This is an optimization exercise on Yosys and OpenROAD, whose aim is small area, a short achievable clock period and few clock cycles per item, not a production implementation. RTL that was checked went through simulation tests only; none was proved equivalent to the original. Some runs may be left out. An edit can pass the tests and still lose a function that they never use. Function not checked in runs 2 and 13 to 19: the RTL went through the layout flow alone.

==> run_1/pins.png <==
Scale: 3 px per um. Pins as bars across the die edge, other pins in grey.
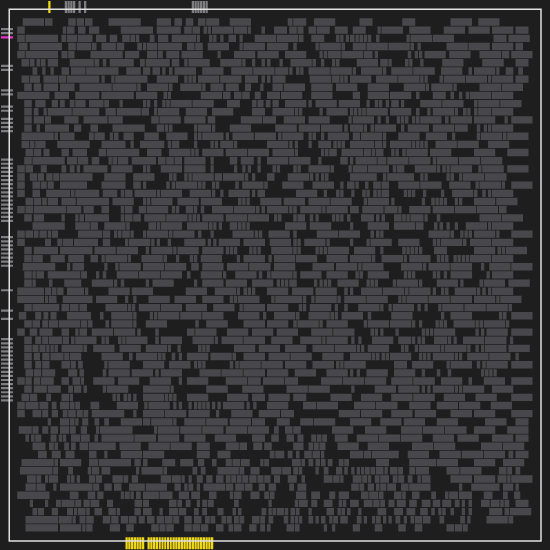
==> run_1/met2.png <==
Scale: 3 px per um.
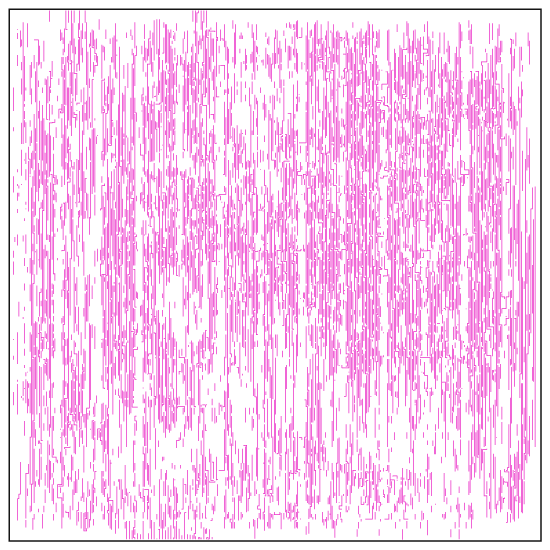
==> run_1/registers.png <==
Scale: 2 px per um.
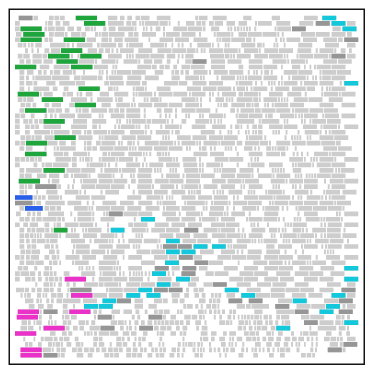
--- flow/standard.sh ---
#!/bin/bash
# synth_recipe.tcl (not shown) runs the flow's synth.tcl, then flattens the netlist and writes it again
# the make line also repeats each setting of config.mk as NAME=value (left out here)
make -C /OpenROAD-flow-scripts/flow DESIGN_CONFIG=/design/flow/config.mk WORK_HOME=/design/flow/orfs CLKGATE_MAP_FILE= SYNTH_SCRIPT=/design/flow/synth_recipe.tcl "${@:-finish}"
--- flow/constraint.sdc ---
create_clock -name core_clock -period 8.0 [get_ports {clk}]
set_input_delay 1.6000 -clock core_clock [delete_from_list [all_inputs] [get_ports {clk}]]
set_output_delay 1.6000 -clock core_clock [all_outputs]
set_load 0.01 [all_outputs]
--- flow/config.mk ---
export PLATFORM = sky130hd
export DESIGN_NAME = multiplier
export DESIGN_NICKNAME = multiplier
export VERILOG_FILES = /design/flow/design.v
export SDC_FILE = /design/flow/constraint.sdc
export NUM_CORES = 4
export LEC_CHECK = 0
export CAP_MARGIN = 20
export CORE_MARGIN = 2
export CORE_UTILIZATION = 65
export SETUP_SLACK_MARGIN = 2.0
export SLEW_MARGIN = 20
export SYNTH_HIERARCHICAL = 1
--- flow/flow/run.sh ---
#!/bin/bash
set -euo pipefail
export BUFFER_PORTS_ARGS="-buffer_cell sky130_fd_sc_hd__buf_4"
bash standard.sh > standard.log 2>&1
--- flow/design.v ---
module multiplier #(MANT_BITS=23, EXP_BITS=8)(
	input wire clk,
	input wire reset_n,
	input wire input_valid,
	input logic [EXP_BITS+MANT_BITS:0] in_a,
	input logic [EXP_BITS+MANT_BITS:0] in_b,
	output logic [EXP_BITS+MANT_BITS:0] data_out,
	output logic output_valid
);
localparam [1:0] IDLE = 2'd0, SHIFT = 2'd1, MUL = 2'd2;
logic [1:0] st;
logic [7:0] ea, eb;
logic za, zb;
logic [9:0] esum;               
logic slow;
assign ea = in_a[30:23];
assign eb = in_b[30:23];
assign za = (ea == 8'd0);
assign zb = (eb == 8'd0);
assign esum = {2'b0, ea | {7'b0, za}} + {2'b0, eb | {7'b0, zb}};
assign slow = (za & ~zb & (|in_a[22:0])) | (zb & ~za & (|in_b[22:0]));
logic [23:0] sh;                
logic        sh_a;              
logic [8:0]  e;                 
logic        s126_r;
wire shifting = (st == SHIFT) && !sh[23] && !e[8] && !s126_r;
always_ff @(posedge clk) begin
	if (st == IDLE) begin
		sh <= {1'b0, za ? in_a[22:0] : in_b[22:0]};
		sh_a <= za;
	end else if (shifting)
		sh <= sh << 1;
end
wire use_sh = (st == MUL);
wire [23:0] x = (use_sh && sh_a) ? sh : {~za, in_a[22:0]};
wire [23:0] y = (use_sh && !sh_a) ? sh : {~zb, in_b[22:0]};
	wire pp1 = x[0] & y[0];
	wire pp2 = x[0] & y[1];
	wire pp3 = x[0] & y[2];
	wire pp4 = x[0] & y[3];
	wire pp5 = x[0] & y[4];
	wire pp6 = x[0] & y[5];
	wire pp7 = x[0] & y[6];
	wire pp8 = x[0] & y[7];
	wire pp9 = x[0] & y[8];
	wire pp10 = x[0] & y[9];
	wire pp11 = x[0] & y[10];
	wire pp12 = x[0] & y[11];
	wire pp13 = x[0] & y[12];
	wire pp14 = x[0] & y[13];
	wire pp15 = x[0] & y[14];
	wire pp16 = x[0] & y[15];
	wire pp17 = x[0] & y[16];
	wire pp18 = x[0] & y[17];
	wire pp19 = x[0] & y[18];
	wire pp20 = x[0] & y[19];
	wire pp21 = x[0] & y[20];
	wire pp22 = x[0] & y[21];
	wire pp23 = x[0] & y[22];
	wire pp24 = x[0] & y[23];
	wire pp25 = x[1] & y[0];
	wire pp26 = x[1] & y[1];
	wire pp27 = x[1] & y[2];
	wire pp28 = x[1] & y[3];
	wire pp29 = x[1] & y[4];
	wire pp30 = x[1] & y[5];
	wire pp31 = x[1] & y[6];
	wire pp32 = x[1] & y[7];
	wire pp33 = x[1] & y[8];
	wire pp34 = x[1] & y[9];
	wire pp35 = x[1] & y[10];
	wire pp36 = x[1] & y[11];
	wire pp37 = x[1] & y[12];
	wire pp38 = x[1] & y[13];
	wire pp39 = x[1] & y[14];
	wire pp40 = x[1] & y[15];
	wire pp41 = x[1] & y[16];
	wire pp42 = x[1] & y[17];
	wire pp43 = x[1] & y[18];
	wire pp44 = x[1] & y[19];
	wire pp45 = x[1] & y[20];
	wire pp46 = x[1] & y[21];
	wire pp47 = x[1] & y[22];
	wire pp48 = x[1] & y[23];
	wire pp49 = x[2] & y[0];
	wire pp50 = x[2] & y[1];
	wire pp51 = x[2] & y[2];
	wire pp52 = x[2] & y[3];
	wire pp53 = x[2] & y[4];
	wire pp54 = x[2] & y[5];
	wire pp55 = x[2] & y[6];
	wire pp56 = x[2] & y[7];
	wire pp57 = x[2] & y[8];
	wire pp58 = x[2] & y[9];
	wire pp59 = x[2] & y[10];
	wire pp60 = x[2] & y[11];
	wire pp61 = x[2] & y[12];
	wire pp62 = x[2] & y[13];
	wire pp63 = x[2] & y[14];
	wire pp64 = x[2] & y[15];
	wire pp65 = x[2] & y[16];
	wire pp66 = x[2] & y[17];
	wire pp67 = x[2] & y[18];
	wire pp68 = x[2] & y[19];
	wire pp69 = x[2] & y[20];
	wire pp70 = x[2] & y[21];
	wire pp71 = x[2] & y[22];
	wire pp72 = x[2] & y[23];
	wire pp73 = x[3] & y[0];
	wire pp74 = x[3] & y[1];
	wire pp75 = x[3] & y[2];
	wire pp76 = x[3] & y[3];
	wire pp77 = x[3] & y[4];
	wire pp78 = x[3] & y[5];
	wire pp79 = x[3] & y[6];
	wire pp80 = x[3] & y[7];
	wire pp81 = x[3] & y[8];
	wire pp82 = x[3] & y[9];
	wire pp83 = x[3] & y[10];
	wire pp84 = x[3] & y[11];
	wire pp85 = x[3] & y[12];
	wire pp86 = x[3] & y[13];
	wire pp87 = x[3] & y[14];
	wire pp88 = x[3] & y[15];
	wire pp89 = x[3] & y[16];
	wire pp90 = x[3] & y[17];
	wire pp91 = x[3] & y[18];
	wire pp92 = x[3] & y[19];
	wire pp93 = x[3] & y[20];
	wire pp94 = x[3] & y[21];
	wire pp95 = x[3] & y[22];
	wire pp96 = x[3] & y[23];
	wire pp97 = x[4] & y[0];
	wire pp98 = x[4] & y[1];
	wire pp99 = x[4] & y[2];
	wire pp100 = x[4] & y[3];
	wire pp101 = x[4] & y[4];
	wire pp102 = x[4] & y[5];
	wire pp103 = x[4] & y[6];
	wire pp104 = x[4] & y[7];
	wire pp105 = x[4] & y[8];
	wire pp106 = x[4] & y[9];
	wire pp107 = x[4] & y[10];
	wire pp108 = x[4] & y[11];
	wire pp109 = x[4] & y[12];
	wire pp110 = x[4] & y[13];
	wire pp111 = x[4] & y[14];
	wire pp112 = x[4] & y[15];
	wire pp113 = x[4] & y[16];
	wire pp114 = x[4] & y[17];
	wire pp115 = x[4] & y[18];
	wire pp116 = x[4] & y[19];
	wire pp117 = x[4] & y[20];
	wire pp118 = x[4] & y[21];
	wire pp119 = x[4] & y[22];
	wire pp120 = x[4] & y[23];
	wire pp121 = x[5] & y[0];
	wire pp122 = x[5] & y[1];
	wire pp123 = x[5] & y[2];
	wire pp124 = x[5] & y[3];
	wire pp125 = x[5] & y[4];
	wire pp126 = x[5] & y[5];
	wire pp127 = x[5] & y[6];
	wire pp128 = x[5] & y[7];
	wire pp129 = x[5] & y[8];
	wire pp130 = x[5] & y[9];
	wire pp131 = x[5] & y[10];
	wire pp132 = x[5] & y[11];
	wire pp133 = x[5] & y[12];
	wire pp134 = x[5] & y[13];
	wire pp135 = x[5] & y[14];
	wire pp136 = x[5] & y[15];
	wire pp137 = x[5] & y[16];
	wire pp138 = x[5] & y[17];
	wire pp139 = x[5] & y[18];
	wire pp140 = x[5] & y[19];
	wire pp141 = x[5] & y[20];
	wire pp142 = x[5] & y[21];
	wire pp143 = x[5] & y[22];
	wire pp144 = x[5] & y[23];
	wire pp145 = x[6] & y[0];
	wire pp146 = x[6] & y[1];
	wire pp147 = x[6] & y[2];
	wire pp148 = x[6] & y[3];
	wire pp149 = x[6] & y[4];
	wire pp150 = x[6] & y[5];
	wire pp151 = x[6] & y[6];
	wire pp152 = x[6] & y[7];
	wire pp153 = x[6] & y[8];
	wire pp154 = x[6] & y[9];
	wire pp155 = x[6] & y[10];
	wire pp156 = x[6] & y[11];
	wire pp157 = x[6] & y[12];
	wire pp158 = x[6] & y[13];
	wire pp159 = x[6] & y[14];
	wire pp160 = x[6] & y[15];
	wire pp161 = x[6] & y[16];
	wire pp162 = x[6] & y[17];
	wire pp163 = x[6] & y[18];
	wire pp164 = x[6] & y[19];
	wire pp165 = x[6] & y[20];
	wire pp166 = x[6] & y[21];
	wire pp167 = x[6] & y[22];
	wire pp168 = x[6] & y[23];
	wire pp169 = x[7] & y[0];
	wire pp170 = x[7] & y[1];
	wire pp171 = x[7] & y[2];
	wire pp172 = x[7] & y[3];
	wire pp173 = x[7] & y[4];
	wire pp174 = x[7] & y[5];
	wire pp175 = x[7] & y[6];
	wire pp176 = x[7] & y[7];
	wire pp177 = x[7] & y[8];
	wire pp178 = x[7] & y[9];
	wire pp179 = x[7] & y[10];
	wire pp180 = x[7] & y[11];
	wire pp181 = x[7] & y[12];
	wire pp182 = x[7] & y[13];
	wire pp183 = x[7] & y[14];
	wire pp184 = x[7] & y[15];
	wire pp185 = x[7] & y[16];
	wire pp186 = x[7] & y[17];
	wire pp187 = x[7] & y[18];
	wire pp188 = x[7] & y[19];
	wire pp189 = x[7] & y[20];
	wire pp190 = x[7] & y[21];
	wire pp191 = x[7] & y[22];
	wire pp192 = x[7] & y[23];
	wire pp193 = x[8] & y[0];
	wire pp194 = x[8] & y[1];
	wire pp195 = x[8] & y[2];
	wire pp196 = x[8] & y[3];
	wire pp197 = x[8] & y[4];
	wire pp198 = x[8] & y[5];
	wire pp199 = x[8] & y[6];
	wire pp200 = x[8] & y[7];
	wire pp201 = x[8] & y[8];
	wire pp202 = x[8] & y[9];
	wire pp203 = x[8] & y[10];
	wire pp204 = x[8] & y[11];
	wire pp205 = x[8] & y[12];
	wire pp206 = x[8] & y[13];
	wire pp207 = x[8] & y[14];
	wire pp208 = x[8] & y[15];
	wire pp209 = x[8] & y[16];
	wire pp210 = x[8] & y[17];
	wire pp211 = x[8] & y[18];
	wire pp212 = x[8] & y[19];
	wire pp213 = x[8] & y[20];
	wire pp214 = x[8] & y[21];
	wire pp215 = x[8] & y[22];
	wire pp216 = x[8] & y[23];
	wire pp217 = x[9] & y[0];
	wire pp218 = x[9] & y[1];
	wire pp219 = x[9] & y[2];
	wire pp220 = x[9] & y[3];
	wire pp221 = x[9] & y[4];
	wire pp222 = x[9] & y[5];
	wire pp223 = x[9] & y[6];
	wire pp224 = x[9] & y[7];
	wire pp225 = x[9] & y[8];
	wire pp226 = x[9] & y[9];
	wire pp227 = x[9] & y[10];
	wire pp228 = x[9] & y[11];
	wire pp229 = x[9] & y[12];
	wire pp230 = x[9] & y[13];
	wire pp231 = x[9] & y[14];
	wire pp232 = x[9] & y[15];
	wire pp233 = x[9] & y[16];
	wire pp234 = x[9] & y[17];
	wire pp235 = x[9] & y[18];
	wire pp236 = x[9] & y[19];
	wire pp237 = x[9] & y[20];
	wire pp238 = x[9] & y[21];
	wire pp239 = x[9] & y[22];
	wire pp240 = x[9] & y[23];
	wire pp241 = x[10] & y[0];
	wire pp242 = x[10] & y[1];
	wire pp243 = x[10] & y[2];
	wire pp244 = x[10] & y[3];
	wire pp245 = x[10] & y[4];
	wire pp246 = x[10] & y[5];
	wire pp247 = x[10] & y[6];
	wire pp248 = x[10] & y[7];
	wire pp249 = x[10] & y[8];
	wire pp250 = x[10] & y[9];
	wire pp251 = x[10] & y[10];
	wire pp252 = x[10] & y[11];
	wire pp253 = x[10] & y[12];
	wire pp254 = x[10] & y[13];
	wire pp255 = x[10] & y[14];
	wire pp256 = x[10] & y[15];
	wire pp257 = x[10] & y[16];
	wire pp258 = x[10] & y[17];
	wire pp259 = x[10] & y[18];
	wire pp260 = x[10] & y[19];
	wire pp261 = x[10] & y[20];
	wire pp262 = x[10] & y[21];
	wire pp263 = x[10] & y[22];
	wire pp264 = x[10] & y[23];
	wire pp265 = x[11] & y[0];
	wire pp266 = x[11] & y[1];
	wire pp267 = x[11] & y[2];
	wire pp268 = x[11] & y[3];
	wire pp269 = x[11] & y[4];
	wire pp270 = x[11] & y[5];
	wire pp271 = x[11] & y[6];
	wire pp272 = x[11] & y[7];
	wire pp273 = x[11] & y[8];
	wire pp274 = x[11] & y[9];
	wire pp275 = x[11] & y[10];
	wire pp276 = x[11] & y[11];
	wire pp277 = x[11] & y[12];
	wire pp278 = x[11] & y[13];
	wire pp279 = x[11] & y[14];
	wire pp280 = x[11] & y[15];
	wire pp281 = x[11] & y[16];
	wire pp282 = x[11] & y[17];
	wire pp283 = x[11] & y[18];
	wire pp284 = x[11] & y[19];
	wire pp285 = x[11] & y[20];
	wire pp286 = x[11] & y[21];
	wire pp287 = x[11] & y[22];
	wire pp288 = x[11] & y[23];
	wire pp289 = x[12] & y[0];
	wire pp290 = x[12] & y[1];
	wire pp291 = x[12] & y[2];
	wire pp292 = x[12] & y[3];
	wire pp293 = x[12] & y[4];
	wire pp294 = x[12] & y[5];
	wire pp295 = x[12] & y[6];
	wire pp296 = x[12] & y[7];
	wire pp297 = x[12] & y[8];
	wire pp298 = x[12] & y[9];
	wire pp299 = x[12] & y[10];
	wire pp300 = x[12] & y[11];
	wire pp301 = x[12] & y[12];
	wire pp302 = x[12] & y[13];
	wire pp303 = x[12] & y[14];
	wire pp304 = x[12] & y[15];
	wire pp305 = x[12] & y[16];
	wire pp306 = x[12] & y[17];
	wire pp307 = x[12] & y[18];
	wire pp308 = x[12] & y[19];
	wire pp309 = x[12] & y[20];
	wire pp310 = x[12] & y[21];
	wire pp311 = x[12] & y[22];
	wire pp312 = x[12] & y[23];
	wire pp313 = x[13] & y[0];
	wire pp314 = x[13] & y[1];
	wire pp315 = x[13] & y[2];
	wire pp316 = x[13] & y[3];
	wire pp317 = x[13] & y[4];
	wire pp318 = x[13] & y[5];
	wire pp319 = x[13] & y[6];
	wire pp320 = x[13] & y[7];
	wire pp321 = x[13] & y[8];
	wire pp322 = x[13] & y[9];
	wire pp323 = x[13] & y[10];
	wire pp324 = x[13] & y[11];
	wire pp325 = x[13] & y[12];
	wire pp326 = x[13] & y[13];
	wire pp327 = x[13] & y[14];
	wire pp328 = x[13] & y[15];
	wire pp329 = x[13] & y[16];
	wire pp330 = x[13] & y[17];
	wire pp331 = x[13] & y[18];
	wire pp332 = x[13] & y[19];
	wire pp333 = x[13] & y[20];
	wire pp334 = x[13] & y[21];
	wire pp335 = x[13] & y[22];
	wire pp336 = x[13] & y[23];
	wire pp337 = x[14] & y[0];
	wire pp338 = x[14] & y[1];
	wire pp339 = x[14] & y[2];
	wire pp340 = x[14] & y[3];
	wire pp341 = x[14] & y[4];
	wire pp342 = x[14] & y[5];
	wire pp343 = x[14] & y[6];
	wire pp344 = x[14] & y[7];
	wire pp345 = x[14] & y[8];
	wire pp346 = x[14] & y[9];
	wire pp347 = x[14] & y[10];
	wire pp348 = x[14] & y[11];
	wire pp349 = x[14] & y[12];
	wire pp350 = x[14] & y[13];
	wire pp351 = x[14] & y[14];
	wire pp352 = x[14] & y[15];
	wire pp353 = x[14] & y[16];
	wire pp354 = x[14] & y[17];
	wire pp355 = x[14] & y[18];
	wire pp356 = x[14] & y[19];
	wire pp357 = x[14] & y[20];
	wire pp358 = x[14] & y[21];
	wire pp359 = x[14] & y[22];
	wire pp360 = x[14] & y[23];
	wire pp361 = x[15] & y[0];
	wire pp362 = x[15] & y[1];
	wire pp363 = x[15] & y[2];
	wire pp364 = x[15] & y[3];
	wire pp365 = x[15] & y[4];
	wire pp366 = x[15] & y[5];
	wire pp367 = x[15] & y[6];
	wire pp368 = x[15] & y[7];
	wire pp369 = x[15] & y[8];
	wire pp370 = x[15] & y[9];
	wire pp371 = x[15] & y[10];
	wire pp372 = x[15] & y[11];
	wire pp373 = x[15] & y[12];
	wire pp374 = x[15] & y[13];
	wire pp375 = x[15] & y[14];
	wire pp376 = x[15] & y[15];
	wire pp377 = x[15] & y[16];
	wire pp378 = x[15] & y[17];
	wire pp379 = x[15] & y[18];
	wire pp380 = x[15] & y[19];
	wire pp381 = x[15] & y[20];
	wire pp382 = x[15] & y[21];
	wire pp383 = x[15] & y[22];
	wire pp384 = x[15] & y[23];
	wire pp385 = x[16] & y[0];
	wire pp386 = x[16] & y[1];
	wire pp387 = x[16] & y[2];
	wire pp388 = x[16] & y[3];
	wire pp389 = x[16] & y[4];
	wire pp390 = x[16] & y[5];
	wire pp391 = x[16] & y[6];
	wire pp392 = x[16] & y[7];
	wire pp393 = x[16] & y[8];
	wire pp394 = x[16] & y[9];
	wire pp395 = x[16] & y[10];
	wire pp396 = x[16] & y[11];
	wire pp397 = x[16] & y[12];
	wire pp398 = x[16] & y[13];
	wire pp399 = x[16] & y[14];
	wire pp400 = x[16] & y[15];
	wire pp401 = x[16] & y[16];
	wire pp402 = x[16] & y[17];
	wire pp403 = x[16] & y[18];
	wire pp404 = x[16] & y[19];
	wire pp405 = x[16] & y[20];
	wire pp406 = x[16] & y[21];
	wire pp407 = x[16] & y[22];
	wire pp408 = x[16] & y[23];
	wire pp409 = x[17] & y[0];
	wire pp410 = x[17] & y[1];
	wire pp411 = x[17] & y[2];
	wire pp412 = x[17] & y[3];
	wire pp413 = x[17] & y[4];
	wire pp414 = x[17] & y[5];
	wire pp415 = x[17] & y[6];
	wire pp416 = x[17] & y[7];
	wire pp417 = x[17] & y[8];
	wire pp418 = x[17] & y[9];
	wire pp419 = x[17] & y[10];
	wire pp420 = x[17] & y[11];
	wire pp421 = x[17] & y[12];
	wire pp422 = x[17] & y[13];
	wire pp423 = x[17] & y[14];
	wire pp424 = x[17] & y[15];
	wire pp425 = x[17] & y[16];
	wire pp426 = x[17] & y[17];
	wire pp427 = x[17] & y[18];
	wire pp428 = x[17] & y[19];
	wire pp429 = x[17] & y[20];
	wire pp430 = x[17] & y[21];
	wire pp431 = x[17] & y[22];
	wire pp432 = x[17] & y[23];
	wire pp433 = x[18] & y[0];
	wire pp434 = x[18] & y[1];
	wire pp435 = x[18] & y[2];
	wire pp436 = x[18] & y[3];
	wire pp437 = x[18] & y[4];
	wire pp438 = x[18] & y[5];
	wire pp439 = x[18] & y[6];
	wire pp440 = x[18] & y[7];
	wire pp441 = x[18] & y[8];
	wire pp442 = x[18] & y[9];
	wire pp443 = x[18] & y[10];
	wire pp444 = x[18] & y[11];
	wire pp445 = x[18] & y[12];
	wire pp446 = x[18] & y[13];
	wire pp447 = x[18] & y[14];
	wire pp448 = x[18] & y[15];
	wire pp449 = x[18] & y[16];
	wire pp450 = x[18] & y[17];
	wire pp451 = x[18] & y[18];
	wire pp452 = x[18] & y[19];
	wire pp453 = x[18] & y[20];
	wire pp454 = x[18] & y[21];
	wire pp455 = x[18] & y[22];
	wire pp456 = x[18] & y[23];
	wire pp457 = x[19] & y[0];
	wire pp458 = x[19] & y[1];
	wire pp459 = x[19] & y[2];
	wire pp460 = x[19] & y[3];
	wire pp461 = x[19] & y[4];
	wire pp462 = x[19] & y[5];
	wire pp463 = x[19] & y[6];
	wire pp464 = x[19] & y[7];
	wire pp465 = x[19] & y[8];
	wire pp466 = x[19] & y[9];
	wire pp467 = x[19] & y[10];
	wire pp468 = x[19] & y[11];
	wire pp469 = x[19] & y[12];
	wire pp470 = x[19] & y[13];
	wire pp471 = x[19] & y[14];
	wire pp472 = x[19] & y[15];
	wire pp473 = x[19] & y[16];
	wire pp474 = x[19] & y[17];
	wire pp475 = x[19] & y[18];
	wire pp476 = x[19] & y[19];
	wire pp477 = x[19] & y[20];
	wire pp478 = x[19] & y[21];
	wire pp479 = x[19] & y[22];
	wire pp480 = x[19] & y[23];
	wire pp481 = x[20] & y[0];
	wire pp482 = x[20] & y[1];
	wire pp483 = x[20] & y[2];
	wire pp484 = x[20] & y[3];
	wire pp485 = x[20] & y[4];
	wire pp486 = x[20] & y[5];
	wire pp487 = x[20] & y[6];
	wire pp488 = x[20] & y[7];
	wire pp489 = x[20] & y[8];
	wire pp490 = x[20] & y[9];
	wire pp491 = x[20] & y[10];
	wire pp492 = x[20] & y[11];
	wire pp493 = x[20] & y[12];
	wire pp494 = x[20] & y[13];
	wire pp495 = x[20] & y[14];
	wire pp496 = x[20] & y[15];
	wire pp497 = x[20] & y[16];
	wire pp498 = x[20] & y[17];
	wire pp499 = x[20] & y[18];
	wire pp500 = x[20] & y[19];
	wire pp501 = x[20] & y[20];
	wire pp502 = x[20] & y[21];
	wire pp503 = x[20] & y[22];
	wire pp504 = x[20] & y[23];
	wire pp505 = x[21] & y[0];
	wire pp506 = x[21] & y[1];
	wire pp507 = x[21] & y[2];
	wire pp508 = x[21] & y[3];
	wire pp509 = x[21] & y[4];
	wire pp510 = x[21] & y[5];
	wire pp511 = x[21] & y[6];
	wire pp512 = x[21] & y[7];
	wire pp513 = x[21] & y[8];
	wire pp514 = x[21] & y[9];
	wire pp515 = x[21] & y[10];
	wire pp516 = x[21] & y[11];
	wire pp517 = x[21] & y[12];
	wire pp518 = x[21] & y[13];
	wire pp519 = x[21] & y[14];
	wire pp520 = x[21] & y[15];
	wire pp521 = x[21] & y[16];
	wire pp522 = x[21] & y[17];
	wire pp523 = x[21] & y[18];
	wire pp524 = x[21] & y[19];
	wire pp525 = x[21] & y[20];
	wire pp526 = x[21] & y[21];
	wire pp527 = x[21] & y[22];
	wire pp528 = x[21] & y[23];
	wire pp529 = x[22] & y[0];
	wire pp530 = x[22] & y[1];
	wire pp531 = x[22] & y[2];
	wire pp532 = x[22] & y[3];
	wire pp533 = x[22] & y[4];
	wire pp534 = x[22] & y[5];
	wire pp535 = x[22] & y[6];
	wire pp536 = x[22] & y[7];
	wire pp537 = x[22] & y[8];
	wire pp538 = x[22] & y[9];
	wire pp539 = x[22] & y[10];
	wire pp540 = x[22] & y[11];
	wire pp541 = x[22] & y[12];
	wire pp542 = x[22] & y[13];
	wire pp543 = x[22] & y[14];
	wire pp544 = x[22] & y[15];
	wire pp545 = x[22] & y[16];
	wire pp546 = x[22] & y[17];
	wire pp547 = x[22] & y[18];
	wire pp548 = x[22] & y[19];
	wire pp549 = x[22] & y[20];
	wire pp550 = x[22] & y[21];
	wire pp551 = x[22] & y[22];
	wire pp552 = x[22] & y[23];
	wire pp553 = x[23] & y[0];
	wire pp554 = x[23] & y[1];
	wire pp555 = x[23] & y[2];
	wire pp556 = x[23] & y[3];
	wire pp557 = x[23] & y[4];
	wire pp558 = x[23] & y[5];
	wire pp559 = x[23] & y[6];
	wire pp560 = x[23] & y[7];
	wire pp561 = x[23] & y[8];
	wire pp562 = x[23] & y[9];
	wire pp563 = x[23] & y[10];
	wire pp564 = x[23] & y[11];
	wire pp565 = x[23] & y[12];
	wire pp566 = x[23] & y[13];
	wire pp567 = x[23] & y[14];
	wire pp568 = x[23] & y[15];
	wire pp569 = x[23] & y[16];
	wire pp570 = x[23] & y[17];
	wire pp571 = x[23] & y[18];
	wire pp572 = x[23] & y[19];
	wire pp573 = x[23] & y[20];
	wire pp574 = x[23] & y[21];
	wire pp575 = x[23] & y[22];
	wire pp576 = x[23] & y[23];
	wire s577, c578;
	mul_ha us577 (pp112, pp135, s577, c578);
	wire s579, c580;
	mul_fa us579 (pp113, pp136, pp159, s579, c580);
	wire s581, c582;
	mul_ha us581 (pp182, pp205, s581, c582);
	wire s583, c584;
	mul_fa us583 (pp114, pp137, pp160, s583, c584);
	wire s585, c586;
	mul_fa us585 (pp183, pp206, pp22, s585, c586);
	wire s587, c588;
	mul_ha us587 (pp229, pp252, s587, c588);
	wire s589, c590;
	mul_fa us589 (pp115, pp138, pp161, s589, c590);
	wire s591, c592;
	mul_fa us591 (pp184, pp207, pp23, s591, c592);
	wire s593, c594;
	mul_fa us593 (pp230, pp253, pp276, s593, c594);
	wire s595, c596;
	mul_ha us595 (pp299, pp322, s595, c596);
	wire s597, c598;
	mul_fa us597 (pp116, pp139, pp162, s597, c598);
	wire s599, c600;
	mul_fa us599 (pp185, pp208, pp231, s599, c600);
	wire s601, c602;
	mul_fa us601 (pp24, pp254, pp277, s601, c602);
	wire s603, c604;
	mul_fa us603 (pp300, pp323, pp346, s603, c604);
	wire s605, c606;
	mul_ha us605 (pp369, pp392, s605, c606);
	wire s607, c608;
	mul_fa us607 (pp117, pp140, pp163, s607, c608);
	wire s609, c610;
	mul_fa us609 (pp186, pp209, pp232, s609, c610);
	wire s611, c612;
	mul_fa us611 (pp255, pp278, pp301, s611, c612);
	wire s613, c614;
	mul_fa us613 (pp324, pp347, pp370, s613, c614);
	wire s615, c616;
	mul_ha us615 (pp393, pp416, s615, c616);
	wire s617, c618;
	mul_fa us617 (pp118, pp141, pp164, s617, c618);
	wire s619, c620;
	mul_fa us619 (pp187, pp210, pp233, s619, c620);
	wire s621, c622;
	mul_fa us621 (pp256, pp279, pp302, s621, c622);
	wire s623, c624;
	mul_fa us623 (pp325, pp348, pp371, s623, c624);
	wire s625, c626;
	mul_fa us625 (pp119, pp142, pp165, s625, c626);
	wire s627, c628;
	mul_fa us627 (pp188, pp211, pp234, s627, c628);
	wire s629, c630;
	mul_fa us629 (pp257, pp280, pp303, s629, c630);
	wire s631, c632;
	mul_fa us631 (pp120, pp143, pp166, s631, c632);
	wire s633, c634;
	mul_fa us633 (pp189, pp212, pp235, s633, c634);
	wire s635, c636;
	mul_fa us635 (pp144, pp167, pp190, s635, c636);
	wire s637, c638;
	mul_ha us637 (pp106, pp129, s637, c638);
	wire s639, c640;
	mul_fa us639 (pp107, pp130, pp15, s639, c640);
	wire s641, c642;
	mul_ha us641 (pp153, pp176, s641, c642);
	wire s643, c644;
	mul_fa us643 (pp108, pp131, pp154, s643, c644);
	wire s645, c646;
	mul_fa us645 (pp16, pp177, pp200, s645, c646);
	wire s647, c648;
	mul_ha us647 (pp223, pp246, s647, c648);
	wire s649, c650;
	mul_fa us649 (pp109, pp132, pp155, s649, c650);
	wire s651, c652;
	mul_fa us651 (pp17, pp178, pp201, s651, c652);
	wire s653, c654;
	mul_fa us653 (pp224, pp247, pp270, s653, c654);
	wire s655, c656;
	mul_ha us655 (pp293, pp316, s655, c656);
	wire s657, c658;
	mul_fa us657 (pp110, pp133, pp156, s657, c658);
	wire s659, c660;
	mul_fa us659 (pp179, pp18, pp202, s659, c660);
	wire s661, c662;
	mul_fa us661 (pp225, pp248, pp271, s661, c662);
	wire s663, c664;
	mul_fa us663 (pp294, pp317, pp340, s663, c664);
	wire s665, c666;
	mul_ha us665 (pp363, pp386, s665, c666);
	wire s667, c668;
	mul_fa us667 (pp111, pp134, pp157, s667, c668);
	wire s669, c670;
	mul_fa us669 (pp180, pp19, pp203, s669, c670);
	wire s671, c672;
	mul_fa us671 (pp226, pp249, pp272, s671, c672);
	wire s673, c674;
	mul_fa us673 (pp295, pp318, pp341, s673, c674);
	wire s675, c676;
	mul_fa us675 (pp364, pp387, pp410, s675, c676);
	wire s677, c678;
	mul_ha us677 (pp42, pp433, s677, c678);
	wire s679, c680;
	mul_fa us679 (pp158, pp181, pp20, s679, c680);
	wire s681, c682;
	mul_fa us681 (pp204, pp227, pp250, s681, c682);
	wire s683, c684;
	mul_fa us683 (pp273, pp296, pp319, s683, c684);
	wire s685, c686;
	mul_fa us685 (pp342, pp365, pp388, s685, c686);
	wire s687, c688;
	mul_fa us687 (pp411, pp43, pp434, s687, c688);
	wire s689, c690;
	mul_fa us689 (pp457, pp66, pp89, s689, c690);
	wire s691, c692;
	mul_fa us691 (pp21, pp228, pp251, s691, c692);
	wire s693, c694;
	mul_fa us693 (pp274, pp297, pp320, s693, c694);
	wire s695, c696;
	mul_fa us695 (pp343, pp366, pp389, s695, c696);
	wire s697, c698;
	mul_fa us697 (pp412, pp435, pp44, s697, c698);
	wire s699, c700;
	mul_fa us699 (pp458, pp481, pp67, s699, c700);
	wire s701, c702;
	mul_fa us701 (pp90, c578, s581, s701, c702);
	wire s703, c704;
	mul_fa us703 (pp275, pp298, pp321, s703, c704);
	wire s705, c706;
	mul_fa us705 (pp344, pp367, pp390, s705, c706);
	wire s707, c708;
	mul_fa us707 (pp413, pp436, pp45, s707, c708);
	wire s709, c710;
	mul_fa us709 (pp459, pp482, pp505, s709, c710);
	wire s711, c712;
	mul_fa us711 (pp68, pp91, c582, s711, c712);
	wire s713, c714;
	mul_fa us713 (s587, c580, s583, s713, c714);
	wire s715, c716;
	mul_fa us715 (pp345, pp368, pp391, s715, c716);
	wire s717, c718;
	mul_fa us717 (pp414, pp437, pp46, s717, c718);
	wire s719, c720;
	mul_fa us719 (pp460, pp483, pp506, s719, c720);
	wire s721, c722;
	mul_fa us721 (pp529, pp69, pp92, s721, c722);
	wire s723, c724;
	mul_fa us723 (c588, s595, c584, s723, c724);
	wire s725, c726;
	mul_fa us725 (c586, s589, s591, s725, c726);
	wire s727, c728;
	mul_fa us727 (pp415, pp438, pp461, s727, c728);
	wire s729, c730;
	mul_fa us729 (pp47, pp484, pp507, s729, c730);
	wire s731, c732;
	mul_fa us731 (pp530, pp553, pp70, s731, c732);
	wire s733, c734;
	mul_fa us733 (pp93, c596, s605, s733, c734);
	wire s735, c736;
	mul_fa us735 (c590, c592, c594, s735, c736);
	wire s737, c738;
	mul_fa us737 (s597, s599, s601, s737, c738);
	wire s739, c740;
	mul_fa us739 (pp439, pp462, pp48, s739, c740);
	wire s741, c742;
	mul_fa us741 (pp485, pp508, pp531, s741, c742);
	wire s743, c744;
	mul_fa us743 (pp554, pp71, pp94, s743, c744);
	wire s745, c746;
	mul_fa us745 (c606, s615, c598, s745, c746);
	wire s747, c748;
	mul_fa us747 (c600, c602, c604, s747, c748);
	wire s749, c750;
	mul_fa us749 (s607, s609, s611, s749, c750);
	wire s751, c752;
	mul_fa us751 (pp394, pp417, pp440, s751, c752);
	wire s753, c754;
	mul_fa us753 (pp463, pp486, pp509, s753, c754);
	wire s755, c756;
	mul_fa us755 (pp532, pp555, pp72, s755, c756);
	wire s757, c758;
	mul_fa us757 (pp95, c616, c608, s757, c758);
	wire s759, c760;
	mul_fa us759 (c610, c612, c614, s759, c760);
	wire s761, c762;
	mul_fa us761 (s617, s619, s621, s761, c762);
	wire s763, c764;
	mul_fa us763 (pp326, pp349, pp372, s763, c764);
	wire s765, c766;
	mul_fa us765 (pp395, pp418, pp441, s765, c766);
	wire s767, c768;
	mul_fa us767 (pp464, pp487, pp510, s767, c768);
	wire s769, c770;
	mul_fa us769 (pp533, pp556, pp96, s769, c770);
	wire s771, c772;
	mul_fa us771 (c618, c620, c622, s771, c772);
	wire s773, c774;
	mul_fa us773 (c624, s625, s627, s773, c774);
	wire s775, c776;
	mul_fa us775 (pp258, pp281, pp304, s775, c776);
	wire s777, c778;
	mul_fa us777 (pp327, pp350, pp373, s777, c778);
	wire s779, c780;
	mul_fa us779 (pp396, pp419, pp442, s779, c780);
	wire s781, c782;
	mul_fa us781 (pp465, pp488, pp511, s781, c782);
	wire s783, c784;
	mul_fa us783 (pp534, pp557, c626, s783, c784);
	wire s785, c786;
	mul_fa us785 (c628, c630, s631, s785, c786);
	wire s787, c788;
	mul_fa us787 (pp213, pp236, pp259, s787, c788);
	wire s789, c790;
	mul_fa us789 (pp282, pp305, pp328, s789, c790);
	wire s791, c792;
	mul_fa us791 (pp351, pp374, pp397, s791, c792);
	wire s793, c794;
	mul_fa us793 (pp420, pp443, pp466, s793, c794);
	wire s795, c796;
	mul_fa us795 (pp489, pp512, pp535, s795, c796);
	wire s797, c798;
	mul_fa us797 (pp558, c632, c634, s797, c798);
	wire s799, c800;
	mul_fa us799 (pp168, pp191, pp214, s799, c800);
	wire s801, c802;
	mul_fa us801 (pp237, pp260, pp283, s801, c802);
	wire s803, c804;
	mul_fa us803 (pp306, pp329, pp352, s803, c804);
	wire s805, c806;
	mul_fa us805 (pp375, pp398, pp421, s805, c806);
	wire s807, c808;
	mul_fa us807 (pp444, pp467, pp490, s807, c808);
	wire s809, c810;
	mul_fa us809 (pp513, pp536, pp559, s809, c810);
	wire s811, c812;
	mul_fa us811 (pp192, pp215, pp238, s811, c812);
	wire s813, c814;
	mul_fa us813 (pp261, pp284, pp307, s813, c814);
	wire s815, c816;
	mul_fa us815 (pp330, pp353, pp376, s815, c816);
	wire s817, c818;
	mul_fa us817 (pp399, pp422, pp445, s817, c818);
	wire s819, c820;
	mul_fa us819 (pp468, pp491, pp514, s819, c820);
	wire s821, c822;
	mul_fa us821 (pp216, pp239, pp262, s821, c822);
	wire s823, c824;
	mul_fa us823 (pp285, pp308, pp331, s823, c824);
	wire s825, c826;
	mul_fa us825 (pp354, pp377, pp400, s825, c826);
	wire s827, c828;
	mul_fa us827 (pp423, pp446, pp469, s827, c828);
	wire s829, c830;
	mul_fa us829 (pp240, pp263, pp286, s829, c830);
	wire s831, c832;
	mul_fa us831 (pp309, pp332, pp355, s831, c832);
	wire s833, c834;
	mul_fa us833 (pp378, pp401, pp424, s833, c834);
	wire s835, c836;
	mul_fa us835 (pp264, pp287, pp310, s835, c836);
	wire s837, c838;
	mul_fa us837 (pp333, pp356, pp379, s837, c838);
	wire s839, c840;
	mul_fa us839 (pp288, pp311, pp334, s839, c840);
	wire s841, c842;
	mul_ha us841 (pp10, pp102, s841, c842);
	wire s843, c844;
	mul_fa us843 (pp103, pp11, pp126, s843, c844);
	wire s845, c846;
	mul_ha us845 (pp149, pp172, s845, c846);
	wire s847, c848;
	mul_fa us847 (pp104, pp12, pp127, s847, c848);
	wire s849, c850;
	mul_fa us849 (pp150, pp173, pp196, s849, c850);
	wire s851, c852;
	mul_ha us851 (pp219, pp242, s851, c852);
	wire s853, c854;
	mul_fa us853 (pp105, pp128, pp13, s853, c854);
	wire s855, c856;
	mul_fa us855 (pp151, pp174, pp197, s855, c856);
	wire s857, c858;
	mul_fa us857 (pp220, pp243, pp266, s857, c858);
	wire s859, c860;
	mul_ha us859 (pp289, pp36, s859, c860);
	wire s861, c862;
	mul_fa us861 (pp14, pp152, pp175, s861, c862);
	wire s863, c864;
	mul_fa us863 (pp198, pp221, pp244, s863, c864);
	wire s865, c866;
	mul_fa us865 (pp267, pp290, pp313, s865, c866);
	wire s867, c868;
	mul_fa us867 (pp37, pp60, pp83, s867, c868);
	wire s869, c870;
	mul_fa us869 (pp199, pp222, pp245, s869, c870);
	wire s871, c872;
	mul_fa us871 (pp268, pp291, pp314, s871, c872);
	wire s873, c874;
	mul_fa us873 (pp337, pp38, pp61, s873, c874);
	wire s875, c876;
	mul_fa us875 (pp84, c638, s641, s875, c876);
	wire s877, c878;
	mul_fa us877 (pp269, pp292, pp315, s877, c878);
	wire s879, c880;
	mul_fa us879 (pp338, pp361, pp39, s879, c880);
	wire s881, c882;
	mul_fa us881 (pp62, pp85, c642, s881, c882);
	wire s883, c884;
	mul_fa us883 (s647, c640, s643, s883, c884);
	wire s885, c886;
	mul_fa us885 (pp339, pp362, pp385, s885, c886);
	wire s887, c888;
	mul_fa us887 (pp40, pp63, pp86, s887, c888);
	wire s889, c890;
	mul_fa us889 (c648, s655, c644, s889, c890);
	wire s891, c892;
	mul_fa us891 (c646, s649, s651, s891, c892);
	wire s893, c894;
	mul_fa us893 (pp409, pp41, pp64, s893, c894);
	wire s895, c896;
	mul_fa us895 (pp87, c656, s665, s895, c896);
	wire s897, c898;
	mul_fa us897 (c650, c652, c654, s897, c898);
	wire s899, c900;
	mul_fa us899 (s657, s659, s661, s899, c900);
	wire s901, c902;
	mul_fa us901 (pp65, pp88, c666, s901, c902);
	wire s903, c904;
	mul_fa us903 (s677, c658, c660, s903, c904);
	wire s905, c906;
	mul_fa us905 (c662, c664, s667, s905, c906);
	wire s907, c908;
	mul_fa us907 (s669, s671, s673, s907, c908);
	wire s909, c910;
	mul_fa us909 (c678, s577, c668, s909, c910);
	wire s911, c912;
	mul_fa us911 (c670, c672, c674, s911, c912);
	wire s913, c914;
	mul_fa us913 (c676, s679, s681, s913, c914);
	wire s915, c916;
	mul_fa us915 (s683, s685, s687, s915, c916);
	wire s917, c918;
	mul_fa us917 (c680, c682, c684, s917, c918);
	wire s919, c920;
	mul_fa us919 (c686, c688, c690, s919, c920);
	wire s921, c922;
	mul_fa us921 (s579, s691, s693, s921, c922);
	wire s923, c924;
	mul_fa us923 (s695, s697, s699, s923, c924);
	wire s925, c926;
	mul_fa us925 (c692, c694, c696, s925, c926);
	wire s927, c928;
	mul_fa us927 (c698, c700, s585, s927, c928);
	wire s929, c930;
	mul_fa us929 (s703, s705, s707, s929, c930);
	wire s931, c932;
	mul_fa us931 (s709, s711, c702, s931, c932);
	wire s933, c934;
	mul_fa us933 (c704, c706, c708, s933, c934);
	wire s935, c936;
	mul_fa us935 (c710, s593, s715, s935, c936);
	wire s937, c938;
	mul_fa us937 (s717, s719, s721, s937, c938);
	wire s939, c940;
	mul_fa us939 (c712, c714, s723, s939, c940);
	wire s941, c942;
	mul_fa us941 (c716, c718, c720, s941, c942);
	wire s943, c944;
	mul_fa us943 (c722, s603, s727, s943, c944);
	wire s945, c946;
	mul_fa us945 (s729, s731, s733, s945, c946);
	wire s947, c948;
	mul_fa us947 (c724, c726, s735, s947, c948);
	wire s949, c950;
	mul_fa us949 (c728, c730, c732, s949, c950);
	wire s951, c952;
	mul_fa us951 (s613, s739, s741, s951, c952);
	wire s953, c954;
	mul_fa us953 (s743, c734, c736, s953, c954);
	wire s955, c956;
	mul_fa us955 (c738, s745, s747, s955, c956);
	wire s957, c958;
	mul_fa us957 (c740, c742, c744, s957, c958);
	wire s959, c960;
	mul_fa us959 (s623, s751, s753, s959, c960);
	wire s961, c962;
	mul_fa us961 (s755, c746, c748, s961, c962);
	wire s963, c964;
	mul_fa us963 (c750, s757, s759, s963, c964);
	wire s965, c966;
	mul_fa us965 (c752, c754, c756, s965, c966);
	wire s967, c968;
	mul_fa us967 (s629, s763, s765, s967, c968);
	wire s969, c970;
	mul_fa us969 (s767, s769, c758, s969, c970);
	wire s971, c972;
	mul_fa us971 (c760, c762, s771, s971, c972);
	wire s973, c974;
	mul_fa us973 (c764, c766, c768, s973, c974);
	wire s975, c976;
	mul_fa us975 (c770, s633, s775, s975, c976);
	wire s977, c978;
	mul_fa us977 (s777, s779, s781, s977, c978);
	wire s979, c980;
	mul_fa us979 (c772, c774, s783, s979, c980);
	wire s981, c982;
	mul_fa us981 (c776, c778, c780, s981, c982);
	wire s983, c984;
	mul_fa us983 (c782, s635, s787, s983, c984);
	wire s985, c986;
	mul_fa us985 (s789, s791, s793, s985, c986);
	wire s987, c988;
	mul_fa us987 (s795, c784, c786, s987, c988);
	wire s989, c990;
	mul_fa us989 (c636, c788, c790, s989, c990);
	wire s991, c992;
	mul_fa us991 (c792, c794, c796, s991, c992);
	wire s993, c994;
	mul_fa us993 (s799, s801, s803, s993, c994);
	wire s995, c996;
	mul_fa us995 (s805, s807, s809, s995, c996);
	wire s997, c998;
	mul_fa us997 (pp537, pp560, c800, s997, c998);
	wire s999, c1000;
	mul_fa us999 (c802, c804, c806, s999, c1000);
	wire s1001, c1002;
	mul_fa us1001 (c808, c810, s811, s1001, c1002);
	wire s1003, c1004;
	mul_fa us1003 (s813, s815, s817, s1003, c1004);
	wire s1005, c1006;
	mul_fa us1005 (pp492, pp515, pp538, s1005, c1006);
	wire s1007, c1008;
	mul_fa us1007 (pp561, c812, c814, s1007, c1008);
	wire s1009, c1010;
	mul_fa us1009 (c816, c818, c820, s1009, c1010);
	wire s1011, c1012;
	mul_fa us1011 (s821, s823, s825, s1011, c1012);
	wire s1013, c1014;
	mul_fa us1013 (pp447, pp470, pp493, s1013, c1014);
	wire s1015, c1016;
	mul_fa us1015 (pp516, pp539, pp562, s1015, c1016);
	wire s1017, c1018;
	mul_fa us1017 (c822, c824, c826, s1017, c1018);
	wire s1019, c1020;
	mul_fa us1019 (c828, s829, s831, s1019, c1020);
	wire s1021, c1022;
	mul_fa us1021 (pp402, pp425, pp448, s1021, c1022);
	wire s1023, c1024;
	mul_fa us1023 (pp471, pp494, pp517, s1023, c1024);
	wire s1025, c1026;
	mul_fa us1025 (pp540, pp563, c830, s1025, c1026);
	wire s1027, c1028;
	mul_fa us1027 (c832, c834, s835, s1027, c1028);
	wire s1029, c1030;
	mul_fa us1029 (pp357, pp380, pp403, s1029, c1030);
	wire s1031, c1032;
	mul_fa us1031 (pp426, pp449, pp472, s1031, c1032);
	wire s1033, c1034;
	mul_fa us1033 (pp495, pp518, pp541, s1033, c1034);
	wire s1035, c1036;
	mul_fa us1035 (pp564, c836, c838, s1035, c1036);
	wire s1037, c1038;
	mul_fa us1037 (pp312, pp335, pp358, s1037, c1038);
	wire s1039, c1040;
	mul_fa us1039 (pp381, pp404, pp427, s1039, c1040);
	wire s1041, c1042;
	mul_fa us1041 (pp450, pp473, pp496, s1041, c1042);
	wire s1043, c1044;
	mul_fa us1043 (pp519, pp542, pp565, s1043, c1044);
	wire s1045, c1046;
	mul_fa us1045 (pp336, pp359, pp382, s1045, c1046);
	wire s1047, c1048;
	mul_fa us1047 (pp405, pp428, pp451, s1047, c1048);
	wire s1049, c1050;
	mul_fa us1049 (pp474, pp497, pp520, s1049, c1050);
	wire s1051, c1052;
	mul_fa us1051 (pp360, pp383, pp406, s1051, c1052);
	wire s1053, c1054;
	mul_fa us1053 (pp429, pp452, pp475, s1053, c1054);
	wire s1055, c1056;
	mul_fa us1055 (pp384, pp407, pp430, s1055, c1056);
	wire s1057, c1058;
	mul_ha us1057 (pp122, pp145, s1057, c1058);
	wire s1059, c1060;
	mul_fa us1059 (pp100, pp123, pp146, s1059, c1060);
	wire s1061, c1062;
	mul_ha us1061 (pp169, pp31, s1061, c1062);
	wire s1063, c1064;
	mul_fa us1063 (pp101, pp124, pp147, s1063, c1064);
	wire s1065, c1066;
	mul_fa us1065 (pp170, pp193, pp32, s1065, c1066);
	wire s1067, c1068;
	mul_ha us1067 (pp55, pp78, s1067, c1068);
	wire s1069, c1070;
	mul_fa us1069 (pp125, pp148, pp171, s1069, c1070);
	wire s1071, c1072;
	mul_fa us1071 (pp194, pp217, pp33, s1071, c1072);
	wire s1073, c1074;
	mul_fa us1073 (pp56, pp79, s841, s1073, c1074);
	wire s1075, c1076;
	mul_fa us1075 (pp195, pp218, pp241, s1075, c1076);
	wire s1077, c1078;
	mul_fa us1077 (pp34, pp57, pp80, s1077, c1078);
	wire s1079, c1080;
	mul_fa us1079 (c842, s845, s843, s1079, c1080);
	wire s1081, c1082;
	mul_fa us1081 (pp265, pp35, pp58, s1081, c1082);
	wire s1083, c1084;
	mul_fa us1083 (pp81, c846, s851, s1083, c1084);
	wire s1085, c1086;
	mul_fa us1085 (c844, s847, s849, s1085, c1086);
	wire s1087, c1088;
	mul_fa us1087 (pp59, pp82, c852, s1087, c1088);
	wire s1089, c1090;
	mul_fa us1089 (s859, c848, c850, s1089, c1090);
	wire s1091, c1092;
	mul_fa us1091 (s853, s855, s857, s1091, c1092);
	wire s1093, c1094;
	mul_fa us1093 (c860, s637, c854, s1093, c1094);
	wire s1095, c1096;
	mul_fa us1095 (c856, c858, s861, s1095, c1096);
	wire s1097, c1098;
	mul_fa us1097 (s863, s865, s867, s1097, c1098);
	wire s1099, c1100;
	mul_fa us1099 (c862, c864, c866, s1099, c1100);
	wire s1101, c1102;
	mul_fa us1101 (c868, s639, s869, s1101, c1102);
	wire s1103, c1104;
	mul_fa us1103 (s871, s873, s875, s1103, c1104);
	wire s1105, c1106;
	mul_fa us1105 (c870, c872, c874, s1105, c1106);
	wire s1107, c1108;
	mul_fa us1107 (s645, s877, s879, s1107, c1108);
	wire s1109, c1110;
	mul_fa us1109 (s881, c876, s883, s1109, c1110);
	wire s1111, c1112;
	mul_fa us1111 (c878, c880, s653, s1111, c1112);
	wire s1113, c1114;
	mul_fa us1113 (s885, s887, c882, s1113, c1114);
	wire s1115, c1116;
	mul_fa us1115 (c884, s889, s891, s1115, c1116);
	wire s1117, c1118;
	mul_fa us1117 (c886, c888, s663, s1117, c1118);
	wire s1119, c1120;
	mul_fa us1119 (s893, s895, c890, s1119, c1120);
	wire s1121, c1122;
	mul_fa us1121 (c892, s897, s899, s1121, c1122);
	wire s1123, c1124;
	mul_fa us1123 (c894, s675, s901, s1123, c1124);
	wire s1125, c1126;
	mul_fa us1125 (c896, c898, c900, s1125, c1126);
	wire s1127, c1128;
	mul_fa us1127 (s903, s905, s907, s1127, c1128);
	wire s1129, c1130;
	mul_fa us1129 (s689, c902, c904, s1129, c1130);
	wire s1131, c1132;
	mul_fa us1131 (c906, c908, s909, s1131, c1132);
	wire s1133, c1134;
	mul_fa us1133 (s911, s913, s915, s1133, c1134);
	wire s1135, c1136;
	mul_fa us1135 (s701, c910, c912, s1135, c1136);
	wire s1137, c1138;
	mul_fa us1137 (c914, c916, s917, s1137, c1138);
	wire s1139, c1140;
	mul_fa us1139 (s919, s921, s923, s1139, c1140);
	wire s1141, c1142;
	mul_fa us1141 (c918, c920, c922, s1141, c1142);
	wire s1143, c1144;
	mul_fa us1143 (c924, s713, s925, s1143, c1144);
	wire s1145, c1146;
	mul_fa us1145 (s927, s929, s931, s1145, c1146);
	wire s1147, c1148;
	mul_fa us1147 (c926, c928, c930, s1147, c1148);
	wire s1149, c1150;
	mul_fa us1149 (s725, s933, s935, s1149, c1150);
	wire s1151, c1152;
	mul_fa us1151 (s937, c932, s939, s1151, c1152);
	wire s1153, c1154;
	mul_fa us1153 (c934, c936, c938, s1153, c1154);
	wire s1155, c1156;
	mul_fa us1155 (s737, s941, s943, s1155, c1156);
	wire s1157, c1158;
	mul_fa us1157 (s945, c940, s947, s1157, c1158);
	wire s1159, c1160;
	mul_fa us1159 (c942, c944, s749, s1159, c1160);
	wire s1161, c1162;
	mul_fa us1161 (s949, s951, c946, s1161, c1162);
	wire s1163, c1164;
	mul_fa us1163 (c948, s953, s955, s1163, c1164);
	wire s1165, c1166;
	mul_fa us1165 (c950, c952, s761, s1165, c1166);
	wire s1167, c1168;
	mul_fa us1167 (s957, s959, c954, s1167, c1168);
	wire s1169, c1170;
	mul_fa us1169 (c956, s961, s963, s1169, c1170);
	wire s1171, c1172;
	mul_fa us1171 (c958, c960, s773, s1171, c1172);
	wire s1173, c1174;
	mul_fa us1173 (s965, s967, c962, s1173, c1174);
	wire s1175, c1176;
	mul_fa us1175 (c964, s969, s971, s1175, c1176);
	wire s1177, c1178;
	mul_fa us1177 (c966, c968, s785, s1177, c1178);
	wire s1179, c1180;
	mul_fa us1179 (s973, s975, s977, s1179, c1180);
	wire s1181, c1182;
	mul_fa us1181 (c970, c972, s979, s1181, c1182);
	wire s1183, c1184;
	mul_fa us1183 (c974, c976, c978, s1183, c1184);
	wire s1185, c1186;
	mul_fa us1185 (s797, s981, s983, s1185, c1186);
	wire s1187, c1188;
	mul_fa us1187 (s985, c980, s987, s1187, c1188);
	wire s1189, c1190;
	mul_fa us1189 (c798, c982, c984, s1189, c1190);
	wire s1191, c1192;
	mul_fa us1191 (c986, s989, s991, s1191, c1192);
	wire s1193, c1194;
	mul_fa us1193 (s993, s995, c988, s1193, c1194);
	wire s1195, c1196;
	mul_fa us1195 (s819, c990, c992, s1195, c1196);
	wire s1197, c1198;
	mul_fa us1197 (c994, c996, s1001, s1197, c1198);
	wire s1199, c1200;
	mul_fa us1199 (s1003, s997, s999, s1199, c1200);
	wire s1201, c1202;
	mul_fa us1201 (s1005, s827, c1000, s1201, c1202);
	wire s1203, c1204;
	mul_fa us1203 (c1002, c1004, c998, s1203, c1204);
	wire s1205, c1206;
	mul_fa us1205 (s1007, s1009, s1011, s1205, c1206);
	wire s1207, c1208;
	mul_fa us1207 (c1006, s1013, s1015, s1207, c1208);
	wire s1209, c1210;
	mul_fa us1209 (s833, c1008, c1010, s1209, c1210);
	wire s1211, c1212;
	mul_fa us1211 (c1012, s1017, s1019, s1211, c1212);
	wire s1213, c1214;
	mul_fa us1213 (c1014, c1016, s1021, s1213, c1214);
	wire s1215, c1216;
	mul_fa us1215 (s1023, s837, c1018, s1215, c1216);
	wire s1217, c1218;
	mul_fa us1217 (c1020, s1025, s1027, s1217, c1218);
	wire s1219, c1220;
	mul_fa us1219 (c1022, c1024, s1029, s1219, c1220);
	wire s1221, c1222;
	mul_fa us1221 (s1031, s1033, s839, s1221, c1222);
	wire s1223, c1224;
	mul_fa us1223 (c1026, c1028, s1035, s1223, c1224);
	wire s1225, c1226;
	mul_fa us1225 (c1030, c1032, c1034, s1225, c1226);
	wire s1227, c1228;
	mul_fa us1227 (c840, s1037, s1039, s1227, c1228);
	wire s1229, c1230;
	mul_fa us1229 (s1041, s1043, c1036, s1229, c1230);
	wire s1231, c1232;
	mul_fa us1231 (pp543, pp566, c1038, s1231, c1232);
	wire s1233, c1234;
	mul_fa us1233 (c1040, c1042, c1044, s1233, c1234);
	wire s1235, c1236;
	mul_fa us1235 (s1045, s1047, s1049, s1235, c1236);
	wire s1237, c1238;
	mul_fa us1237 (pp498, pp521, pp544, s1237, c1238);
	wire s1239, c1240;
	mul_fa us1239 (pp567, c1046, c1048, s1239, c1240);
	wire s1241, c1242;
	mul_fa us1241 (c1050, s1051, s1053, s1241, c1242);
	wire s1243, c1244;
	mul_fa us1243 (pp453, pp476, pp499, s1243, c1244);
	wire s1245, c1246;
	mul_fa us1245 (pp522, pp545, pp568, s1245, c1246);
	wire s1247, c1248;
	mul_fa us1247 (c1052, c1054, s1055, s1247, c1248);
	wire s1249, c1250;
	mul_fa us1249 (pp408, pp431, pp454, s1249, c1250);
	wire s1251, c1252;
	mul_fa us1251 (pp477, pp500, pp523, s1251, c1252);
	wire s1253, c1254;
	mul_fa us1253 (pp546, pp569, c1056, s1253, c1254);
	wire s1255, c1256;
	mul_fa us1255 (pp432, pp455, pp478, s1255, c1256);
	wire s1257, c1258;
	mul_fa us1257 (pp501, pp524, pp547, s1257, c1258);
	wire s1259, c1260;
	mul_fa us1259 (pp456, pp479, pp502, s1259, c1260);
	wire s1261, c1262;
	mul_ha us1261 (pp28, pp5, s1261, c1262);
	wire s1263, c1264;
	mul_fa us1263 (pp121, pp29, pp52, s1263, c1264);
	wire s1265, c1266;
	mul_ha us1265 (pp6, pp75, s1265, c1266);
	wire s1267, c1268;
	mul_fa us1267 (pp30, pp53, pp7, s1267, c1268);
	wire s1269, c1270;
	mul_fa us1269 (pp76, pp99, s1057, s1269, c1270);
	wire s1271, c1272;
	mul_fa us1271 (pp54, pp77, pp8, s1271, c1272);
	wire s1273, c1274;
	mul_fa us1273 (c1058, s1061, s1059, s1273, c1274);
	wire s1275, c1276;
	mul_fa us1275 (pp9, c1062, s1067, s1275, c1276);
	wire s1277, c1278;
	mul_fa us1277 (c1060, s1063, s1065, s1277, c1278);
	wire s1279, c1280;
	mul_fa us1279 (c1068, c1064, c1066, s1279, c1280);
	wire s1281, c1282;
	mul_fa us1281 (s1069, s1071, s1073, s1281, c1282);
	wire s1283, c1284;
	mul_fa us1283 (c1070, c1072, s1075, s1283, c1284);
	wire s1285, c1286;
	mul_fa us1285 (s1077, c1074, s1079, s1285, c1286);
	wire s1287, c1288;
	mul_fa us1287 (c1076, c1078, s1081, s1287, c1288);
	wire s1289, c1290;
	mul_fa us1289 (s1083, c1080, s1085, s1289, c1290);
	wire s1291, c1292;
	mul_fa us1291 (c1082, s1087, c1084, s1291, c1292);
	wire s1293, c1294;
	mul_fa us1293 (c1086, s1089, s1091, s1293, c1294);
	wire s1295, c1296;
	mul_fa us1295 (c1088, c1090, c1092, s1295, c1296);
	wire s1297, c1298;
	mul_fa us1297 (s1093, s1095, s1097, s1297, c1298);
	wire s1299, c1300;
	mul_fa us1299 (c1094, c1096, c1098, s1299, c1300);
	wire s1301, c1302;
	mul_fa us1301 (s1099, s1101, s1103, s1301, c1302);
	wire s1303, c1304;
	mul_fa us1303 (c1100, c1102, s1105, s1303, c1304);
	wire s1305, c1306;
	mul_fa us1305 (s1107, c1104, s1109, s1305, c1306);
	wire s1307, c1308;
	mul_fa us1307 (c1106, c1108, s1111, s1307, c1308);
	wire s1309, c1310;
	mul_fa us1309 (s1113, c1110, s1115, s1309, c1310);
	wire s1311, c1312;
	mul_fa us1311 (c1112, s1117, c1114, s1311, c1312);
	wire s1313, c1314;
	mul_fa us1313 (c1116, s1119, s1121, s1313, c1314);
	wire s1315, c1316;
	mul_fa us1315 (c1118, s1123, c1120, s1315, c1316);
	wire s1317, c1318;
	mul_fa us1317 (c1122, s1125, s1127, s1317, c1318);
	wire s1319, c1320;
	mul_fa us1319 (c1124, c1126, c1128, s1319, c1320);
	wire s1321, c1322;
	mul_fa us1321 (s1129, s1131, s1133, s1321, c1322);
	wire s1323, c1324;
	mul_fa us1323 (c1130, c1132, c1134, s1323, c1324);
	wire s1325, c1326;
	mul_fa us1325 (s1135, s1137, s1139, s1325, c1326);
	wire s1327, c1328;
	mul_fa us1327 (c1136, c1138, c1140, s1327, c1328);
	wire s1329, c1330;
	mul_fa us1329 (s1141, s1143, s1145, s1329, c1330);
	wire s1331, c1332;
	mul_fa us1331 (c1142, c1144, s1147, s1331, c1332);
	wire s1333, c1334;
	mul_fa us1333 (s1149, c1146, s1151, s1333, c1334);
	wire s1335, c1336;
	mul_fa us1335 (c1148, c1150, s1153, s1335, c1336);
	wire s1337, c1338;
	mul_fa us1337 (s1155, c1152, s1157, s1337, c1338);
	wire s1339, c1340;
	mul_fa us1339 (c1154, c1156, s1159, s1339, c1340);
	wire s1341, c1342;
	mul_fa us1341 (s1161, c1158, s1163, s1341, c1342);
	wire s1343, c1344;
	mul_fa us1343 (c1160, s1165, c1162, s1343, c1344);
	wire s1345, c1346;
	mul_fa us1345 (c1164, s1167, s1169, s1345, c1346);
	wire s1347, c1348;
	mul_fa us1347 (c1166, s1171, c1168, s1347, c1348);
	wire s1349, c1350;
	mul_fa us1349 (c1170, s1173, s1175, s1349, c1350);
	wire s1351, c1352;
	mul_fa us1351 (c1172, s1177, s1179, s1351, c1352);
	wire s1353, c1354;
	mul_fa us1353 (c1174, c1176, s1181, s1353, c1354);
	wire s1355, c1356;
	mul_fa us1355 (c1178, c1180, s1183, s1355, c1356);
	wire s1357, c1358;
	mul_fa us1357 (s1185, c1182, s1187, s1357, c1358);
	wire s1359, c1360;
	mul_fa us1359 (c1184, c1186, s1189, s1359, c1360);
	wire s1361, c1362;
	mul_fa us1361 (s1191, c1188, s1193, s1361, c1362);
	wire s1363, c1364;
	mul_fa us1363 (c1190, c1192, s1195, s1363, c1364);
	wire s1365, c1366;
	mul_fa us1365 (s1197, s1199, c1194, s1365, c1366);
	wire s1367, c1368;
	mul_fa us1367 (c1196, c1198, c1200, s1367, c1368);
	wire s1369, c1370;
	mul_fa us1369 (s1201, s1203, s1205, s1369, c1370);
	wire s1371, c1372;
	mul_fa us1371 (s1207, c1202, c1204, s1371, c1372);
	wire s1373, c1374;
	mul_fa us1373 (c1206, s1209, s1211, s1373, c1374);
	wire s1375, c1376;
	mul_fa us1375 (c1208, s1213, c1210, s1375, c1376);
	wire s1377, c1378;
	mul_fa us1377 (c1212, s1215, s1217, s1377, c1378);
	wire s1379, c1380;
	mul_fa us1379 (c1214, s1219, s1221, s1379, c1380);
	wire s1381, c1382;
	mul_fa us1381 (c1216, c1218, s1223, s1381, c1382);
	wire s1383, c1384;
	mul_fa us1383 (c1220, c1222, s1225, s1383, c1384);
	wire s1385, c1386;
	mul_fa us1385 (s1227, c1224, s1229, s1385, c1386);
	wire s1387, c1388;
	mul_fa us1387 (c1226, c1228, s1231, s1387, c1388);
	wire s1389, c1390;
	mul_fa us1389 (s1233, s1235, c1230, s1389, c1390);
	wire s1391, c1392;
	mul_fa us1391 (s1237, c1232, c1234, s1391, c1392);
	wire s1393, c1394;
	mul_fa us1393 (c1236, s1239, s1241, s1393, c1394);
	wire s1395, c1396;
	mul_fa us1395 (c1238, s1243, s1245, s1395, c1396);
	wire s1397, c1398;
	mul_fa us1397 (c1240, c1242, s1247, s1397, c1398);
	wire s1399, c1400;
	mul_fa us1399 (c1244, c1246, s1249, s1399, c1400);
	wire s1401, c1402;
	mul_fa us1401 (s1251, c1248, s1253, s1401, c1402);
	wire s1403, c1404;
	mul_fa us1403 (pp570, c1250, c1252, s1403, c1404);
	wire s1405, c1406;
	mul_fa us1405 (s1255, s1257, c1254, s1405, c1406);
	wire s1407, c1408;
	mul_fa us1407 (pp525, pp548, pp571, s1407, c1408);
	wire s1409, c1410;
	mul_fa us1409 (c1256, c1258, s1259, s1409, c1410);
	wire s1411, c1412;
	mul_fa us1411 (pp480, pp503, pp526, s1411, c1412);
	wire s1413, c1414;
	mul_fa us1413 (pp549, pp572, c1260, s1413, c1414);
	wire s1415, c1416;
	mul_fa us1415 (pp504, pp527, pp550, s1415, c1416);
	wire s1417, c1418;
	mul_ha us1417 (pp27, pp4, s1417, c1418);
	wire s1419, c1420;
	mul_fa us1419 (pp51, pp74, pp97, s1419, c1420);
	wire s1421, c1422;
	mul_fa us1421 (pp98, c1262, s1265, s1421, c1422);
	wire s1423, c1424;
	mul_fa us1423 (c1266, c1264, s1267, s1423, c1424);
	wire s1425, c1426;
	mul_fa us1425 (c1268, s1271, c1270, s1425, c1426);
	wire s1427, c1428;
	mul_fa us1427 (c1272, s1275, c1274, s1427, c1428);
	wire s1429, c1430;
	mul_fa us1429 (c1276, c1278, s1279, s1429, c1430);
	wire s1431, c1432;
	mul_fa us1431 (c1280, s1283, c1282, s1431, c1432);
	wire s1433, c1434;
	mul_fa us1433 (c1284, s1287, c1286, s1433, c1434);
	wire s1435, c1436;
	mul_fa us1435 (c1288, s1291, c1290, s1435, c1436);
	wire s1437, c1438;
	mul_fa us1437 (c1292, c1294, s1295, s1437, c1438);
	wire s1439, c1440;
	mul_fa us1439 (c1296, c1298, s1299, s1439, c1440);
	wire s1441, c1442;
	mul_fa us1441 (c1300, s1303, c1302, s1441, c1442);
	wire s1443, c1444;
	mul_fa us1443 (c1304, s1307, c1306, s1443, c1444);
	wire s1445, c1446;
	mul_fa us1445 (c1308, s1311, c1310, s1445, c1446);
	wire s1447, c1448;
	mul_fa us1447 (c1312, c1314, s1315, s1447, c1448);
	wire s1449, c1450;
	mul_fa us1449 (c1316, c1318, s1319, s1449, c1450);
	wire s1451, c1452;
	mul_fa us1451 (c1320, c1322, s1323, s1451, c1452);
	wire s1453, c1454;
	mul_fa us1453 (c1324, c1326, s1327, s1453, c1454);
	wire s1455, c1456;
	mul_fa us1455 (c1328, s1331, c1330, s1455, c1456);
	wire s1457, c1458;
	mul_fa us1457 (c1332, s1335, c1334, s1457, c1458);
	wire s1459, c1460;
	mul_fa us1459 (c1336, s1339, c1338, s1459, c1460);
	wire s1461, c1462;
	mul_fa us1461 (c1340, s1343, c1342, s1461, c1462);
	wire s1463, c1464;
	mul_fa us1463 (c1344, c1346, s1347, s1463, c1464);
	wire s1465, c1466;
	mul_fa us1465 (s1351, c1348, c1350, s1465, c1466);
	wire s1467, c1468;
	mul_fa us1467 (c1352, s1355, c1354, s1467, c1468);
	wire s1469, c1470;
	mul_fa us1469 (c1356, s1359, c1358, s1469, c1470);
	wire s1471, c1472;
	mul_fa us1471 (c1360, s1363, c1362, s1471, c1472);
	wire s1473, c1474;
	mul_fa us1473 (c1364, s1367, s1369, s1473, c1474);
	wire s1475, c1476;
	mul_fa us1475 (c1368, c1370, s1371, s1475, c1476);
	wire s1477, c1478;
	mul_fa us1477 (c1372, c1374, s1375, s1477, c1478);
	wire s1479, c1480;
	mul_fa us1479 (s1379, c1376, c1378, s1479, c1480);
	wire s1481, c1482;
	mul_fa us1481 (c1380, s1383, c1382, s1481, c1482);
	wire s1483, c1484;
	mul_fa us1483 (c1384, s1387, c1386, s1483, c1484);
	wire s1485, c1486;
	mul_fa us1485 (c1388, s1391, s1393, s1485, c1486);
	wire s1487, c1488;
	mul_fa us1487 (s1395, c1392, c1394, s1487, c1488);
	wire s1489, c1490;
	mul_fa us1489 (c1396, s1399, c1398, s1489, c1490);
	wire s1491, c1492;
	mul_fa us1491 (c1400, s1403, c1402, s1491, c1492);
	wire s1493, c1494;
	mul_fa us1493 (s1407, c1404, s1409, s1493, c1494);
	wire s1495, c1496;
	mul_fa us1495 (c1408, s1411, c1410, s1495, c1496);
	wire s1497, c1498;
	mul_fa us1497 (pp573, c1412, s1415, s1497, c1498);
	wire s1499, c1500;
	mul_fa us1499 (pp528, pp551, pp574, s1499, c1500);
	wire s1501, c1502;
	mul_ha us1501 (pp26, pp3, s1501, c1502);
	wire s1503, c1504;
	mul_fa us1503 (pp50, pp73, s1417, s1503, c1504);
	wire s1505, c1506;
	mul_fa us1505 (c1418, s1261, s1419, s1505, c1506);
	wire s1507, c1508;
	mul_fa us1507 (c1420, s1263, s1421, s1507, c1508);
	wire s1509, c1510;
	mul_fa us1509 (c1422, s1269, s1423, s1509, c1510);
	wire s1511, c1512;
	mul_fa us1511 (c1424, s1273, s1425, s1511, c1512);
	wire s1513, c1514;
	mul_fa us1513 (s1277, c1426, s1427, s1513, c1514);
	wire s1515, c1516;
	mul_fa us1515 (s1281, c1428, s1429, s1515, c1516);
	wire s1517, c1518;
	mul_fa us1517 (c1430, s1285, s1431, s1517, c1518);
	wire s1519, c1520;
	mul_fa us1519 (s1289, c1432, s1433, s1519, c1520);
	wire s1521, c1522;
	mul_fa us1521 (s1293, c1434, s1435, s1521, c1522);
	wire s1523, c1524;
	mul_fa us1523 (s1297, c1436, s1437, s1523, c1524);
	wire s1525, c1526;
	mul_fa us1525 (s1301, c1438, s1439, s1525, c1526);
	wire s1527, c1528;
	mul_fa us1527 (c1440, s1305, s1441, s1527, c1528);
	wire s1529, c1530;
	mul_fa us1529 (s1309, c1442, s1443, s1529, c1530);
	wire s1531, c1532;
	mul_fa us1531 (s1313, c1444, s1445, s1531, c1532);
	wire s1533, c1534;
	mul_fa us1533 (s1317, c1446, s1447, s1533, c1534);
	wire s1535, c1536;
	mul_fa us1535 (s1321, c1448, s1449, s1535, c1536);
	wire s1537, c1538;
	mul_fa us1537 (s1325, c1450, s1451, s1537, c1538);
	wire s1539, c1540;
	mul_fa us1539 (s1329, c1452, s1453, s1539, c1540);
	wire s1541, c1542;
	mul_fa us1541 (c1454, s1333, s1455, s1541, c1542);
	wire s1543, c1544;
	mul_fa us1543 (s1337, c1456, s1457, s1543, c1544);
	wire s1545, c1546;
	mul_fa us1545 (s1341, c1458, s1459, s1545, c1546);
	wire s1547, c1548;
	mul_fa us1547 (s1345, c1460, s1461, s1547, c1548);
	wire s1549, c1550;
	mul_fa us1549 (s1349, c1462, s1463, s1549, c1550);
	wire s1551, c1552;
	mul_fa us1551 (s1353, c1464, s1465, s1551, c1552);
	wire s1553, c1554;
	mul_fa us1553 (s1357, c1466, s1467, s1553, c1554);
	wire s1555, c1556;
	mul_fa us1555 (s1361, c1468, s1469, s1555, c1556);
	wire s1557, c1558;
	mul_fa us1557 (s1365, c1470, s1471, s1557, c1558);
	wire s1559, c1560;
	mul_fa us1559 (c1366, s1473, c1472, s1559, c1560);
	wire s1561, c1562;
	mul_fa us1561 (s1373, c1474, s1475, s1561, c1562);
	wire s1563, c1564;
	mul_fa us1563 (s1377, c1476, s1477, s1563, c1564);
	wire s1565, c1566;
	mul_fa us1565 (s1381, c1478, s1479, s1565, c1566);
	wire s1567, c1568;
	mul_fa us1567 (s1385, c1480, s1481, s1567, c1568);
	wire s1569, c1570;
	mul_fa us1569 (s1389, c1482, s1483, s1569, c1570);
	wire s1571, c1572;
	mul_fa us1571 (c1390, s1485, c1484, s1571, c1572);
	wire s1573, c1574;
	mul_fa us1573 (s1397, c1486, s1487, s1573, c1574);
	wire s1575, c1576;
	mul_fa us1575 (s1401, c1488, s1489, s1575, c1576);
	wire s1577, c1578;
	mul_fa us1577 (s1405, c1490, s1491, s1577, c1578);
	wire s1579, c1580;
	mul_fa us1579 (c1406, s1493, c1492, s1579, c1580);
	wire s1581, c1582;
	mul_fa us1581 (s1413, c1494, s1495, s1581, c1582);
	wire s1583, c1584;
	mul_fa us1583 (c1414, s1497, c1496, s1583, c1584);
	wire s1585, c1586;
	mul_fa us1585 (c1416, s1499, c1498, s1585, c1586);
	wire s1587, c1588;
	mul_fa us1587 (pp552, pp575, c1500, s1587, c1588);
wire [16:0] lo_sum = {1'b0, {c1526, c1524, c1522, c1520, c1518, c1516, c1514, c1512, c1510, c1508, c1506, c1504, c1502, pp49, pp2, pp1}} + {1'b0, {s1527, s1525, s1523, s1521, s1519, s1517, s1515, s1513, s1511, s1509, s1507, s1505, s1503, s1501, pp25, 1'b0}};
logic [31:0] ra, rb;
logic rc;
logic sgn, inf_r, zero_r;
always_ff @(posedge clk) begin
	ra <= {1'b0, pp576, s1587, s1585, c1582, s1581, c1578, c1576, c1574, s1573, c1570, c1568, c1566, c1564, c1562, s1561, c1558, c1556, c1554, c1552, c1550, c1548, c1546, c1544, c1542, c1540, c1538, c1536, c1534, c1532, c1530, c1528};
	rb <= {1'b0, c1588, c1586, c1584, s1583, c1580, s1579, s1577, s1575, c1572, s1571, s1569, s1567, s1565, s1563, c1560, s1559, s1557, s1555, s1553, s1551, s1549, s1547, s1545, s1543, s1541, s1539, s1537, s1535, s1533, s1531, s1529};
	rc <= lo_sum[16];
	sgn <= in_a[31] ^ in_b[31];
	inf_r <= (ea == 8'hff) || (eb == 8'hff) || (esum >= 10'd382);
	zero_r <= (za && in_a[22:0] == 0) || (zb && in_b[22:0] == 0) || (esum < 10'd128);
	if (st == IDLE) begin
		e <= 9'(esum - 10'd127);
		s126_r <= (esum == 10'd128);
	end else if (shifting)
		e <= e - 9'd1;
end
always_ff @(posedge clk, negedge reset_n) begin
	if (!reset_n) begin
		st <= IDLE;
		output_valid <= 1'b0;
	end else begin
		output_valid <= (st == MUL) || (st == IDLE && input_valid && !slow);
		case (st)
			IDLE: if (input_valid && slow) st <= SHIFT;
			SHIFT: if (!shifting) st <= MUL;
			default: st <= IDLE;
		endcase
	end
end
wire [32:0] ps = {ra, 1'b1} + {rb, rc};    
wire [31:0] p = ps[32:1];                     
wire p47 = p[31];
wire p46 = p[30];
wire [22:0] mo = p47 ? p[30:8] : p[29:7];
wire [7:0] e1 = e[7:0] + 8'd1;
wire [7:0] eo = p47 ? e1 : (s126_r && !p46) ? 8'd0 : e[7:0];
assign data_out = {sgn, inf_r ? {8'hff, 23'd0} : zero_r ? 31'd0 : {eo, mo}};
endmodule
module mul_fa(input a, input b, input c, output s, output co);
	assign s = a ^ b ^ c;
	assign co = (a & b) | (a & c) | (b & c);
endmodule
module mul_bsel(input one, input two, input xi, input xim, output tn);
	assign tn = ~((one & xi) | (two & xim));
endmodule
module mul_bpp(input one, input two, input neg, input xi, input xim, output pp);
	assign pp = ((one & xi) | (two & xim)) ^ neg;
endmodule
module mul_ha(input a, input b, output s, output co);
	assign s = a ^ b;
	assign co = a & b;
endmodule
==> metrics.md, run 1 <==
| Metric | Value |
|---|---|
| Status | timing/DRC/antenna clean |
| Mapped Nets | 2568 |
| Number of buffers created by CTS | 9 |
| CP endpoint kind | flip-flop |
| Crit start category | input port |
| Slew @ Worst Pin | 1.16 ns |
| CTS root buffer | clkbuf_16 |
| Synth area leader | fa_1 |
| First-pass GRT wire length | 92.2 mm |
| Area contributors post-synth | fa_1 (50%), nor2_1 (12%), dfxtp_1 (6.9%) |
| Commonest non-fill, non-tap cell in the layout | nor2_1 |
| Setup_tns | 0 ns |
| Synthesized area | 19400 um^2 |
| Nets | 2618 |
| Iteration-0 DRC count of the detailed router | 1694 |
| Hpwl dp | 43.8 mm |
| Final ANT Viol Nets | 0 |
| Largest net degree at the start of global routing | 61 |
| CTS HTree Levels | 3 |
| Yosys Warn Count | 7 |
| Vias in the first global route | 16.9k |
| GPL Wtd Cong | 0.916 |
| Worst Path Buf+Inv | 2 |
| EDFF count, synth | 34 |
| WL/cell | 25.2 um |
| Vias per cell | 6.61 |
| Storage element area | 2440 um^2 |
| 1st-pass router iterations | 8 |
| Critical path fanouts, max | 24 |
| Die X | 177 um |
| Post-synth top area share | 50.0% |
| RSZ-0062 raised after global routing | false |
| Critical path arrival | 6.09 ns |
| Antenna violations before repair | 0 |
| Syn Area/Cell | 10.0 um^2 |
| Ant diodes | 0 |
| Post-CTS setup buffer count | 0 |
| Minimum clock period | 5.83 ns |
| Critical path type | in -> reg |
| Distinct cell type count after synthesis | 70 |
| Commonest non-fill, non-tap cells in the layout | nor2_1 (633), fa_1 (484), buf_4 (165) |
| Clk sinks | 104 |
| CTS clk-pin slew, worst paths | 0.07 ns |
| Starting Density | 65.8% |
| GR Overflow Total | 0 |
| Synth top cells by count | nor2_1 (634), fa_1 (484), clkbuf_1 (122) |
| Max-cap violations | 0 |
| Fin. Hold Viols | 0 |
| CTS tree | built |
| Final design utilization | 72.7% |
| Mapped Cells | 1937 |
| Count leader, synth | nor2_1 |
| Area of the core | 29500 um^2 |
| FFs w/ async S/R, synth | 2.88% |
| Synthesized flop and latch total | 104 |
| Worst path most repeated cell | fa_1 |
| Cts hold-fix bufs | 0 |
| GRT Total Usage | 39.6% |
| Syn-to-layout area delta | 10.5% |
| Layout cells sized above 1 | 12.9% |
Testbench counts for the RTL of run 1, summed over its fixed seeds: cycles 3,200, items 3,200.
-- pins.png (at the start) --
yellow -> data_out  # pins 32, direction output, edge 31 south, 1 north
magenta -> clk  # pins 1, direction input, edge west

-- met2.png (at the start) --
wire length on this layer = 27.9 mm
nets with wire on the layer = 2370
main direction = vertical
longest straight run = 90.4 um
share of all routed wire = 46%
Routed WL: 59.9 mm
Vias: 15.7k

-- registers.png (at the start) --
magenta -> e  # flops 9, where south-west
green -> sh  # flops 24, where north-west
blue -> st  # flops 2
cyan -> rb  # flops 31, where widely spread

-- run 1: routing by layer --
metal  GRT usage, %  vias up  routed length, um
met2           61.4     1173              27900
met1           51.4     7944              21900
li1               -     6390                  -
met5              0        -                  0
met3           12.5      240               7340
met4           18.2        0               2800
-- run 1: metrics by stage --
stage	std cells	area (um^2)	setup WS (ns)
after floorplan	1937	19400	2.02
after global placement	2352	20800	1.63
after detailed placement	2352	20800	1.58
after CTS	2369	21200	1.99
after global routing	2382	21400	2.00
final	2382	21400	2.17
-- run 1: path summary, 6_finish.rpt --
path / startpoint / slack [ns] / cells after the start / endpoint
max in group asynchronous: reset_n / 6.92 / 1 / st[0]$_DFFE_PN0P_
min in group asynchronous: reset_n / 0.99 / 1 / st[1]$_DFFE_PN0P_
setup / recovery: in_a[26] / 2.17 / 13 / rb[11]$_DFF_P_
hold / removal: st[1]$_DFFE_PN0P_ / 0.60 / 1 / st[0]$_DFFE_PN0P_
hold reg to reg: st[1]$_DFFE_PN0P_ / 0.60 / 1 / st[0]$_DFFE_PN0P_
setup reg to reg: st[1]$_DFFE_PN0P_ / 2.20 / 13 / rb[13]$_DFF_P_
-- run 1: modules after synthesis (local to each module, per instance) --
module      times used  cell area (um^2)
mul_fa             483              20.0
mul_ha              23              12.5
multiplier           1              9430
-- run 1: logic make-up (layout without fill, tap and decap cells) --
| kind of cell | Yosys count | in the layout | share of synthesized area, % |
|---|---|---|---|
| AOI/OAI and AO/OA | 202 | 202 | 6.76 |
| xor gates and xnor gates | 36 | 36 | 1.63 |
| adders and majority gates | 564 | 564 | 55.1 |
| buffers and inverters | 153 | 206 | 3.09 |
| DFF | 104 | 104 | 12.6 |
| muxes | 71 | 73 | 3.67 |
| and+or+nand+nor | 807 | 807 | 17.2 |
-- run 1: area by class of cell --
cell class                      count  area share, %
Tap cell                          390           2.28
Timing Repair Buffer              171           6.31
Clock inverter                      6          0.204
Clock buffer                       10           1.07
Multi-Input combinational cell   1682           78.4
Sequential cell                   104           11.4
Inverter                           19          0.333
==> run_1/final_all.png <==
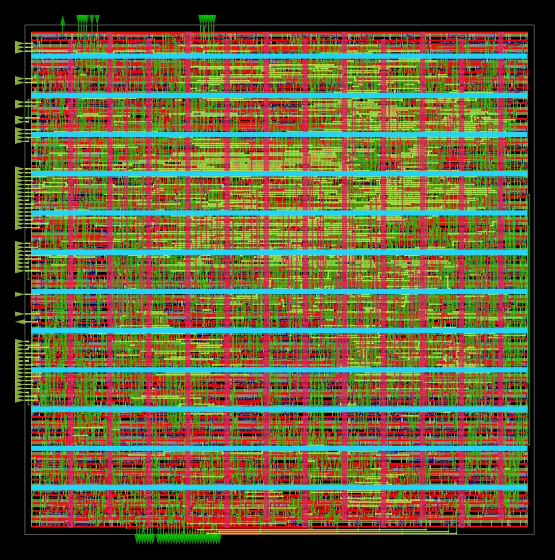

==> run 2: changes to the inputs <==
--- a/flow/design.v
+++ b/flow/design.v
@@ -1622,14 +1622,14 @@
 	mul_fa us1585 (c1416, s1499, c1498, s1585, c1586);
 	wire s1587, c1588;
 	mul_fa us1587 (pp552, pp575, c1500, s1587, c1588);
-wire [16:0] lo_sum = {1'b0, {c1526, c1524, c1522, c1520, c1518, c1516, c1514, c1512, c1510, c1508, c1506, c1504, c1502, pp49, pp2, pp1}} + {1'b0, {s1527, s1525, s1523, s1521, s1519, s1517, s1515, s1513, s1511, s1509, s1507, s1505, s1503, s1501, pp25, 1'b0}};
-logic [31:0] ra, rb;
+wire [12:0] lo_sum = {1'b0, {c1518, c1516, c1514, c1512, c1510, c1508, c1506, c1504, c1502, pp49, pp2, pp1}} + {1'b0, {s1519, s1517, s1515, s1513, s1511, s1509, s1507, s1505, s1503, s1501, pp25, 1'b0}};
+logic [35:0] ra, rb;
 logic rc;
 logic sgn, inf_r, zero_r;
 always_ff @(posedge clk) begin
-	ra <= {1'b0, pp576, s1587, s1585, c1582, s1581, c1578, c1576, c1574, s1573, c1570, c1568, c1566, c1564, c1562, s1561, c1558, c1556, c1554, c1552, c1550, c1548, c1546, c1544, c1542, c1540, c1538, c1536, c1534, c1532, c1530, c1528};
-	rb <= {1'b0, c1588, c1586, c1584, s1583, c1580, s1579, s1577, s1575, c1572, s1571, s1569, s1567, s1565, s1563, c1560, s1559, s1557, s1555, s1553, s1551, s1549, s1547, s1545, s1543, s1541, s1539, s1537, s1535, s1533, s1531, s1529};
-	rc <= lo_sum[16];
+	ra <= {1'b0, pp576, s1587, s1585, c1582, s1581, c1578, c1576, c1574, s1573, c1570, c1568, c1566, c1564, c1562, s1561, c1558, c1556, c1554, c1552, c1550, c1548, c1546, c1544, c1542, c1540, c1538, c1536, c1534, c1532, c1530, c1528, c1526, c1524, c1522, c1520};
+	rb <= {1'b0, c1588, c1586, c1584, s1583, c1580, s1579, s1577, s1575, c1572, s1571, s1569, s1567, s1565, s1563, c1560, s1559, s1557, s1555, s1553, s1551, s1549, s1547, s1545, s1543, s1541, s1539, s1537, s1535, s1533, s1531, s1529, s1527, s1525, s1523, s1521};
+	rc <= lo_sum[12];
 	sgn <= in_a[31] ^ in_b[31];
 	inf_r <= (ea == 8'hff) || (eb == 8'hff) || (esum >= 10'd382);
 	zero_r <= (za && in_a[22:0] == 0) || (zb && in_b[22:0] == 0) || (esum < 10'd128);
@@ -1652,11 +1652,11 @@
 		endcase
 	end
 end
-wire [32:0] ps = {ra, 1'b1} + {rb, rc};    
-wire [31:0] p = ps[32:1];                     
-wire p47 = p[31];
-wire p46 = p[30];
-wire [22:0] mo = p47 ? p[30:8] : p[29:7];
+wire [36:0] ps = {ra, 1'b1} + {rb, rc};    
+wire [35:0] p = ps[36:1];                     
+wire p47 = p[35];
+wire p46 = p[34];
+wire [22:0] mo = p47 ? p[34:12] : p[33:11];
 wire [7:0] e1 = e[7:0] + 8'd1;
 wire [7:0] eo = p47 ? e1 : (s126_r && !p46) ? 8'd0 : e[7:0];
 assign data_out = {sgn, inf_r ? {8'hff, 23'd0} : zero_r ? 31'd0 : {eo, mo}};
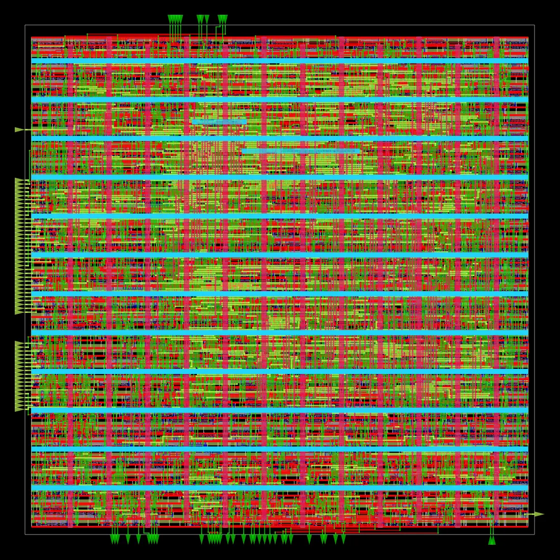
(run_2/final_all.png)
Ports: 100
num rows: 63
Die H: 178 um
Routed WL: 60.8 mm

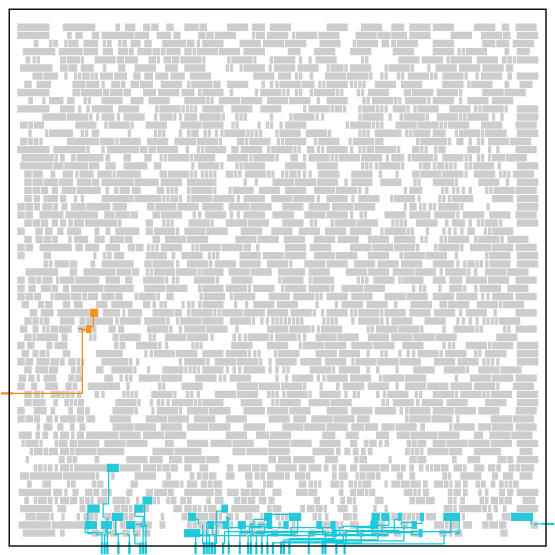
(run_2/port_nets.png)
Scale: 3 px per um.
orange -> input_valid  # bits 1, direction input, end cells 2, wire 57.2 um
cyan -> data_out  # bits 32, direction output, end cells 32, wire 816 um
PortBufs: 99

==> metrics.md, run 2 <==
| Metric | Value |
|---|---|
| CTS HTree Levels | 3 |
| Finished Layout Cells | 2406 |
| Pre-CTS WS | 1.65 ns |
| GPL Wtd Cong | 0.950 |
| Die X | 178 um |
| Synth area leader | fa_1 |
| CTS clk-pin slew, worst paths | 0.09 ns |
| Slew @ Worst Pin | 1.08 ns |
| Crit start category | input port |
| Worst Setup Slack, final | 2.09 ns |
| Iteration-0 DRC count of the detailed router | 1383 |
| WL/cell | 25.3 um |
| Critical path arrival | 6.20 ns |
| GRT Total Usage | 40.4% |
| Storage element area | 2600 um^2 |
| EDFF count, synth | 34 |
| Setup_tns | 0 ns |
| Commonest non-fill, non-tap cells in the layout | nor2_1 (647), fa_1 (484), buf_4 (163) |
| Area contributors post-synth | fa_1 (49%), nor2_1 (12%), dfxtp_1 (7.6%) |
| Minimum clock period | 5.91 ns |
| R2r startpoint | st[1]$_DFFE_PN0P_ |
| Number of buffers created by CTS | 9 |
| Cts hold-fix bufs | 0 |
| Met2 Track Usage GR | 60.4% |
| FFs w/ async S/R, synth | 2.68% |
| Post-synth top area share | 49.0% |
| Antenna violations before repair | 0 |
| Final ANT Viol Nets | 0 |
| Synth top cells by count | nor2_1 (648), fa_1 (484), clkbuf_1 (118) |
| Critical path fanouts, max | 13 |
| Clk sinks | 112 |
| Hold Startpoint | sh[23]$_SDFFE_PP0P_ |
| Status | timing/DRC/antenna clean |
| Setup crit start | in_a[7] |
| Critical path type | in -> reg |
| Vias in the first global route | 17.3k |
| Nets | 2642 |
| Vias | 16.0k |
| 1st-pass router iterations | 5 |
| Distinct cell type count after synthesis | 83 |
| CTS tree | built |
| Largest net degree at the start of global routing | 46 |
| Hpwl dp | 45.7 mm |
| GR Overflow Total | 0 |
| Synthesized area | 19800 um^2 |
| CTS root buffer | clkbuf_16 |
| Mapped Cells | 1964 |
| Hold Crit Class | reg -> reg |
| Syn-to-layout area delta | 9.61% |
| Ant diodes | 0 |
| Register area share after synthesis | 13.1% |
| Max-cap violations | 0 |
| Global routing met1 resource utilization | 51.6% |
| Syn Area/Cell | 10.1 um^2 |
| Fin. Hold Viols | 0 |
| Vias per cell | 6.66 |
| Synthesized flop and latch total | 112 |
| Layout cells sized above 1 | 13.0% |
## run 2: cell count changes after synthesis, moves of 6 or more
cell     before  now
dfxtp_1      67   75
nand2_1      53   40
nor2_1      634  648
nor3_1        9   16
a21oi_1      84   78
## run 2: modules after synthesis (local to each module, per instance)
module	copies in the design	cells
mul_fa	483	1
multiplier	1	1458
mul_ha	23	1
## run 2: worst max-delay path, stage by stage
cell	delay, ns
buf_4	0.13
mux2i_2	0.84
buf_4	0.31
nor2_1	0.08
fa_1	0.53
fa_1	0.41
fa_1	0.54
fa_1	0.43
fa_1	0.41
fa_1	0.51
fa_1	0.41
## run 2: metrics by stage
stage | instance area (um^2)
after floorplan | 19800
after CTS | 21500
after global routing | 21700
after global placement | 21200
final | 21700
after detailed placement | 21200
## run 2: per-layer routing
layer | routed length, um | up-vias
met5 | 57 | -
met4 | 3710 | 4
met3 | 7830 | 279
met2 | 27100 | 1179
met1 | 22100 | 8039
li1 | - | 6513
## run 2: final cells by class
cell class,instances,share of cell area [%]
clock buffer,10,1.06
clock inverter,6,0.277
tap,390,2.25
sequential,112,12.0
timing repair buffer,167,6.06
inverter,21,0.364
multi-input combinational,1700,78.0
## run 2: cell families after synthesis
| kind of cell | share of synthesized area (%) |
|---|---|
| DFF | 13.1 |
| muxes | 3.69 |
| buffers and inverters | 3.04 |
| AOI/OAI and AO/OA | 7.66 |
| xor gates and xnor gates | 1.55 |
| and+or+nand+nor | 16.9 |
| adders and majority gates | 54.0 |
## run 2: final timing paths
path / slack (ns) / to
setup reg to reg: 2.13 / rb[11]$_DFF_P_
max in group asynchronous: 6.92 / output_valid$_DFF_PN0_
setup / recovery: 2.09 / rb[16]$_DFF_P_
min in group asynchronous: 0.97 / st[0]$_DFFE_PN0P_
hold reg to reg: 0.62 / sh[23]$_SDFFE_PP0P_
hold / removal: 0.62 / sh[23]$_SDFFE_PP0P_
## run 2: timing repair
item | 4_1_cts | 5_1_grt
setup buffers | 0 | 0
setup endpoints to repair | 0 | 17
resized for setup | 0 | 12
==> run_2/met2.png <==
Scale: 3 px per um.
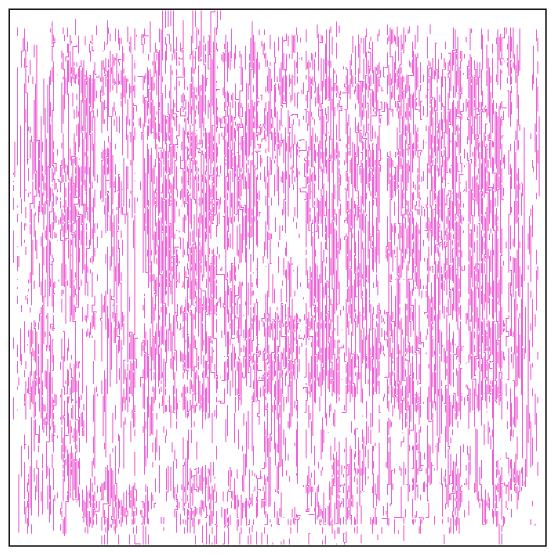

==> run 3: changes to the inputs <==
--- a/flow/design.v
+++ b/flow/design.v
@@ -635,11 +635,11 @@
 	wire s599, c600;
 	mul_fa us599 (pp185, pp208, pp231, s599, c600);
 	wire s601, c602;
-	mul_fa us601 (pp24, pp254, pp277, s601, c602);
+	mul_fa us601 (pp254, pp277, pp300, s601, c602);
 	wire s603, c604;
-	mul_fa us603 (pp300, pp323, pp346, s603, c604);
+	mul_fa us603 (pp323, pp346, pp369, s603, c604);
 	wire s605, c606;
-	mul_ha us605 (pp369, pp392, s605, c606);
+	mul_ha us605 (pp392, pp415, s605, c606);
 	wire s607, c608;
 	mul_fa us607 (pp117, pp140, pp163, s607, c608);
 	wire s609, c610;
@@ -665,11 +665,11 @@
 	wire s629, c630;
 	mul_fa us629 (pp257, pp280, pp303, s629, c630);
 	wire s631, c632;
-	mul_fa us631 (pp120, pp143, pp166, s631, c632);
+	mul_fa us631 (pp143, pp166, pp189, s631, c632);
 	wire s633, c634;
-	mul_fa us633 (pp189, pp212, pp235, s633, c634);
+	mul_fa us633 (pp212, pp235, pp258, s633, c634);
 	wire s635, c636;
-	mul_fa us635 (pp144, pp167, pp190, s635, c636);
+	mul_fa us635 (pp167, pp190, pp213, s635, c636);
 	wire s637, c638;
 	mul_ha us637 (pp106, pp129, s637, c638);
 	wire s639, c640;
@@ -761,25 +761,25 @@
 	wire s725, c726;
 	mul_fa us725 (c586, s589, s591, s725, c726);
 	wire s727, c728;
-	mul_fa us727 (pp415, pp438, pp461, s727, c728);
+	mul_fa us727 (pp438, pp461, pp47, s727, c728);
 	wire s729, c730;
-	mul_fa us729 (pp47, pp484, pp507, s729, c730);
+	mul_fa us729 (pp484, pp507, pp530, s729, c730);
 	wire s731, c732;
-	mul_fa us731 (pp530, pp553, pp70, s731, c732);
+	mul_fa us731 (pp70, pp93, c596, s731, c732);
 	wire s733, c734;
-	mul_fa us733 (pp93, c596, s605, s733, c734);
+	mul_fa us733 (s605, pp24, pp553, s733, c734);
 	wire s735, c736;
 	mul_fa us735 (c590, c592, c594, s735, c736);
 	wire s737, c738;
 	mul_fa us737 (s597, s599, s601, s737, c738);
 	wire s739, c740;
-	mul_fa us739 (pp439, pp462, pp48, s739, c740);
+	mul_fa us739 (pp439, pp462, pp485, s739, c740);
 	wire s741, c742;
-	mul_fa us741 (pp485, pp508, pp531, s741, c742);
+	mul_fa us741 (pp508, pp531, pp71, s741, c742);
 	wire s743, c744;
-	mul_fa us743 (pp554, pp71, pp94, s743, c744);
+	mul_fa us743 (pp94, c606, s615, s743, c744);
 	wire s745, c746;
-	mul_fa us745 (c606, s615, c598, s745, c746);
+	mul_fa us745 (pp48, pp554, c598, s745, c746);
 	wire s747, c748;
 	mul_fa us747 (c600, c602, c604, s747, c748);
 	wire s749, c750;
@@ -789,9 +789,9 @@
 	wire s753, c754;
 	mul_fa us753 (pp463, pp486, pp509, s753, c754);
 	wire s755, c756;
-	mul_fa us755 (pp532, pp555, pp72, s755, c756);
+	mul_fa us755 (pp532, pp95, c616, s755, c756);
 	wire s757, c758;
-	mul_fa us757 (pp95, c616, c608, s757, c758);
+	mul_fa us757 (pp555, pp72, c608, s757, c758);
 	wire s759, c760;
 	mul_fa us759 (c610, c612, c614, s759, c760);
 	wire s761, c762;
@@ -809,71 +809,71 @@
 	wire s773, c774;
 	mul_fa us773 (c624, s625, s627, s773, c774);
 	wire s775, c776;
-	mul_fa us775 (pp258, pp281, pp304, s775, c776);
+	mul_fa us775 (pp281, pp304, pp327, s775, c776);
 	wire s777, c778;
-	mul_fa us777 (pp327, pp350, pp373, s777, c778);
+	mul_fa us777 (pp350, pp373, pp396, s777, c778);
 	wire s779, c780;
-	mul_fa us779 (pp396, pp419, pp442, s779, c780);
+	mul_fa us779 (pp419, pp442, pp465, s779, c780);
 	wire s781, c782;
-	mul_fa us781 (pp465, pp488, pp511, s781, c782);
+	mul_fa us781 (pp488, pp511, pp534, s781, c782);
 	wire s783, c784;
-	mul_fa us783 (pp534, pp557, c626, s783, c784);
+	mul_fa us783 (pp120, pp557, c626, s783, c784);
 	wire s785, c786;
 	mul_fa us785 (c628, c630, s631, s785, c786);
 	wire s787, c788;
-	mul_fa us787 (pp213, pp236, pp259, s787, c788);
+	mul_fa us787 (pp236, pp259, pp282, s787, c788);
 	wire s789, c790;
-	mul_fa us789 (pp282, pp305, pp328, s789, c790);
+	mul_fa us789 (pp305, pp328, pp351, s789, c790);
 	wire s791, c792;
-	mul_fa us791 (pp351, pp374, pp397, s791, c792);
+	mul_fa us791 (pp374, pp397, pp420, s791, c792);
 	wire s793, c794;
-	mul_fa us793 (pp420, pp443, pp466, s793, c794);
+	mul_fa us793 (pp443, pp466, pp489, s793, c794);
 	wire s795, c796;
-	mul_fa us795 (pp489, pp512, pp535, s795, c796);
+	mul_fa us795 (pp512, pp535, pp144, s795, c796);
 	wire s797, c798;
 	mul_fa us797 (pp558, c632, c634, s797, c798);
 	wire s799, c800;
-	mul_fa us799 (pp168, pp191, pp214, s799, c800);
+	mul_fa us799 (pp191, pp214, pp237, s799, c800);
 	wire s801, c802;
-	mul_fa us801 (pp237, pp260, pp283, s801, c802);
+	mul_fa us801 (pp260, pp283, pp306, s801, c802);
 	wire s803, c804;
-	mul_fa us803 (pp306, pp329, pp352, s803, c804);
+	mul_fa us803 (pp329, pp352, pp375, s803, c804);
 	wire s805, c806;
-	mul_fa us805 (pp375, pp398, pp421, s805, c806);
+	mul_fa us805 (pp398, pp421, pp444, s805, c806);
 	wire s807, c808;
-	mul_fa us807 (pp444, pp467, pp490, s807, c808);
+	mul_fa us807 (pp467, pp490, pp513, s807, c808);
 	wire s809, c810;
-	mul_fa us809 (pp513, pp536, pp559, s809, c810);
+	mul_fa us809 (pp536, pp168, pp559, s809, c810);
 	wire s811, c812;
-	mul_fa us811 (pp192, pp215, pp238, s811, c812);
+	mul_fa us811 (pp215, pp238, pp261, s811, c812);
 	wire s813, c814;
-	mul_fa us813 (pp261, pp284, pp307, s813, c814);
+	mul_fa us813 (pp284, pp307, pp330, s813, c814);
 	wire s815, c816;
-	mul_fa us815 (pp330, pp353, pp376, s815, c816);
+	mul_fa us815 (pp353, pp376, pp399, s815, c816);
 	wire s817, c818;
-	mul_fa us817 (pp399, pp422, pp445, s817, c818);
+	mul_fa us817 (pp422, pp445, pp468, s817, c818);
 	wire s819, c820;
-	mul_fa us819 (pp468, pp491, pp514, s819, c820);
+	mul_fa us819 (pp491, pp514, pp537, s819, c820);
 	wire s821, c822;
-	mul_fa us821 (pp216, pp239, pp262, s821, c822);
+	mul_fa us821 (pp239, pp262, pp285, s821, c822);
 	wire s823, c824;
-	mul_fa us823 (pp285, pp308, pp331, s823, c824);
+	mul_fa us823 (pp308, pp331, pp354, s823, c824);
 	wire s825, c826;
-	mul_fa us825 (pp354, pp377, pp400, s825, c826);
+	mul_fa us825 (pp377, pp400, pp423, s825, c826);
 	wire s827, c828;
-	mul_fa us827 (pp423, pp446, pp469, s827, c828);
+	mul_fa us827 (pp446, pp469, pp492, s827, c828);
 	wire s829, c830;
-	mul_fa us829 (pp240, pp263, pp286, s829, c830);
+	mul_fa us829 (pp263, pp286, pp309, s829, c830);
 	wire s831, c832;
-	mul_fa us831 (pp309, pp332, pp355, s831, c832);
+	mul_fa us831 (pp332, pp355, pp378, s831, c832);
 	wire s833, c834;
-	mul_fa us833 (pp378, pp401, pp424, s833, c834);
+	mul_fa us833 (pp401, pp424, pp447, s833, c834);
 	wire s835, c836;
-	mul_fa us835 (pp264, pp287, pp310, s835, c836);
+	mul_fa us835 (pp287, pp310, pp333, s835, c836);
 	wire s837, c838;
-	mul_fa us837 (pp333, pp356, pp379, s837, c838);
+	mul_fa us837 (pp356, pp379, pp402, s837, c838);
 	wire s839, c840;
-	mul_fa us839 (pp288, pp311, pp334, s839, c840);
+	mul_fa us839 (pp311, pp334, pp357, s839, c840);
 	wire s841, c842;
 	mul_ha us841 (pp10, pp102, s841, c842);
 	wire s843, c844;
@@ -983,35 +983,35 @@
 	wire s947, c948;
 	mul_fa us947 (c724, c726, s735, s947, c948);
 	wire s949, c950;
-	mul_fa us949 (c728, c730, c732, s949, c950);
+	mul_fa us949 (c728, c730, s613, s949, c950);
 	wire s951, c952;
-	mul_fa us951 (s613, s739, s741, s951, c952);
+	mul_fa us951 (s739, s741, c732, s951, c952);
 	wire s953, c954;
 	mul_fa us953 (s743, c734, c736, s953, c954);
 	wire s955, c956;
 	mul_fa us955 (c738, s745, s747, s955, c956);
 	wire s957, c958;
-	mul_fa us957 (c740, c742, c744, s957, c958);
+	mul_fa us957 (c740, c742, s623, s957, c958);
 	wire s959, c960;
-	mul_fa us959 (s623, s751, s753, s959, c960);
+	mul_fa us959 (s751, s753, s755, s959, c960);
 	wire s961, c962;
-	mul_fa us961 (s755, c746, c748, s961, c962);
+	mul_fa us961 (c744, c746, c748, s961, c962);
 	wire s963, c964;
 	mul_fa us963 (c750, s757, s759, s963, c964);
 	wire s965, c966;
-	mul_fa us965 (c752, c754, c756, s965, c966);
+	mul_fa us965 (c752, c754, s629, s965, c966);
 	wire s967, c968;
-	mul_fa us967 (s629, s763, s765, s967, c968);
+	mul_fa us967 (s763, s765, s767, s967, c968);
 	wire s969, c970;
-	mul_fa us969 (s767, s769, c758, s969, c970);
+	mul_fa us969 (c756, s769, c758, s969, c970);
 	wire s971, c972;
 	mul_fa us971 (c760, c762, s771, s971, c972);
 	wire s973, c974;
 	mul_fa us973 (c764, c766, c768, s973, c974);
 	wire s975, c976;
-	mul_fa us975 (c770, s633, s775, s975, c976);
+	mul_fa us975 (s633, s775, s777, s975, c976);
 	wire s977, c978;
-	mul_fa us977 (s777, s779, s781, s977, c978);
+	mul_fa us977 (s779, s781, c770, s977, c978);
 	wire s979, c980;
 	mul_fa us979 (c772, c774, s783, s979, c980);
 	wire s981, c982;
@@ -1025,21 +1025,21 @@
 	wire s989, c990;
 	mul_fa us989 (c636, c788, c790, s989, c990);
 	wire s991, c992;
-	mul_fa us991 (c792, c794, c796, s991, c992);
+	mul_fa us991 (c792, c794, s799, s991, c992);
 	wire s993, c994;
-	mul_fa us993 (s799, s801, s803, s993, c994);
+	mul_fa us993 (s801, s803, s805, s993, c994);
 	wire s995, c996;
-	mul_fa us995 (s805, s807, s809, s995, c996);
+	mul_fa us995 (s807, c796, s809, s995, c996);
 	wire s997, c998;
-	mul_fa us997 (pp537, pp560, c800, s997, c998);
+	mul_fa us997 (pp192, pp560, c800, s997, c998);
 	wire s999, c1000;
 	mul_fa us999 (c802, c804, c806, s999, c1000);
 	wire s1001, c1002;
-	mul_fa us1001 (c808, c810, s811, s1001, c1002);
+	mul_fa us1001 (c808, s811, s813, s1001, c1002);
 	wire s1003, c1004;
-	mul_fa us1003 (s813, s815, s817, s1003, c1004);
+	mul_fa us1003 (s815, s817, s819, s1003, c1004);
 	wire s1005, c1006;
-	mul_fa us1005 (pp492, pp515, pp538, s1005, c1006);
+	mul_fa us1005 (pp515, pp538, pp216, s1005, c1006);
 	wire s1007, c1008;
 	mul_fa us1007 (pp561, c812, c814, s1007, c1008);
 	wire s1009, c1010;
@@ -1047,49 +1047,49 @@
 	wire s1011, c1012;
 	mul_fa us1011 (s821, s823, s825, s1011, c1012);
 	wire s1013, c1014;
-	mul_fa us1013 (pp447, pp470, pp493, s1013, c1014);
+	mul_fa us1013 (pp470, pp493, pp516, s1013, c1014);
 	wire s1015, c1016;
-	mul_fa us1015 (pp516, pp539, pp562, s1015, c1016);
+	mul_fa us1015 (pp539, pp240, pp562, s1015, c1016);
 	wire s1017, c1018;
 	mul_fa us1017 (c822, c824, c826, s1017, c1018);
 	wire s1019, c1020;
 	mul_fa us1019 (c828, s829, s831, s1019, c1020);
 	wire s1021, c1022;
-	mul_fa us1021 (pp402, pp425, pp448, s1021, c1022);
+	mul_fa us1021 (pp425, pp448, pp471, s1021, c1022);
 	wire s1023, c1024;
-	mul_fa us1023 (pp471, pp494, pp517, s1023, c1024);
+	mul_fa us1023 (pp494, pp517, pp540, s1023, c1024);
 	wire s1025, c1026;
-	mul_fa us1025 (pp540, pp563, c830, s1025, c1026);
+	mul_fa us1025 (pp264, pp563, c830, s1025, c1026);
 	wire s1027, c1028;
 	mul_fa us1027 (c832, c834, s835, s1027, c1028);
 	wire s1029, c1030;
-	mul_fa us1029 (pp357, pp380, pp403, s1029, c1030);
+	mul_fa us1029 (pp380, pp403, pp426, s1029, c1030);
 	wire s1031, c1032;
-	mul_fa us1031 (pp426, pp449, pp472, s1031, c1032);
+	mul_fa us1031 (pp449, pp472, pp495, s1031, c1032);
 	wire s1033, c1034;
-	mul_fa us1033 (pp495, pp518, pp541, s1033, c1034);
+	mul_fa us1033 (pp518, pp541, pp288, s1033, c1034);
 	wire s1035, c1036;
 	mul_fa us1035 (pp564, c836, c838, s1035, c1036);
 	wire s1037, c1038;
-	mul_fa us1037 (pp312, pp335, pp358, s1037, c1038);
+	mul_fa us1037 (pp335, pp358, pp381, s1037, c1038);
 	wire s1039, c1040;
-	mul_fa us1039 (pp381, pp404, pp427, s1039, c1040);
+	mul_fa us1039 (pp404, pp427, pp450, s1039, c1040);
 	wire s1041, c1042;
-	mul_fa us1041 (pp450, pp473, pp496, s1041, c1042);
+	mul_fa us1041 (pp473, pp496, pp519, s1041, c1042);
 	wire s1043, c1044;
-	mul_fa us1043 (pp519, pp542, pp565, s1043, c1044);
+	mul_fa us1043 (pp542, pp312, pp565, s1043, c1044);
 	wire s1045, c1046;
-	mul_fa us1045 (pp336, pp359, pp382, s1045, c1046);
+	mul_fa us1045 (pp359, pp382, pp405, s1045, c1046);
 	wire s1047, c1048;
-	mul_fa us1047 (pp405, pp428, pp451, s1047, c1048);
+	mul_fa us1047 (pp428, pp451, pp474, s1047, c1048);
 	wire s1049, c1050;
-	mul_fa us1049 (pp474, pp497, pp520, s1049, c1050);
+	mul_fa us1049 (pp497, pp520, pp543, s1049, c1050);
 	wire s1051, c1052;
-	mul_fa us1051 (pp360, pp383, pp406, s1051, c1052);
+	mul_fa us1051 (pp383, pp406, pp429, s1051, c1052);
 	wire s1053, c1054;
-	mul_fa us1053 (pp429, pp452, pp475, s1053, c1054);
+	mul_fa us1053 (pp452, pp475, pp498, s1053, c1054);
 	wire s1055, c1056;
-	mul_fa us1055 (pp384, pp407, pp430, s1055, c1056);
+	mul_fa us1055 (pp407, pp430, pp453, s1055, c1056);
 	wire s1057, c1058;
 	mul_ha us1057 (pp122, pp145, s1057, c1058);
 	wire s1059, c1060;
@@ -1199,15 +1199,15 @@
 	wire s1163, c1164;
 	mul_fa us1163 (c948, s953, s955, s1163, c1164);
 	wire s1165, c1166;
-	mul_fa us1165 (c950, c952, s761, s1165, c1166);
+	mul_fa us1165 (c950, s761, s957, s1165, c1166);
 	wire s1167, c1168;
-	mul_fa us1167 (s957, s959, c954, s1167, c1168);
+	mul_fa us1167 (c952, s959, c954, s1167, c1168);
 	wire s1169, c1170;
 	mul_fa us1169 (c956, s961, s963, s1169, c1170);
 	wire s1171, c1172;
-	mul_fa us1171 (c958, c960, s773, s1171, c1172);
+	mul_fa us1171 (c958, s773, s965, s1171, c1172);
 	wire s1173, c1174;
-	mul_fa us1173 (s965, s967, c962, s1173, c1174);
+	mul_fa us1173 (s967, c960, c962, s1173, c1174);
 	wire s1175, c1176;
 	mul_fa us1175 (c964, s969, s971, s1175, c1176);
 	wire s1177, c1178;
@@ -1217,11 +1217,11 @@
 	wire s1181, c1182;
 	mul_fa us1181 (c970, c972, s979, s1181, c1182);
 	wire s1183, c1184;
-	mul_fa us1183 (c974, c976, c978, s1183, c1184);
+	mul_fa us1183 (c974, c976, s797, s1183, c1184);
 	wire s1185, c1186;
-	mul_fa us1185 (s797, s981, s983, s1185, c1186);
+	mul_fa us1185 (s981, s983, s985, s1185, c1186);
 	wire s1187, c1188;
-	mul_fa us1187 (s985, c980, s987, s1187, c1188);
+	mul_fa us1187 (c978, c980, s987, s1187, c1188);
 	wire s1189, c1190;
 	mul_fa us1189 (c798, c982, c984, s1189, c1190);
 	wire s1191, c1192;
@@ -1229,71 +1229,71 @@
 	wire s1193, c1194;
 	mul_fa us1193 (s993, s995, c988, s1193, c1194);
 	wire s1195, c1196;
-	mul_fa us1195 (s819, c990, c992, s1195, c1196);
+	mul_fa us1195 (c810, c990, c992, s1195, c1196);
 	wire s1197, c1198;
-	mul_fa us1197 (c994, c996, s1001, s1197, c1198);
+	mul_fa us1197 (c994, s1001, s1003, s1197, c1198);
 	wire s1199, c1200;
-	mul_fa us1199 (s1003, s997, s999, s1199, c1200);
+	mul_fa us1199 (s997, s999, c996, s1199, c1200);
 	wire s1201, c1202;
-	mul_fa us1201 (s1005, s827, c1000, s1201, c1202);
+	mul_fa us1201 (s827, s1005, c1000, s1201, c1202);
 	wire s1203, c1204;
 	mul_fa us1203 (c1002, c1004, c998, s1203, c1204);
 	wire s1205, c1206;
 	mul_fa us1205 (s1007, s1009, s1011, s1205, c1206);
 	wire s1207, c1208;
-	mul_fa us1207 (c1006, s1013, s1015, s1207, c1208);
+	mul_fa us1207 (s1013, s833, c1006, s1207, c1208);
 	wire s1209, c1210;
-	mul_fa us1209 (s833, c1008, c1010, s1209, c1210);
+	mul_fa us1209 (s1015, c1008, c1010, s1209, c1210);
 	wire s1211, c1212;
 	mul_fa us1211 (c1012, s1017, s1019, s1211, c1212);
 	wire s1213, c1214;
-	mul_fa us1213 (c1014, c1016, s1021, s1213, c1214);
+	mul_fa us1213 (c1014, s1021, s1023, s1213, c1214);
 	wire s1215, c1216;
-	mul_fa us1215 (s1023, s837, c1018, s1215, c1216);
+	mul_fa us1215 (s837, c1016, c1018, s1215, c1216);
 	wire s1217, c1218;
 	mul_fa us1217 (c1020, s1025, s1027, s1217, c1218);
 	wire s1219, c1220;
 	mul_fa us1219 (c1022, c1024, s1029, s1219, c1220);
 	wire s1221, c1222;
-	mul_fa us1221 (s1031, s1033, s839, s1221, c1222);
+	mul_fa us1221 (s1031, s839, s1033, s1221, c1222);
 	wire s1223, c1224;
 	mul_fa us1223 (c1026, c1028, s1035, s1223, c1224);
 	wire s1225, c1226;
-	mul_fa us1225 (c1030, c1032, c1034, s1225, c1226);
+	mul_fa us1225 (c1030, c1032, c840, s1225, c1226);
 	wire s1227, c1228;
-	mul_fa us1227 (c840, s1037, s1039, s1227, c1228);
+	mul_fa us1227 (s1037, s1039, s1041, s1227, c1228);
 	wire s1229, c1230;
-	mul_fa us1229 (s1041, s1043, c1036, s1229, c1230);
+	mul_fa us1229 (c1034, s1043, c1036, s1229, c1230);
 	wire s1231, c1232;
-	mul_fa us1231 (pp543, pp566, c1038, s1231, c1232);
+	mul_fa us1231 (pp336, pp566, c1038, s1231, c1232);
 	wire s1233, c1234;
-	mul_fa us1233 (c1040, c1042, c1044, s1233, c1234);
+	mul_fa us1233 (c1040, c1042, s1045, s1233, c1234);
 	wire s1235, c1236;
-	mul_fa us1235 (s1045, s1047, s1049, s1235, c1236);
+	mul_fa us1235 (s1047, s1049, c1044, s1235, c1236);
 	wire s1237, c1238;
-	mul_fa us1237 (pp498, pp521, pp544, s1237, c1238);
+	mul_fa us1237 (pp521, pp544, pp360, s1237, c1238);
 	wire s1239, c1240;
 	mul_fa us1239 (pp567, c1046, c1048, s1239, c1240);
 	wire s1241, c1242;
 	mul_fa us1241 (c1050, s1051, s1053, s1241, c1242);
 	wire s1243, c1244;
-	mul_fa us1243 (pp453, pp476, pp499, s1243, c1244);
+	mul_fa us1243 (pp476, pp499, pp522, s1243, c1244);
 	wire s1245, c1246;
-	mul_fa us1245 (pp522, pp545, pp568, s1245, c1246);
+	mul_fa us1245 (pp545, pp384, pp568, s1245, c1246);
 	wire s1247, c1248;
 	mul_fa us1247 (c1052, c1054, s1055, s1247, c1248);
 	wire s1249, c1250;
-	mul_fa us1249 (pp408, pp431, pp454, s1249, c1250);
+	mul_fa us1249 (pp431, pp454, pp477, s1249, c1250);
 	wire s1251, c1252;
-	mul_fa us1251 (pp477, pp500, pp523, s1251, c1252);
+	mul_fa us1251 (pp500, pp523, pp546, s1251, c1252);
 	wire s1253, c1254;
-	mul_fa us1253 (pp546, pp569, c1056, s1253, c1254);
+	mul_fa us1253 (pp408, pp569, c1056, s1253, c1254);
 	wire s1255, c1256;
-	mul_fa us1255 (pp432, pp455, pp478, s1255, c1256);
+	mul_fa us1255 (pp455, pp478, pp501, s1255, c1256);
 	wire s1257, c1258;
-	mul_fa us1257 (pp501, pp524, pp547, s1257, c1258);
+	mul_fa us1257 (pp524, pp547, pp432, s1257, c1258);
 	wire s1259, c1260;
-	mul_fa us1259 (pp456, pp479, pp502, s1259, c1260);
+	mul_fa us1259 (pp479, pp502, pp525, s1259, c1260);
 	wire s1261, c1262;
 	mul_ha us1261 (pp28, pp5, s1261, c1262);
 	wire s1263, c1264;
@@ -1389,9 +1389,9 @@
 	wire s1353, c1354;
 	mul_fa us1353 (c1174, c1176, s1181, s1353, c1354);
 	wire s1355, c1356;
-	mul_fa us1355 (c1178, c1180, s1183, s1355, c1356);
+	mul_fa us1355 (c1178, s1183, s1185, s1355, c1356);
 	wire s1357, c1358;
-	mul_fa us1357 (s1185, c1182, s1187, s1357, c1358);
+	mul_fa us1357 (c1180, c1182, s1187, s1357, c1358);
 	wire s1359, c1360;
 	mul_fa us1359 (c1184, c1186, s1189, s1359, c1360);
 	wire s1361, c1362;
@@ -1401,15 +1401,15 @@
 	wire s1365, c1366;
 	mul_fa us1365 (s1197, s1199, c1194, s1365, c1366);
 	wire s1367, c1368;
-	mul_fa us1367 (c1196, c1198, c1200, s1367, c1368);
+	mul_fa us1367 (c1196, c1198, s1201, s1367, c1368);
 	wire s1369, c1370;
-	mul_fa us1369 (s1201, s1203, s1205, s1369, c1370);
+	mul_fa us1369 (s1203, s1205, c1200, s1369, c1370);
 	wire s1371, c1372;
 	mul_fa us1371 (s1207, c1202, c1204, s1371, c1372);
 	wire s1373, c1374;
 	mul_fa us1373 (c1206, s1209, s1211, s1373, c1374);
 	wire s1375, c1376;
-	mul_fa us1375 (c1208, s1213, c1210, s1375, c1376);
+	mul_fa us1375 (s1213, c1208, c1210, s1375, c1376);
 	wire s1377, c1378;
 	mul_fa us1377 (c1212, s1215, s1217, s1377, c1378);
 	wire s1379, c1380;
@@ -1417,9 +1417,9 @@
 	wire s1381, c1382;
 	mul_fa us1381 (c1216, c1218, s1223, s1381, c1382);
 	wire s1383, c1384;
-	mul_fa us1383 (c1220, c1222, s1225, s1383, c1384);
+	mul_fa us1383 (c1220, s1225, s1227, s1383, c1384);
 	wire s1385, c1386;
-	mul_fa us1385 (s1227, c1224, s1229, s1385, c1386);
+	mul_fa us1385 (c1222, c1224, s1229, s1385, c1386);
 	wire s1387, c1388;
 	mul_fa us1387 (c1226, c1228, s1231, s1387, c1388);
 	wire s1389, c1390;
@@ -1427,29 +1427,29 @@
 	wire s1391, c1392;
 	mul_fa us1391 (s1237, c1232, c1234, s1391, c1392);
 	wire s1393, c1394;
-	mul_fa us1393 (c1236, s1239, s1241, s1393, c1394);
+	mul_fa us1393 (s1239, s1241, c1236, s1393, c1394);
 	wire s1395, c1396;
-	mul_fa us1395 (c1238, s1243, s1245, s1395, c1396);
+	mul_fa us1395 (s1243, c1238, s1245, s1395, c1396);
 	wire s1397, c1398;
 	mul_fa us1397 (c1240, c1242, s1247, s1397, c1398);
 	wire s1399, c1400;
-	mul_fa us1399 (c1244, c1246, s1249, s1399, c1400);
+	mul_fa us1399 (c1244, s1249, s1251, s1399, c1400);
 	wire s1401, c1402;
-	mul_fa us1401 (s1251, c1248, s1253, s1401, c1402);
+	mul_fa us1401 (c1246, c1248, s1253, s1401, c1402);
 	wire s1403, c1404;
 	mul_fa us1403 (pp570, c1250, c1252, s1403, c1404);
 	wire s1405, c1406;
 	mul_fa us1405 (s1255, s1257, c1254, s1405, c1406);
 	wire s1407, c1408;
-	mul_fa us1407 (pp525, pp548, pp571, s1407, c1408);
+	mul_fa us1407 (pp548, pp456, pp571, s1407, c1408);
 	wire s1409, c1410;
-	mul_fa us1409 (c1256, c1258, s1259, s1409, c1410);
+	mul_fa us1409 (c1256, s1259, c1258, s1409, c1410);
 	wire s1411, c1412;
-	mul_fa us1411 (pp480, pp503, pp526, s1411, c1412);
+	mul_fa us1411 (pp503, pp526, pp549, s1411, c1412);
 	wire s1413, c1414;
-	mul_fa us1413 (pp549, pp572, c1260, s1413, c1414);
+	mul_fa us1413 (pp480, pp572, c1260, s1413, c1414);
 	wire s1415, c1416;
-	mul_fa us1415 (pp504, pp527, pp550, s1415, c1416);
+	mul_fa us1415 (pp527, pp550, pp504, s1415, c1416);
 	wire s1417, c1418;
 	mul_ha us1417 (pp27, pp4, s1417, c1418);
 	wire s1419, c1420;
@@ -1501,7 +1501,7 @@
 	wire s1465, c1466;
 	mul_fa us1465 (s1351, c1348, c1350, s1465, c1466);
 	wire s1467, c1468;
-	mul_fa us1467 (c1352, s1355, c1354, s1467, c1468);
+	mul_fa us1467 (s1355, c1352, c1354, s1467, c1468);
 	wire s1469, c1470;
 	mul_fa us1469 (c1356, s1359, c1358, s1469, c1470);
 	wire s1471, c1472;
@@ -1509,31 +1509,31 @@
 	wire s1473, c1474;
 	mul_fa us1473 (c1364, s1367, s1369, s1473, c1474);
 	wire s1475, c1476;
-	mul_fa us1475 (c1368, c1370, s1371, s1475, c1476);
+	mul_fa us1475 (c1368, s1371, s1373, s1475, c1476);
 	wire s1477, c1478;
 	mul_fa us1477 (c1372, c1374, s1375, s1477, c1478);
 	wire s1479, c1480;
 	mul_fa us1479 (s1379, c1376, c1378, s1479, c1480);
 	wire s1481, c1482;
-	mul_fa us1481 (c1380, s1383, c1382, s1481, c1482);
+	mul_fa us1481 (s1383, c1380, c1382, s1481, c1482);
 	wire s1483, c1484;
 	mul_fa us1483 (c1384, s1387, c1386, s1483, c1484);
 	wire s1485, c1486;
 	mul_fa us1485 (c1388, s1391, s1393, s1485, c1486);
 	wire s1487, c1488;
-	mul_fa us1487 (s1395, c1392, c1394, s1487, c1488);
+	mul_fa us1487 (s1395, c1392, s1397, s1487, c1488);
 	wire s1489, c1490;
-	mul_fa us1489 (c1396, s1399, c1398, s1489, c1490);
+	mul_fa us1489 (s1399, c1396, c1398, s1489, c1490);
 	wire s1491, c1492;
 	mul_fa us1491 (c1400, s1403, c1402, s1491, c1492);
 	wire s1493, c1494;
 	mul_fa us1493 (s1407, c1404, s1409, s1493, c1494);
 	wire s1495, c1496;
-	mul_fa us1495 (c1408, s1411, c1410, s1495, c1496);
+	mul_fa us1495 (s1411, c1408, s1413, s1495, c1496);
 	wire s1497, c1498;
 	mul_fa us1497 (pp573, c1412, s1415, s1497, c1498);
 	wire s1499, c1500;
-	mul_fa us1499 (pp528, pp551, pp574, s1499, c1500);
+	mul_fa us1499 (pp551, pp528, pp574, s1499, c1500);
 	wire s1501, c1502;
 	mul_ha us1501 (pp26, pp3, s1501, c1502);
 	wire s1503, c1504;
@@ -1595,7 +1595,7 @@
 	wire s1559, c1560;
 	mul_fa us1559 (c1366, s1473, c1472, s1559, c1560);
 	wire s1561, c1562;
-	mul_fa us1561 (s1373, c1474, s1475, s1561, c1562);
+	mul_fa us1561 (c1370, s1475, c1474, s1561, c1562);
 	wire s1563, c1564;
 	mul_fa us1563 (s1377, c1476, s1477, s1563, c1564);
 	wire s1565, c1566;
@@ -1607,7 +1607,7 @@
 	wire s1571, c1572;
 	mul_fa us1571 (c1390, s1485, c1484, s1571, c1572);
 	wire s1573, c1574;
-	mul_fa us1573 (s1397, c1486, s1487, s1573, c1574);
+	mul_fa us1573 (c1394, s1487, c1486, s1573, c1574);
 	wire s1575, c1576;
 	mul_fa us1575 (s1401, c1488, s1489, s1575, c1576);
 	wire s1577, c1578;
@@ -1615,21 +1615,21 @@
 	wire s1579, c1580;
 	mul_fa us1579 (c1406, s1493, c1492, s1579, c1580);
 	wire s1581, c1582;
-	mul_fa us1581 (s1413, c1494, s1495, s1581, c1582);
+	mul_fa us1581 (c1410, s1495, c1494, s1581, c1582);
 	wire s1583, c1584;
 	mul_fa us1583 (c1414, s1497, c1496, s1583, c1584);
 	wire s1585, c1586;
 	mul_fa us1585 (c1416, s1499, c1498, s1585, c1586);
 	wire s1587, c1588;
 	mul_fa us1587 (pp552, pp575, c1500, s1587, c1588);
-wire [12:0] lo_sum = {1'b0, {c1518, c1516, c1514, c1512, c1510, c1508, c1506, c1504, c1502, pp49, pp2, pp1}} + {1'b0, {s1519, s1517, s1515, s1513, s1511, s1509, s1507, s1505, s1503, s1501, pp25, 1'b0}};
-logic [35:0] ra, rb;
+wire [16:0] lo_sum = {1'b0, {c1526, c1524, c1522, c1520, c1518, c1516, c1514, c1512, c1510, c1508, c1506, c1504, c1502, pp49, pp2, pp1}} + {1'b0, {s1527, s1525, s1523, s1521, s1519, s1517, s1515, s1513, s1511, s1509, s1507, s1505, s1503, s1501, pp25, 1'b0}};
+logic [31:0] ra, rb;
 logic rc;
 logic sgn, inf_r, zero_r;
 always_ff @(posedge clk) begin
-	ra <= {1'b0, pp576, s1587, s1585, c1582, s1581, c1578, c1576, c1574, s1573, c1570, c1568, c1566, c1564, c1562, s1561, c1558, c1556, c1554, c1552, c1550, c1548, c1546, c1544, c1542, c1540, c1538, c1536, c1534, c1532, c1530, c1528, c1526, c1524, c1522, c1520};
-	rb <= {1'b0, c1588, c1586, c1584, s1583, c1580, s1579, s1577, s1575, c1572, s1571, s1569, s1567, s1565, s1563, c1560, s1559, s1557, s1555, s1553, s1551, s1549, s1547, s1545, s1543, s1541, s1539, s1537, s1535, s1533, s1531, s1529, s1527, s1525, s1523, s1521};
-	rc <= lo_sum[12];
+	ra <= {1'b0, pp576, s1587, s1585, s1583, s1581, c1578, c1576, s1575, s1573, c1570, c1568, c1566, c1564, s1563, s1561, c1558, c1556, c1554, c1552, c1550, c1548, c1546, c1544, c1542, c1540, c1538, c1536, c1534, c1532, c1530, c1528};
+	rb <= {1'b0, c1588, c1586, c1584, c1582, c1580, s1579, s1577, c1574, c1572, s1571, s1569, s1567, s1565, c1562, c1560, s1559, s1557, s1555, s1553, s1551, s1549, s1547, s1545, s1543, s1541, s1539, s1537, s1535, s1533, s1531, s1529};
+	rc <= lo_sum[16];
 	sgn <= in_a[31] ^ in_b[31];
 	inf_r <= (ea == 8'hff) || (eb == 8'hff) || (esum >= 10'd382);
 	zero_r <= (za && in_a[22:0] == 0) || (zb && in_b[22:0] == 0) || (esum < 10'd128);
@@ -1652,11 +1652,11 @@
 		endcase
 	end
 end
-wire [36:0] ps = {ra, 1'b1} + {rb, rc};    
-wire [35:0] p = ps[36:1];                     
-wire p47 = p[35];
-wire p46 = p[34];
-wire [22:0] mo = p47 ? p[34:12] : p[33:11];
+wire [32:0] ps = {ra, 1'b1} + {rb, rc};    
+wire [31:0] p = ps[32:1];                     
+wire p47 = p[31];
+wire p46 = p[30];
+wire [22:0] mo = p47 ? p[30:8] : p[29:7];
 wire [7:0] e1 = e[7:0] + 8'd1;
 wire [7:0] eo = p47 ? e1 : (s126_r && !p46) ? 8'd0 : e[7:0];
 assign data_out = {sgn, inf_r ? {8'hff, 23'd0} : zero_r ? 31'd0 : {eo, mo}};
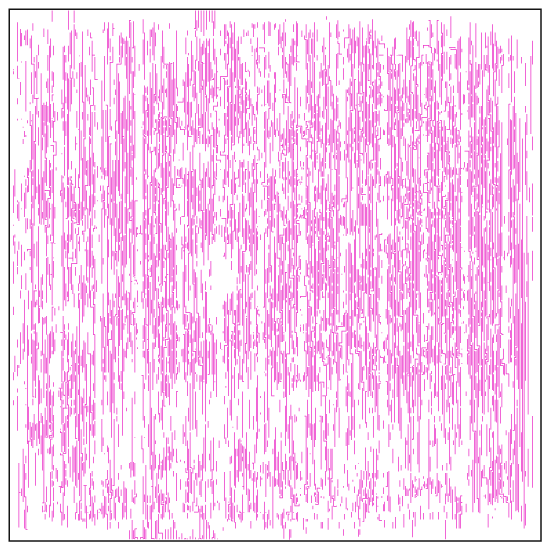
(run_3/met2.png)
Scale: 3 px per um.
share of all routed wire = 46%
nets with wire on the layer = 2365
longest straight run = 114 um
main direction = vertical

==> metrics.md, run 3 <==
| Metric | Value |
|---|---|
| Ports | 100 |
| Synth area leader | fa_1 |
| Count leader, synth | nor2_1 |
| Finished Layout Cells | 2378 |
| Dpl cell area | 20800 um^2 |
| Synthesized flop and latch total | 104 |
| Top Registers | ra: 31 flops, rb: 31 flops, sh: 24 flops |
| Vias per cell | 6.59 |
| RSZ-0062 raised after global routing | false |
| Worst Setup Slack, final | 2.09 ns |
| WHS | 0.584 ns |
| Synth top cells by count | nor2_1 (634), fa_1 (484), clkbuf_1 (122) |
| EDFF count, synth | 34 |
| Synthesized area | 19400 um^2 |
| Setup_tns | 0 ns |
| Critical path arrival | 6.20 ns |
| Vias in the first global route | 16.8k |
| Distinct cell type count after synthesis | 70 |
| Yosys Warn Count | 7 |
| Pre-CTS WS | 1.76 ns |
| Die area | 31200 um^2 |
| GRT Total Usage | 39.5% |
| 1st-pass router iterations | 6 |
| Nets | 2614 |
| Final instance area | 21200 um^2 |
| Hold Crit Class | reg -> reg |
| Critical path type | in -> reg |
| Minimum clock period | 5.91 ns |
| WL/cell | 24.8 um |
| Hpwl dp | 43.5 mm |
| Syn Area/Cell | 10.0 um^2 |
| Number of buffers created by CTS | 9 |
| CP endpoint kind | flip-flop |
| Max-cap violations | 0 |
| Final ANT Viol Nets | 0 |
| Iteration-0 DRC count of the detailed router | 1630 |
| Crit start category | input port |
| Cell count after placement | 2353 |
| Final number of setup-violating endpoints | 0 |
| Final design utilization | 71.9% |
| Ant diodes | 0 |
| Drt drc | 0 |
| Largest net degree at the start of global routing | 61 |
| CTS root buffer | clkbuf_16 |
| Starting Density | 65.8% |
| Mapped Cells | 1937 |
| Critical path fanouts, max | 11 |
| CTS tree | built |
| Layout cells sized above 1 | 12.7% |
| Critical Path RT | 8.28 ns |
| GPL Wtd Cong | 0.930 |
| Mapped Nets | 2568 |
| Status | timing/DRC/antenna clean |
| Vias | 15.7k |
| Routed WL | 58.9 mm |
| Register area share after synthesis | 12.6% |
| GR Overflow Total | 0 |
| Clk sinks | 104 |
| PortBufs | 99 |
| Slew HR | 31.4% |
| FFs w/ async S/R, synth | 2.88% |
| Slew @ Worst Pin | 1.01 ns |
| Main synth FF type | dfxtp_1 |
| CTS HTree Levels | 3 |
| Syn-to-layout area delta | 9.33% |
| Antenna violations before repair | 0 |
| Commonest non-fill, non-tap cell in the layout | nor2_1 |
| Commonest non-fill, non-tap cells in the layout | nor2_1 (633), fa_1 (484), buf_4 (167) |
| Fin. Hold Viols | 0 |
| First-pass GRT wire length | 91.8 mm |
| Post-synth top area share | 50.0% |
| Num rows | 63 |
| Area contributors post-synth | fa_1 (50%), nor2_1 (12%), dfxtp_1 (6.9%) |
| Area of the core | 29500 um^2 |
| Clk latency of the worst-skew pair | 0.39 ns |
| CTS clk-pin slew, worst paths | 0.08 ns |
Testbench counts for the RTL of run 3, summed over its fixed seeds: cycles 3,200, items 3,200.
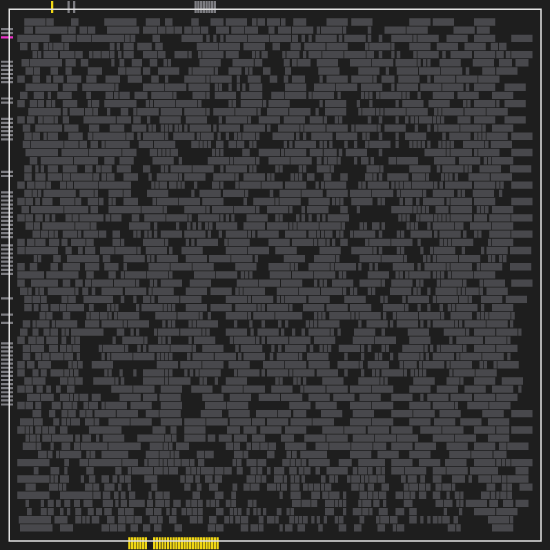
(run_3/pins.png)
Scale: 3 px per um. Pins as bars across the die edge, other pins in grey.
magenta -> clk  # pins 1, direction input, edge west
yellow -> data_out  # pins 32, direction output, edge 31 south, 1 north
Die X: 177 um
Die H: 177 um

## run 3: what timing repair did
item | in CTS | in global routing
hold endpoints to repair | 0 | 0
resized for setup | 1 | 3
endpoints found under the setup margin | 6 | 28
pin swaps | 1 | 1
hold buffers | 0 | 0
setup buffers | 4 | 4
## run 3: cell type report
cell class / count / area [um^2]
well taps: 390 / 488
fillers: 2250 / 8280
clock buffers: 11 / 264
multi-input cells: 1680 / 16600
repair buffers: 169 / 1300
clock inverters: 5 / 35.0
inverters: 19 / 71.3
flip-flops and latches: 104 / 2440
## run 3: modules after synthesis, one instance, submodules excluded
module | area (um^2) | copies in the design
multiplier | 9430 | 1
mul_fa | 20.0 | 483
mul_ha | 12.5 | 23
## run 3: cells by family after synthesis
family          Yosys count  share of synthesized area [%]
xor+xnor                 36                           1.63
compound gates          202                           6.76
mux                      71                           3.67
fa+ha+maj               564                           55.1
simple gates            807                           17.2
buf+inv                 153                           3.09
flops                   104                           12.6
## run 3: worst paths after layout
check	depth (start not counted)	start	slack, ns	to
max	14	in_a[0]	2.09	rc$_DFF_P_
min	1	st[1]$_DFFE_PN0P_	0.58	st[0]$_DFFE_PN0P_
max reg2reg	13	st[1]$_DFFE_PN0P_	2.19	rb[10]$_DFF_P_
min reg2reg	1	st[1]$_DFFE_PN0P_	0.58	st[0]$_DFFE_PN0P_
max in group asynchronous	1	reset_n	6.93	st[0]$_DFFE_PN0P_
min in group asynchronous	1	reset_n	0.97	st[1]$_DFFE_PN0P_
## run 3: layer usage
layer / routed length [um] / part of all wire (%) / GRT usage [%] / up-vias
met4: 3370 / 5.7 / 19.9 / 0
li1: - / - / - / 6362
met3: 6930 / 12 / 11.5 / 283
met2: 27300 / 46 / 61.9 / 1180
met1: 21300 / 36 / 50.5 / 7840
met5: 0 / 0 / 0 / -
## run 3: critical path, cell delays in order
cell and delay (ns):
buf_4 0.13, mux2i_2 0.64, buf_4 0.32, nor2_1 0.09, fa_1 0.54, fa_1 0.45, fa_1 0.46, fa_1 0.55
fa_1 0.45, ha_1 0.30, nor2b_1 0.13, o21ai_0 0.16, nand2b_1 0.07, a221o_1 0.28
==> run 4: changes to the inputs <==
--- a/flow/config.mk
+++ b/flow/config.mk
@@ -8,6 +8,6 @@
 export CAP_MARGIN = 20
 export CORE_MARGIN = 2
 export CORE_UTILIZATION = 65
-export SETUP_SLACK_MARGIN = 2.0
+export SETUP_SLACK_MARGIN = 3.0
 export SLEW_MARGIN = 20
 export SYNTH_HIERARCHICAL = 1
==> metrics.md, run 4 <==
| Metric | Value |
|---|---|
| Hpwl dp | 43.2 mm |
| Die H | 177 um |
| Dpl cell area | 21000 um^2 |
| Mapped Nets | 2568 |
| Synth top cells by count | nor2_1 (634), fa_1 (484), clkbuf_1 (122) |
| EDFF count, synth | 34 |
| Err | [ERROR GRT-0232] Routing congestion too high. Check the congestion heatmap in the GUI. |
| Synthesized flop and latch total | 104 |
| CTS HTree Levels | 3 |
| Number of buffers created by CTS | 9 |
| GPL Wtd Cong | 0.938 |
| Cell count after placement | 2342 |
| Num rows | 63 |
| Syn Area/Cell | 10.0 um^2 |
| WEP type | register data pin |
| Mapped Cells | 1937 |
| GR Overflow Total | 73 |
| Pre-CTS WS | 1.50 ns |
| Distinct cell type count after synthesis | 70 |
| Yosys Warn Count | 7 |
| Starting Density | 65.8% |
| Maximum clock insertion buffer count | 2 |
| Synth area leader | fa_1 |
| Register area share after synthesis | 12.6% |
| Ports | 100 |
| Clk sinks | 104 |
| GRT Total Usage | 68.4% |
| PortBufs | 99 |
| Area contributors post-synth | fa_1 (50%), nor2_1 (12%), dfxtp_1 (6.9%) |
| Cts hold-fix bufs | 0 |
| Count leader, synth | nor2_1 |
| FFs w/ async S/R, synth | 2.88% |
| Main synth FF type | dfxtp_1 |
| Status | aborted with a tool error |
| Synthesized area | 19400 um^2 |
| GRT worst endpoint | rc$_DFF_P_/D |
| Stopping stage | 5_1_grt |
| Die X | 177 um |
| Post-synth top area share | 50.0% |
| Largest net degree at the start of global routing | 61 |
| CTS root buffer | clkbuf_16 |
run 4: cell counts after synthesis:
No cell type changed its count.
run 4: how the worst max path moves through the flow:
stage                   from              to  slack (ns)  cells after the start
CTS                  in_a[4]      rc$_DFF_P_        2.74                     16
floorplan           in_a[24]  rb[11]$_DFF_P_        2.31                     12
global placement    in_b[28]   rb[8]$_DFF_P_        1.53                     11
detailed placement  in_b[28]   rb[8]$_DFF_P_        1.50                     11
run 4: modules after synthesis (local to each module, per instance):
module      cells inside  copies in the design  flops+latches
mul_ha                 1                    23              0
multiplier          1431                     1            104
mul_fa                 1                   483              0
run 4: routing by layer:
layer | GRT overflow | GRT usage [%]
met5 | 0 | 34.5
met4 | 29 | 64.4
met3 | 0 | 49.7
met2 | 43 | 86.0
met1 | 1 | 70.1
run 4: logic make-up after synthesis:
kind of cell / synth area share, %
mux: 3.67
compound gates: 6.76
flops: 12.6
simple gates: 17.2
xor+xnor: 1.63
fa+ha+maj: 55.1
buf+inv: 3.09
run 4: per-stage QoR:
step           hold slack [ns]  utilization, %
2_1_floorplan            0.478               -
3_3_place_gp             0.557            71.2
3_5_place_dp             0.574            71.2
4_1_cts                  0.538            82.8
run 4: repair_timing:
| action | in CTS |
|---|---|
| resized for setup | 246 |
| gates cloned | 28 |
| buffers inserted | 150 |
| pin swaps | 85 |
| endpoints found under the setup margin | 88 |
==> run 5: changes to the inputs <==
--- a/flow/config.mk
+++ b/flow/config.mk
@@ -8,6 +8,6 @@
 export CAP_MARGIN = 20
 export CORE_MARGIN = 2
 export CORE_UTILIZATION = 65
-export SETUP_SLACK_MARGIN = 3.0
+export SETUP_SLACK_MARGIN = 3.5
 export SLEW_MARGIN = 20
 export SYNTH_HIERARCHICAL = 1
==> metrics.md, run 5 <==
| Metric | Value |
|---|---|
| Status | aborted with a tool error |
| Stopping stage | 5_1_grt |
| Err | [ERROR GRT-0232] Routing congestion too high. Check the congestion heatmap in the GUI. |
| PortBufs | 99 |
| Synth top cells by count | nor2_1 (634), fa_1 (484), clkbuf_1 (122) |
| Post-synth top area share | 50.0% |
| Yosys Warn Count | 7 |
| Die X | 177 um |
| Largest net degree at the start of global routing | 61 |
| WEP type | register data pin |
| Main synth FF type | dfxtp_1 |
| Maximum clock insertion buffer count | 2 |
| Starting Density | 65.8% |
| Number of buffers created by CTS | 9 |
| Num rows | 63 |
| Synthesized area | 19400 um^2 |
| CTS root buffer | clkbuf_16 |
| Clk sinks | 104 |
| Synthesized flop and latch total | 104 |
| Register area share after synthesis | 12.6% |
| GRT worst endpoint | rb[8]$_DFF_P_/D |
| Distinct cell type count after synthesis | 70 |
| Area contributors post-synth | fa_1 (50%), nor2_1 (12%), dfxtp_1 (6.9%) |
| Cts hold-fix bufs | 0 |
| Ports | 100 |
| Synth area leader | fa_1 |
| Hpwl dp | 44.0 mm |
| FFs w/ async S/R, synth | 2.88% |
| GR Overflow Total | 12 |
| Syn Area/Cell | 10.0 um^2 |
| GRT Total Usage | 70.4% |
| Mapped Nets | 2568 |
| EDFF count, synth | 34 |
| GPL Wtd Cong | 0.942 |
| Pre-CTS WS | 1.68 ns |
| Die H | 177 um |
| CTS HTree Levels | 3 |
| Mapped Cells | 1937 |
| Count leader, synth | nor2_1 |
[run 5: worst max-delay path by stage]
| stage | from | endpoint | slack (ns) | depth (start not counted) |
|---|---|---|---|---|
| after CTS | in_b[4] | rc$_DFF_P_ | 2.68 | 17 |
| after global placement | in_b[28] | rb[14]$_DFF_P_ | 1.66 | 12 |
| after detailed placement | in_a[4] | rc$_DFF_P_ | 1.68 | 15 |
| after floorplan | in_a[24] | rb[11]$_DFF_P_ | 2.31 | 12 |
[run 5: logic make-up after synthesis]
family                   after synthesis  share of synthesized area (%)
AND/OR/NAND/NOR                      807                           17.2
adder cells (fa/ha/maj)              564                           55.1
AO/OA/AOI/OAI                        202                           6.76
buffers and inverters                153                           3.09
flip-flops                           104                           12.6
multiplexers                          71                           3.67
XOR/XNOR                              36                           1.63
[run 5: repair_timing]
| item | in CTS |
|---|---|
| pin swaps | 125 |
| resized for setup | 345 |
| buffers inserted | 222 |
| cloned | 26 |
| endpoints found under the setup margin | 96 |
[run 5: Yosys stat by module, one instance, submodules excluded]
module      times used  cells inside
multiplier           1          1431
mul_fa             483             1
mul_ha              23             1
[run 5: routing by layer]
metal,GRT overflow,GRT usage [%]
met5,0,29.3
met4,8,68.0
met3,0,51.4
met2,4,89.8
met1,0,70.7
[run 5: metrics by stage]
stage,instance area [um^2],instances
after floorplan,20700,1937
after global placement,21200,2338
after detailed placement,21200,2338
after CTS,25600,2602
==> run 6: changes to the inputs <==
--- a/flow/config.mk
+++ b/flow/config.mk
@@ -8,6 +8,6 @@
 export CAP_MARGIN = 20
 export CORE_MARGIN = 2
 export CORE_UTILIZATION = 65
-export SETUP_SLACK_MARGIN = 3.5
+export SETUP_SLACK_MARGIN = 2.2
 export SLEW_MARGIN = 20
 export SYNTH_HIERARCHICAL = 1
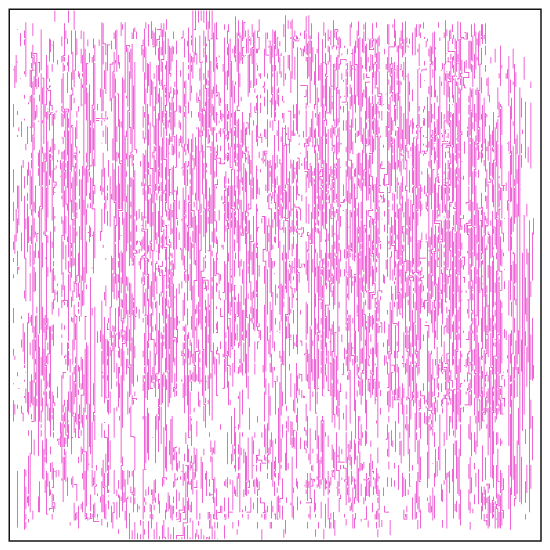
(run_6/met2.png)
Scale: 3 px per um.
nets with wire on the layer = 2339
share of all routed wire = 47%

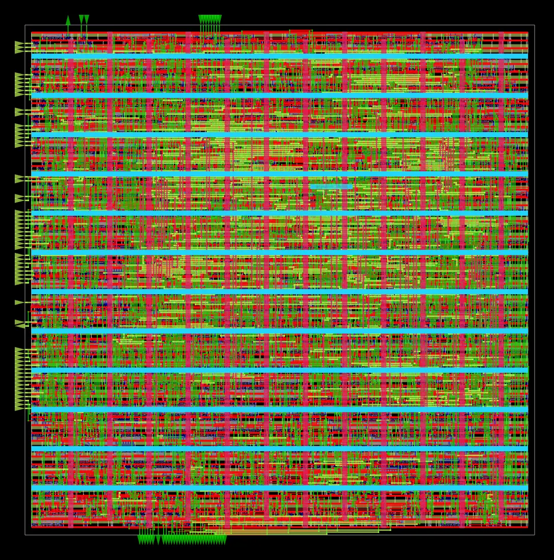
(run_6/final_all.png)
Routed WL: 58.8 mm
final design utilization: 72.6%
die area: 31200 um^2

==> metrics.md, run 6 <==
| Metric | Value |
|---|---|
| Worst Hold Endpoint | st[0]$_DFFE_PN0P_ |
| Count leader, synth | nor2_1 |
| Status | timing/DRC/antenna clean |
| Num rows | 63 |
| GRT Total Usage | 39.3% |
| Die X | 177 um |
| R2r startpoint | st[0]$_DFFE_PN0P_ |
| Synth top cells by count | nor2_1 (634), fa_1 (484), clkbuf_1 (122) |
| Hpwl dp | 43.4 mm |
| Synth area leader | fa_1 |
| RSZ-0062 raised after global routing | true |
| PortBufs | 99 |
| FFs w/ async S/R, synth | 2.88% |
| CP max stage delay | 0.75 ns |
| Syn Area/Cell | 10.0 um^2 |
| CTS clk-pin slew, worst paths | 0.08 ns |
| Crit start category | input port |
| Main synth FF type | dfxtp_1 |
| Post-synth top area share | 50.0% |
| WL/cell | 24.6 um |
| Area of the core | 29500 um^2 |
| GPL Wtd Cong | 0.920 |
| Number of buffers created by CTS | 9 |
| Hold Path Stages | 1 |
| Register area share after synthesis | 12.6% |
| Cts hold-fix bufs | 0 |
| Fillers | 2171 |
| Setup crit start | in_b[15] |
| Layout cells sized above 1 | 13.0% |
| Nets | 2620 |
| Setup_tns | 0 ns |
| Antenna violations before repair | 1 |
| Syn-to-layout area delta | 10.4% |
| Hold Crit Class | reg -> reg |
| Critical path type | in -> reg |
| 1st-pass router iterations | 6 |
| R2R setup slack | 2.35 ns |
| Pre-CTS WS | 1.53 ns |
| Maximum clock insertion buffer count | 2 |
| CTS root buffer | clkbuf_16 |
| Worst path slowest cell | mux2i_2 |
| Mapped Nets | 2568 |
| Area contributors post-synth | fa_1 (50%), nor2_1 (12%), dfxtp_1 (6.9%) |
| CTS HTree Levels | 3 |
| Ant diodes | 0 |
| Commonest non-fill, non-tap cells in the layout | nor2_1 (633), fa_1 (484), buf_4 (171) |
| Slew HR | 29.4% |
| Slew @ Worst Pin | 1.04 ns |
| Distinct cell type count after synthesis | 70 |
| Vias in the first global route | 16.6k |
| Final number of setup-violating endpoints | 0 |
| RR Endpoint | rb[5]$_DFF_P_ |
| Critical path arrival | 6.01 ns |
| Synthesized flop and latch total | 104 |
| Top Registers | ra: 31 flops, rb: 31 flops, sh: 24 flops |
[run 6: cell counts after synthesis]
Identical to the previous run, type by type.
[run 6: per-layer routing]
metal	global-route usage [%]	share of wire (%)
met1	49.7	36
met2	62.1	47
met3	12.6	12
met4	18.4	4.8
met5	0	0.020
[run 6: cell families after synthesis]
family	after synthesis	share of synthesized area, %
AOI/OAI and AO/OA	202	6.76
DFF	104	12.6
xor gates and xnor gates	36	1.63
muxes	71	3.67
buffers and inverters	153	3.09
and+or+nand+nor	807	17.2
adders and majority gates	564	55.1
[run 6: worst max-delay path, delay by kind of cell]
kind / cells / cell delay, ns
adders and majority gates: 7 / 3.34
muxes: 1 / 0.75
and+or+nand+nor: 1 / 0.18
buffers and inverters: 1 / 0.13
[run 6: worst max-delay path by stage]
stage / endpoint / cells past startpoint
floorplan: rb[10]$_DFF_P_ / 12
global placement: rb[10]$_DFF_P_ / 11
detailed placement: rb[8]$_DFF_P_ / 11
CTS: rc$_DFF_P_ / 13
global route: rc$_DFF_P_ / 16
finish: rb[10]$_DFF_P_ / 10
[run 6: what timing repair did]
item,4_1_cts,5_1_grt
gates resized for setup,8,7
setup buffers,8,4
pin swaps,1,0
endpoints found under the setup margin,44,9
hold endpoints to repair,0,0
[run 6: per-stage QoR]
stage               utilization, %  hold slack [ns]  instance area [um^2]
floorplan                        -            0.478                 19400
global placement              70.5            0.560                 20800
detailed placement            70.5            0.565                 20800
CTS                           72.2            0.576                 21300
global route                  72.6            0.608                 21400
finish                        72.6            0.581                 21400
[run 6: final cells by class]
| type | instances | area, um^2 | area share (%) |
|---|---|---|---|
| Multi-Input combinational cell | 1680 | 16700 | 78.1 |
| Sequential cell | 104 | 2440 | 11.4 |
| Timing Repair Buffer | 175 | 1370 | 6.40 |
| Tap cell | 390 | 488 | 2.28 |
| Clock buffer | 10 | 229 | 1.07 |
| Clock inverter | 6 | 98.8 | 0.462 |
| Inverter | 19 | 71.3 | 0.333 |
==> run_6/port_nets.png <==
Scale: 3 px per um.
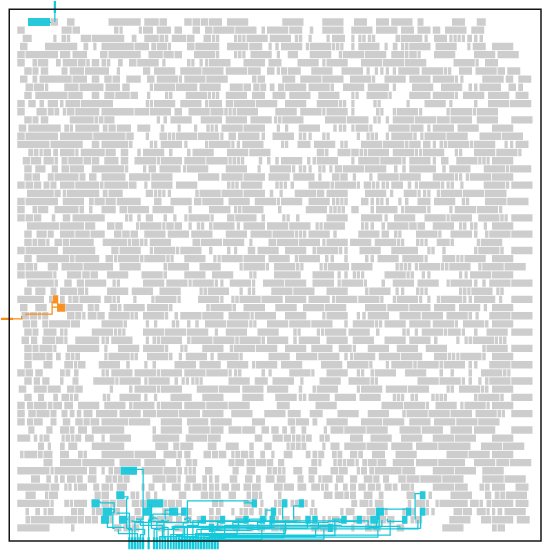

==> run 7: changes to the inputs <==
--- a/flow/config.mk
+++ b/flow/config.mk
@@ -7,7 +7,7 @@
 export LEC_CHECK = 0
 export CAP_MARGIN = 20
 export CORE_MARGIN = 2
-export CORE_UTILIZATION = 65
-export SETUP_SLACK_MARGIN = 2.2
+export CORE_UTILIZATION = 45
+export SETUP_SLACK_MARGIN = 3.0
 export SLEW_MARGIN = 20
 export SYNTH_HIERARCHICAL = 1
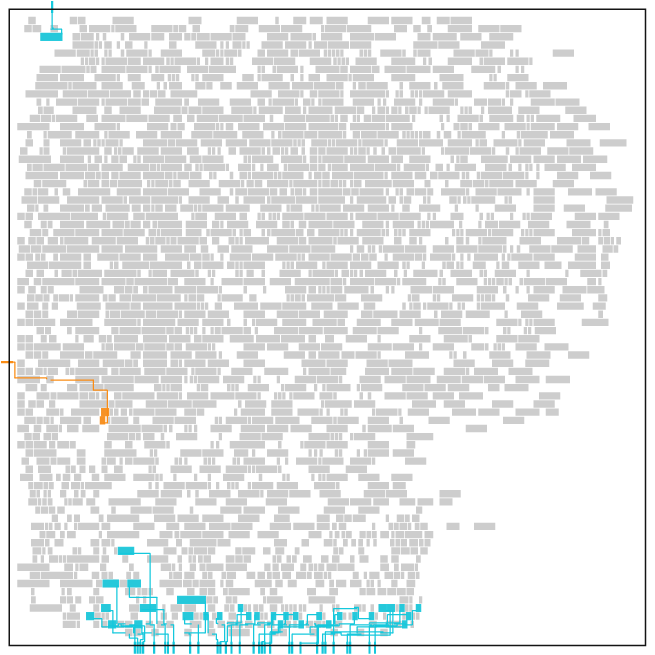
(run_7/port_nets.png)
Scale: 3 px per um.
orange -> input_valid  # bits 1, direction input, end cells 2, wire 51.9 um
cyan -> data_out  # bits 32, direction output, end cells 32, wire 675 um

==> metrics.md, run 7 <==
| Metric | Value |
|---|---|
| Status | timing/DRC/antenna clean |
| Syn-to-layout area delta | 31.0% |
| Synth area leader | fa_1 |
| First-pass GRT wire length | 105 mm |
| Vias in the first global route | 17.7k |
| R2r startpoint | st[1]$_DFFE_PN0P_ |
| Distinct cell type count after synthesis | 70 |
| Storage element area | 2440 um^2 |
| CTS clk-pin slew, worst paths | 0.09 ns |
| Hold Crit Class | reg -> reg |
| GPL Wtd Cong | 0.868 |
| WL/cell | 26.1 um |
| Clock-cell share | 1.23% |
| Mapped Cells | 1937 |
| Largest cell class | multi-input gates |
| Clock buffer count | 9 |
| Critical path arrival | 5.61 ns |
| Fillers | 3406 |
| Hold Path Stages | 1 |
| CTS tree | built |
| Largest net degree at the start of global routing | 61 |
| Max-cap violations | 0 |
| Clk sinks | 104 |
| 1st-pass router iterations | 6 |
| Final instance area | 25400 um^2 |
| Final number of setup-violating endpoints | 0 |
| RSZ-0062 raised after global routing | true |
| Yosys Warn Count | 7 |
| Cts hold-fix bufs | 0 |
| Layout cells sized above 1 | 28.9% |
| Non-Clock Buffer Count | 365 |
| Die X | 212 um |
| Dpl cell area | 21200 um^2 |
| Slew HR | 30.3% |
| Slew @ Worst Pin | 1.05 ns |
| Global routing met1 resource utilization | 40.5% |
| Minimum clock period | 5.31 ns |
| Count leader, synth | nor2_1 |
| Post-synth top area share | 50.0% |
| RR Endpoint | rc$_DFF_P_ |
| Ports | 100 |
| Final non-clock buffer share | 15.8% |
| CTS HTree Levels | 3 |
| Met3 GRT Util | 11.0% |
| Top Registers | ra: 31 flops, rb: 31 flops, sh: 24 flops |
| Hpwl dp | 44.8 mm |
| Non-Clock Inverter Count | 19 |
| Iteration-0 DRC count of the detailed router | 1734 |
| Reg2reg path depth | 16 |
| Pre-CTS WS | 1.69 ns |
| CP endpoint kind | flip-flop |
| Worst Setup Slack, final | 2.69 ns |
| Final ANT Viol Nets | 0 |
| Synth top cells by count | nor2_1 (634), fa_1 (484), clkbuf_1 (122) |
| Antenna violations before repair | 1 |
| Critical Path RT | 8.30 ns |
| WHS | 0.519 ns |
| Num rows | 76 |
| Critical path fanouts, max | 8 |
| CTS root buffer | clkbuf_16 |
| Area contributors post-synth | fa_1 (50%), nor2_1 (12%), dfxtp_1 (6.9%) |
| CP Capture Point | rc$_DFF_P_ |
| EDFF count, synth | 34 |
| Die area | 44800 um^2 |
| Grt peak-use layer | met2 |
| Seq area share | 9.61% |
| Crit start category | input port |
| FFs w/ async S/R, synth | 2.88% |
| GR Overflow Total | 0 |
| Ant diodes | 0 |
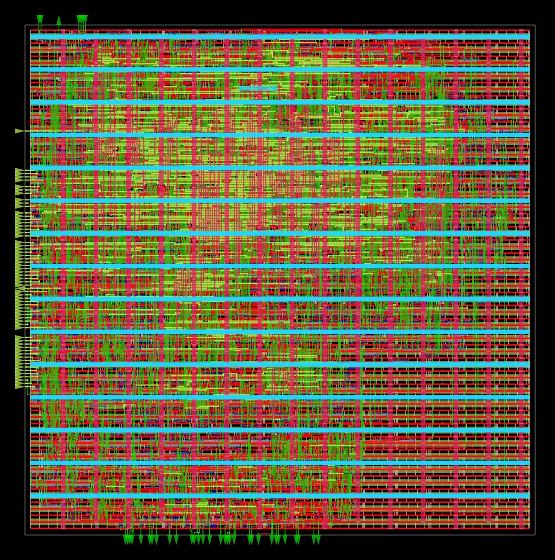
(run_7/final_all.png)
Finished Layout Cells: 2742
final design utilization: 59.4%
Die H: 212 um
Routed WL: 71.6 mm

## run 7: cell count changes in the layout (fill, tap and decap cells not counted), moves of 6 or more
cell	previous run	this run
buf_12	3	64
mux2i_2	29	3
buf_6	0	38
fa_1	484	372
buf_8	0	6
ha_1	80	67
buf_4	171	243
fa_2	0	112
ha_4	0	8
nor2_4	1	8
nor2_2	0	12
nor2_1	633	614
mux2i_4	18	55
## run 7: kinds of logic (layout without fill, tap and decap cells)
family | count (synthesis) | in the layout | synth area share, %
xor+xnor | 36 | 36 | 1.63
flops | 104 | 104 | 12.6
simple gates | 807 | 807 | 17.2
compound gates | 202 | 203 | 6.76
mux | 71 | 82 | 3.67
buf+inv | 153 | 400 | 3.09
fa+ha+maj | 564 | 564 | 55.1
## run 7: Yosys stat by module, one instance, submodules excluded
module | cell area [um^2] | times used
multiplier | 9430 | 1
mul_fa | 20.0 | 483
mul_ha | 12.5 | 23
## run 7: layer usage
metal	vias up	part of all wire, %
met5	-	0.018
met4	2	5.8
met3	307	13
met2	1174	45
met1	8567	37
li1	6838	-
## run 7: worst min-delay path by stage
stage	slack (ns)	start	end
after global routing	0.54	st[1]$_DFFE_PN0P_	st[0]$_DFFE_PN0P_
after CTS	0.57	st[1]$_DFFE_PN0P_	st[0]$_DFFE_PN0P_
after floorplan	0.48	st[1]$_DFFE_PN0P_	st[0]$_DFFE_PN0P_
after detailed placement	0.58	st[1]$_DFFE_PN0P_	st[0]$_DFFE_PN0P_
after global placement	0.56	st[1]$_DFFE_PN0P_	st[0]$_DFFE_PN0P_
final	0.52	st[1]$_DFFE_PN0P_	st[0]$_DFFE_PN0P_
## run 7: critical path, cell delays in order
cell,delay (ns)
buf_4,0.13
mux2i_4,0.16
buf_12,0.17
buf_4,0.19
nor2_1,0.10
fa_1,0.47
fa_1,0.51
fa_1,0.56
fa_1,0.47
fa_1,0.58
ha_4,0.22
nand4_1,0.08
nor2_1,0.06
a221o_1,0.30
## run 7: repair_timing
item	in CTS	in global routing
setup endpoints to repair	90	59
hold endpoints to repair	0	0
gates cloned	19	5
buffers inserted	148	58
gates resized for setup	176	123
pin swaps	37	72
==> run_7/registers.png <==
Scale: 2 px per um.
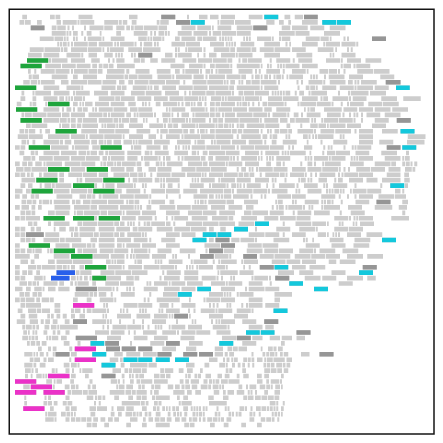

==> run 8: changes to the inputs <==
--- a/flow/config.mk
+++ b/flow/config.mk
@@ -7,7 +7,8 @@
 export LEC_CHECK = 0
 export CAP_MARGIN = 20
 export CORE_MARGIN = 2
-export CORE_UTILIZATION = 45
+export CORE_UTILIZATION = 65
 export SETUP_SLACK_MARGIN = 3.0
 export SLEW_MARGIN = 20
 export SYNTH_HIERARCHICAL = 1
+export TNS_END_PERCENT = 10
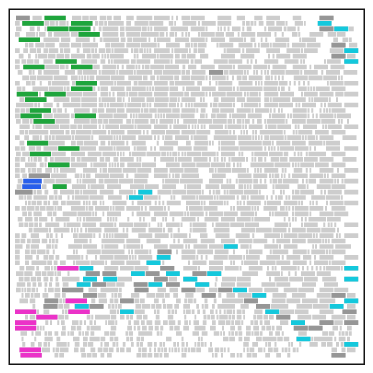
(run_8/registers.png)
Scale: 2 px per um.
cyan -> rb  # flops 31, where widely spread
blue -> st  # flops 2
magenta -> e  # flops 9, where south-west
green -> sh  # flops 24
storage element area: 2440 um^2
final design utilization: 79.1%
Seq area share: 10.5%

==> metrics.md, run 8 <==
| Metric | Value |
|---|---|
| Vias | 16.9k |
| Distinct cell type count after synthesis | 70 |
| CTS clk-pin slew, worst paths | 0.08 ns |
| Routed WL | 66.9 mm |
| Fin. Hold Viols | 0 |
| CP endpoint kind | flip-flop |
| Die area | 31200 um^2 |
| Cell count after placement | 2354 |
| Synth area leader | fa_1 |
| CP max stage delay | 0.58 ns |
| Mux cell area share after synthesis | 3.67% |
| GRT Total Usage | 42.6% |
| Critical path arrival | 5.87 ns |
| Skew final | 0.0193 ns |
| Mapped Cells | 1937 |
| Setup_tns | 0 ns |
| Clk latency of the worst-skew pair | 0.40 ns |
| WHS | 0.590 ns |
| Post-synthesis adder-cell area fraction | 55.1% |
| Syn Area/Cell | 10.0 um^2 |
| Cts hold-fix bufs | 0 |
| Reg2reg path depth | 18 |
| Post-synth top area share | 50.0% |
| Yosys Warn Count | 7 |
| Main synth FF type | dfxtp_1 |
| Finished Layout Cells | 2479 |
| Largest net degree at the start of global routing | 61 |
| Final number of setup-violating endpoints | 0 |
| Nets | 2715 |
| Final ANT Viol Nets | 0 |
| First-pass GRT wire length | 98.1 mm |
| Top Registers | ra: 31 flops, rb: 31 flops, sh: 24 flops |
| Hpwl dp | 43.2 mm |
| Worst path most repeated cell | fa_1 |
| Synthesized area | 19400 um^2 |
| Layout cells sized above 1 | 19.3% |
| Antenna violations before repair | 0 |
| Vias per cell | 6.83 |
| Register area share after synthesis | 12.6% |
| Crit start category | input port |
| EDFF count, synth | 34 |
| Ports | 100 |
| CTS root buffer | clkbuf_16 |
| Max-cap violations | 0 |
| Iteration-0 DRC count of the detailed router | 2157 |
| Drt drc | 0 |
| Minimum clock period | 5.59 ns |
| FFs w/ async S/R, synth | 2.88% |
| Slew HR | 32.2% |
| Area of the core | 29500 um^2 |
| Starting Density | 65.8% |
| Final instance area | 23300 um^2 |
| PortBufs | 99 |
| Post-synthesis simple-gate area fraction | 17.2% |
| Area contributors post-synth | fa_1 (50%), nor2_1 (12%), dfxtp_1 (6.9%) |
| Dpl cell area | 20800 um^2 |
| Vias in the first global route | 17.5k |
| Slew @ Worst Pin | 1.02 ns |
| Num rows | 63 |
| GR Overflow Total | 0 |
| Maximum clock insertion buffer count | 2 |
| Die X | 177 um |
| Number of buffers created by CTS | 9 |
| CTS tree | built |
| Status | timing/DRC/antenna clean |
| Critical Path RT | 8.28 ns |
| Synthesized flop and latch total | 104 |
| Complex-gate fraction of the synthesized area | 6.76% |
| Syn-to-layout area delta | 20.2% |
| XOR/XNOR Fraction of Synth Area | 1.63% |
| Commonest non-fill, non-tap cell in the layout | nor2_1 |
| GPL Wtd Cong | 0.910 |
| Hold Crit Class | reg -> reg |
| RSZ-0062 raised after global routing | true |
| Worst path cell trace | buf_4, mux2i_4, buf_8, nor2_1, fa_1, fa_1, fa_2, fa_1, fa_1, ha_1, a21o_1, a21oi_1, nor2b_1, o21ai_1, nand2b_1, a221o_1 |
| Largest family of logic cells by synthesized area | adder cells |
| Worst path slowest cell | fa_1 |
| CTS HTree Levels | 3 |
| Clk sinks | 104 |
| Mapped Nets | 2568 |
| Hold Path Stages | 1 |
| Ant diodes | 0 |
| WL/cell | 27.0 um |
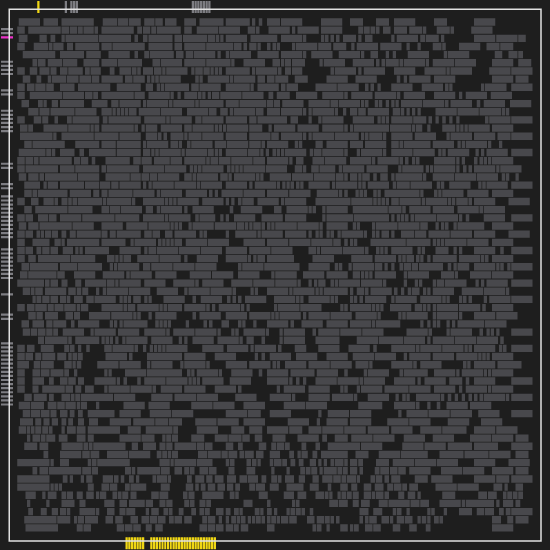
(run_8/pins.png)
Scale: 3 px per um. Pins as bars across the die edge, other pins in grey.
magenta -> clk  # pins 1, direction input, edge west
yellow -> data_out  # pins 32, direction output, edge 31 south, 1 north
Die H: 177 um

==> run 8: changes by cell type in the layout (fill, tap and decap cells not counted), moves of 7 or more <==
cell	delta
buf_4	-53
buf_12	-29
fa_1	+86
nor2_1	+13
nor2_2	-7
mux2i_2	+11
buf_6	-16
ha_1	+10
mux2i_4	-21
fa_2	-86
==> run 8: final cells by class <==
type,count,area (um^2),share of cell area (%)
inverter,19,71.3,0.306
sequential,104,2440,10.5
timing repair buffer,268,2900,12.5
clock buffer,11,255,1.09
clock inverter,5,67.6,0.290
tap,390,488,2.09
multi-input combinational,1682,17100,73.3
==> run 8: timing repair <==
action	4_1_cts	5_1_grt
pin swaps	28	19
buffers inserted	58	33
gates resized for setup	129	52
endpoints found under the setup margin	85	79
cloned	13	4
==> run 8: critical path, delay by kind of cell <==
| kind | cells | cell delay, ns |
|---|---|---|
| adder cells (fa/ha/maj) | 6 | 2.74 |
| AO/OA/AOI/OAI | 4 | 0.75 |
| buffers and inverters | 2 | 0.32 |
| multiplexers | 1 | 0.26 |
| AND/OR/NAND/NOR | 3 | 0.19 |
==> run 8: per-module statistics from Yosys, one instance, submodules excluded <==
module / cells / flops+latches
multiplier: 1431 / 104
mul_fa: 1 / 0
mul_ha: 1 / 0
==> run 8: stage by stage <==
step                setup slack (ns)  utilization (%)
finish                          2.41             79.1
global placement                1.71             70.6
CTS                             2.65             77.0
global route                    2.44             79.1
floorplan                       2.29                -
detailed placement              1.59             70.6
==> run 8: per-layer routing <==
layer  part of all wire [%]  wire, um  vias to the layer above  GRT usage [%]
met5                      0         0                        -              0
met4                    7.8      5240                        0           25.8
met3                     14      9590                      475           14.5
met2                     44     29700                     1564           65.3
met1                     33     22300                     8298           52.6
li1                       -         -                     6590              -
==> run 8: path summary, 6_finish.rpt <==
| path | from | to | slack, ns |
|---|---|---|---|
| worst max-delay path | in_a[5] | rc$_DFF_P_ | 2.41 |
| worst min-delay path | st[0]$_DFFE_PN0P_ | output_valid$_DFF_PN0_ | 0.59 |
| worst max register to register | st[1]$_DFFE_PN0P_ | rc$_DFF_P_ | 2.54 |
| worst min register to register | st[0]$_DFFE_PN0P_ | output_valid$_DFF_PN0_ | 0.59 |
| max in group asynchronous | reset_n | st[1]$_DFFE_PN0P_ | 6.91 |
| min in group asynchronous | reset_n | output_valid$_DFF_PN0_ | 0.98 |
==> run_8/final_all.png <==
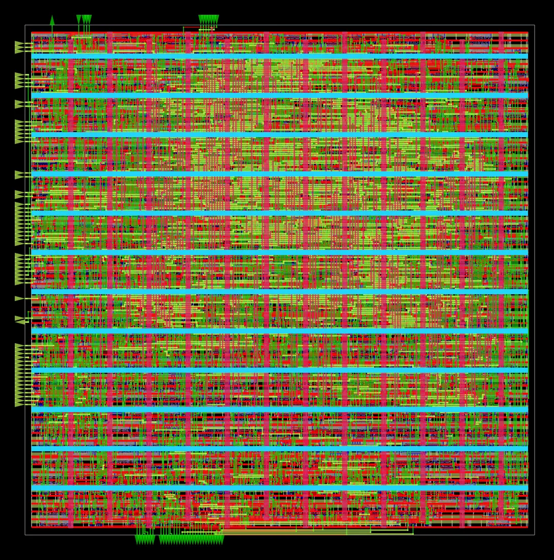

==> run 9: changes to the inputs <==
--- a/flow/config.mk
+++ b/flow/config.mk
@@ -8,7 +8,7 @@
 export CAP_MARGIN = 20
 export CORE_MARGIN = 2
 export CORE_UTILIZATION = 65
-export SETUP_SLACK_MARGIN = 3.0
+export SETUP_SLACK_MARGIN = 2.5
 export SLEW_MARGIN = 20
 export SYNTH_HIERARCHICAL = 1
 export TNS_END_PERCENT = 10
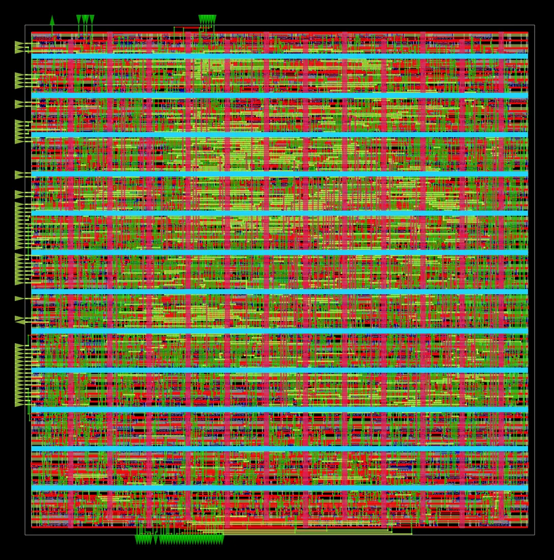
(run_9/final_all.png)
final instance area: 21600 um^2
Routed WL: 58.1 mm
final design utilization: 73.4%

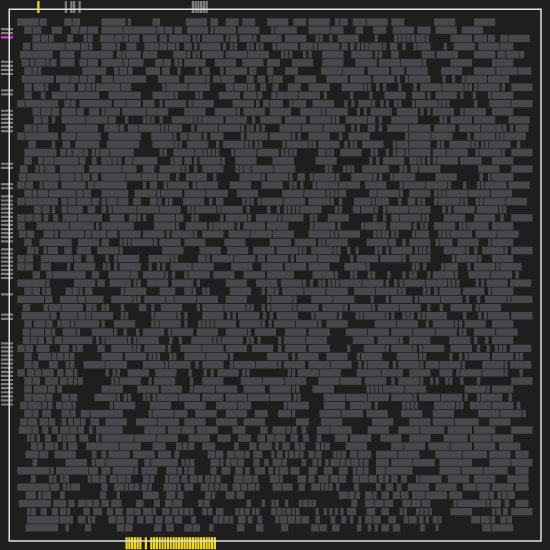
(run_9/pins.png)
Scale: 3 px per um. Pins as bars across the die edge, other pins in grey.
yellow -> data_out  # pins 32, direction output, edge 31 south, 1 north
magenta -> clk  # pins 1, direction input, edge west

==> metrics.md, run 9 <==
| Metric | Value |
|---|---|
| Status | timing/DRC/antenna clean |
| Dpl cell area | 20800 um^2 |
| Fin. Hold Viols | 0 |
| PortBufs | 99 |
| Final number of setup-violating endpoints | 0 |
| WHS | 0.534 ns |
| Largest net degree at the start of global routing | 61 |
| Yosys Warn Count | 7 |
| Top Registers | ra: 31 flops, rb: 31 flops, sh: 24 flops |
| Worst path depth | 17 |
| CTS HTree Levels | 3 |
| Register area share after synthesis | 12.6% |
| CP max stage delay | 0.55 ns |
| Met2 WL post-DR | 26.7 mm |
| Part of the cycle the worst path needs | 69.4% |
| M1 wire length | 21.4 mm |
| FFs w/ async S/R, synth | 2.88% |
| Post-synth top area share | 50.0% |
| Crit path max-delay family | adder cells |
| Iteration-0 DRC count of the detailed router | 1485 |
| Commonest non-fill, non-tap cells in the layout | nor2_1 (633), fa_1 (477), buf_4 (170) |
| Die X | 177 um |
| Critical path fanouts, max | 24 |
| Minimum clock period | 5.55 ns |
| Syn Area/Cell | 10.0 um^2 |
| Synthesized area | 19400 um^2 |
| Worst Path Buf+Inv | 2 |
| Clk latency of the worst-skew pair | 0.39 ns |
| Count leader, synth | nor2_1 |
| Area contributors post-synth | fa_1 (50%), nor2_1 (12%), dfxtp_1 (6.9%) |
| EDFF count, synth | 34 |
| GPL Wtd Cong | 0.932 |
| Crit start category | input port |
| Synthesized flop and latch total | 104 |
| Layout cells sized above 1 | 14.1% |
| Slew @ Worst Pin | 0.992 ns |
| Num rows | 63 |
| CTS tree | built |
| Highest clock rate | 0.180 GHz |
| WL met3 | 6.58 mm |
| Hpwl dp | 42.7 mm |
| CTS clk-pin slew, worst paths | 0.08 ns |
| Vias in the first global route | 16.7k |
| Die area | 31200 um^2 |
| Ant diodes | 0 |
| CTS root buffer | clkbuf_16 |
| Worst path slowest cell | fa_1 |
| Syn-to-layout area delta | 11.6% |
| Critical path arrival | 5.83 ns |
| Die H | 177 um |
| Slew HR | 33.8% |
| Mapped Nets | 2568 |
| Hold Crit Class | reg -> reg |
| Drt drc | 0 |
| Worst path cell trace | buf_4, mux2i_4, buf_4, nor2_1, fa_1, fa_1, fa_1, fa_1, ha_1, a21o_1, a21o_1, a21o_1, a21oi_1, nor2b_1, o21ai_0, nand2b_1, a221o_1 |
| Mapped Cells | 1937 |
| Highest Signal Layer | met4 |
| Distinct cell type count after synthesis | 70 |
| Setup_tns | 0 ns |
| Worst path most repeated cell | fa_1 |
| Skew final | 0.0140 ns |
| Synth area leader | fa_1 |
| Critical Path RT | 8.28 ns |
| Synth top cells by count | nor2_1 (634), fa_1 (484), clkbuf_1 (122) |
| First-pass GRT wire length | 91.2 mm |
| CP endpoint kind | flip-flop |
| Critical path type | in -> reg |
| Final ANT Viol Nets | 0 |
| Starting Density | 65.8% |
| 1st-pass router iterations | 6 |
| Main synth FF type | dfxtp_1 |
| Nets | 2632 |
| Commonest non-fill, non-tap cell in the layout | nor2_1 |
| Hold Path Stages | 1 |
| Number of buffers created by CTS | 9 |
| GR Overflow Total | 0 |
| Max-cap violations | 0 |
| Vias per cell | 6.50 |
| GRT Total Usage | 39.2% |
| Final number of max-transition violations | 0 |
| WL/cell | 24.3 um |
| Vias | 15.6k |
| Clk sinks | 104 |
| Reg2reg path depth | 20 |
| Area of the core | 29500 um^2 |
| Antenna violations before repair | 0 |
| RSZ-0062 raised after global routing | true |
| Maximum clock insertion buffer count | 2 |
| Ports | 100 |
run 9: cells by family (layout without fill, tap and decap cells):
group	Yosys count	after routing	share of synthesized area, %
compound gates	202	202	6.76
xor+xnor	36	36	1.63
fa+ha+maj	564	564	55.1
buf+inv	153	222	3.09
flops	104	104	12.6
mux	71	71	3.67
simple gates	807	807	17.2
run 9: layout make-up:
class / instances / area [um^2]
Timing Repair Buffer: 187 / 1570
Clock buffer: 10 / 229
Fill cell: 2129 / 7850
Sequential cell: 104 / 2440
Multi-Input combinational cell: 1680 / 16700
Inverter: 19 / 71.3
Clock inverter: 6 / 86.3
Tap cell: 390 / 488
run 9: layer usage:
| metal | track usage (%) | vias up |
|---|---|---|
| li1 | - | 6411 |
| met1 | 50.8 | 7807 |
| met2 | 61.2 | 1109 |
| met3 | 10.7 | 240 |
| met4 | 20.1 | 0 |
| met5 | 0 | - |
run 9: metrics by stage:
stage               worst slack, ns  utilization [%]  cells
floorplan                      2.29                -   1937
finish                         2.45             73.4   2396
global route                   2.32             73.4   2396
detailed placement             1.62             70.6   2353
CTS                            2.51             73.2   2395
global placement               1.67             70.6   2353
run 9: repair_timing:
item,4_1_cts,5_1_grt
hold buffers,0,0
buffers inserted,26,0
setup endpoints to repair,45,28
pin swaps,1,0
gates resized for setup,28,6
run 9: path summary, 6_finish.rpt:
| check | start | end | slack (ns) |
|---|---|---|---|
| max in group asynchronous | reset_n | st[0]$_DFFE_PN0P_ | 6.92 |
| worst max-delay path | in_b[2] | rc$_DFF_P_ | 2.45 |
| worst min-delay path | st[1]$_DFFE_PN0P_ | st[0]$_DFFE_PN0P_ | 0.53 |
| min in group asynchronous | reset_n | st[1]$_DFFE_PN0P_ | 0.98 |
| worst min register to register | st[1]$_DFFE_PN0P_ | st[0]$_DFFE_PN0P_ | 0.53 |
| worst max register to register | st[1]$_DFFE_PN0P_ | rc$_DFF_P_ | 2.60 |
run 9: per-module statistics from Yosys (local to each module, per instance):
module | cells inside | flops+latches | times used | area, um^2
mul_fa | 1 | 0 | 483 | 20.0
multiplier | 1431 | 104 | 1 | 9430
mul_ha | 1 | 0 | 23 | 12.5
==> run_9/registers.png <==
Scale: 2 px per um.
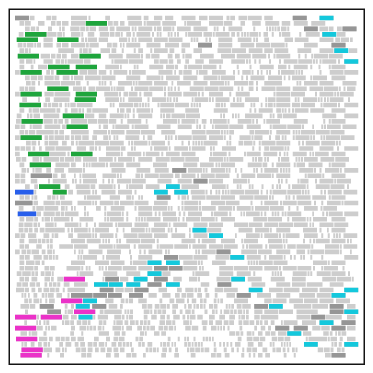

==> run 10: changes to the inputs <==
--- a/flow/config.mk
+++ b/flow/config.mk
@@ -11,4 +11,3 @@
 export SETUP_SLACK_MARGIN = 2.5
 export SLEW_MARGIN = 20
 export SYNTH_HIERARCHICAL = 1
-export TNS_END_PERCENT = 10
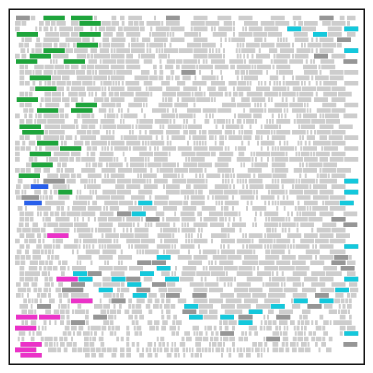
(run_10/registers.png)
Scale: 2 px per um.
green -> sh  # flops 24
blue -> st  # flops 2
magenta -> e  # flops 9, where south-west
cyan -> rb  # flops 31, where widely spread
not coloured = 38

==> metrics.md, run 10 <==
| Metric | Value |
|---|---|
| Fillers | 2152 |
| First-pass GRT wire length | 93.6 mm |
| Routed WL | 61.8 mm |
| Synthesized area | 19400 um^2 |
| Num rows | 63 |
| WHS | 0.594 ns |
| Hold Startpoint | st[1]$_DFFE_PN0P_ |
| Critical path arrival | 5.81 ns |
| Main synth FF type | dfxtp_1 |
| Yosys Warn Count | 7 |
| CTS clk-pin slew, worst paths | 0.09 ns |
| Final design utilization | 73.8% |
| GRT Total Usage | 40.4% |
| Hold Path Stages | 1 |
| Die H | 177 um |
| Minimum clock period | 5.51 ns |
| Commonest non-fill, non-tap cell in the layout | nor2_1 |
| Critical Path RT | 8.30 ns |
| Starting Density | 65.8% |
| Area contributors post-synth | fa_1 (50%), nor2_1 (12%), dfxtp_1 (6.9%) |
| Hpwl dp | 43.8 mm |
| RSZ-0062 raised after global routing | true |
| Antenna violations before repair | 0 |
| Clk latency of the worst-skew pair | 0.40 ns |
| Final ANT Viol Nets | 0 |
| Syn Area/Cell | 10.0 um^2 |
| Number of buffers created by CTS | 9 |
| Worst path slowest cell | fa_1 |
| CTS tree | built |
| Reg2reg path depth | 18 |
| Multi-input logic area | 16800 um^2 |
| Register area share after synthesis | 12.6% |
| Max-cap violations | 0 |
| Area of the core | 29500 um^2 |
| Crit path max-delay family | adder cells |
| Critical path type | in -> reg |
| Count leader, synth | nor2_1 |
| GPL Wtd Cong | 0.931 |
| R2r startpoint | st[1]$_DFFE_PN0P_ |
| Storage element area | 2440 um^2 |
| CTS HTree Levels | 3 |
| Highest clock rate | 0.182 GHz |
| Drt drc | 0 |
| Layout cells sized above 1 | 14.6% |
| Worst path cell trace | buf_4, mux2i_2, buf_6, nor2_1, fa_1, fa_1, fa_1, fa_1, fa_1, ha_1, a21o_1, a21oi_1, nor2b_1, o21ai_0, nand2b_1, a221o_1 |
| Commonest non-fill, non-tap cells in the layout | nor2_1 (633), fa_1 (468), buf_4 (149) |
| Worst path most repeated cell | fa_1 |
| Iteration-0 DRC count of the detailed router | 1993 |
| RR Endpoint | rc$_DFF_P_ |
| GR Overflow Total | 0 |
| Setup_tns | 0 ns |
| Synth area leader | fa_1 |
| Status | timing/DRC/antenna clean |
| Slew HR | 32.0% |
| Ports | 100 |
| WL/cell | 25.8 um |
| PortBufs | 99 |
| Crit start category | input port |
| EDFF count, synth | 34 |
| Final number of max-transition violations | 0 |
| Critical path fanouts, max | 24 |
| CTS root buffer | clkbuf_16 |
| Top Registers | ra: 31 flops, rb: 31 flops, sh: 24 flops |
| CP max stage delay | 0.56 ns |
| 1st-pass router iterations | 8 |
| Post-synth top area share | 50.0% |
| Die X | 177 um |
| Maximum clock insertion buffer count | 2 |
| Worst Path Buf+Inv | 2 |
| Vias in the first global route | 17.1k |
| Ant diodes | 0 |
| Skew final | 0.0244 ns |
| Synth top cells by count | nor2_1 (634), fa_1 (484), clkbuf_1 (122) |
| Worst Hold Endpoint | st[0]$_DFFE_PN0P_ |
| Nets | 2632 |
| FFs w/ async S/R, synth | 2.88% |
| Clk sinks | 104 |
| Largest net degree at the start of global routing | 61 |
| Part of the cycle the worst path needs | 68.9% |
| R2R setup slack | 2.58 ns |
| Mapped Cells | 1937 |
| Fin. Hold Viols | 0 |
| Mapped Nets | 2568 |
| Syn-to-layout area delta | 12.2% |
| Cts hold-fix bufs | 0 |
| CP endpoint kind | flip-flop |
| Final number of setup-violating endpoints | 0 |
| Slew @ Worst Pin | 1.02 ns |
| Distinct cell type count after synthesis | 70 |
| Finished Layout Cells | 2396 |
| Die area | 31200 um^2 |
| Vias per cell | 6.65 |
| Hold Crit Class | reg -> reg |
| Synthesized flop and latch total | 104 |
| Cell count after placement | 2347 |
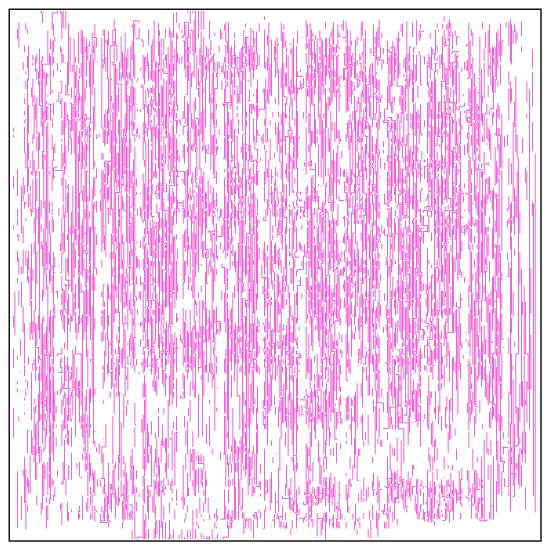
(run_10/met2.png)
Scale: 3 px per um.
main direction = vertical
share of all routed wire = 46%
wire length on this layer = 28.4 mm
Vias: 15.9k
met2 Track Usage GR: 62.5%

run 10: cell counts after synthesis:
Identical to the previous run, type by type.
run 10: per-stage QoR:
step	instance area, um^2	worst slack (ns)
finish	21800	2.49
CTS	21300	2.49
detailed placement	20800	1.55
floorplan	19600	2.30
global route	21800	2.39
global placement	20800	1.64
run 10: kinds of logic after synthesis:
logic type | Yosys count | synth area share (%)
simple gates | 807 | 17.2
fa+ha+maj | 564 | 55.1
compound gates | 202 | 6.76
buf+inv | 153 | 3.09
flops | 104 | 12.6
mux | 71 | 3.67
xor+xnor | 36 | 1.63
run 10: worst max-delay path by stage:
stage	slack, ns	to	from	cells past startpoint
3_3_place_gp	1.64	rb[12]$_DFF_P_	in_b[28]	11
5_1_grt	2.39	rc$_DFF_P_	in_b[10]	16
4_1_cts	2.49	rb[8]$_DFF_P_	in_b[28]	12
3_5_place_dp	1.55	rb[11]$_DFF_P_	in_b[28]	11
2_1_floorplan	2.30	rb[11]$_DFF_P_	in_a[24]	12
6_report	2.49	rc$_DFF_P_	in_b[10]	16
run 10: area by class of cell:
cell class / instances / area share (%)
multi-input cells: 1684 / 77.4
flip-flops and latches: 104 / 11.2
repair buffers: 183 / 7.52
well taps: 390 / 2.24
clock buffers: 10 / 1.05
inverters: 19 / 0.328
clock inverters: 6 / 0.236
run 10: routing by layer:
metal	part of all wire (%)	vias to the layer above	GRT usage, %	wire, um
met2	46	1278	62.5	28400
met3	13	276	13.3	8240
li1	-	6425	-	-
met1	36	7954	51.7	22000
met5	0	-	0	0
met4	5.1	0	19.6	3150
run 10: Yosys stat by module (local to each module, per instance):
module,times used,area (um^2)
mul_fa,483,20.0
mul_ha,23,12.5
multiplier,1,9430
run 10: what timing repair did:
item / CTS / global route
gates cloned: 1 / 3
setup buffers: 9 / 19
endpoints found under the setup margin: 56 / 28
hold endpoints to repair: 0 / 0
gates resized for setup: 17 / 27
==> run_10/pins.png <==
Scale: 3 px per um. Pins as bars across the die edge, other pins in grey.
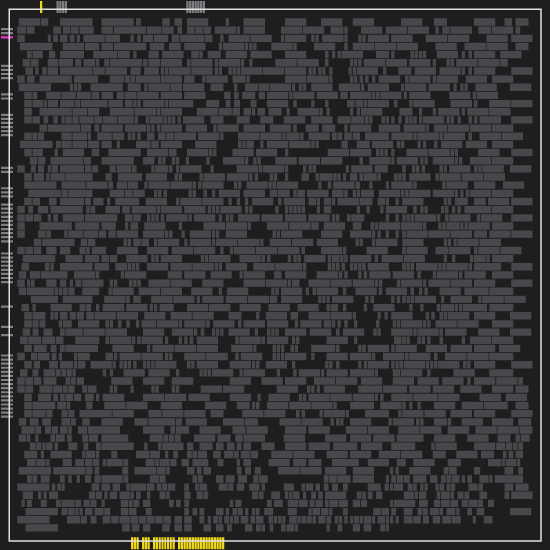

==> run 11: changes to the inputs <==
--- a/flow/config.mk
+++ b/flow/config.mk
@@ -7,7 +7,7 @@
 export LEC_CHECK = 0
 export CAP_MARGIN = 20
 export CORE_MARGIN = 2
-export CORE_UTILIZATION = 65
+export CORE_UTILIZATION = 50
 export SETUP_SLACK_MARGIN = 2.5
 export SLEW_MARGIN = 20
 export SYNTH_HIERARCHICAL = 1
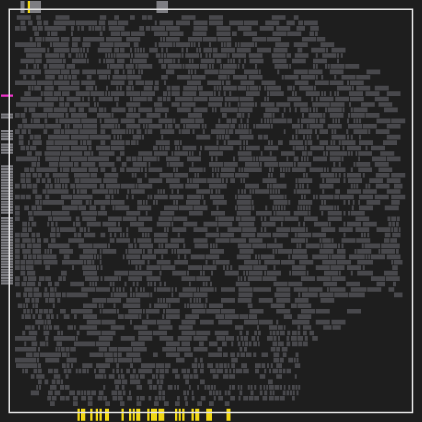
(run_11/pins.png)
Scale: 2 px per um. Pins as bars across the die edge, other pins in grey.
yellow -> data_out  # pins 32, direction output, edge 31 south, 1 north
magenta -> clk  # pins 1, direction input, edge west

==> metrics.md, run 11 <==
| Metric | Value |
|---|---|
| Area contributors post-synth | fa_1 (50%), nor2_1 (12%), dfxtp_1 (6.9%) |
| Largest family of logic cells by synthesized area | adder cells |
| R2r startpoint | st[1]$_DFFE_PN0P_ |
| Die area | 40400 um^2 |
| Worst path cell trace | buf_4, mux2i_4, nor2_1, fa_1, fa_1, fa_1, fa_2, fa_2, fa_2, fa_1 |
| GRT Total Usage | 31.0% |
| Die H | 201 um |
| Hpwl dp | 45.8 mm |
| Reg2reg path depth | 12 |
| Setup_tns | 0 ns |
| Vias in the first global route | 16.6k |
| Worst Hold Endpoint | st[0]$_DFFE_PN0P_ |
| Slew HR | 33.7% |
| Ant diodes | 0 |
| Cts hold-fix bufs | 0 |
| Post-synthesis simple-gate area fraction | 17.2% |
| Slew @ Worst Pin | 0.976 ns |
| Top Registers | ra: 31 flops, rb: 31 flops, sh: 24 flops |
| Hold Path Stages | 1 |
| RR Endpoint | rb[8]$_DFF_P_ |
| Distinct cell type count after synthesis | 70 |
| Finished Layout Cells | 2564 |
| Post-synthesis adder-cell area fraction | 55.1% |
| FFs w/ async S/R, synth | 2.88% |
| Worst Path Buf+Inv | 1 |
| Main synth FF type | dfxtp_1 |
| Commonest non-fill, non-tap cell in the layout | nor2_1 |
| Complex-gate fraction of the synthesized area | 6.76% |
| Synth top cells by count | nor2_1 (634), fa_1 (484), clkbuf_1 (122) |
| Worst path slowest cell | fa_1 |
| GPL Wtd Cong | 0.884 |
| Minimum clock period | 5.49 ns |
| Number of buffers created by CTS | 9 |
| Crit path max-delay family | adder cells |
| Part of the cycle the worst path needs | 68.6% |
| Mux cell area share after synthesis | 3.67% |
| PortBufs | 99 |
| Starting Density | 50.4% |
| Crit start category | input port |
| Status | timing/DRC/antenna clean |
| Final ANT Viol Nets | 0 |
| CTS root buffer | clkbuf_16 |
| CP max stage delay | 0.62 ns |
| Antenna violations before repair | 0 |
| Critical Path RT | 8.26 ns |
| Cells resized by post-CTS repair | 36 |
| Largest net degree at the start of global routing | 61 |
| Routed WL | 61.9 mm |
| WHS | 0.574 ns |
| Area of the core | 38500 um^2 |
| Hold Crit Class | reg -> reg |
| XOR/XNOR Fraction of Synth Area | 1.63% |
| Clk sinks | 104 |
| Count leader, synth | nor2_1 |
| Post-CTS setup buffer count | 13 |
| Vias | 15.5k |
| Final number of max-transition violations | 0 |
| Register area share after synthesis | 12.6% |
| R2R setup slack | 2.62 ns |
| Vias per cell | 6.06 |
| Mapped Nets | 2568 |
| Critical path fanouts, max | 11 |
| Die X | 201 um |
| Drt drc | 0 |
| Layout cells sized above 1 | 16.4% |
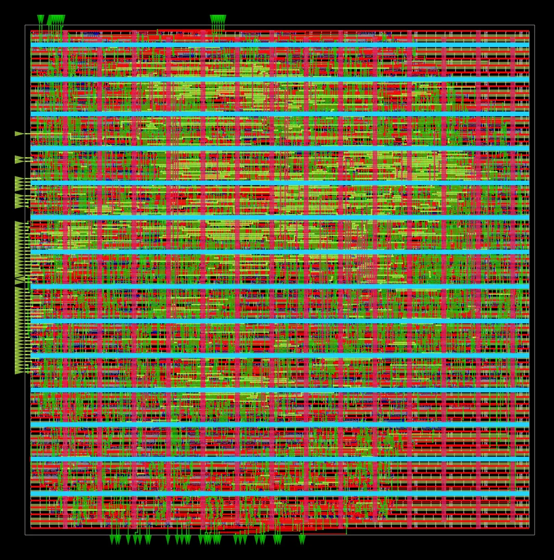
(run_11/final_all.png)
num rows: 72
final design utilization: 58.7%
final instance area: 22600 um^2

-- run 11: cell types whose count changed in the layout (fill, tap and decap cells not counted), moves of 4 or more --
cell,delta
buf_6,-12
clkbuf_16,+4
mux2i_4,+17
buf_4,+36
mux2i_2,-20
buf_12,+13
-- run 11: final cells by class --
cell class              count  area, um^2
multi-input cells        1681       17000
fillers                  3243       15900
repair buffers            226        2200
inverters                  19        71.3
clock inverters             6        58.8
clock buffers              10         229
flip-flops and latches    104        2440
well taps                 518         648
-- run 11: worst max-delay path by stage --
stage                                 start        endpoint  cells after the start
after CTS                           in_b[8]      rc$_DFF_P_                     14
after global routing      st[1]$_DFFE_PN0P_      rc$_DFF_P_                     19
after detailed placement           in_a[24]  rb[11]$_DFF_P_                     14
after global placement             in_a[12]   rb[8]$_DFF_P_                     11
final                              in_b[15]   rb[8]$_DFF_P_                     10
after floorplan                    in_a[24]  rb[11]$_DFF_P_                     12
-- run 11: per-module statistics from Yosys (local to each module, per instance) --
module      flops+latches  copies in the design  cells inside  area (um^2)
multiplier            104                     1          1431         9430
mul_fa                  0                   483             1         20.0
mul_ha                  0                    23             1         12.5
-- run 11: layer usage --
metal  GRT usage [%]  up-vias  part of all wire [%]
met5               0        -                     0
met4            10.1        0                   3.5
met3            8.67      163                    10
met2            49.8      888                    47
met1            41.0     7986                    39
li1                -     6500                     -
-- run 11: logic make-up after synthesis --
kind of cell / after synthesis
simple gates: 807
mux: 71
fa+ha+maj: 564
flops: 104
xor+xnor: 36
buf+inv: 153
compound gates: 202
-- run 11: metrics by stage --
| step | worst slack, ns | instance area [um^2] | utilization, % |
|---|---|---|---|
| global route | 2.47 | 22600 | 58.7 |
| finish | 2.51 | 22600 | 58.7 |
| CTS | 2.37 | 21800 | 56.6 |
| detailed placement | 1.61 | 21000 | 54.7 |
| global placement | 1.62 | 21000 | 54.7 |
| floorplan | 2.30 | 19600 | - |
==> run_11/registers.png <==
Scale: 2 px per um.
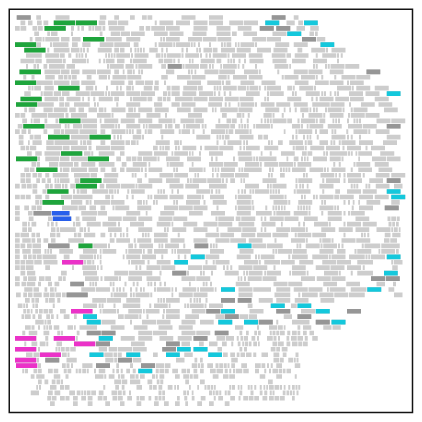

==> run 12: changes to the inputs <==
==> flow/flow/run.sh (replaced) <==
#!/bin/bash
set -euo pipefail
export BUFFER_PORTS_ARGS="-buffer_cell sky130_fd_sc_hd__buf_2"
bash standard.sh > standard.log 2>&1
--- a/flow/config.mk
+++ b/flow/config.mk
@@ -7,7 +7,7 @@
 export LEC_CHECK = 0
 export CAP_MARGIN = 20
 export CORE_MARGIN = 2
-export CORE_UTILIZATION = 50
+export CORE_UTILIZATION = 65
 export SETUP_SLACK_MARGIN = 2.5
 export SLEW_MARGIN = 20
 export SYNTH_HIERARCHICAL = 1
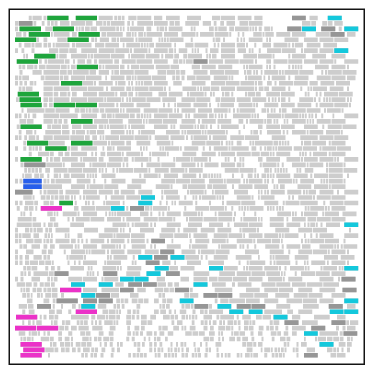
(run_12/registers.png)
Scale: 2 px per um.
green -> sh  # flops 24, where north-west
magenta -> e  # flops 9, where south-west
cyan -> rb  # flops 31, where widely spread
blue -> st  # flops 2
not coloured = 38

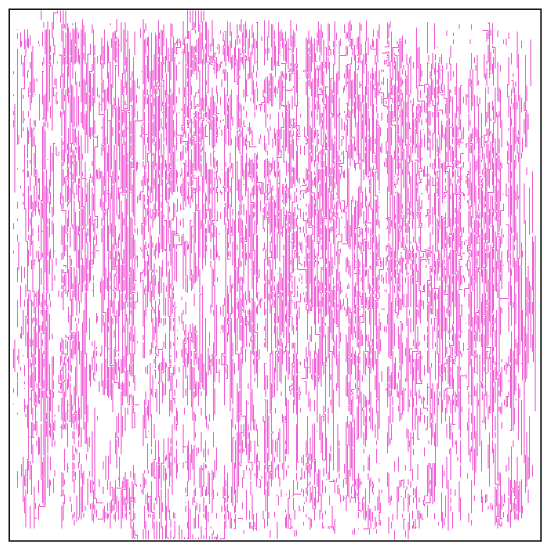
(run_12/met2.png)
Scale: 3 px per um.
longest straight run = 65.4 um
share of all routed wire = 46%
met2 Track Usage GR: 63.5%
Routed WL: 62.6 mm
Vias: 16.3k

==> metrics.md, run 12 <==
| Metric | Value |
|---|---|
| Commonest non-fill, non-tap cells in the layout | nor2_1 (632), fa_1 (464), buf_2 (99) |
| Storage element area | 2440 um^2 |
| GRT Total Usage | 40.4% |
| 1st-pass router iterations | 8 |
| PortBufs | 99 |
| Nets | 2680 |
| Synthesized area | 19400 um^2 |
| Area of the core | 29500 um^2 |
| Final ANT Viol Nets | 0 |
| Complex-gate fraction of the synthesized area | 6.76% |
| XOR/XNOR Fraction of Synth Area | 1.63% |
| Worst Path Buf+Inv | 2 |
| CTS root buffer | clkbuf_16 |
| Slew @ Worst Pin | 1.06 ns |
| Post-synthesis adder-cell area fraction | 55.1% |
| Distinct cell type count after synthesis | 70 |
| CP endpoint kind | flip-flop |
| Mux cell area share after synthesis | 3.67% |
| Synthesized flop and latch total | 104 |
| Main synth FF type | dfxtp_1 |
| Mapped Cells | 1937 |
| Ports | 100 |
| Syn-to-layout area delta | 14.9% |
| Yosys Warn Count | 7 |
| Number of buffers created by CTS | 9 |
| Largest net degree at the start of global routing | 61 |
| EDFF count, synth | 34 |
| Status | timing/DRC/antenna clean |
| Starting Density | 65.8% |
| Mapped Nets | 2568 |
| Worst path most repeated cell | fa_1 |
| Skew final | 0.00874 ns |
| Hpwl dp | 43.7 mm |
| Clk sinks | 104 |
| Drt drc | 0 |
| Final design utilization | 75.6% |
| Clk latency of the worst-skew pair | 0.39 ns |
| Crit path max-delay family | adder cells |
| Largest family of logic cells by synthesized area | adder cells |
| Antenna violations before repair | 2 |
| Die area | 31200 um^2 |
| Critical Path RT | 8.26 ns |
| Top Registers | ra: 31 flops, rb: 31 flops, sh: 24 flops |
| FFs w/ async S/R, synth | 2.88% |
| Post-CTS setup buffer count | 26 |
| Area contributors post-synth | fa_1 (50%), nor2_1 (12%), dfxtp_1 (6.9%) |
| Die H | 177 um |
| First-pass GRT wire length | 94.0 mm |
| Num rows | 63 |
| Critical path fanouts, max | 15 |
==> run 12: final timing paths <==
check,cells after the start,end,slack [ns],start
max in group asynchronous,1,st[1]$_DFFE_PN0P_,6.89,reset_n
worst max register to register,12,rb[15]$_DFF_P_,2.59,st[0]$_DFFE_PN0P_
worst max-delay path,10,rb[15]$_DFF_P_,2.50,in_b[18]
worst min-delay path,1,st[0]$_DFFE_PN0P_,0.52,st[1]$_DFFE_PN0P_
worst min register to register,1,st[0]$_DFFE_PN0P_,0.52,st[1]$_DFFE_PN0P_
min in group asynchronous,1,output_valid$_DFF_PN0_,0.99,reset_n
==> run 12: metal layers <==
layer	wire length [um]	track usage, %	vias up	part of all wire [%]
met3	7970	12.8	332	13
li1	-	-	6519	-
met2	29000	63.5	1208	46
met5	67	0	-	0.11
met1	21600	51.2	8212	35
met4	3930	19.8	4	6.3
==> run 12: cells by family (layout without fill, tap and decap cells) <==
family	count (synthesis)	in the layout
mux	71	72
buf+inv	153	269
xor+xnor	36	36
fa+ha+maj	564	564
flops	104	104
compound gates	202	202
other cells	0	1
simple gates	807	807
==> run 12: layout make-up <==
| cell class | instances | area share (%) |
|---|---|---|
| Clock inverter | 7 | 0.241 |
| Clock buffer | 9 | 1.01 |
| Timing Repair Buffer | 234 | 9.24 |
| Multi-Input combinational cell | 1681 | 76.0 |
| Antenna cell | 1 | 0.0112 |
| Sequential cell | 104 | 10.9 |
| Tap cell | 390 | 2.19 |
| Inverter | 19 | 0.320 |
==> run 12: per-module statistics from Yosys (local to each module, per instance) <==
module / cells / cell area, um^2 / copies in the design / flip-flops and latches
mul_fa: 1 / 20.0 / 483 / 0
mul_ha: 1 / 12.5 / 23 / 0
multiplier: 1431 / 9430 / 1 / 104
==> run 12: metrics by stage <==
step | hold WS, ns | cell area (um^2) | setup slack [ns] | cells
final | 0.525 | 22300 | 2.50 | 2445
after global routing | 0.540 | 22300 | 2.41 | 2444
after CTS | 0.572 | 21400 | 2.47 | 2399
after detailed placement | 0.563 | 20600 | 1.40 | 2356
after global placement | 0.551 | 20600 | 1.40 | 2356
after floorplan | 0.478 | 19600 | 2.30 | 1937
==> run_12/pins.png <==
Scale: 3 px per um. Pins as bars across the die edge, other pins in grey.
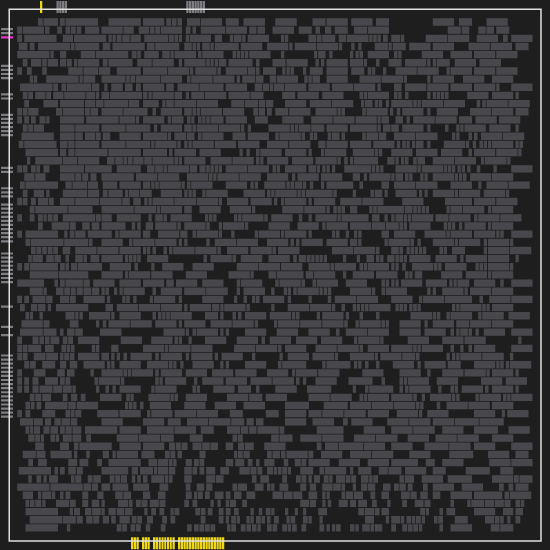

==> run 13: changes to the inputs <==
--- a/flow/design.v
+++ b/flow/design.v
@@ -7,7 +7,7 @@
 	output logic [EXP_BITS+MANT_BITS:0] data_out,
 	output logic output_valid
 );
-localparam [1:0] IDLE = 2'd0, SHIFT = 2'd1, MUL = 2'd2;
+localparam [1:0] IDLE = 2'd0, SHIFT = 2'd1, MUL = 2'd2, LOAD = 2'd3;
 logic [1:0] st;
 logic [7:0] ea, eb;
 logic za, zb;
@@ -25,10 +25,11 @@
 logic        s126_r;
 wire shifting = (st == SHIFT) && !sh[23] && !e[8] && !s126_r;
 always_ff @(posedge clk) begin
-	if (st == IDLE) begin
-		sh <= {1'b0, za ? in_a[22:0] : in_b[22:0]};
+	if (st == IDLE)
 		sh_a <= za;
-	end else if (shifting)
+	if (st == LOAD)
+		sh <= {1'b0, sh_a ? in_a[22:0] : in_b[22:0]};
+	else if (shifting)
 		sh <= sh << 1;
 end
 wire use_sh = (st == MUL);
@@ -1646,7 +1647,8 @@
 	end else begin
 		output_valid <= (st == MUL) || (st == IDLE && input_valid && !slow);
 		case (st)
-			IDLE: if (input_valid && slow) st <= SHIFT;
+			IDLE: if (input_valid && slow) st <= LOAD;
+			LOAD: st <= SHIFT;
 			SHIFT: if (!shifting) st <= MUL;
 			default: st <= IDLE;
 		endcase
@@ -1665,6 +1667,9 @@
 	assign s = a ^ b ^ c;
 	assign co = (a & b) | (a & c) | (b & c);
 endmodule
+module mul_bselp(input one, input two, input xi, input xim, output t);
+	assign t = (one & xi) | (two & xim);
+endmodule
 module mul_bsel(input one, input two, input xi, input xim, output tn);
 	assign tn = ~((one & xi) | (two & xim));
 endmodule
==> flow/flow/run.sh (replaced) <==
#!/bin/bash
set -euo pipefail
export BUFFER_PORTS_ARGS="-buffer_cell sky130_fd_sc_hd__buf_4"
bash standard.sh > standard.log 2>&1
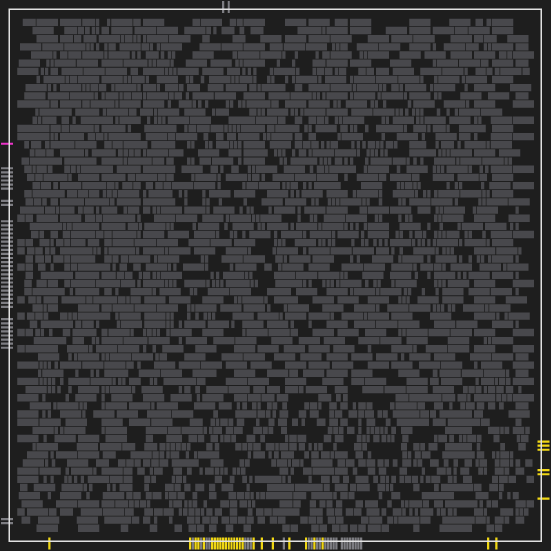
(run_13/pins.png)
Scale: 3 px per um. Pins as bars across the die edge, other pins in grey.
yellow -> data_out  # pins 32, direction output, edge 26 south, 6 east
magenta -> clk  # pins 1, direction input, edge west
all pins by edge = 51 south, 41 west, 6 east, 2 north
Die H: 177 um
Die X: 177 um

==> metrics.md, run 13 <==
| Metric | Value |
|---|---|
| Maximum clock insertion buffer count | 2 |
| Commonest non-fill, non-tap cells in the layout | nor2_1 (636), fa_1 (482), buf_4 (193) |
| Critical path type | in -> reg |
| Fin. Hold Viols | 0 |
| Hold Crit Class | reg -> reg |
| Hold Startpoint | sh[23]$_SDFFE_PN0P_ |
| Top Registers | ra: 31 flops, rb: 31 flops, sh: 24 flops |
| Storage element area | 2440 um^2 |
| Ant diodes | 0 |
| Vias per cell | 6.81 |
| Final ANT Viol Nets | 0 |
| CTS tree | built |
| Syn-to-layout area delta | 16.5% |
| Area of the core | 29600 um^2 |
| Slew @ Worst Pin | 1.02 ns |
| Critical path arrival | 5.87 ns |
| Commonest non-fill, non-tap cell in the layout | nor2_1 |
| Multi-input logic area | 17100 um^2 |
| Synthesized flop and latch total | 104 |
| Slew HR | 32.2% |
| 1st-pass router iterations | 8 |
| Final instance area | 22600 um^2 |
| Synth area leader | fa_1 |
| CTS clk-pin slew, worst paths | 0.10 ns |
| Layout cells sized above 1 | 16.3% |
| Mapped Nets | 2569 |
| Synth top cells by count | nor2_1 (636), fa_1 (484), clkbuf_1 (113) |
| Skew final | 0.0199 ns |
| Largest net degree at the start of global routing | 48 |
| Die area | 31300 um^2 |
| Mapped Cells | 1934 |
| Part of the cycle the worst path needs | 69.4% |
| Setup_tns | 0 ns |
| GRT Total Usage | 42.2% |
| Hold Path Stages | 2 |
| RR Endpoint | rc$_DFF_P_ |
| CP Capture Point | rc$_DFF_P_ |
| Status | timing/DRC/antenna clean |
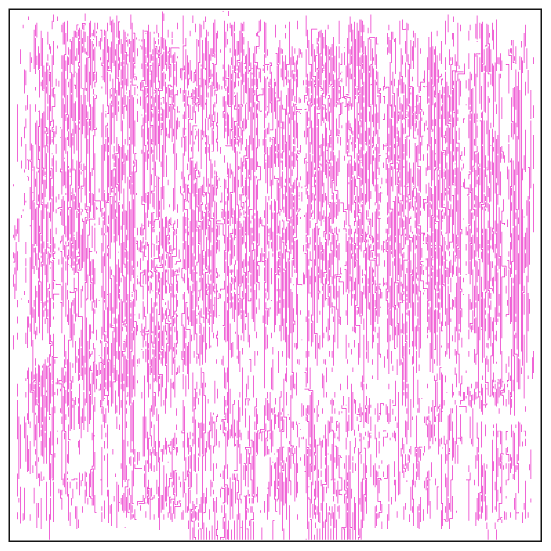
(run_13/met2.png)
Scale: 3 px per um.
share of all routed wire = 44%
wire length on this layer = 29.1 mm
Vias: 16.7k
met2 Track Usage GR: 62.6%
Routed WL: 65.5 mm

==> run 13: cell types whose count changed after synthesis, moves of 4 or more <==
| cell | previous run | this run |
|---|---|---|
| nor3_1 | 9 | 20 |
| clkbuf_1 | 122 | 113 |
| a211o_1 | 1 | 9 |
| a21oi_1 | 84 | 77 |
| o21bai_1 | 3 | 9 |
| nand2b_1 | 12 | 7 |
| a31oi_1 | 10 | 6 |
| ha_1 | 80 | 84 |
| or3b_2 | 0 | 4 |
==> run 13: kinds of logic (layout without fill, tap and decap cells) <==
family	Yosys count	after routing	synth area share, %
AND/OR/NAND/NOR	811	811	17.1
flip-flops	104	104	12.6
AO/OA/AOI/OAI	197	197	6.76
multiplexers	71	75	3.66
buffers and inverters	149	272	3.05
XOR/XNOR	34	34	1.53
adder cells (fa/ha/maj)	568	568	55.3
==> run 13: critical path, cell delays in order <==
cell	delay, ns
buf_4	0.14
mux2i_4	0.24
buf_12	0.15
buf_4	0.10
nor2_1	0.06
fa_1	0.53
fa_1	0.46
fa_1	0.44
fa_1	0.54
fa_1	0.44
ha_1	0.32
nand4_1	0.18
or4_1	0.55
o2111ai_2	0.11
==> run 13: per-module statistics from Yosys, one instance, submodules excluded <==
module / flip-flops and latches / copies in the design / cell area, um^2 / cells inside
mul_ha: 0 / 23 / 12.5 / 1
multiplier: 104 / 1 / 9460 / 1428
mul_fa: 0 / 483 / 20.0 / 1
==> run 13: through the flow <==
step | setup slack, ns | utilization (%) | instances
finish | 2.45 | 76.5 | 2451
global route | 2.32 | 76.5 | 2451
CTS | 2.43 | 74.4 | 2418
detailed placement | 1.63 | 70.6 | 2355
global placement | 1.69 | 70.6 | 2355
floorplan | 2.47 | - | 1934
==> run 13: per-layer routing <==
layer	wire, um	vias up	global-route usage [%]
met4	4620	0	25.5
met5	0	-	0
li1	-	6564	-
met2	29100	1442	62.6
met1	23000	8311	55.7
met3	8770	371	11.8
==> run 13: timing repair <==
item | 4_1_cts | 5_1_grt
setup buffers | 43 | 28
cloned | 4 | 5
endpoints found under the setup margin | 58 | 28
pin swaps | 0 | 5
gates resized for setup | 47 | 38
==> run_13/port_nets.png <==
Scale: 3 px per um.
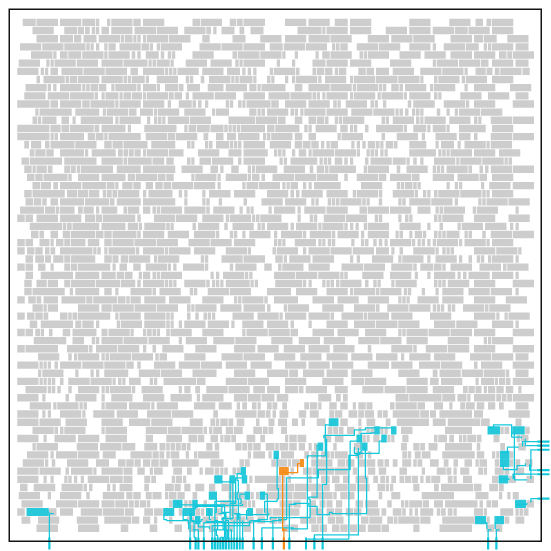

==> run 14: changes to the inputs <==
--- a/flow/design.v
+++ b/flow/design.v
@@ -7,7 +7,7 @@
 	output logic [EXP_BITS+MANT_BITS:0] data_out,
 	output logic output_valid
 );
-localparam [1:0] IDLE = 2'd0, SHIFT = 2'd1, MUL = 2'd2, LOAD = 2'd3;
+localparam [1:0] IDLE = 2'd0, SHIFT = 2'd1, MUL = 2'd2;
 logic [1:0] st;
 logic [7:0] ea, eb;
 logic za, zb;
@@ -25,11 +25,10 @@
 logic        s126_r;
 wire shifting = (st == SHIFT) && !sh[23] && !e[8] && !s126_r;
 always_ff @(posedge clk) begin
-	if (st == IDLE)
+	if (st == IDLE) begin
+		sh <= {1'b0, za ? in_a[22:0] : in_b[22:0]};
 		sh_a <= za;
-	if (st == LOAD)
-		sh <= {1'b0, sh_a ? in_a[22:0] : in_b[22:0]};
-	else if (shifting)
+	end else if (shifting)
 		sh <= sh << 1;
 end
 wire use_sh = (st == MUL);
@@ -1623,14 +1622,14 @@
 	mul_fa us1585 (c1416, s1499, c1498, s1585, c1586);
 	wire s1587, c1588;
 	mul_fa us1587 (pp552, pp575, c1500, s1587, c1588);
-wire [16:0] lo_sum = {1'b0, {c1526, c1524, c1522, c1520, c1518, c1516, c1514, c1512, c1510, c1508, c1506, c1504, c1502, pp49, pp2, pp1}} + {1'b0, {s1527, s1525, s1523, s1521, s1519, s1517, s1515, s1513, s1511, s1509, s1507, s1505, s1503, s1501, pp25, 1'b0}};
-logic [31:0] ra, rb;
+wire [14:0] lo_sum = {1'b0, {c1522, c1520, c1518, c1516, c1514, c1512, c1510, c1508, c1506, c1504, c1502, pp49, pp2, pp1}} + {1'b0, {s1523, s1521, s1519, s1517, s1515, s1513, s1511, s1509, s1507, s1505, s1503, s1501, pp25, 1'b0}};
+logic [33:0] ra, rb;
 logic rc;
 logic sgn, inf_r, zero_r;
 always_ff @(posedge clk) begin
-	ra <= {1'b0, pp576, s1587, s1585, s1583, s1581, c1578, c1576, s1575, s1573, c1570, c1568, c1566, c1564, s1563, s1561, c1558, c1556, c1554, c1552, c1550, c1548, c1546, c1544, c1542, c1540, c1538, c1536, c1534, c1532, c1530, c1528};
-	rb <= {1'b0, c1588, c1586, c1584, c1582, c1580, s1579, s1577, c1574, c1572, s1571, s1569, s1567, s1565, c1562, c1560, s1559, s1557, s1555, s1553, s1551, s1549, s1547, s1545, s1543, s1541, s1539, s1537, s1535, s1533, s1531, s1529};
-	rc <= lo_sum[16];
+	ra <= {1'b0, pp576, s1587, s1585, s1583, s1581, c1578, c1576, s1575, s1573, c1570, c1568, c1566, c1564, s1563, s1561, c1558, c1556, c1554, c1552, c1550, c1548, c1546, c1544, c1542, c1540, c1538, c1536, c1534, c1532, c1530, c1528, c1526, c1524};
+	rb <= {1'b0, c1588, c1586, c1584, c1582, c1580, s1579, s1577, c1574, c1572, s1571, s1569, s1567, s1565, c1562, c1560, s1559, s1557, s1555, s1553, s1551, s1549, s1547, s1545, s1543, s1541, s1539, s1537, s1535, s1533, s1531, s1529, s1527, s1525};
+	rc <= lo_sum[14];
 	sgn <= in_a[31] ^ in_b[31];
 	inf_r <= (ea == 8'hff) || (eb == 8'hff) || (esum >= 10'd382);
 	zero_r <= (za && in_a[22:0] == 0) || (zb && in_b[22:0] == 0) || (esum < 10'd128);
@@ -1647,18 +1646,17 @@
 	end else begin
 		output_valid <= (st == MUL) || (st == IDLE && input_valid && !slow);
 		case (st)
-			IDLE: if (input_valid && slow) st <= LOAD;
-			LOAD: st <= SHIFT;
+			IDLE: if (input_valid && slow) st <= SHIFT;
 			SHIFT: if (!shifting) st <= MUL;
 			default: st <= IDLE;
 		endcase
 	end
 end
-wire [32:0] ps = {ra, 1'b1} + {rb, rc};    
-wire [31:0] p = ps[32:1];                     
-wire p47 = p[31];
-wire p46 = p[30];
-wire [22:0] mo = p47 ? p[30:8] : p[29:7];
+wire [34:0] ps = {ra, 1'b1} + {rb, rc};    
+wire [33:0] p = ps[34:1];                     
+wire p47 = p[33];
+wire p46 = p[32];
+wire [22:0] mo = p47 ? p[32:10] : p[31:9];
 wire [7:0] e1 = e[7:0] + 8'd1;
 wire [7:0] eo = p47 ? e1 : (s126_r && !p46) ? 8'd0 : e[7:0];
 assign data_out = {sgn, inf_r ? {8'hff, 23'd0} : zero_r ? 31'd0 : {eo, mo}};
@@ -1667,9 +1665,6 @@
 	assign s = a ^ b ^ c;
 	assign co = (a & b) | (a & c) | (b & c);
 endmodule
-module mul_bselp(input one, input two, input xi, input xim, output t);
-	assign t = (one & xi) | (two & xim);
-endmodule
 module mul_bsel(input one, input two, input xi, input xim, output tn);
 	assign tn = ~((one & xi) | (two & xim));
 endmodule
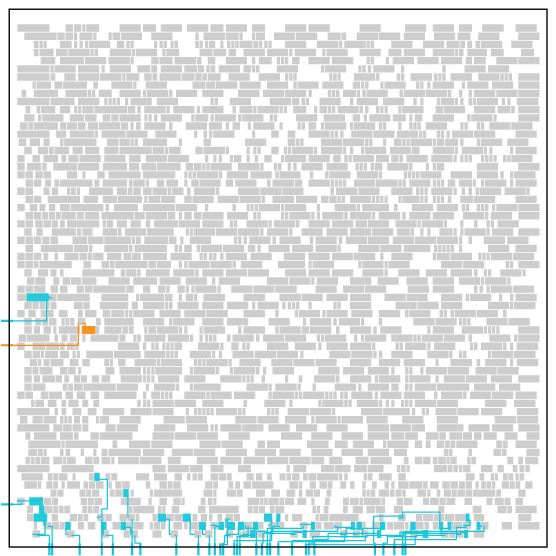
(run_14/port_nets.png)
Scale: 3 px per um.
orange -> input_valid  # bits 1, direction input, end cells 2, wire 35.7 um
cyan -> data_out  # bits 32, direction output, end cells 32, wire 692 um

==> metrics.md, run 14 <==
| Metric | Value |
|---|---|
| Iteration-0 DRC count of the detailed router | 1779 |
| 1st-pass router iterations | 6 |
| Synth area leader | fa_1 |
| Vias per cell | 6.72 |
| Starting Density | 66.4% |
| Count leader, synth | nor2_1 |
| Commonest non-fill, non-tap cell in the layout | nor2_1 |
| CTS HTree Levels | 3 |
| Number of buffers created by CTS | 9 |
| Max-cap violations | 0 |
| Mapped Cells | 1981 |
| Yosys Warn Count | 7 |
| Multi-input logic area | 17200 um^2 |
| Num rows | 63 |
| Main synth FF type | dfxtp_1 |
| Fillers | 2125 |
| Antenna violations before repair | 2 |
| Hpwl dp | 45.2 mm |
| Critical path arrival | 5.71 ns |
| Area contributors post-synth | fa_1 (49%), nor2_1 (12%), dfxtp_1 (7.2%) |
| Clk latency of the worst-skew pair | 0.38 ns |
| Synthesized flop and latch total | 108 |
| Largest net degree at the start of global routing | 46 |
| Worst Path Buf+Inv | 2 |
| FFs w/ async S/R, synth | 2.78% |
| Mapped Nets | 2612 |
| Area of the core | 29900 um^2 |
| Register area share after synthesis | 12.7% |
| CTS root buffer | clkbuf_16 |
| PortBufs | 99 |
| Highest clock rate | 0.183 GHz |
| Worst path slowest cell | fa_1 |
| Fin. Hold Viols | 0 |
| Layout cells sized above 1 | 14.5% |
| Ports | 100 |
| CP endpoint kind | flip-flop |
| Maximum clock insertion buffer count | 2 |
| Synth top cells by count | nor2_1 (643), fa_1 (484), clkbuf_1 (123) |
| Finished Layout Cells | 2452 |
| Final number of setup-violating endpoints | 0 |
| GRT Total Usage | 41.3% |
| GR Overflow Total | 0 |
| GPL Wtd Cong | 0.924 |
| Worst path most repeated cell | fa_1 |
| Cts hold-fix bufs | 0 |
| Syn Area/Cell | 10.0 um^2 |
| Crit path max-delay family | adder cells |
| Critical Path RT | 8.25 ns |
| Critical path fanouts, max | 24 |
| Slew @ Worst Pin | 0.920 ns |
| Top Registers | ra: 33 flops, rb: 33 flops, sh: 24 flops |
| Vias | 16.5k |
| Slew HR | 38.7% |
| Crit start category | input port |
| Die area | 31900 um^2 |
| RSZ-0062 raised after global routing | false |
| Storage element area | 2520 um^2 |
| WL/cell | 25.8 um |
| Post-synth top area share | 48.8% |
| Setup_tns | 0 ns |
| Hold Crit Class | reg -> reg |
| Skew final | 0.0171 ns |
| CTS tree | built |
| Critical path type | in -> reg |
| Clk sinks | 108 |
| Commonest non-fill, non-tap cells in the layout | nor2_1 (642), fa_1 (484), buf_4 (171) |
| Distinct cell type count after synthesis | 71 |
| First-pass GRT wire length | 97.2 mm |
| Vias in the first global route | 17.5k |
| Drt drc | 0 |
| Nets | 2687 |
| Syn-to-layout area delta | 12.8% |
| CTS clk-pin slew, worst paths | 0.09 ns |
| Final number of max-transition violations | 0 |
| Worst path cell trace | buf_4, mux2i_2, buf_6, nor2_1, fa_1, fa_1, fa_1, fa_1, fa_1, fa_1, fa_1 |
| Part of the cycle the worst path needs | 68.2% |
| Status | timing/DRC/antenna clean |
| Minimum clock period | 5.46 ns |
| Final ANT Viol Nets | 0 |
| EDFF count, synth | 34 |
| CP max stage delay | 0.55 ns |
| Synthesized area | 19800 um^2 |
| Die X | 179 um |
| Cell count after placement | 2399 |
| Die H | 179 um |
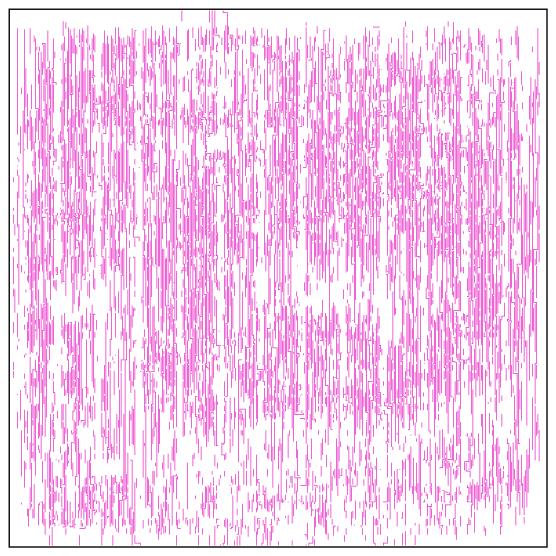
(run_14/met2.png)
Scale: 3 px per um.
wire length on this layer = 28.4 mm
share of all routed wire = 45%
nets with wire on the layer = 2417
main direction = vertical
longest straight run = 59.8 um
met2 Track Usage GR: 61.6%
Routed WL: 63.3 mm

[run 14: timing repair]
item,CTS,global route
setup endpoints to repair,41,58
setup buffers,13,20
resized for setup,29,31
pin swaps,1,0
cloned,1,1
[run 14: final cells by class]
cell class	count	share of cell area, %
tap	390	2.18
timing repair buffer	201	7.97
clock inverter	6	0.369
timing repair inverter	1	0.0280
clock buffer	10	1.02
inverter	20	0.369
antenna	1	0.0112
sequential	108	11.3
multi-input combinational	1715	76.8
[run 14: per-layer routing]
metal	share of wire, %	up-vias	GRT usage, %
met5	0.021	-	0
met4	5.6	2	20.4
met3	14	296	16.2
met2	45	1309	61.6
met1	36	8234	53.0
li1	-	6628	-
[run 14: logic make-up (layout without fill, tap and decap cells)]
group / after synthesis / after routing / share of synthesized area [%]
xor+xnor: 38 / 38 / 1.68
compound gates: 204 / 204 / 7.01
simple gates: 822 / 822 / 17.3
fa+ha+maj: 564 / 564 / 53.9
buf+inv: 158 / 238 / 3.11
mux: 87 / 87 / 4.39
other cells: 0 / 1 / 0
flops: 108 / 108 / 12.7
[run 14: modules after synthesis, one instance, submodules excluded]
module / cell area (um^2) / copies in the design / cells inside
mul_ha: 12.5 / 23 / 1
multiplier: 9890 / 1 / 1475
mul_fa: 20.0 / 483 / 1
[run 14: stage by stage]
step / worst slack, ns / area, um^2 / hold WS, ns / utilization [%]
final: 2.54 / 22400 / 0.585 / 74.9
after global placement: 1.60 / 21300 / 0.573 / 71.2
after detailed placement: 1.51 / 21300 / 0.582 / 71.2
after global routing: 2.46 / 22400 / 0.603 / 74.9
after CTS: 2.51 / 21900 / 0.631 / 73.3
after floorplan: 2.49 / 20000 / 0.513 / -
[run 14: worst paths after layout]
kind	start	to	slack [ns]	cells after the start
worst max-delay path	in_b[10]	rb[12]$_DFF_P_	2.54	11
worst min-delay path	st[1]$_DFFE_PN0P_	st[0]$_DFFE_PN0P_	0.58	1
worst max register to register	st[0]$_DFFE_PN0P_	rb[6]$_DFF_P_	2.64	12
worst min register to register	st[1]$_DFFE_PN0P_	st[0]$_DFFE_PN0P_	0.58	1
max in group asynchronous	reset_n	st[0]$_DFFE_PN0P_	6.90	1
min in group asynchronous	reset_n	st[1]$_DFFE_PN0P_	0.98	1
==> run_14/pins.png <==
Scale: 3 px per um. Pins as bars across the die edge, other pins in grey.
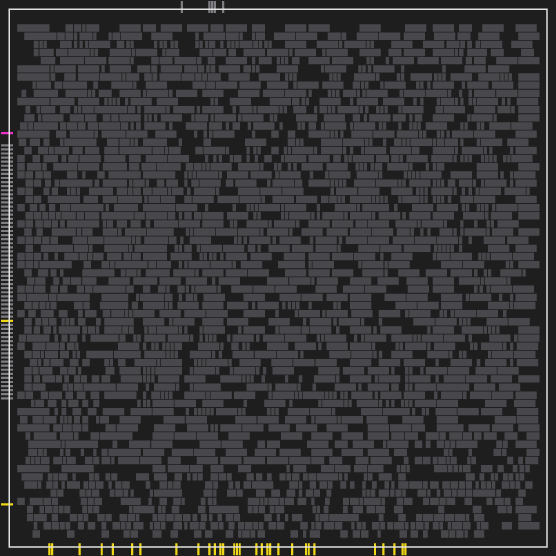

## Run 15: large edit since run 14, in outline
flow/design.v: 1677 -> 1687 lines; modules unchanged: 4
  multiplier: edited, 1663 -> 1673 lines
--- a/flow/config.mk
+++ b/flow/config.mk
@@ -8,5 +8,5 @@
 export CAP_MARGIN = 20
 export CORE_MARGIN = 2
-export CORE_UTILIZATION = 65
+export CORE_UTILIZATION = 55
 export SETUP_SLACK_MARGIN = 2.5
 export SLEW_MARGIN = 20
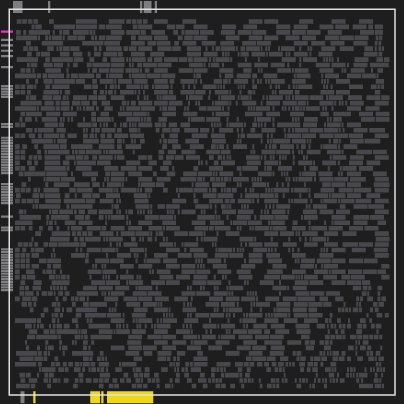
(run_15/pins.png)
Scale: 2 px per um. Pins as bars across the die edge, other pins in grey.
yellow -> data_out  # pins 32, direction output, edge south
magenta -> clk  # pins 1, direction input, edge west
all pins by edge = 54 west, 34 south, 12 north
Die H: 192 um
Die X: 192 um

==> metrics.md, run 15 <==
| Metric | Value |
|---|---|
| Clk latency of the worst-skew pair | 0.40 ns |
| Worst Setup Slack, final | 2.39 ns |
| R2r startpoint | st[0]$_DFFE_PN0P_ |
| Crit start category | input port |
| Fin. Hold Viols | 0 |
| Global routing met1 resource utilization | 49.9% |
| Slew @ Worst Pin | 0.986 ns |
| Area of the core | 34700 um^2 |
| First-pass GRT wire length | 97.7 mm |
| Nets | 2696 |
| Hold Crit Class | reg -> reg |
| Iteration-0 DRC count of the detailed router | 1653 |
| Setup_tns | 0 ns |
| Critical path arrival | 5.91 ns |
| Top Registers | ra: 31 flops, rb: 31 flops, sh: 24 flops |
| Synthesized flop and latch total | 104 |
| Met2 Track Usage GR | 53.0% |
| Fillers | 2755 |
| Met3 GRT Util | 16.0% |
| Setup crit start | in_b[9] |
| Final number of max-transition violations | 0 |
| Critical path fanouts, max | 23 |
| Cts hold-fix bufs | 0 |
| CTS HTree Levels | 3 |
| Main synth FF type | dfxtp_1 |
| Worst path slowest cell | fa_1 |
| GPL Wtd Cong | 0.910 |
| WHS | 0.518 ns |
| Synth top cells by count | nor2_1 (634), fa_1 (484), clkbuf_1 (122) |
| Ports | 100 |
| PortBufs | 99 |
| R2R setup slack | 2.48 ns |
| Slew HR | 32.9% |
| RR Endpoint | rc$_DFF_P_ |
| Reg2reg path depth | 16 |
| GRT Total Usage | 36.6% |
| Starting Density | 56.0% |
| Highest clock rate | 0.178 GHz |
| Num rows | 68 |
| Final ANT Viol Nets | 0 |
| Clk sinks | 104 |
| FFs w/ async S/R, synth | 2.88% |
| Critical Path RT | 8.30 ns |
| RSZ-0062 raised after global routing | true |
| CTS clk-pin slew, worst paths | 0.08 ns |
| Pre-CTS WS | 1.36 ns |
| CTS root buffer | clkbuf_16 |
| Drt drc | 0 |
| Hold Path Stages | 1 |
| Synthesized area | 19500 um^2 |
| Max-cap violations | 0 |
| Critical path type | in -> reg |
| Yosys Warn Count | 7 |
| Largest net degree at the start of global routing | 61 |
| Register area share after synthesis | 12.5% |
| Number of buffers created by CTS | 9 |
| CTS tree | built |
| Worst path most repeated cell | fa_1 |
| Distinct cell type count after synthesis | 70 |
| Synth area leader | fa_1 |
| Worst Hold Endpoint | st[0]$_DFFE_PN0P_ |
| Ant diodes | 0 |
| Hpwl dp | 45.7 mm |
| Hold Startpoint | st[1]$_DFFE_PN0P_ |
| GR Overflow Total | 0 |
| Area contributors post-synth | fa_1 (50%), nor2_1 (12%), dfxtp_1 (6.9%) |
| Syn-to-layout area delta | 16.6% |
| Mapped Cells | 1942 |
| Skew final | 0.0175 ns |
| Final number of setup-violating endpoints | 0 |
| Part of the cycle the worst path needs | 70.2% |
| Status | timing/DRC/antenna clean |
| Antenna violations before repair | 0 |
| Multi-input logic area | 17100 um^2 |
| Count leader, synth | nor2_1 |
| Vias per cell | 6.27 |
| Commonest non-fill, non-tap cells in the layout | nor2_1 (632), fa_1 (458), buf_4 (195) |
| Grt peak-use layer | met2 |
| CP endpoint kind | flip-flop |
| Commonest non-fill, non-tap cell in the layout | nor2_1 |
| Minimum clock period | 5.61 ns |
| CP Capture Point | rc$_DFF_P_ |
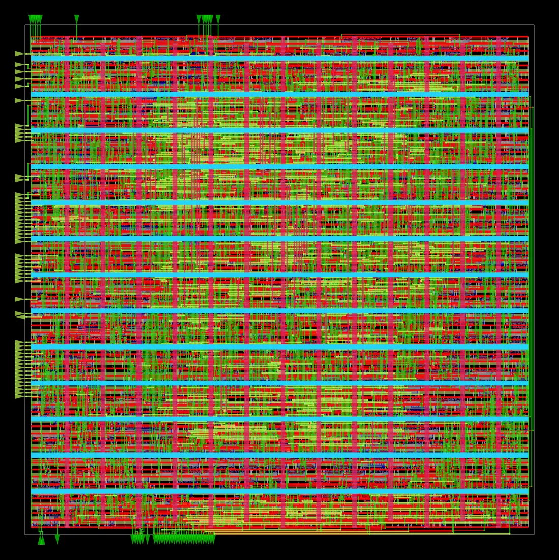
(run_15/final_all.png)
final instance area: 22700 um^2
Routed WL: 64.6 mm
final design utilization: 65.3%
die area: 36900 um^2

## run 15: timing repair
item / CTS / global route
cloned: 5 / 2
gates resized for setup: 27 / 37
setup buffers: 67 / 16
endpoints found under the setup margin: 59 / 46
hold endpoints to repair: 0 / 0
pin swaps: 2 / 5
## run 15: worst max-delay path, delay by kind of cell
family / cells / cell delay [ns]
buf+inv: 2 / 0.42
mux: 1 / 0.24
compound gates: 1 / 0.30
simple gates: 3 / 0.27
fa+ha+maj: 7 / 3.06
## run 15: modules after synthesis, one instance, submodules excluded
module | times used | flops+latches | cells inside
mul_ha | 28 | 0 | 1
multiplier | 1 | 104 | 1431
mul_fa | 483 | 0 | 1
## run 15: metrics by stage
step           instance area [um^2]  instances
3_3_place_gp                  21100       2413
2_1_floorplan                 20000       1942
6_report                      22700       2520
4_1_cts                       22300       2501
3_5_place_dp                  21100       2413
5_1_grt                       22700       2520
## run 15: logic make-up after synthesis
family / Yosys count / synth area share (%)
and+or+nand+nor: 807 / 17.1
adders and majority gates: 569 / 55.3
AOI/OAI and AO/OA: 202 / 6.73
buffers and inverters: 153 / 3.08
DFF: 104 / 12.5
muxes: 71 / 3.65
xor gates and xnor gates: 36 / 1.62
## run 15: per-layer routing
layer	up-vias	wire length, um	part of all wire (%)
li1	6553	-	-
met1	8185	26000	40
met2	945	28000	43
met3	123	8870	14
met4	0	1700	2.6
met5	-	0	0
## run 15: cell type report
cell class              instances  share of cell area [%]
clock buffers                  11                    1.07
inverters                      19                   0.314
clock inverters                 5                   0.281
multi-input cells            1689                    75.2
flip-flops and latches        104                    10.8
repair buffers                237                    9.85
well taps                     455                    2.51
==> run_15/met2.png <==
Scale: 2 px per um.
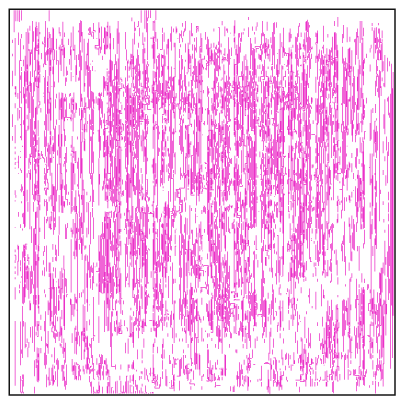

## Run 16: files that changed since run 15, shown whole
removed: flow/flow/run.sh
removed: flow/standard.sh
==> flow/design.v <==
module multiplier #(MANT_BITS=23, EXP_BITS=8)(
	input wire clk,
	input wire reset_n,
	input wire input_valid,
	input logic [EXP_BITS+MANT_BITS:0] in_a,
	input logic [EXP_BITS+MANT_BITS:0] in_b,
	output logic [EXP_BITS+MANT_BITS:0] data_out,
	output logic output_valid
);
enum logic [2:0]{
	WAIT 		= 3'b000,
	INIT 		= 3'b001,
	CALC_EXP 	= 3'b010,
	INC_EXP 	= 3'b011,
	OVERFLOW 	= 3'b100,
	DATA_OUT 	= 3'b101,
	CHECK		= 3'b110,
	CALC_MANT 	= 3'b111
} ps, ns;
logic [EXP_BITS+MANT_BITS:0] data_a;
logic [EXP_BITS+MANT_BITS:0] data_b;
logic [EXP_BITS:0] exp;  
logic [((MANT_BITS+1)*2)-1:0] mant;	 
wire exp_a_0;
wire exp_b_0;
wire need_to_shift;
logic signed [EXP_BITS+1:0] e1;  
logic signed [EXP_BITS+1:0] e2;	 
always_ff @ (posedge clk)
begin
	if(ps == WAIT)
		output_valid <= 0;
	else if(ps == INIT)
	begin
		data_a <= in_a;
		data_b <= in_b;
		exp <= 0;
		mant <= 0;
	end
	else if(ps == CALC_MANT)
	begin
		mant <= {exp_a_0,data_a[MANT_BITS-1:0]} * {exp_b_0,data_b[MANT_BITS-1:0]};
	end
	else if(ps == CALC_EXP)
	begin
		if(((e1 + e2) >= 2**(EXP_BITS-1)) || (e1 == 2**(EXP_BITS-1)) || (e2 == 2**(EXP_BITS-1)))
			exp <= 2**(EXP_BITS+1)-1;
		else if(mant == 0 && (data_a[EXP_BITS+MANT_BITS-1:MANT_BITS] == 0 || data_b[EXP_BITS+MANT_BITS-1:MANT_BITS] == 0))
			exp <= 0;
		else if(((e1+e2) > 2-2**(EXP_BITS-1)) && ((e1+e2) < 2**(EXP_BITS))) 
			exp <= e1 + e2 + 2**(EXP_BITS-1)-1;
		else if(((e1 + e2) == 2-2**(EXP_BITS-1)) && (mant[((MANT_BITS+1)*2)-1:((MANT_BITS+1)*2)-2] == 2'b00))
			exp <= 0;
		else if(((e1 + e2) == 2-2**(EXP_BITS-1)) && (mant[((MANT_BITS+1)*2)-1:((MANT_BITS+1)*2)-2] != 2'b00))
			exp <= 1;
		else
		begin
			exp <= 0;
			mant <= 0;
		end
		data_out[EXP_BITS+MANT_BITS] <= data_a[EXP_BITS+MANT_BITS] ^ data_b[EXP_BITS+MANT_BITS];
	end
	else if(ps == INC_EXP)
	begin
		if(mant[((MANT_BITS+1)*2)-1] == 1)
		begin
			exp <= exp + 1;
			mant <= mant >> 1;
		end
		else
		begin
			exp <= exp - 1;
			mant <= mant << 1;
		end
	end
	else if(ps == OVERFLOW)
	begin
		exp <= 2**(EXP_BITS)-1;
		mant <= 0;
	end
	else if(ps == DATA_OUT)
	begin
		data_out[EXP_BITS+MANT_BITS-1:0] <= {exp[EXP_BITS-1:0],mant[(MANT_BITS*2)-1:MANT_BITS]};
		output_valid <= 1;
	end
end
always_comb
begin
	if(data_a[EXP_BITS+MANT_BITS-1:MANT_BITS] != 0)
		e1 = data_a[EXP_BITS+MANT_BITS-1:MANT_BITS] - (2**(EXP_BITS-1)-1);
	else
		e1 = 2-2**(EXP_BITS-1);
end
always_comb
begin
	if(data_b[EXP_BITS+MANT_BITS-1:MANT_BITS] != 0)
		e2 = data_b[EXP_BITS+MANT_BITS-1:MANT_BITS] - (2**(EXP_BITS-1)-1);
	else
		e2 = 2-2**(EXP_BITS-1);
end
assign need_to_shift = ((mant[((MANT_BITS+1)*2)-1:((MANT_BITS+1)*2)-2] != 2'b01) && (exp[EXP_BITS-1:0] != 0)) || ((mant[((MANT_BITS+1)*2)-1:((MANT_BITS+1)*2)-2] != 2'b00) && (exp[EXP_BITS-1:0] == 0));
assign exp_a_0 = | data_a[EXP_BITS+MANT_BITS-1:MANT_BITS];
assign exp_b_0 = | data_b[EXP_BITS+MANT_BITS-1:MANT_BITS];
always_comb
begin
	case(ps)
		WAIT:
			if(input_valid)
				ns = INIT;
			else
				ns = WAIT;
		INIT:
			ns = CALC_MANT;
		CALC_MANT:
			ns = CALC_EXP;
		CALC_EXP:
			ns = CHECK;
		CHECK:
			if(need_to_shift && !exp[EXP_BITS])
				ns = INC_EXP;
			else if(exp[EXP_BITS])
				ns = OVERFLOW;
			else
				ns = DATA_OUT;
		INC_EXP:
			if(exp[EXP_BITS])
				ns = OVERFLOW;
			else if(need_to_shift && !exp[EXP_BITS] && !((mant[((MANT_BITS+1)*2)-1:((MANT_BITS+1)*2)-3] == 3'b001) || (mant[((MANT_BITS+1)*2)-1] == 1)))
				ns = INC_EXP;
			else
				ns = DATA_OUT;
		OVERFLOW:
			ns = DATA_OUT;
		DATA_OUT:	
			ns = WAIT;
	endcase
end
always_ff @ (posedge clk, negedge reset_n)
begin
	if(!reset_n)
		ps <= WAIT;
	else
		ps <= ns;
end
endmodule
==> flow/run.sh <==
#!/bin/bash
# synth_recipe.tcl (not shown) runs the flow's synth.tcl, then flattens the netlist and writes it again
# the make line also repeats each setting of config.mk as NAME=value (left out here)
make -C /OpenROAD-flow-scripts/flow DESIGN_CONFIG=/design/flow/config.mk WORK_HOME=/design/flow/orfs CLKGATE_MAP_FILE= SYNTH_SCRIPT=/design/flow/synth_recipe.tcl finish
==> flow/config.mk <==
export PLATFORM = sky130hd
export DESIGN_NAME = multiplier
export DESIGN_NICKNAME = multiplier
export VERILOG_FILES = /design/flow/design.v
export SDC_FILE = /design/flow/constraint.sdc
export NUM_CORES = 4
export LEC_CHECK = 0
export CAP_MARGIN = 20
export CORE_MARGIN = 2
export CORE_UTILIZATION = 40
export SLEW_MARGIN = 20
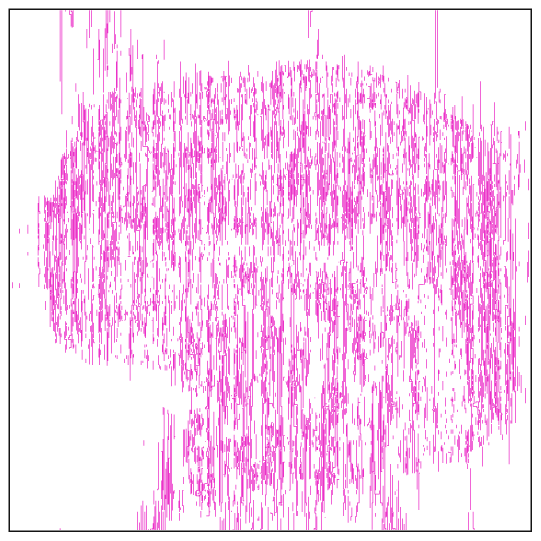
(run_16/met2.png)
Scale: 2 px per um.
nets with wire on the layer = 3081
wire length on this layer = 35.1 mm
longest straight run = 104 um
main direction = vertical
share of all routed wire = 52%
Routed WL: 68.1 mm
met2 Track Usage GR: 37.7%
Vias: 18.9k

==> metrics.md, run 16 <==
| Metric | Value |
|---|---|
| 1st-pass router iterations | 5 |
| Nets | 3525 |
| Layout cells sized above 1 | 5.09% |
| FFs w/ async S/R, synth | 1.91% |
| First-pass GRT wire length | 112 mm |
| GPL Wtd Cong | 0.864 |
| Syn-to-layout area delta | 10.5% |
| Largest family of logic cells by synthesized area | adder cells |
| Status | timing/DRC/antenna clean |
| WHS | 0.486 ns |
| Slew @ Worst Pin | 0.986 ns |
| Antenna violations before repair | 0 |
| Mux cell area share after synthesis | 1.74% |
| Count leader, synth | inv_1 |
| Post-CTS setup buffer count | 0 |
| Post-synthesis adder-cell area fraction | 46.2% |
| Fin. Hold Viols | 0 |
| Iteration-0 DRC count of the detailed router | 1264 |
| CP endpoint kind | flip-flop |
| Num rows | 93 |
| Clk sinks | 157 |
| Distinct cell type count after synthesis | 79 |
| Hold Crit Class | reg -> reg |
| CTS tree | built |
| Die H | 260 um |
| Commonest non-fill, non-tap cell in the layout | inv_1 |
| CP max stage delay | 0.80 ns |
| Slew HR | 34.2% |
| Ant diodes | 0 |
| Complex-gate fraction of the synthesized area | 7.18% |
| Main synth FF type | edfxtp_1 |
| Critical path arrival | 7.87 ns |
| Critical path type | reg -> reg |
| Vias in the first global route | 20.9k |
| Clk latency of the worst-skew pair | 0.51 ns |
| R2R setup slack | 0.37 ns |
| Finished Layout Cells | 3646 |
| CTS HTree Levels | 4 |
| EDFF count, synth | 153 |
| Synth top cells by count | inv_1 (533), fa_1 (484), nand2_1 (410) |
| Die area | 67700 um^2 |
| Area of the core | 64700 um^2 |
| Synthesized flop and latch total | 157 |
| Vias per cell | 5.19 |
| Crit path max-delay family | adder cells |
| Ports | 100 |
| GR Overflow Total | 0 |
| Commonest non-fill, non-tap cells in the layout | inv_1 (533), fa_1 (484), nand2_1 (410) |
| Hpwl dp | 56.1 mm |
| Die X | 260 um |
| Setup_tns | 0 ns |
| Final number of max-transition violations | 0 |
| Register area share after synthesis | 17.9% |
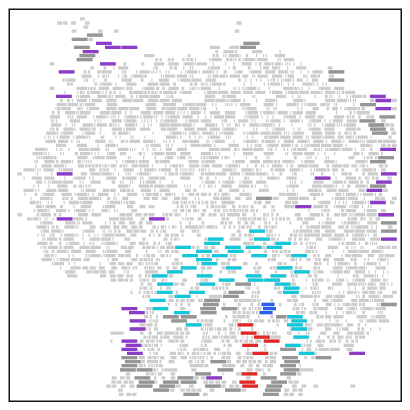
(run_16/registers.png)
Scale: 1.5 px per um.
purple -> data_a  # flops 32, where widely spread
red -> exp  # flops 9, where south
cyan -> mant  # flops 48
blue -> ps  # flops 3
not coloured = 65

## run 16: cell count changes in the layout (fill, tap and decap cells not counted), sizes merged, moves of 19 or more
| cell | change |
|---|---|
| nor2 | -573 |
| mux2i | -35 |
| dfxtp | -66 |
| clkdlybuf4s50 | +99 |
| and2 | +216 |
| ha | +111 |
| edfxtp | +119 |
| buf | -158 |
| xnor2 | +19 |
| inv | +519 |
| o21ai | +24 |
| o22ai | +25 |
| nand2 | +359 |
## run 16: per-stage QoR
step | util [%] | setup slack [ns]
floorplan | - | 0.536
global placement | 43.9 | 0.356
detailed placement | 43.9 | 0.246
CTS | 44.8 | 0.273
global route | 44.8 | -0.0506
finish | 44.8 | 0.366
## run 16: worst paths after layout
check / from / end / depth (start not counted)
worst min-delay path: output_valid$_SDFFE_PP0P_ / output_valid$_SDFFE_PP0P_ / 2
worst min register to register: output_valid$_SDFFE_PP0P_ / output_valid$_SDFFE_PP0P_ / 2
worst max register to register: data_b[9]$_DFFE_PP_ / mant[47]$_SDFFCE_PP0P_ / 22
min in group asynchronous: reset_n / ps[1]$_DFF_PN0_ / 1
worst max-delay path: data_b[9]$_DFFE_PP_ / mant[47]$_SDFFCE_PP0P_ / 22
max in group asynchronous: reset_n / ps[0]$_DFF_PN0_ / 1
## run 16: kinds of logic after synthesis
logic type               after synthesis
AO/OA/AOI/OAI                        279
XOR/XNOR                              70
adder cells (fa/ha/maj)              680
buffers and inverters                668
flip-flops                           157
multiplexers                          45
AND/OR/NAND/NOR                      820
## run 16: cell type report
class,instances,area (um^2)
multi-input combinational,1894,19100
clock inverter,14,135
clock buffer,18,429
fill,6217,35700
tap,855,1070
sequential,157,4690
timing repair buffer,175,1570
inverter,533,2000
## run 16: per-layer routing
| metal | track usage (%) | up-vias | wire length [um] |
|---|---|---|---|
| met4 | 6.65 | 0 | 1580 |
| met5 | 0 | - | 0 |
| met2 | 37.7 | 428 | 35100 |
| li1 | - | 8594 | - |
| met3 | 2.37 | 82 | 2830 |
| met1 | 27.3 | 9817 | 28600 |
==> run_16/pins.png <==
Scale: 2 px per um. Pins as bars across the die edge, other pins in grey.
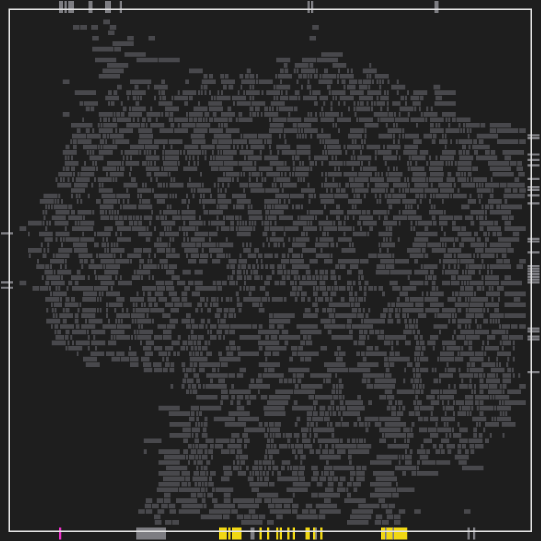

==> run 17: changes to the inputs <==
==> flow/design.v (replaced) <==
module multiplier #(MANT_BITS=23, EXP_BITS=8)(
	input wire clk,
	input wire reset_n,
	input wire input_valid,
	input logic [EXP_BITS+MANT_BITS:0] in_a,
	input logic [EXP_BITS+MANT_BITS:0] in_b,
	output logic [EXP_BITS+MANT_BITS:0] data_out,
	output logic output_valid
);
logic [7:0] ea, eb;
logic za, zb;
logic [23:0] ma, mb;
logic [9:0] esum;           
logic [4:0] la, lb, k;
logic [8:0] cap;
logic [47:0] p;
logic [23:0] sa, sb;
logic inf, zero, s126;
logic [7:0] eo;
logic [22:0] mo;
assign ea = in_a[30:23];
assign eb = in_b[30:23];
assign za = (ea == 0);
assign zb = (eb == 0);
assign ma = {~za, in_a[22:0]};
assign mb = {~zb, in_b[22:0]};
assign esum = {2'b0, ea | {7'b0, za}} + {2'b0, eb | {7'b0, zb}};
always_comb begin
	la = 0;
	for (int i = 0; i < 24; i++) if (ma[i]) la = 5'(23 - i);
	lb = 0;
	for (int i = 0; i < 24; i++) if (mb[i]) lb = 5'(23 - i);
end
assign s126 = (esum == 128);
assign cap = s126 ? 9'd0 : 9'(esum - 126);    
assign k = 5'((za ? la : lb) > cap ? cap : (za ? la : lb));
assign sa = ma << (za ? k : 5'd0);
assign sb = mb << (za ? 5'd0 : k);
assign p = sa * sb;
assign inf = (ea == 8'hff) || (eb == 8'hff) || (esum >= 382);
assign zero = (za && in_a[22:0] == 0) || (zb && in_b[22:0] == 0) || (esum < 128);
assign eo = (s126 && !p[47] && !p[46]) ? 8'd0 : 8'(esum - 127 - k + p[47]);
assign mo = p[47] ? p[46:24] : p[45:23];
always_ff @(posedge clk) begin
	data_out[31] <= in_a[31] ^ in_b[31];
	data_out[30:0] <= inf ? {8'hff, 23'd0} : zero ? 31'd0 : {eo, mo};
end
always_ff @(posedge clk, negedge reset_n) begin
	if (!reset_n)
		output_valid <= 1'b0;
	else
		output_valid <= input_valid;
end
endmodule
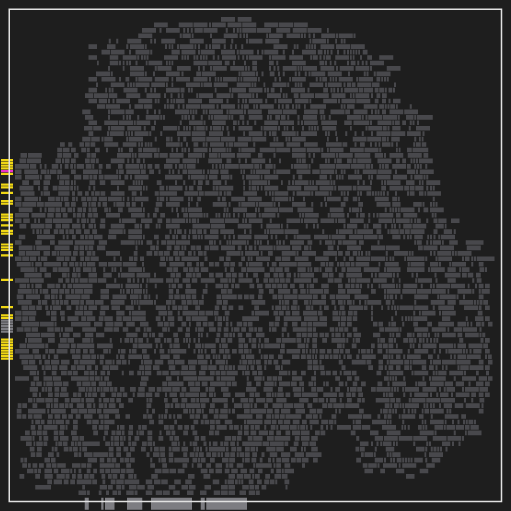
(run_17/pins.png)
Scale: 2 px per um. Pins as bars across the die edge, other pins in grey.
yellow -> data_out  # pins 32, direction output, edge west
magenta -> clk  # pins 1, direction input, edge west
all pins by edge = 62 south, 38 west
Die H: 245 um
Die X: 245 um

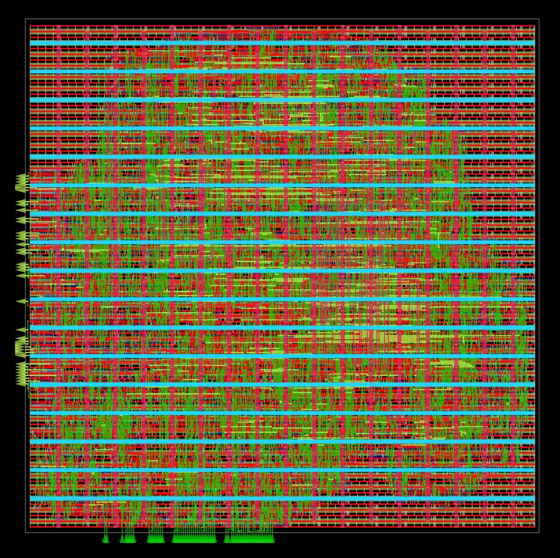
(run_17/final_all.png)
Routed WL: 84.2 mm
final instance area: 32800 um^2
Finished Layout Cells: 4373
num rows: 88
die area: 60200 um^2

==> metrics.md, run 17 <==
| Metric | Value |
|---|---|
| Status | complete, but fails checks |
| Failing Checks | setup timing |
| Part of the cycle the worst path needs | 180% |
| First-pass GRT wire length | 134 mm |
| Vias in the first global route | 24.6k |
| GPL Wtd Cong | 0.990 |
| Crit start category | input port |
| PortBufs | 99 |
| Final number of setup-violating endpoints | 31 |
| Maximum clock insertion buffer count | 2 |
| Main synth FF type | dfxtp_1 |
| Area contributors post-synth | fa_1 (42%), ha_1 (11%), inv_1 (9.0%) |
| Highest clock rate | 0.0694 GHz |
| Max-cap violations | 0 |
| Pre-CTS WS | -7.58 ns |
| Synth top cells by count | inv_1 (560), fa_1 (484), nand2_1 (389) |
| Number of buffers created by CTS | 5 |
| Register area share after synthesis | 2.85% |
| Fin. Hold Viols | 0 |
| Starting Density | 40.4% |
| Fillers | 5241 |
| Commonest non-fill, non-tap cells in the layout | buf_4 (701), inv_1 (547), fa_1 (462) |
| Highest Signal Layer | met4 |
| Mux cell area share after synthesis | 5.09% |
| CTS root buffer | clkbuf_16 |
| Synthesized flop and latch total | 33 |
| Mapped Nets | 3613 |
| Complex-gate fraction of the synthesized area | 8.73% |
| Syn Area/Cell | 8.14 um^2 |
| Count leader, synth | inv_1 |
| CTS tree | built |
| Vias per cell | 5.15 |
| Setup_tns | -174.94 ns |
| WL/cell | 19.3 um |
| WL met3 | 5.41 mm |
| Drt drc | 0 |
| Post-synth top area share | 41.6% |
| GR Overflow Total | 0 |
| Top Registers | data_out: 32 flops, output_valid: 1 flops |
| Largest Register | data_out |
| FFs w/ async S/R, synth | 3.03% |
| Ant diodes | 0 |
| Clk sinks | 33 |
| Post-synthesis adder-cell area fraction | 52.2% |
| Hold Crit Class | in -> async |
| Iteration-0 DRC count of the detailed router | 1466 |
| Critical path fanouts, max | 4 |
| Yosys Warn Count | 1 |
| Nets | 4356 |
| Final design utilization | 56.8% |
| Max FFs per register | 32 |
| Commonest non-fill, non-tap cell in the layout | buf_4 |
| Syn-to-layout area delta | 40.7% |
| Final number of max-transition violations | 0 |
| CP max stage delay | 0.56 ns |
| 1st-pass router iterations | 5 |
| Critical path type | in -> reg |
| Worst Setup Slack, final | -6.42 ns |
| Ports | 100 |
| Mapped Cells | 2864 |
| Area of the core | 57700 um^2 |
| XOR/XNOR Fraction of Synth Area | 1.35% |
| Vias | 22.5k |
| Met2 WL post-DR | 40.0 mm |
| RSZ-0062 raised after global routing | true |
| CP endpoint kind | flip-flop |
| Distinct cell type count after synthesis | 85 |
| Post-synthesis simple-gate area fraction | 18.4% |
| CTS HTree Levels | 2 |
| Largest family of logic cells by synthesized area | adder cells |
| GRT Total Usage | 28.5% |
| Critical path arrival | 14.53 ns |
| EDFF count, synth | 0 |
| Worst path most repeated cell | inv_2 |
| Antenna violations before repair | 0 |
| Synth area leader | fa_1 |
| CTS clk-pin slew, worst paths | 0.05 ns |
| Layout cells sized above 1 | 30.5% |
| Slew @ Worst Pin | 0.917 ns |
| Critical Path RT | 8.11 ns |
| Worst path slowest cell | fa_1 |
| Minimum clock period | 14.42 ns |
| Synthesized area | 23300 um^2 |
| Hpwl dp | 72.3 mm |
| Final ANT Viol Nets | 0 |
| M1 wire length | 35.5 mm |
| Slew HR | 38.4% |
| Largest net degree at the start of global routing | 30 |
## run 17: cell count changes in the layout (fill, tap and decap cells not counted), moves of 24 or more
cell	previous run	this run
buf_4	75	701
xnor2_1	42	18
dfxtp_1	1	32
nor2_1	57	327
o22ai_1	25	0
mux2i_1	40	64
buf_12	1	33
nand2_1	410	377
edfxtp_1	153	0
and2_1	219	17
buf_6	0	36
a21oi_2	0	31
## run 17: what timing repair did
item | in CTS | in global routing
pin swaps | 131 | 118
gates cloned | 3 | 0
setup buffers | 75 | 32
hold buffers | 0 | 0
setup endpoints to repair | 31 | 31
gates resized for setup | 297 | 111
## run 17: stage by stage
| step | hold WS [ns] | std cells | cell area (um^2) |
|---|---|---|---|
| after global placement | 1.75 | 4264 | 30400 |
| after global routing | 1.46 | 4373 | 32800 |
| after floorplan | 1.30 | 2864 | 23800 |
| after CTS | 1.46 | 4347 | 32100 |
| after detailed placement | 1.75 | 4264 | 30400 |
| final | 1.46 | 4373 | 32800 |
## run 17: worst paths after layout
| check | cells after the start | from | endpoint | slack [ns] |
|---|---|---|---|---|
| setup / recovery | 73 | in_b[23] | data_out[30]$_SDFF_PP1_ | -6.42 |
| hold / removal | 1 | reset_n | output_valid$_DFF_PN0_ | 1.46 |
| max in group asynchronous | 1 | reset_n | output_valid$_DFF_PN0_ | 6.44 |
| min in group core_clock | 1 | input_valid | output_valid$_DFF_PN0_ | 1.77 |
## run 17: cell type report
type                       instances  area, um^2  share of cell area [%]
multi-input combinational       2134       21600                    65.8
timing repair buffer             870        7350                    22.4
inverter                         563        2110                    6.44
tap                              765         957                    2.92
sequential                        33         666                    2.03
clock buffer                       6         129                   0.393
clock inverter                     2        10.0                  0.0305
## run 17: worst max-delay path: cells and delay by family
kind | cells | cell delay [ns]
fa+ha+maj | 15 | 5.05
compound gates | 18 | 2.90
simple gates | 18 | 2.27
buf+inv | 15 | 1.23
mux | 5 | 1.10
xor+xnor | 2 | 0.35
## run 17: layer usage
metal / vias up / track usage, %
met3: 182 / 3.23
met2: 752 / 48.6
met5: - / 0
met1: 11271 / 37.8
met4: 0 / 8.79
li1: 10327 / -
==> run_17/port_nets.png <==
Scale: 2 px per um.
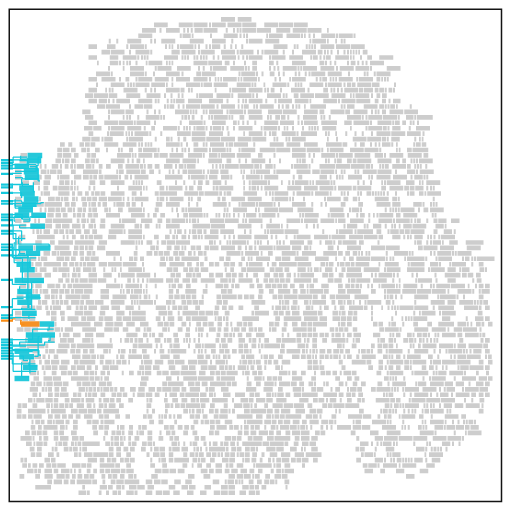

## Run 18: large edit since run 17, in outline
flow/design.v: 54 -> 1681 lines; modules unchanged: 0
  multiplier: edited, 54 -> 1667 lines
  mul_fa: new, 4 lines
  mul_bsel: new, 3 lines
  mul_bpp: new, 3 lines
  mul_ha: new, 4 lines
==> module mul_bsel as of run 18 <==
module mul_bsel(input one, input two, input xi, input xim, output tn);
	assign tn = ~((one & xi) | (two & xim));
endmodule
==> module mul_bpp as of run 18 <==
module mul_bpp(input one, input two, input neg, input xi, input xim, output pp);
	assign pp = ((one & xi) | (two & xim)) ^ neg;
endmodule
==> module mul_fa as of run 18 <==
module mul_fa(input a, input b, input c, output s, output co);
	assign s = a ^ b ^ c;
	assign co = (a & b) | (a & c) | (b & c);
endmodule
==> module mul_ha as of run 18 <==
module mul_ha(input a, input b, output s, output co);
	assign s = a ^ b;
	assign co = a & b;
endmodule
==> flow/flow/run.sh (new file) <==
#!/bin/bash
set -euo pipefail
export BUFFER_PORTS_ARGS="-buffer_cell sky130_fd_sc_hd__buf_4"
bash standard.sh > standard.log 2>&1
==> flow/standard.sh (new file) <==
#!/bin/bash
# synth_recipe.tcl (not shown) runs the flow's synth.tcl, then flattens the netlist and writes it again
# the make line also repeats each setting of config.mk as NAME=value (left out here)
make -C /OpenROAD-flow-scripts/flow DESIGN_CONFIG=/design/flow/config.mk WORK_HOME=/design/flow/orfs CLKGATE_MAP_FILE= SYNTH_SCRIPT=/design/flow/synth_recipe.tcl "${@:-finish}"
--- a/flow/config.mk
+++ b/flow/config.mk
@@ -8,4 +8,6 @@
 export CAP_MARGIN = 20
 export CORE_MARGIN = 2
-export CORE_UTILIZATION = 40
+export CORE_UTILIZATION = 65
+export SETUP_SLACK_MARGIN = 2.5
 export SLEW_MARGIN = 20
+export SYNTH_HIERARCHICAL = 1
removed: flow/run.sh
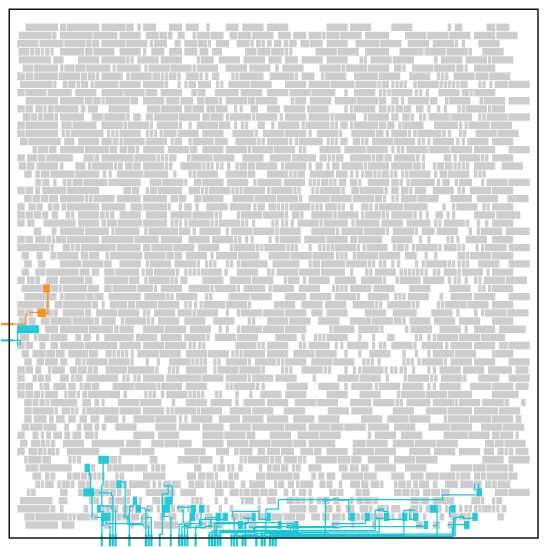
(run_18/port_nets.png)
Scale: 3 px per um.
orange -> input_valid  # bits 1, direction input, end cells 2, wire 23.8 um
cyan -> data_out  # bits 32, direction output, end cells 32, wire 1180 um

==> metrics.md, run 18 <==
| Metric | Value |
|---|---|
| CP max stage delay | 0.53 ns |
| Drt drc | 0 |
| Final number of max-transition violations | 0 |
| Global routing met1 resource utilization | 52.8% |
| Post-synth top area share | 50.5% |
| CP endpoint kind | flip-flop |
| Critical Path RT | 8.29 ns |
| Minimum clock period | 5.82 ns |
| GR Overflow Total | 0 |
| WL/cell | 27.4 um |
| Number of buffers created by CTS | 9 |
| Layout cells sized above 1 | 19.7% |
| Grt peak-use layer | met2 |
| Worst Path Buf+Inv | 2 |
| Die area | 30900 um^2 |
| R2R setup slack | 2.25 ns |
| Worst path cell trace | buf_4, mux2i_4, buf_6, nor2_1, fa_1, fa_2, fa_1, fa_1, fa_2, fa_1, ha_1, ha_1, o21a_1, o211ai_1, nand2_1, o21ai_1, a21oi_1 |
| Nets | 2705 |
| Worst Hold Endpoint | st[0]$_DFFE_PN0P_ |
| Hold Crit Class | reg -> reg |
| Final number of setup-violating endpoints | 0 |
| Routed WL | 67.4 mm |
| Mapped Nets | 2542 |
| Num rows | 62 |
| Synthesized flop and latch total | 96 |
| Multi-input logic area | 17300 um^2 |
| Max-cap violations | 0 |
| Skew final | 0.0247 ns |
| Post-synthesis adder-cell area fraction | 55.9% |
| Highest clock rate | 0.172 GHz |
| R2r startpoint | sh_a$_DFFE_PP_ |
| Post-CTS setup buffer count | 104 |
| 1st-pass router iterations | 12 |
| Mux cell area share after synthesis | 3.82% |
| FFs w/ async S/R, synth | 3.13% |
| RSZ-0062 raised after global routing | true |
| Synth top cells by count | nor2_1 (646), fa_1 (484), clkbuf_1 (111) |
| Commonest non-fill, non-tap cells in the layout | nor2_1 (644), fa_1 (450), buf_4 (202) |
| Iteration-0 DRC count of the detailed router | 2330 |
| Die X | 176 um |
| Syn-to-layout area delta | 20.7% |
| Crit start category | input port |
| Status | timing/DRC/antenna clean |
| XOR/XNOR Fraction of Synth Area | 1.83% |
| GRT Total Usage | 44.6% |
| Vias in the first global route | 17.9k |
| Distinct cell type count after synthesis | 71 |
| Clk latency of the worst-skew pair | 0.40 ns |
| Register area share after synthesis | 11.9% |
| Commonest non-fill, non-tap cell in the layout | nor2_1 |
| Worst path most repeated cell | fa_1 |
| Starting Density | 66.5% |
| Antenna violations before repair | 2 |
| CTS clk-pin slew, worst paths | 0.09 ns |
| Clk sinks | 96 |
| Setup_tns | 0 ns |
| Area contributors post-synth | fa_1 (51%), nor2_1 (13%), dfxtp_1 (6.2%) |
| Synthesized area | 19200 um^2 |
| Hold Startpoint | st[1]$_DFFE_PN0P_ |
| First-pass GRT wire length | 101 mm |
| RR Endpoint | rc$_DFF_P_ |
| CTS tree | built |
| PortBufs | 99 |
| Met3 GRT Util | 20.7% |
| Slew HR | 33.8% |
| GPL Wtd Cong | 0.954 |
| Hold Path Stages | 1 |
| Met2 Track Usage GR | 66.8% |
| Post-synthesis simple-gate area fraction | 17.2% |
| Slew @ Worst Pin | 0.972 ns |
| Top Registers | ra: 27 flops, rb: 27 flops, sh: 24 flops |
| Vias per cell | 6.90 |
| Critical path type | in -> reg |
| Critical path arrival | 6.11 ns |
| Final ANT Viol Nets | 0 |
| Complex-gate fraction of the synthesized area | 6.32% |
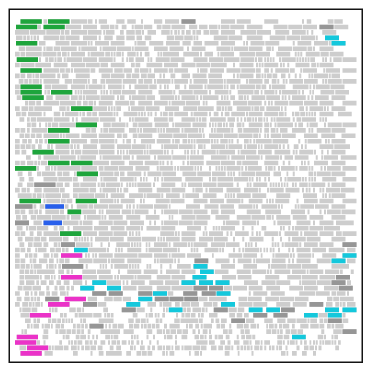
(run_18/registers.png)
Scale: 2 px per um.
cyan -> rb  # flops 27
green -> sh  # flops 24
magenta -> e  # flops 9, where south-west
blue -> st  # flops 2
Seq area share: 9.84%
storage element area: 2280 um^2
final design utilization: 80.2%

run 18: changes by cell type in the layout (fill, tap and decap cells not counted), sizes merged, moves of 24 or more:
cell,delta
mux2i,-24
edfxtp,+34
a21o,-28
inv,-544
or2,-24
buf,-517
clkdlybuf4s50,-83
nand2b,-31
dfxtp,+27
nand2,-327
o21ai,-34
ha,-116
nor2,+280
run 18: layout make-up:
cell class | count | share of cell area, %
diodes | 2 | 0.0216
clock buffers | 11 | 1.05
clock inverters | 5 | 0.243
inverters | 16 | 0.259
multi-input cells | 1678 | 74.6
flip-flops and latches | 96 | 9.84
well taps | 384 | 2.07
repair buffers | 271 | 11.9
run 18: layer usage:
layer / share of wire (%) / up-vias
li1: - / 6543
met3: 15 / 506
met4: 7.3 / 12
met5: 0.52 / -
met2: 44 / 1544
met1: 33 / 8386
run 18: kinds of logic (layout without fill, tap and decap cells):
group                      Yosys count  after routing
and+or+nand+nor                    809            809
adders and majority gates          566            566
AOI/OAI and AO/OA                  179            180
buffers and inverters              146            303
DFF                                 96             96
muxes                               73             83
xor gates and xnor gates            40             40
other                                0              2
run 18: how the worst max path moves through the flow:
stage | from | to | slack [ns] | cells past startpoint
2_1_floorplan | in_b[14] | rc$_DFF_P_ | 2.19 | 16
3_3_place_gp | in_a[13] | rc$_DFF_P_ | 1.35 | 16
3_5_place_dp | in_b[10] | rc$_DFF_P_ | 1.34 | 15
4_1_cts | in_a[6] | rc$_DFF_P_ | 2.25 | 18
5_1_grt | in_a[6] | rc$_DFF_P_ | 2.10 | 18
6_report | in_b[13] | rc$_DFF_P_ | 2.18 | 17
run 18: per-stage QoR:
step / instances / hold WS (ns) / worst slack (ns) / area [um^2]
after floorplan: 1909 / 0.489 / 2.19 / 20100
after global placement: 2311 / 0.554 / 1.35 / 20800
after detailed placement: 2311 / 0.576 / 1.34 / 20800
after CTS: 2444 / 0.574 / 2.25 / 22800
after global routing: 2462 / 0.510 / 2.10 / 23200
final: 2463 / 0.500 / 2.18 / 23200
==> run_18/final_all.png <==
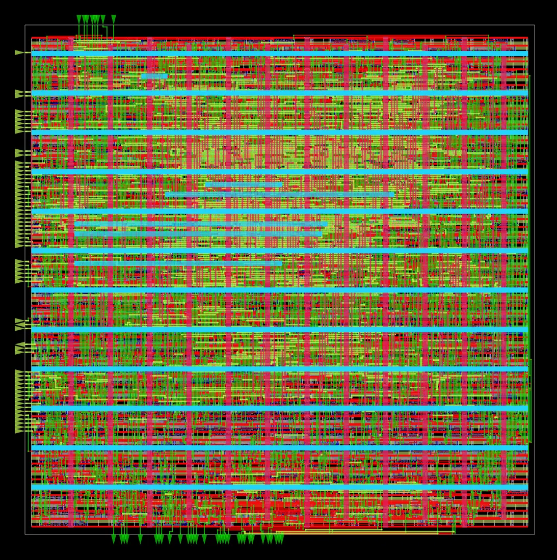

--- run 19: outline of the changes from run 18 ---
flow/design.v: 1681 -> 1041 lines; modules unchanged: 0
  multiplier: edited, 1667 -> 1041 lines
  removed: mul_fa, mul_bsel, mul_bpp, mul_ha
==> flow/run.sh (new file) <==
#!/bin/bash
# synth_recipe.tcl (not shown) runs the flow's synth.tcl, then flattens the netlist and writes it again
# the make line also repeats each setting of config.mk as NAME=value (left out here)
make -C /OpenROAD-flow-scripts/flow DESIGN_CONFIG=/design/flow/config.mk WORK_HOME=/design/flow/orfs CLKGATE_MAP_FILE= SYNTH_SCRIPT=/design/flow/synth_recipe.tcl finish
--- a/flow/config.mk
+++ b/flow/config.mk
@@ -8,6 +8,4 @@
 export CAP_MARGIN = 20
 export CORE_MARGIN = 2
-export CORE_UTILIZATION = 65
-export SETUP_SLACK_MARGIN = 2.5
+export CORE_UTILIZATION = 40
 export SLEW_MARGIN = 20
-export SYNTH_HIERARCHICAL = 1
removed: flow/flow/run.sh
removed: flow/standard.sh
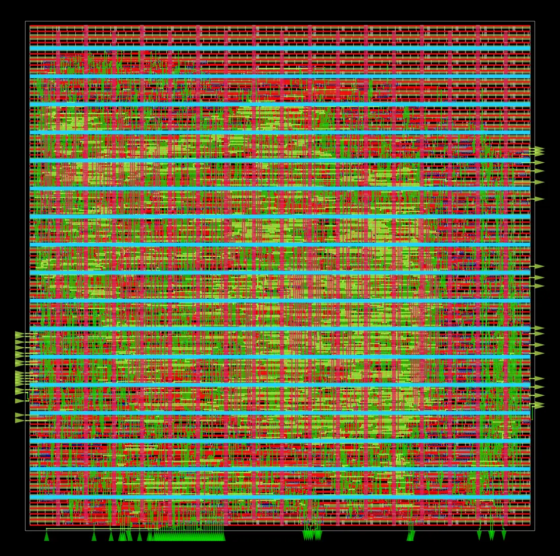
(run_19/final_all.png)
die area: 61000 um^2
Routed WL: 109 mm
final instance area: 26000 um^2

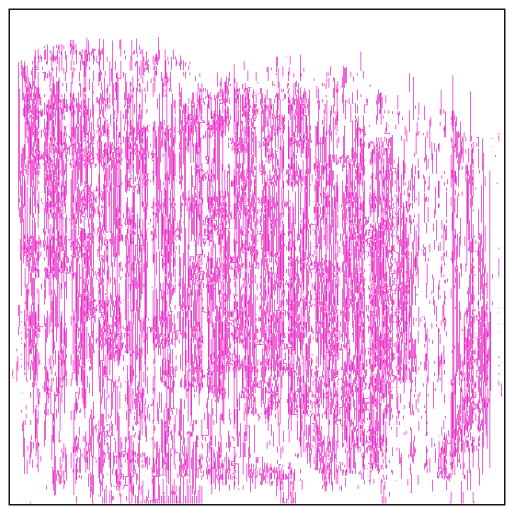
(run_19/met2.png)
Scale: 2 px per um.
nets with wire on the layer = 2749
longest straight run = 173 um
share of all routed wire = 42%
main direction = vertical
wire length on this layer = 46.4 mm

==> metrics.md, run 19 <==
| Metric | Value |
|---|---|
| GRT Total Usage | 35.4% |
| Multi-input logic area | 19100 um^2 |
| Worst Setup Slack, final | 0.755 ns |
| Critical Path RT | 8.36 ns |
| Fillers | 5904 |
| Synth area leader | fa_1 |
| Vias in the first global route | 24.7k |
| Storage element area | 2200 um^2 |
| CP Capture Point | rc$_DFF_P_ |
| Worst path cell trace | clkdlybuf4s50_1, mux2i_4, inv_2, nor2_1, a221oi_1, fa_1, fa_1, fa_1, inv_1, fa_1, inv_1, ha_1, ha_1, nand3_1, nor2_1, nand3_1, a2111oi_0, o221ai_1, a21oi_1 |
| Layout cells sized above 1 | 9.93% |
| CTS root buffer | clkbuf_16 |
| Syn Area/Cell | 7.58 um^2 |
| Worst path slowest cell | a221oi_1 |
| RR Endpoint | rc$_DFF_P_ |
| Die H | 247 um |
| Die X | 247 um |
| Setup crit start | in_b[1] |
| RSZ-0062 raised after global routing | false |
| Hpwl dp | 81.2 mm |
| Highest clock rate | 0.138 GHz |
| Critical path type | in -> reg |
| Final number of max-transition violations | 0 |
| Hold Startpoint | sh[23]$_SDFFE_PP0P_ |
| GR Overflow Total | 0 |
| Ports | 100 |
| Mapped Nets | 3534 |
| Status | timing/DRC/antenna clean |
| CTS clk-pin slew, worst paths | 0.10 ns |
| Count leader, synth | a21oi_1 |
| Setup_tns | 0 ns |
| Antenna violations before repair | 2 |
| Worst Hold Endpoint | sh[23]$_SDFFE_PP0P_ |
| Critical path fanouts, max | 26 |
| Final number of setup-violating endpoints | 0 |
| Largest net degree at the start of global routing | 57 |
| Drt drc | 0 |
| Area contributors post-synth | fa_1 (21%), a21oi_1 (9.4%), o21ai_0 (6.9%) |
| Fin. Hold Viols | 0 |
| Crit start category | input port |
| Clk sinks | 92 |
| Commonest non-fill, non-tap cells in the layout | a21oi_1 (442), o21ai_0 (323), inv_1 (262) |
| Register area share after synthesis | 9.30% |
| Distinct cell type count after synthesis | 77 |
| Hold Crit Class | reg -> reg |
| CP endpoint kind | flip-flop |
| CTS tree | built |
| Final design utilization | 44.3% |
| Post-CTS setup buffer count | 0 |
| First-pass GRT wire length | 162 mm |
| Hold Path Stages | 2 |
| Cells resized by post-CTS repair | 0 |
| Commonest non-fill, non-tap cell in the layout | a21oi_1 |
| Nets | 3463 |
## run 19: changes by cell type after synthesis, moves of 54 or more
| cell | delta |
|---|---|
| a21oi_1 | +366 |
| a221oi_1 | +76 |
| a22oi_1 | +54 |
| buf_2 | +106 |
| clkbuf_1 | +79 |
| fa_1 | -241 |
| inv_1 | +246 |
| nand2_1 | +129 |
| nor2_1 | -497 |
| o21ai_0 | +307 |
| o221ai_1 | +114 |
| o22ai_1 | +208 |
## run 19: stage by stage
step	hold slack, ns	cells
2_1_floorplan	0.513	3118
3_3_place_gp	0.583	3807
3_5_place_dp	0.598	3807
4_1_cts	0.612	3823
5_1_grt	0.648	3825
6_report	0.613	3825
## run 19: layout make-up
| class | count | area share (%) |
|---|---|---|
| Clock buffer | 10 | 0.963 |
| Clock inverter | 6 | 0.279 |
| Inverter | 270 | 3.90 |
| Multi-Input combinational cell | 2402 | 73.6 |
| Sequential cell | 92 | 8.45 |
| Tap cell | 773 | 3.72 |
| Timing Repair Buffer | 272 | 9.06 |
## run 19: layer usage
layer / vias up / track usage, %
met3: 442 / 7.45
met2: 2044 / 53.2
met5: - / 0
met1: 12597 / 46.4
met4: 0 / 21.7
li1: 11242 / -
## run 19: worst max-delay path: cells and delay by family
| kind | cells | cell delay [ns] |
|---|---|---|
| simple gates | 4 | 0.60 |
| fa+ha+maj | 6 | 2.63 |
| buf+inv | 4 | 1.17 |
| compound gates | 4 | 1.45 |
| mux | 1 | 0.12 |
## run 19: cell families (layout without fill, tap and decap cells)
family                     count (synthesis)  count (layout)  share of synthesized area [%]
buffers and inverters                    624             558                           11.0
adders and majority gates                349             349                           26.2
AOI/OAI and AO/OA                       1342            1342                           34.7
and+or+nand+nor                          504             504                           9.65
DFF                                       92              92                           9.30
xor gates and xnor gates                  77              77                           2.89
muxes                                    130             130                           6.27

-- what the ideal ports hide --
The flow's constraints put no driver on any port. The routed layouts listed below were extracted and timed again, unchanged, in two steps. Step 1: set_driving_cell puts a clkbuf_16 on clk and a buf_2 on each other input, an assumption about the parent block. Step 2 moves the port delays by t, midway between the first and last clock arrival at a register: inputs arrive t later, outputs are due t later. That takes back most of the time a late clock gives input paths. a / b / c = ideal / step 1 / step 2; a / b = the first two.
run | t (ns) | setup WS [ns] | hold WS [ns] | worst setup path at the end
run 1 | 0.436 | 2.165 / 2.195 / 1.760 | 0.598 / 0.598 / 0.598 | input to register
run 2 | 0.441 | 2.088 / 2.107 / 1.666 | 0.624 / 0.624 / 0.624 | input to register
run 3 | 0.444 | 2.089 / 2.125 / 1.681 | 0.584 / 0.584 / 0.584 | input to register
run 6 | 0.440 | 2.259 / 2.287 / 1.848 | 0.581 / 0.581 / 0.581 | input to register
run 7 | 0.453 | 2.692 / 2.704 / 2.251 | 0.519 / 0.519 / 0.519 | input to register
run 8 | 0.440 | 2.414 / 2.438 / 1.998 | 0.590 / 0.590 / 0.590 | input to register
run 9 | 0.438 | 2.449 / 2.482 / 2.044 | 0.534 / 0.534 / 0.534 | input to register
run 10 | 0.445 | 2.491 / 2.519 / 2.075 | 0.594 / 0.594 / 0.594 | input to register
run 11 | 0.437 | 2.508 / 2.537 / 2.100 | 0.574 / 0.574 / 0.574 | input to register
run 12 | 0.440 | 2.504 / 2.540 / 2.100 | 0.525 / 0.525 / 0.525 | input to register
run 13 | 0.446 | 2.446 / 2.473 / 2.028 | 0.612 / 0.612 / 0.612 | input to register
run 14 | 0.422 | 2.545 / 2.549 / 2.127 | 0.585 / 0.585 / 0.585 | input to register
run 15 | 0.448 | 2.386 / 2.421 / 1.973 | 0.518 / 0.518 / 0.518 | input to register
run 16 | 0.556 | 0.366 / 0.366 / 0.366 | 0.486 / 0.486 / 0.486 | register to register
run 17 | 0.306 | -6.419 / -6.419 / -6.725 | 1.464 / 1.455 / 1.761 | input to register
run 18 | 0.440 | 2.177 / 2.192 / 1.752 | 0.500 / 0.500 / 0.500 | input to register
run 19 | 0.464 | 0.755 / 0.789 / 0.326 | 0.613 / 0.613 / 0.613 | input to register
The setup slack of run 7, which loses most, moves by +0.012 ns with the drivers and by -0.441 ns with both steps.
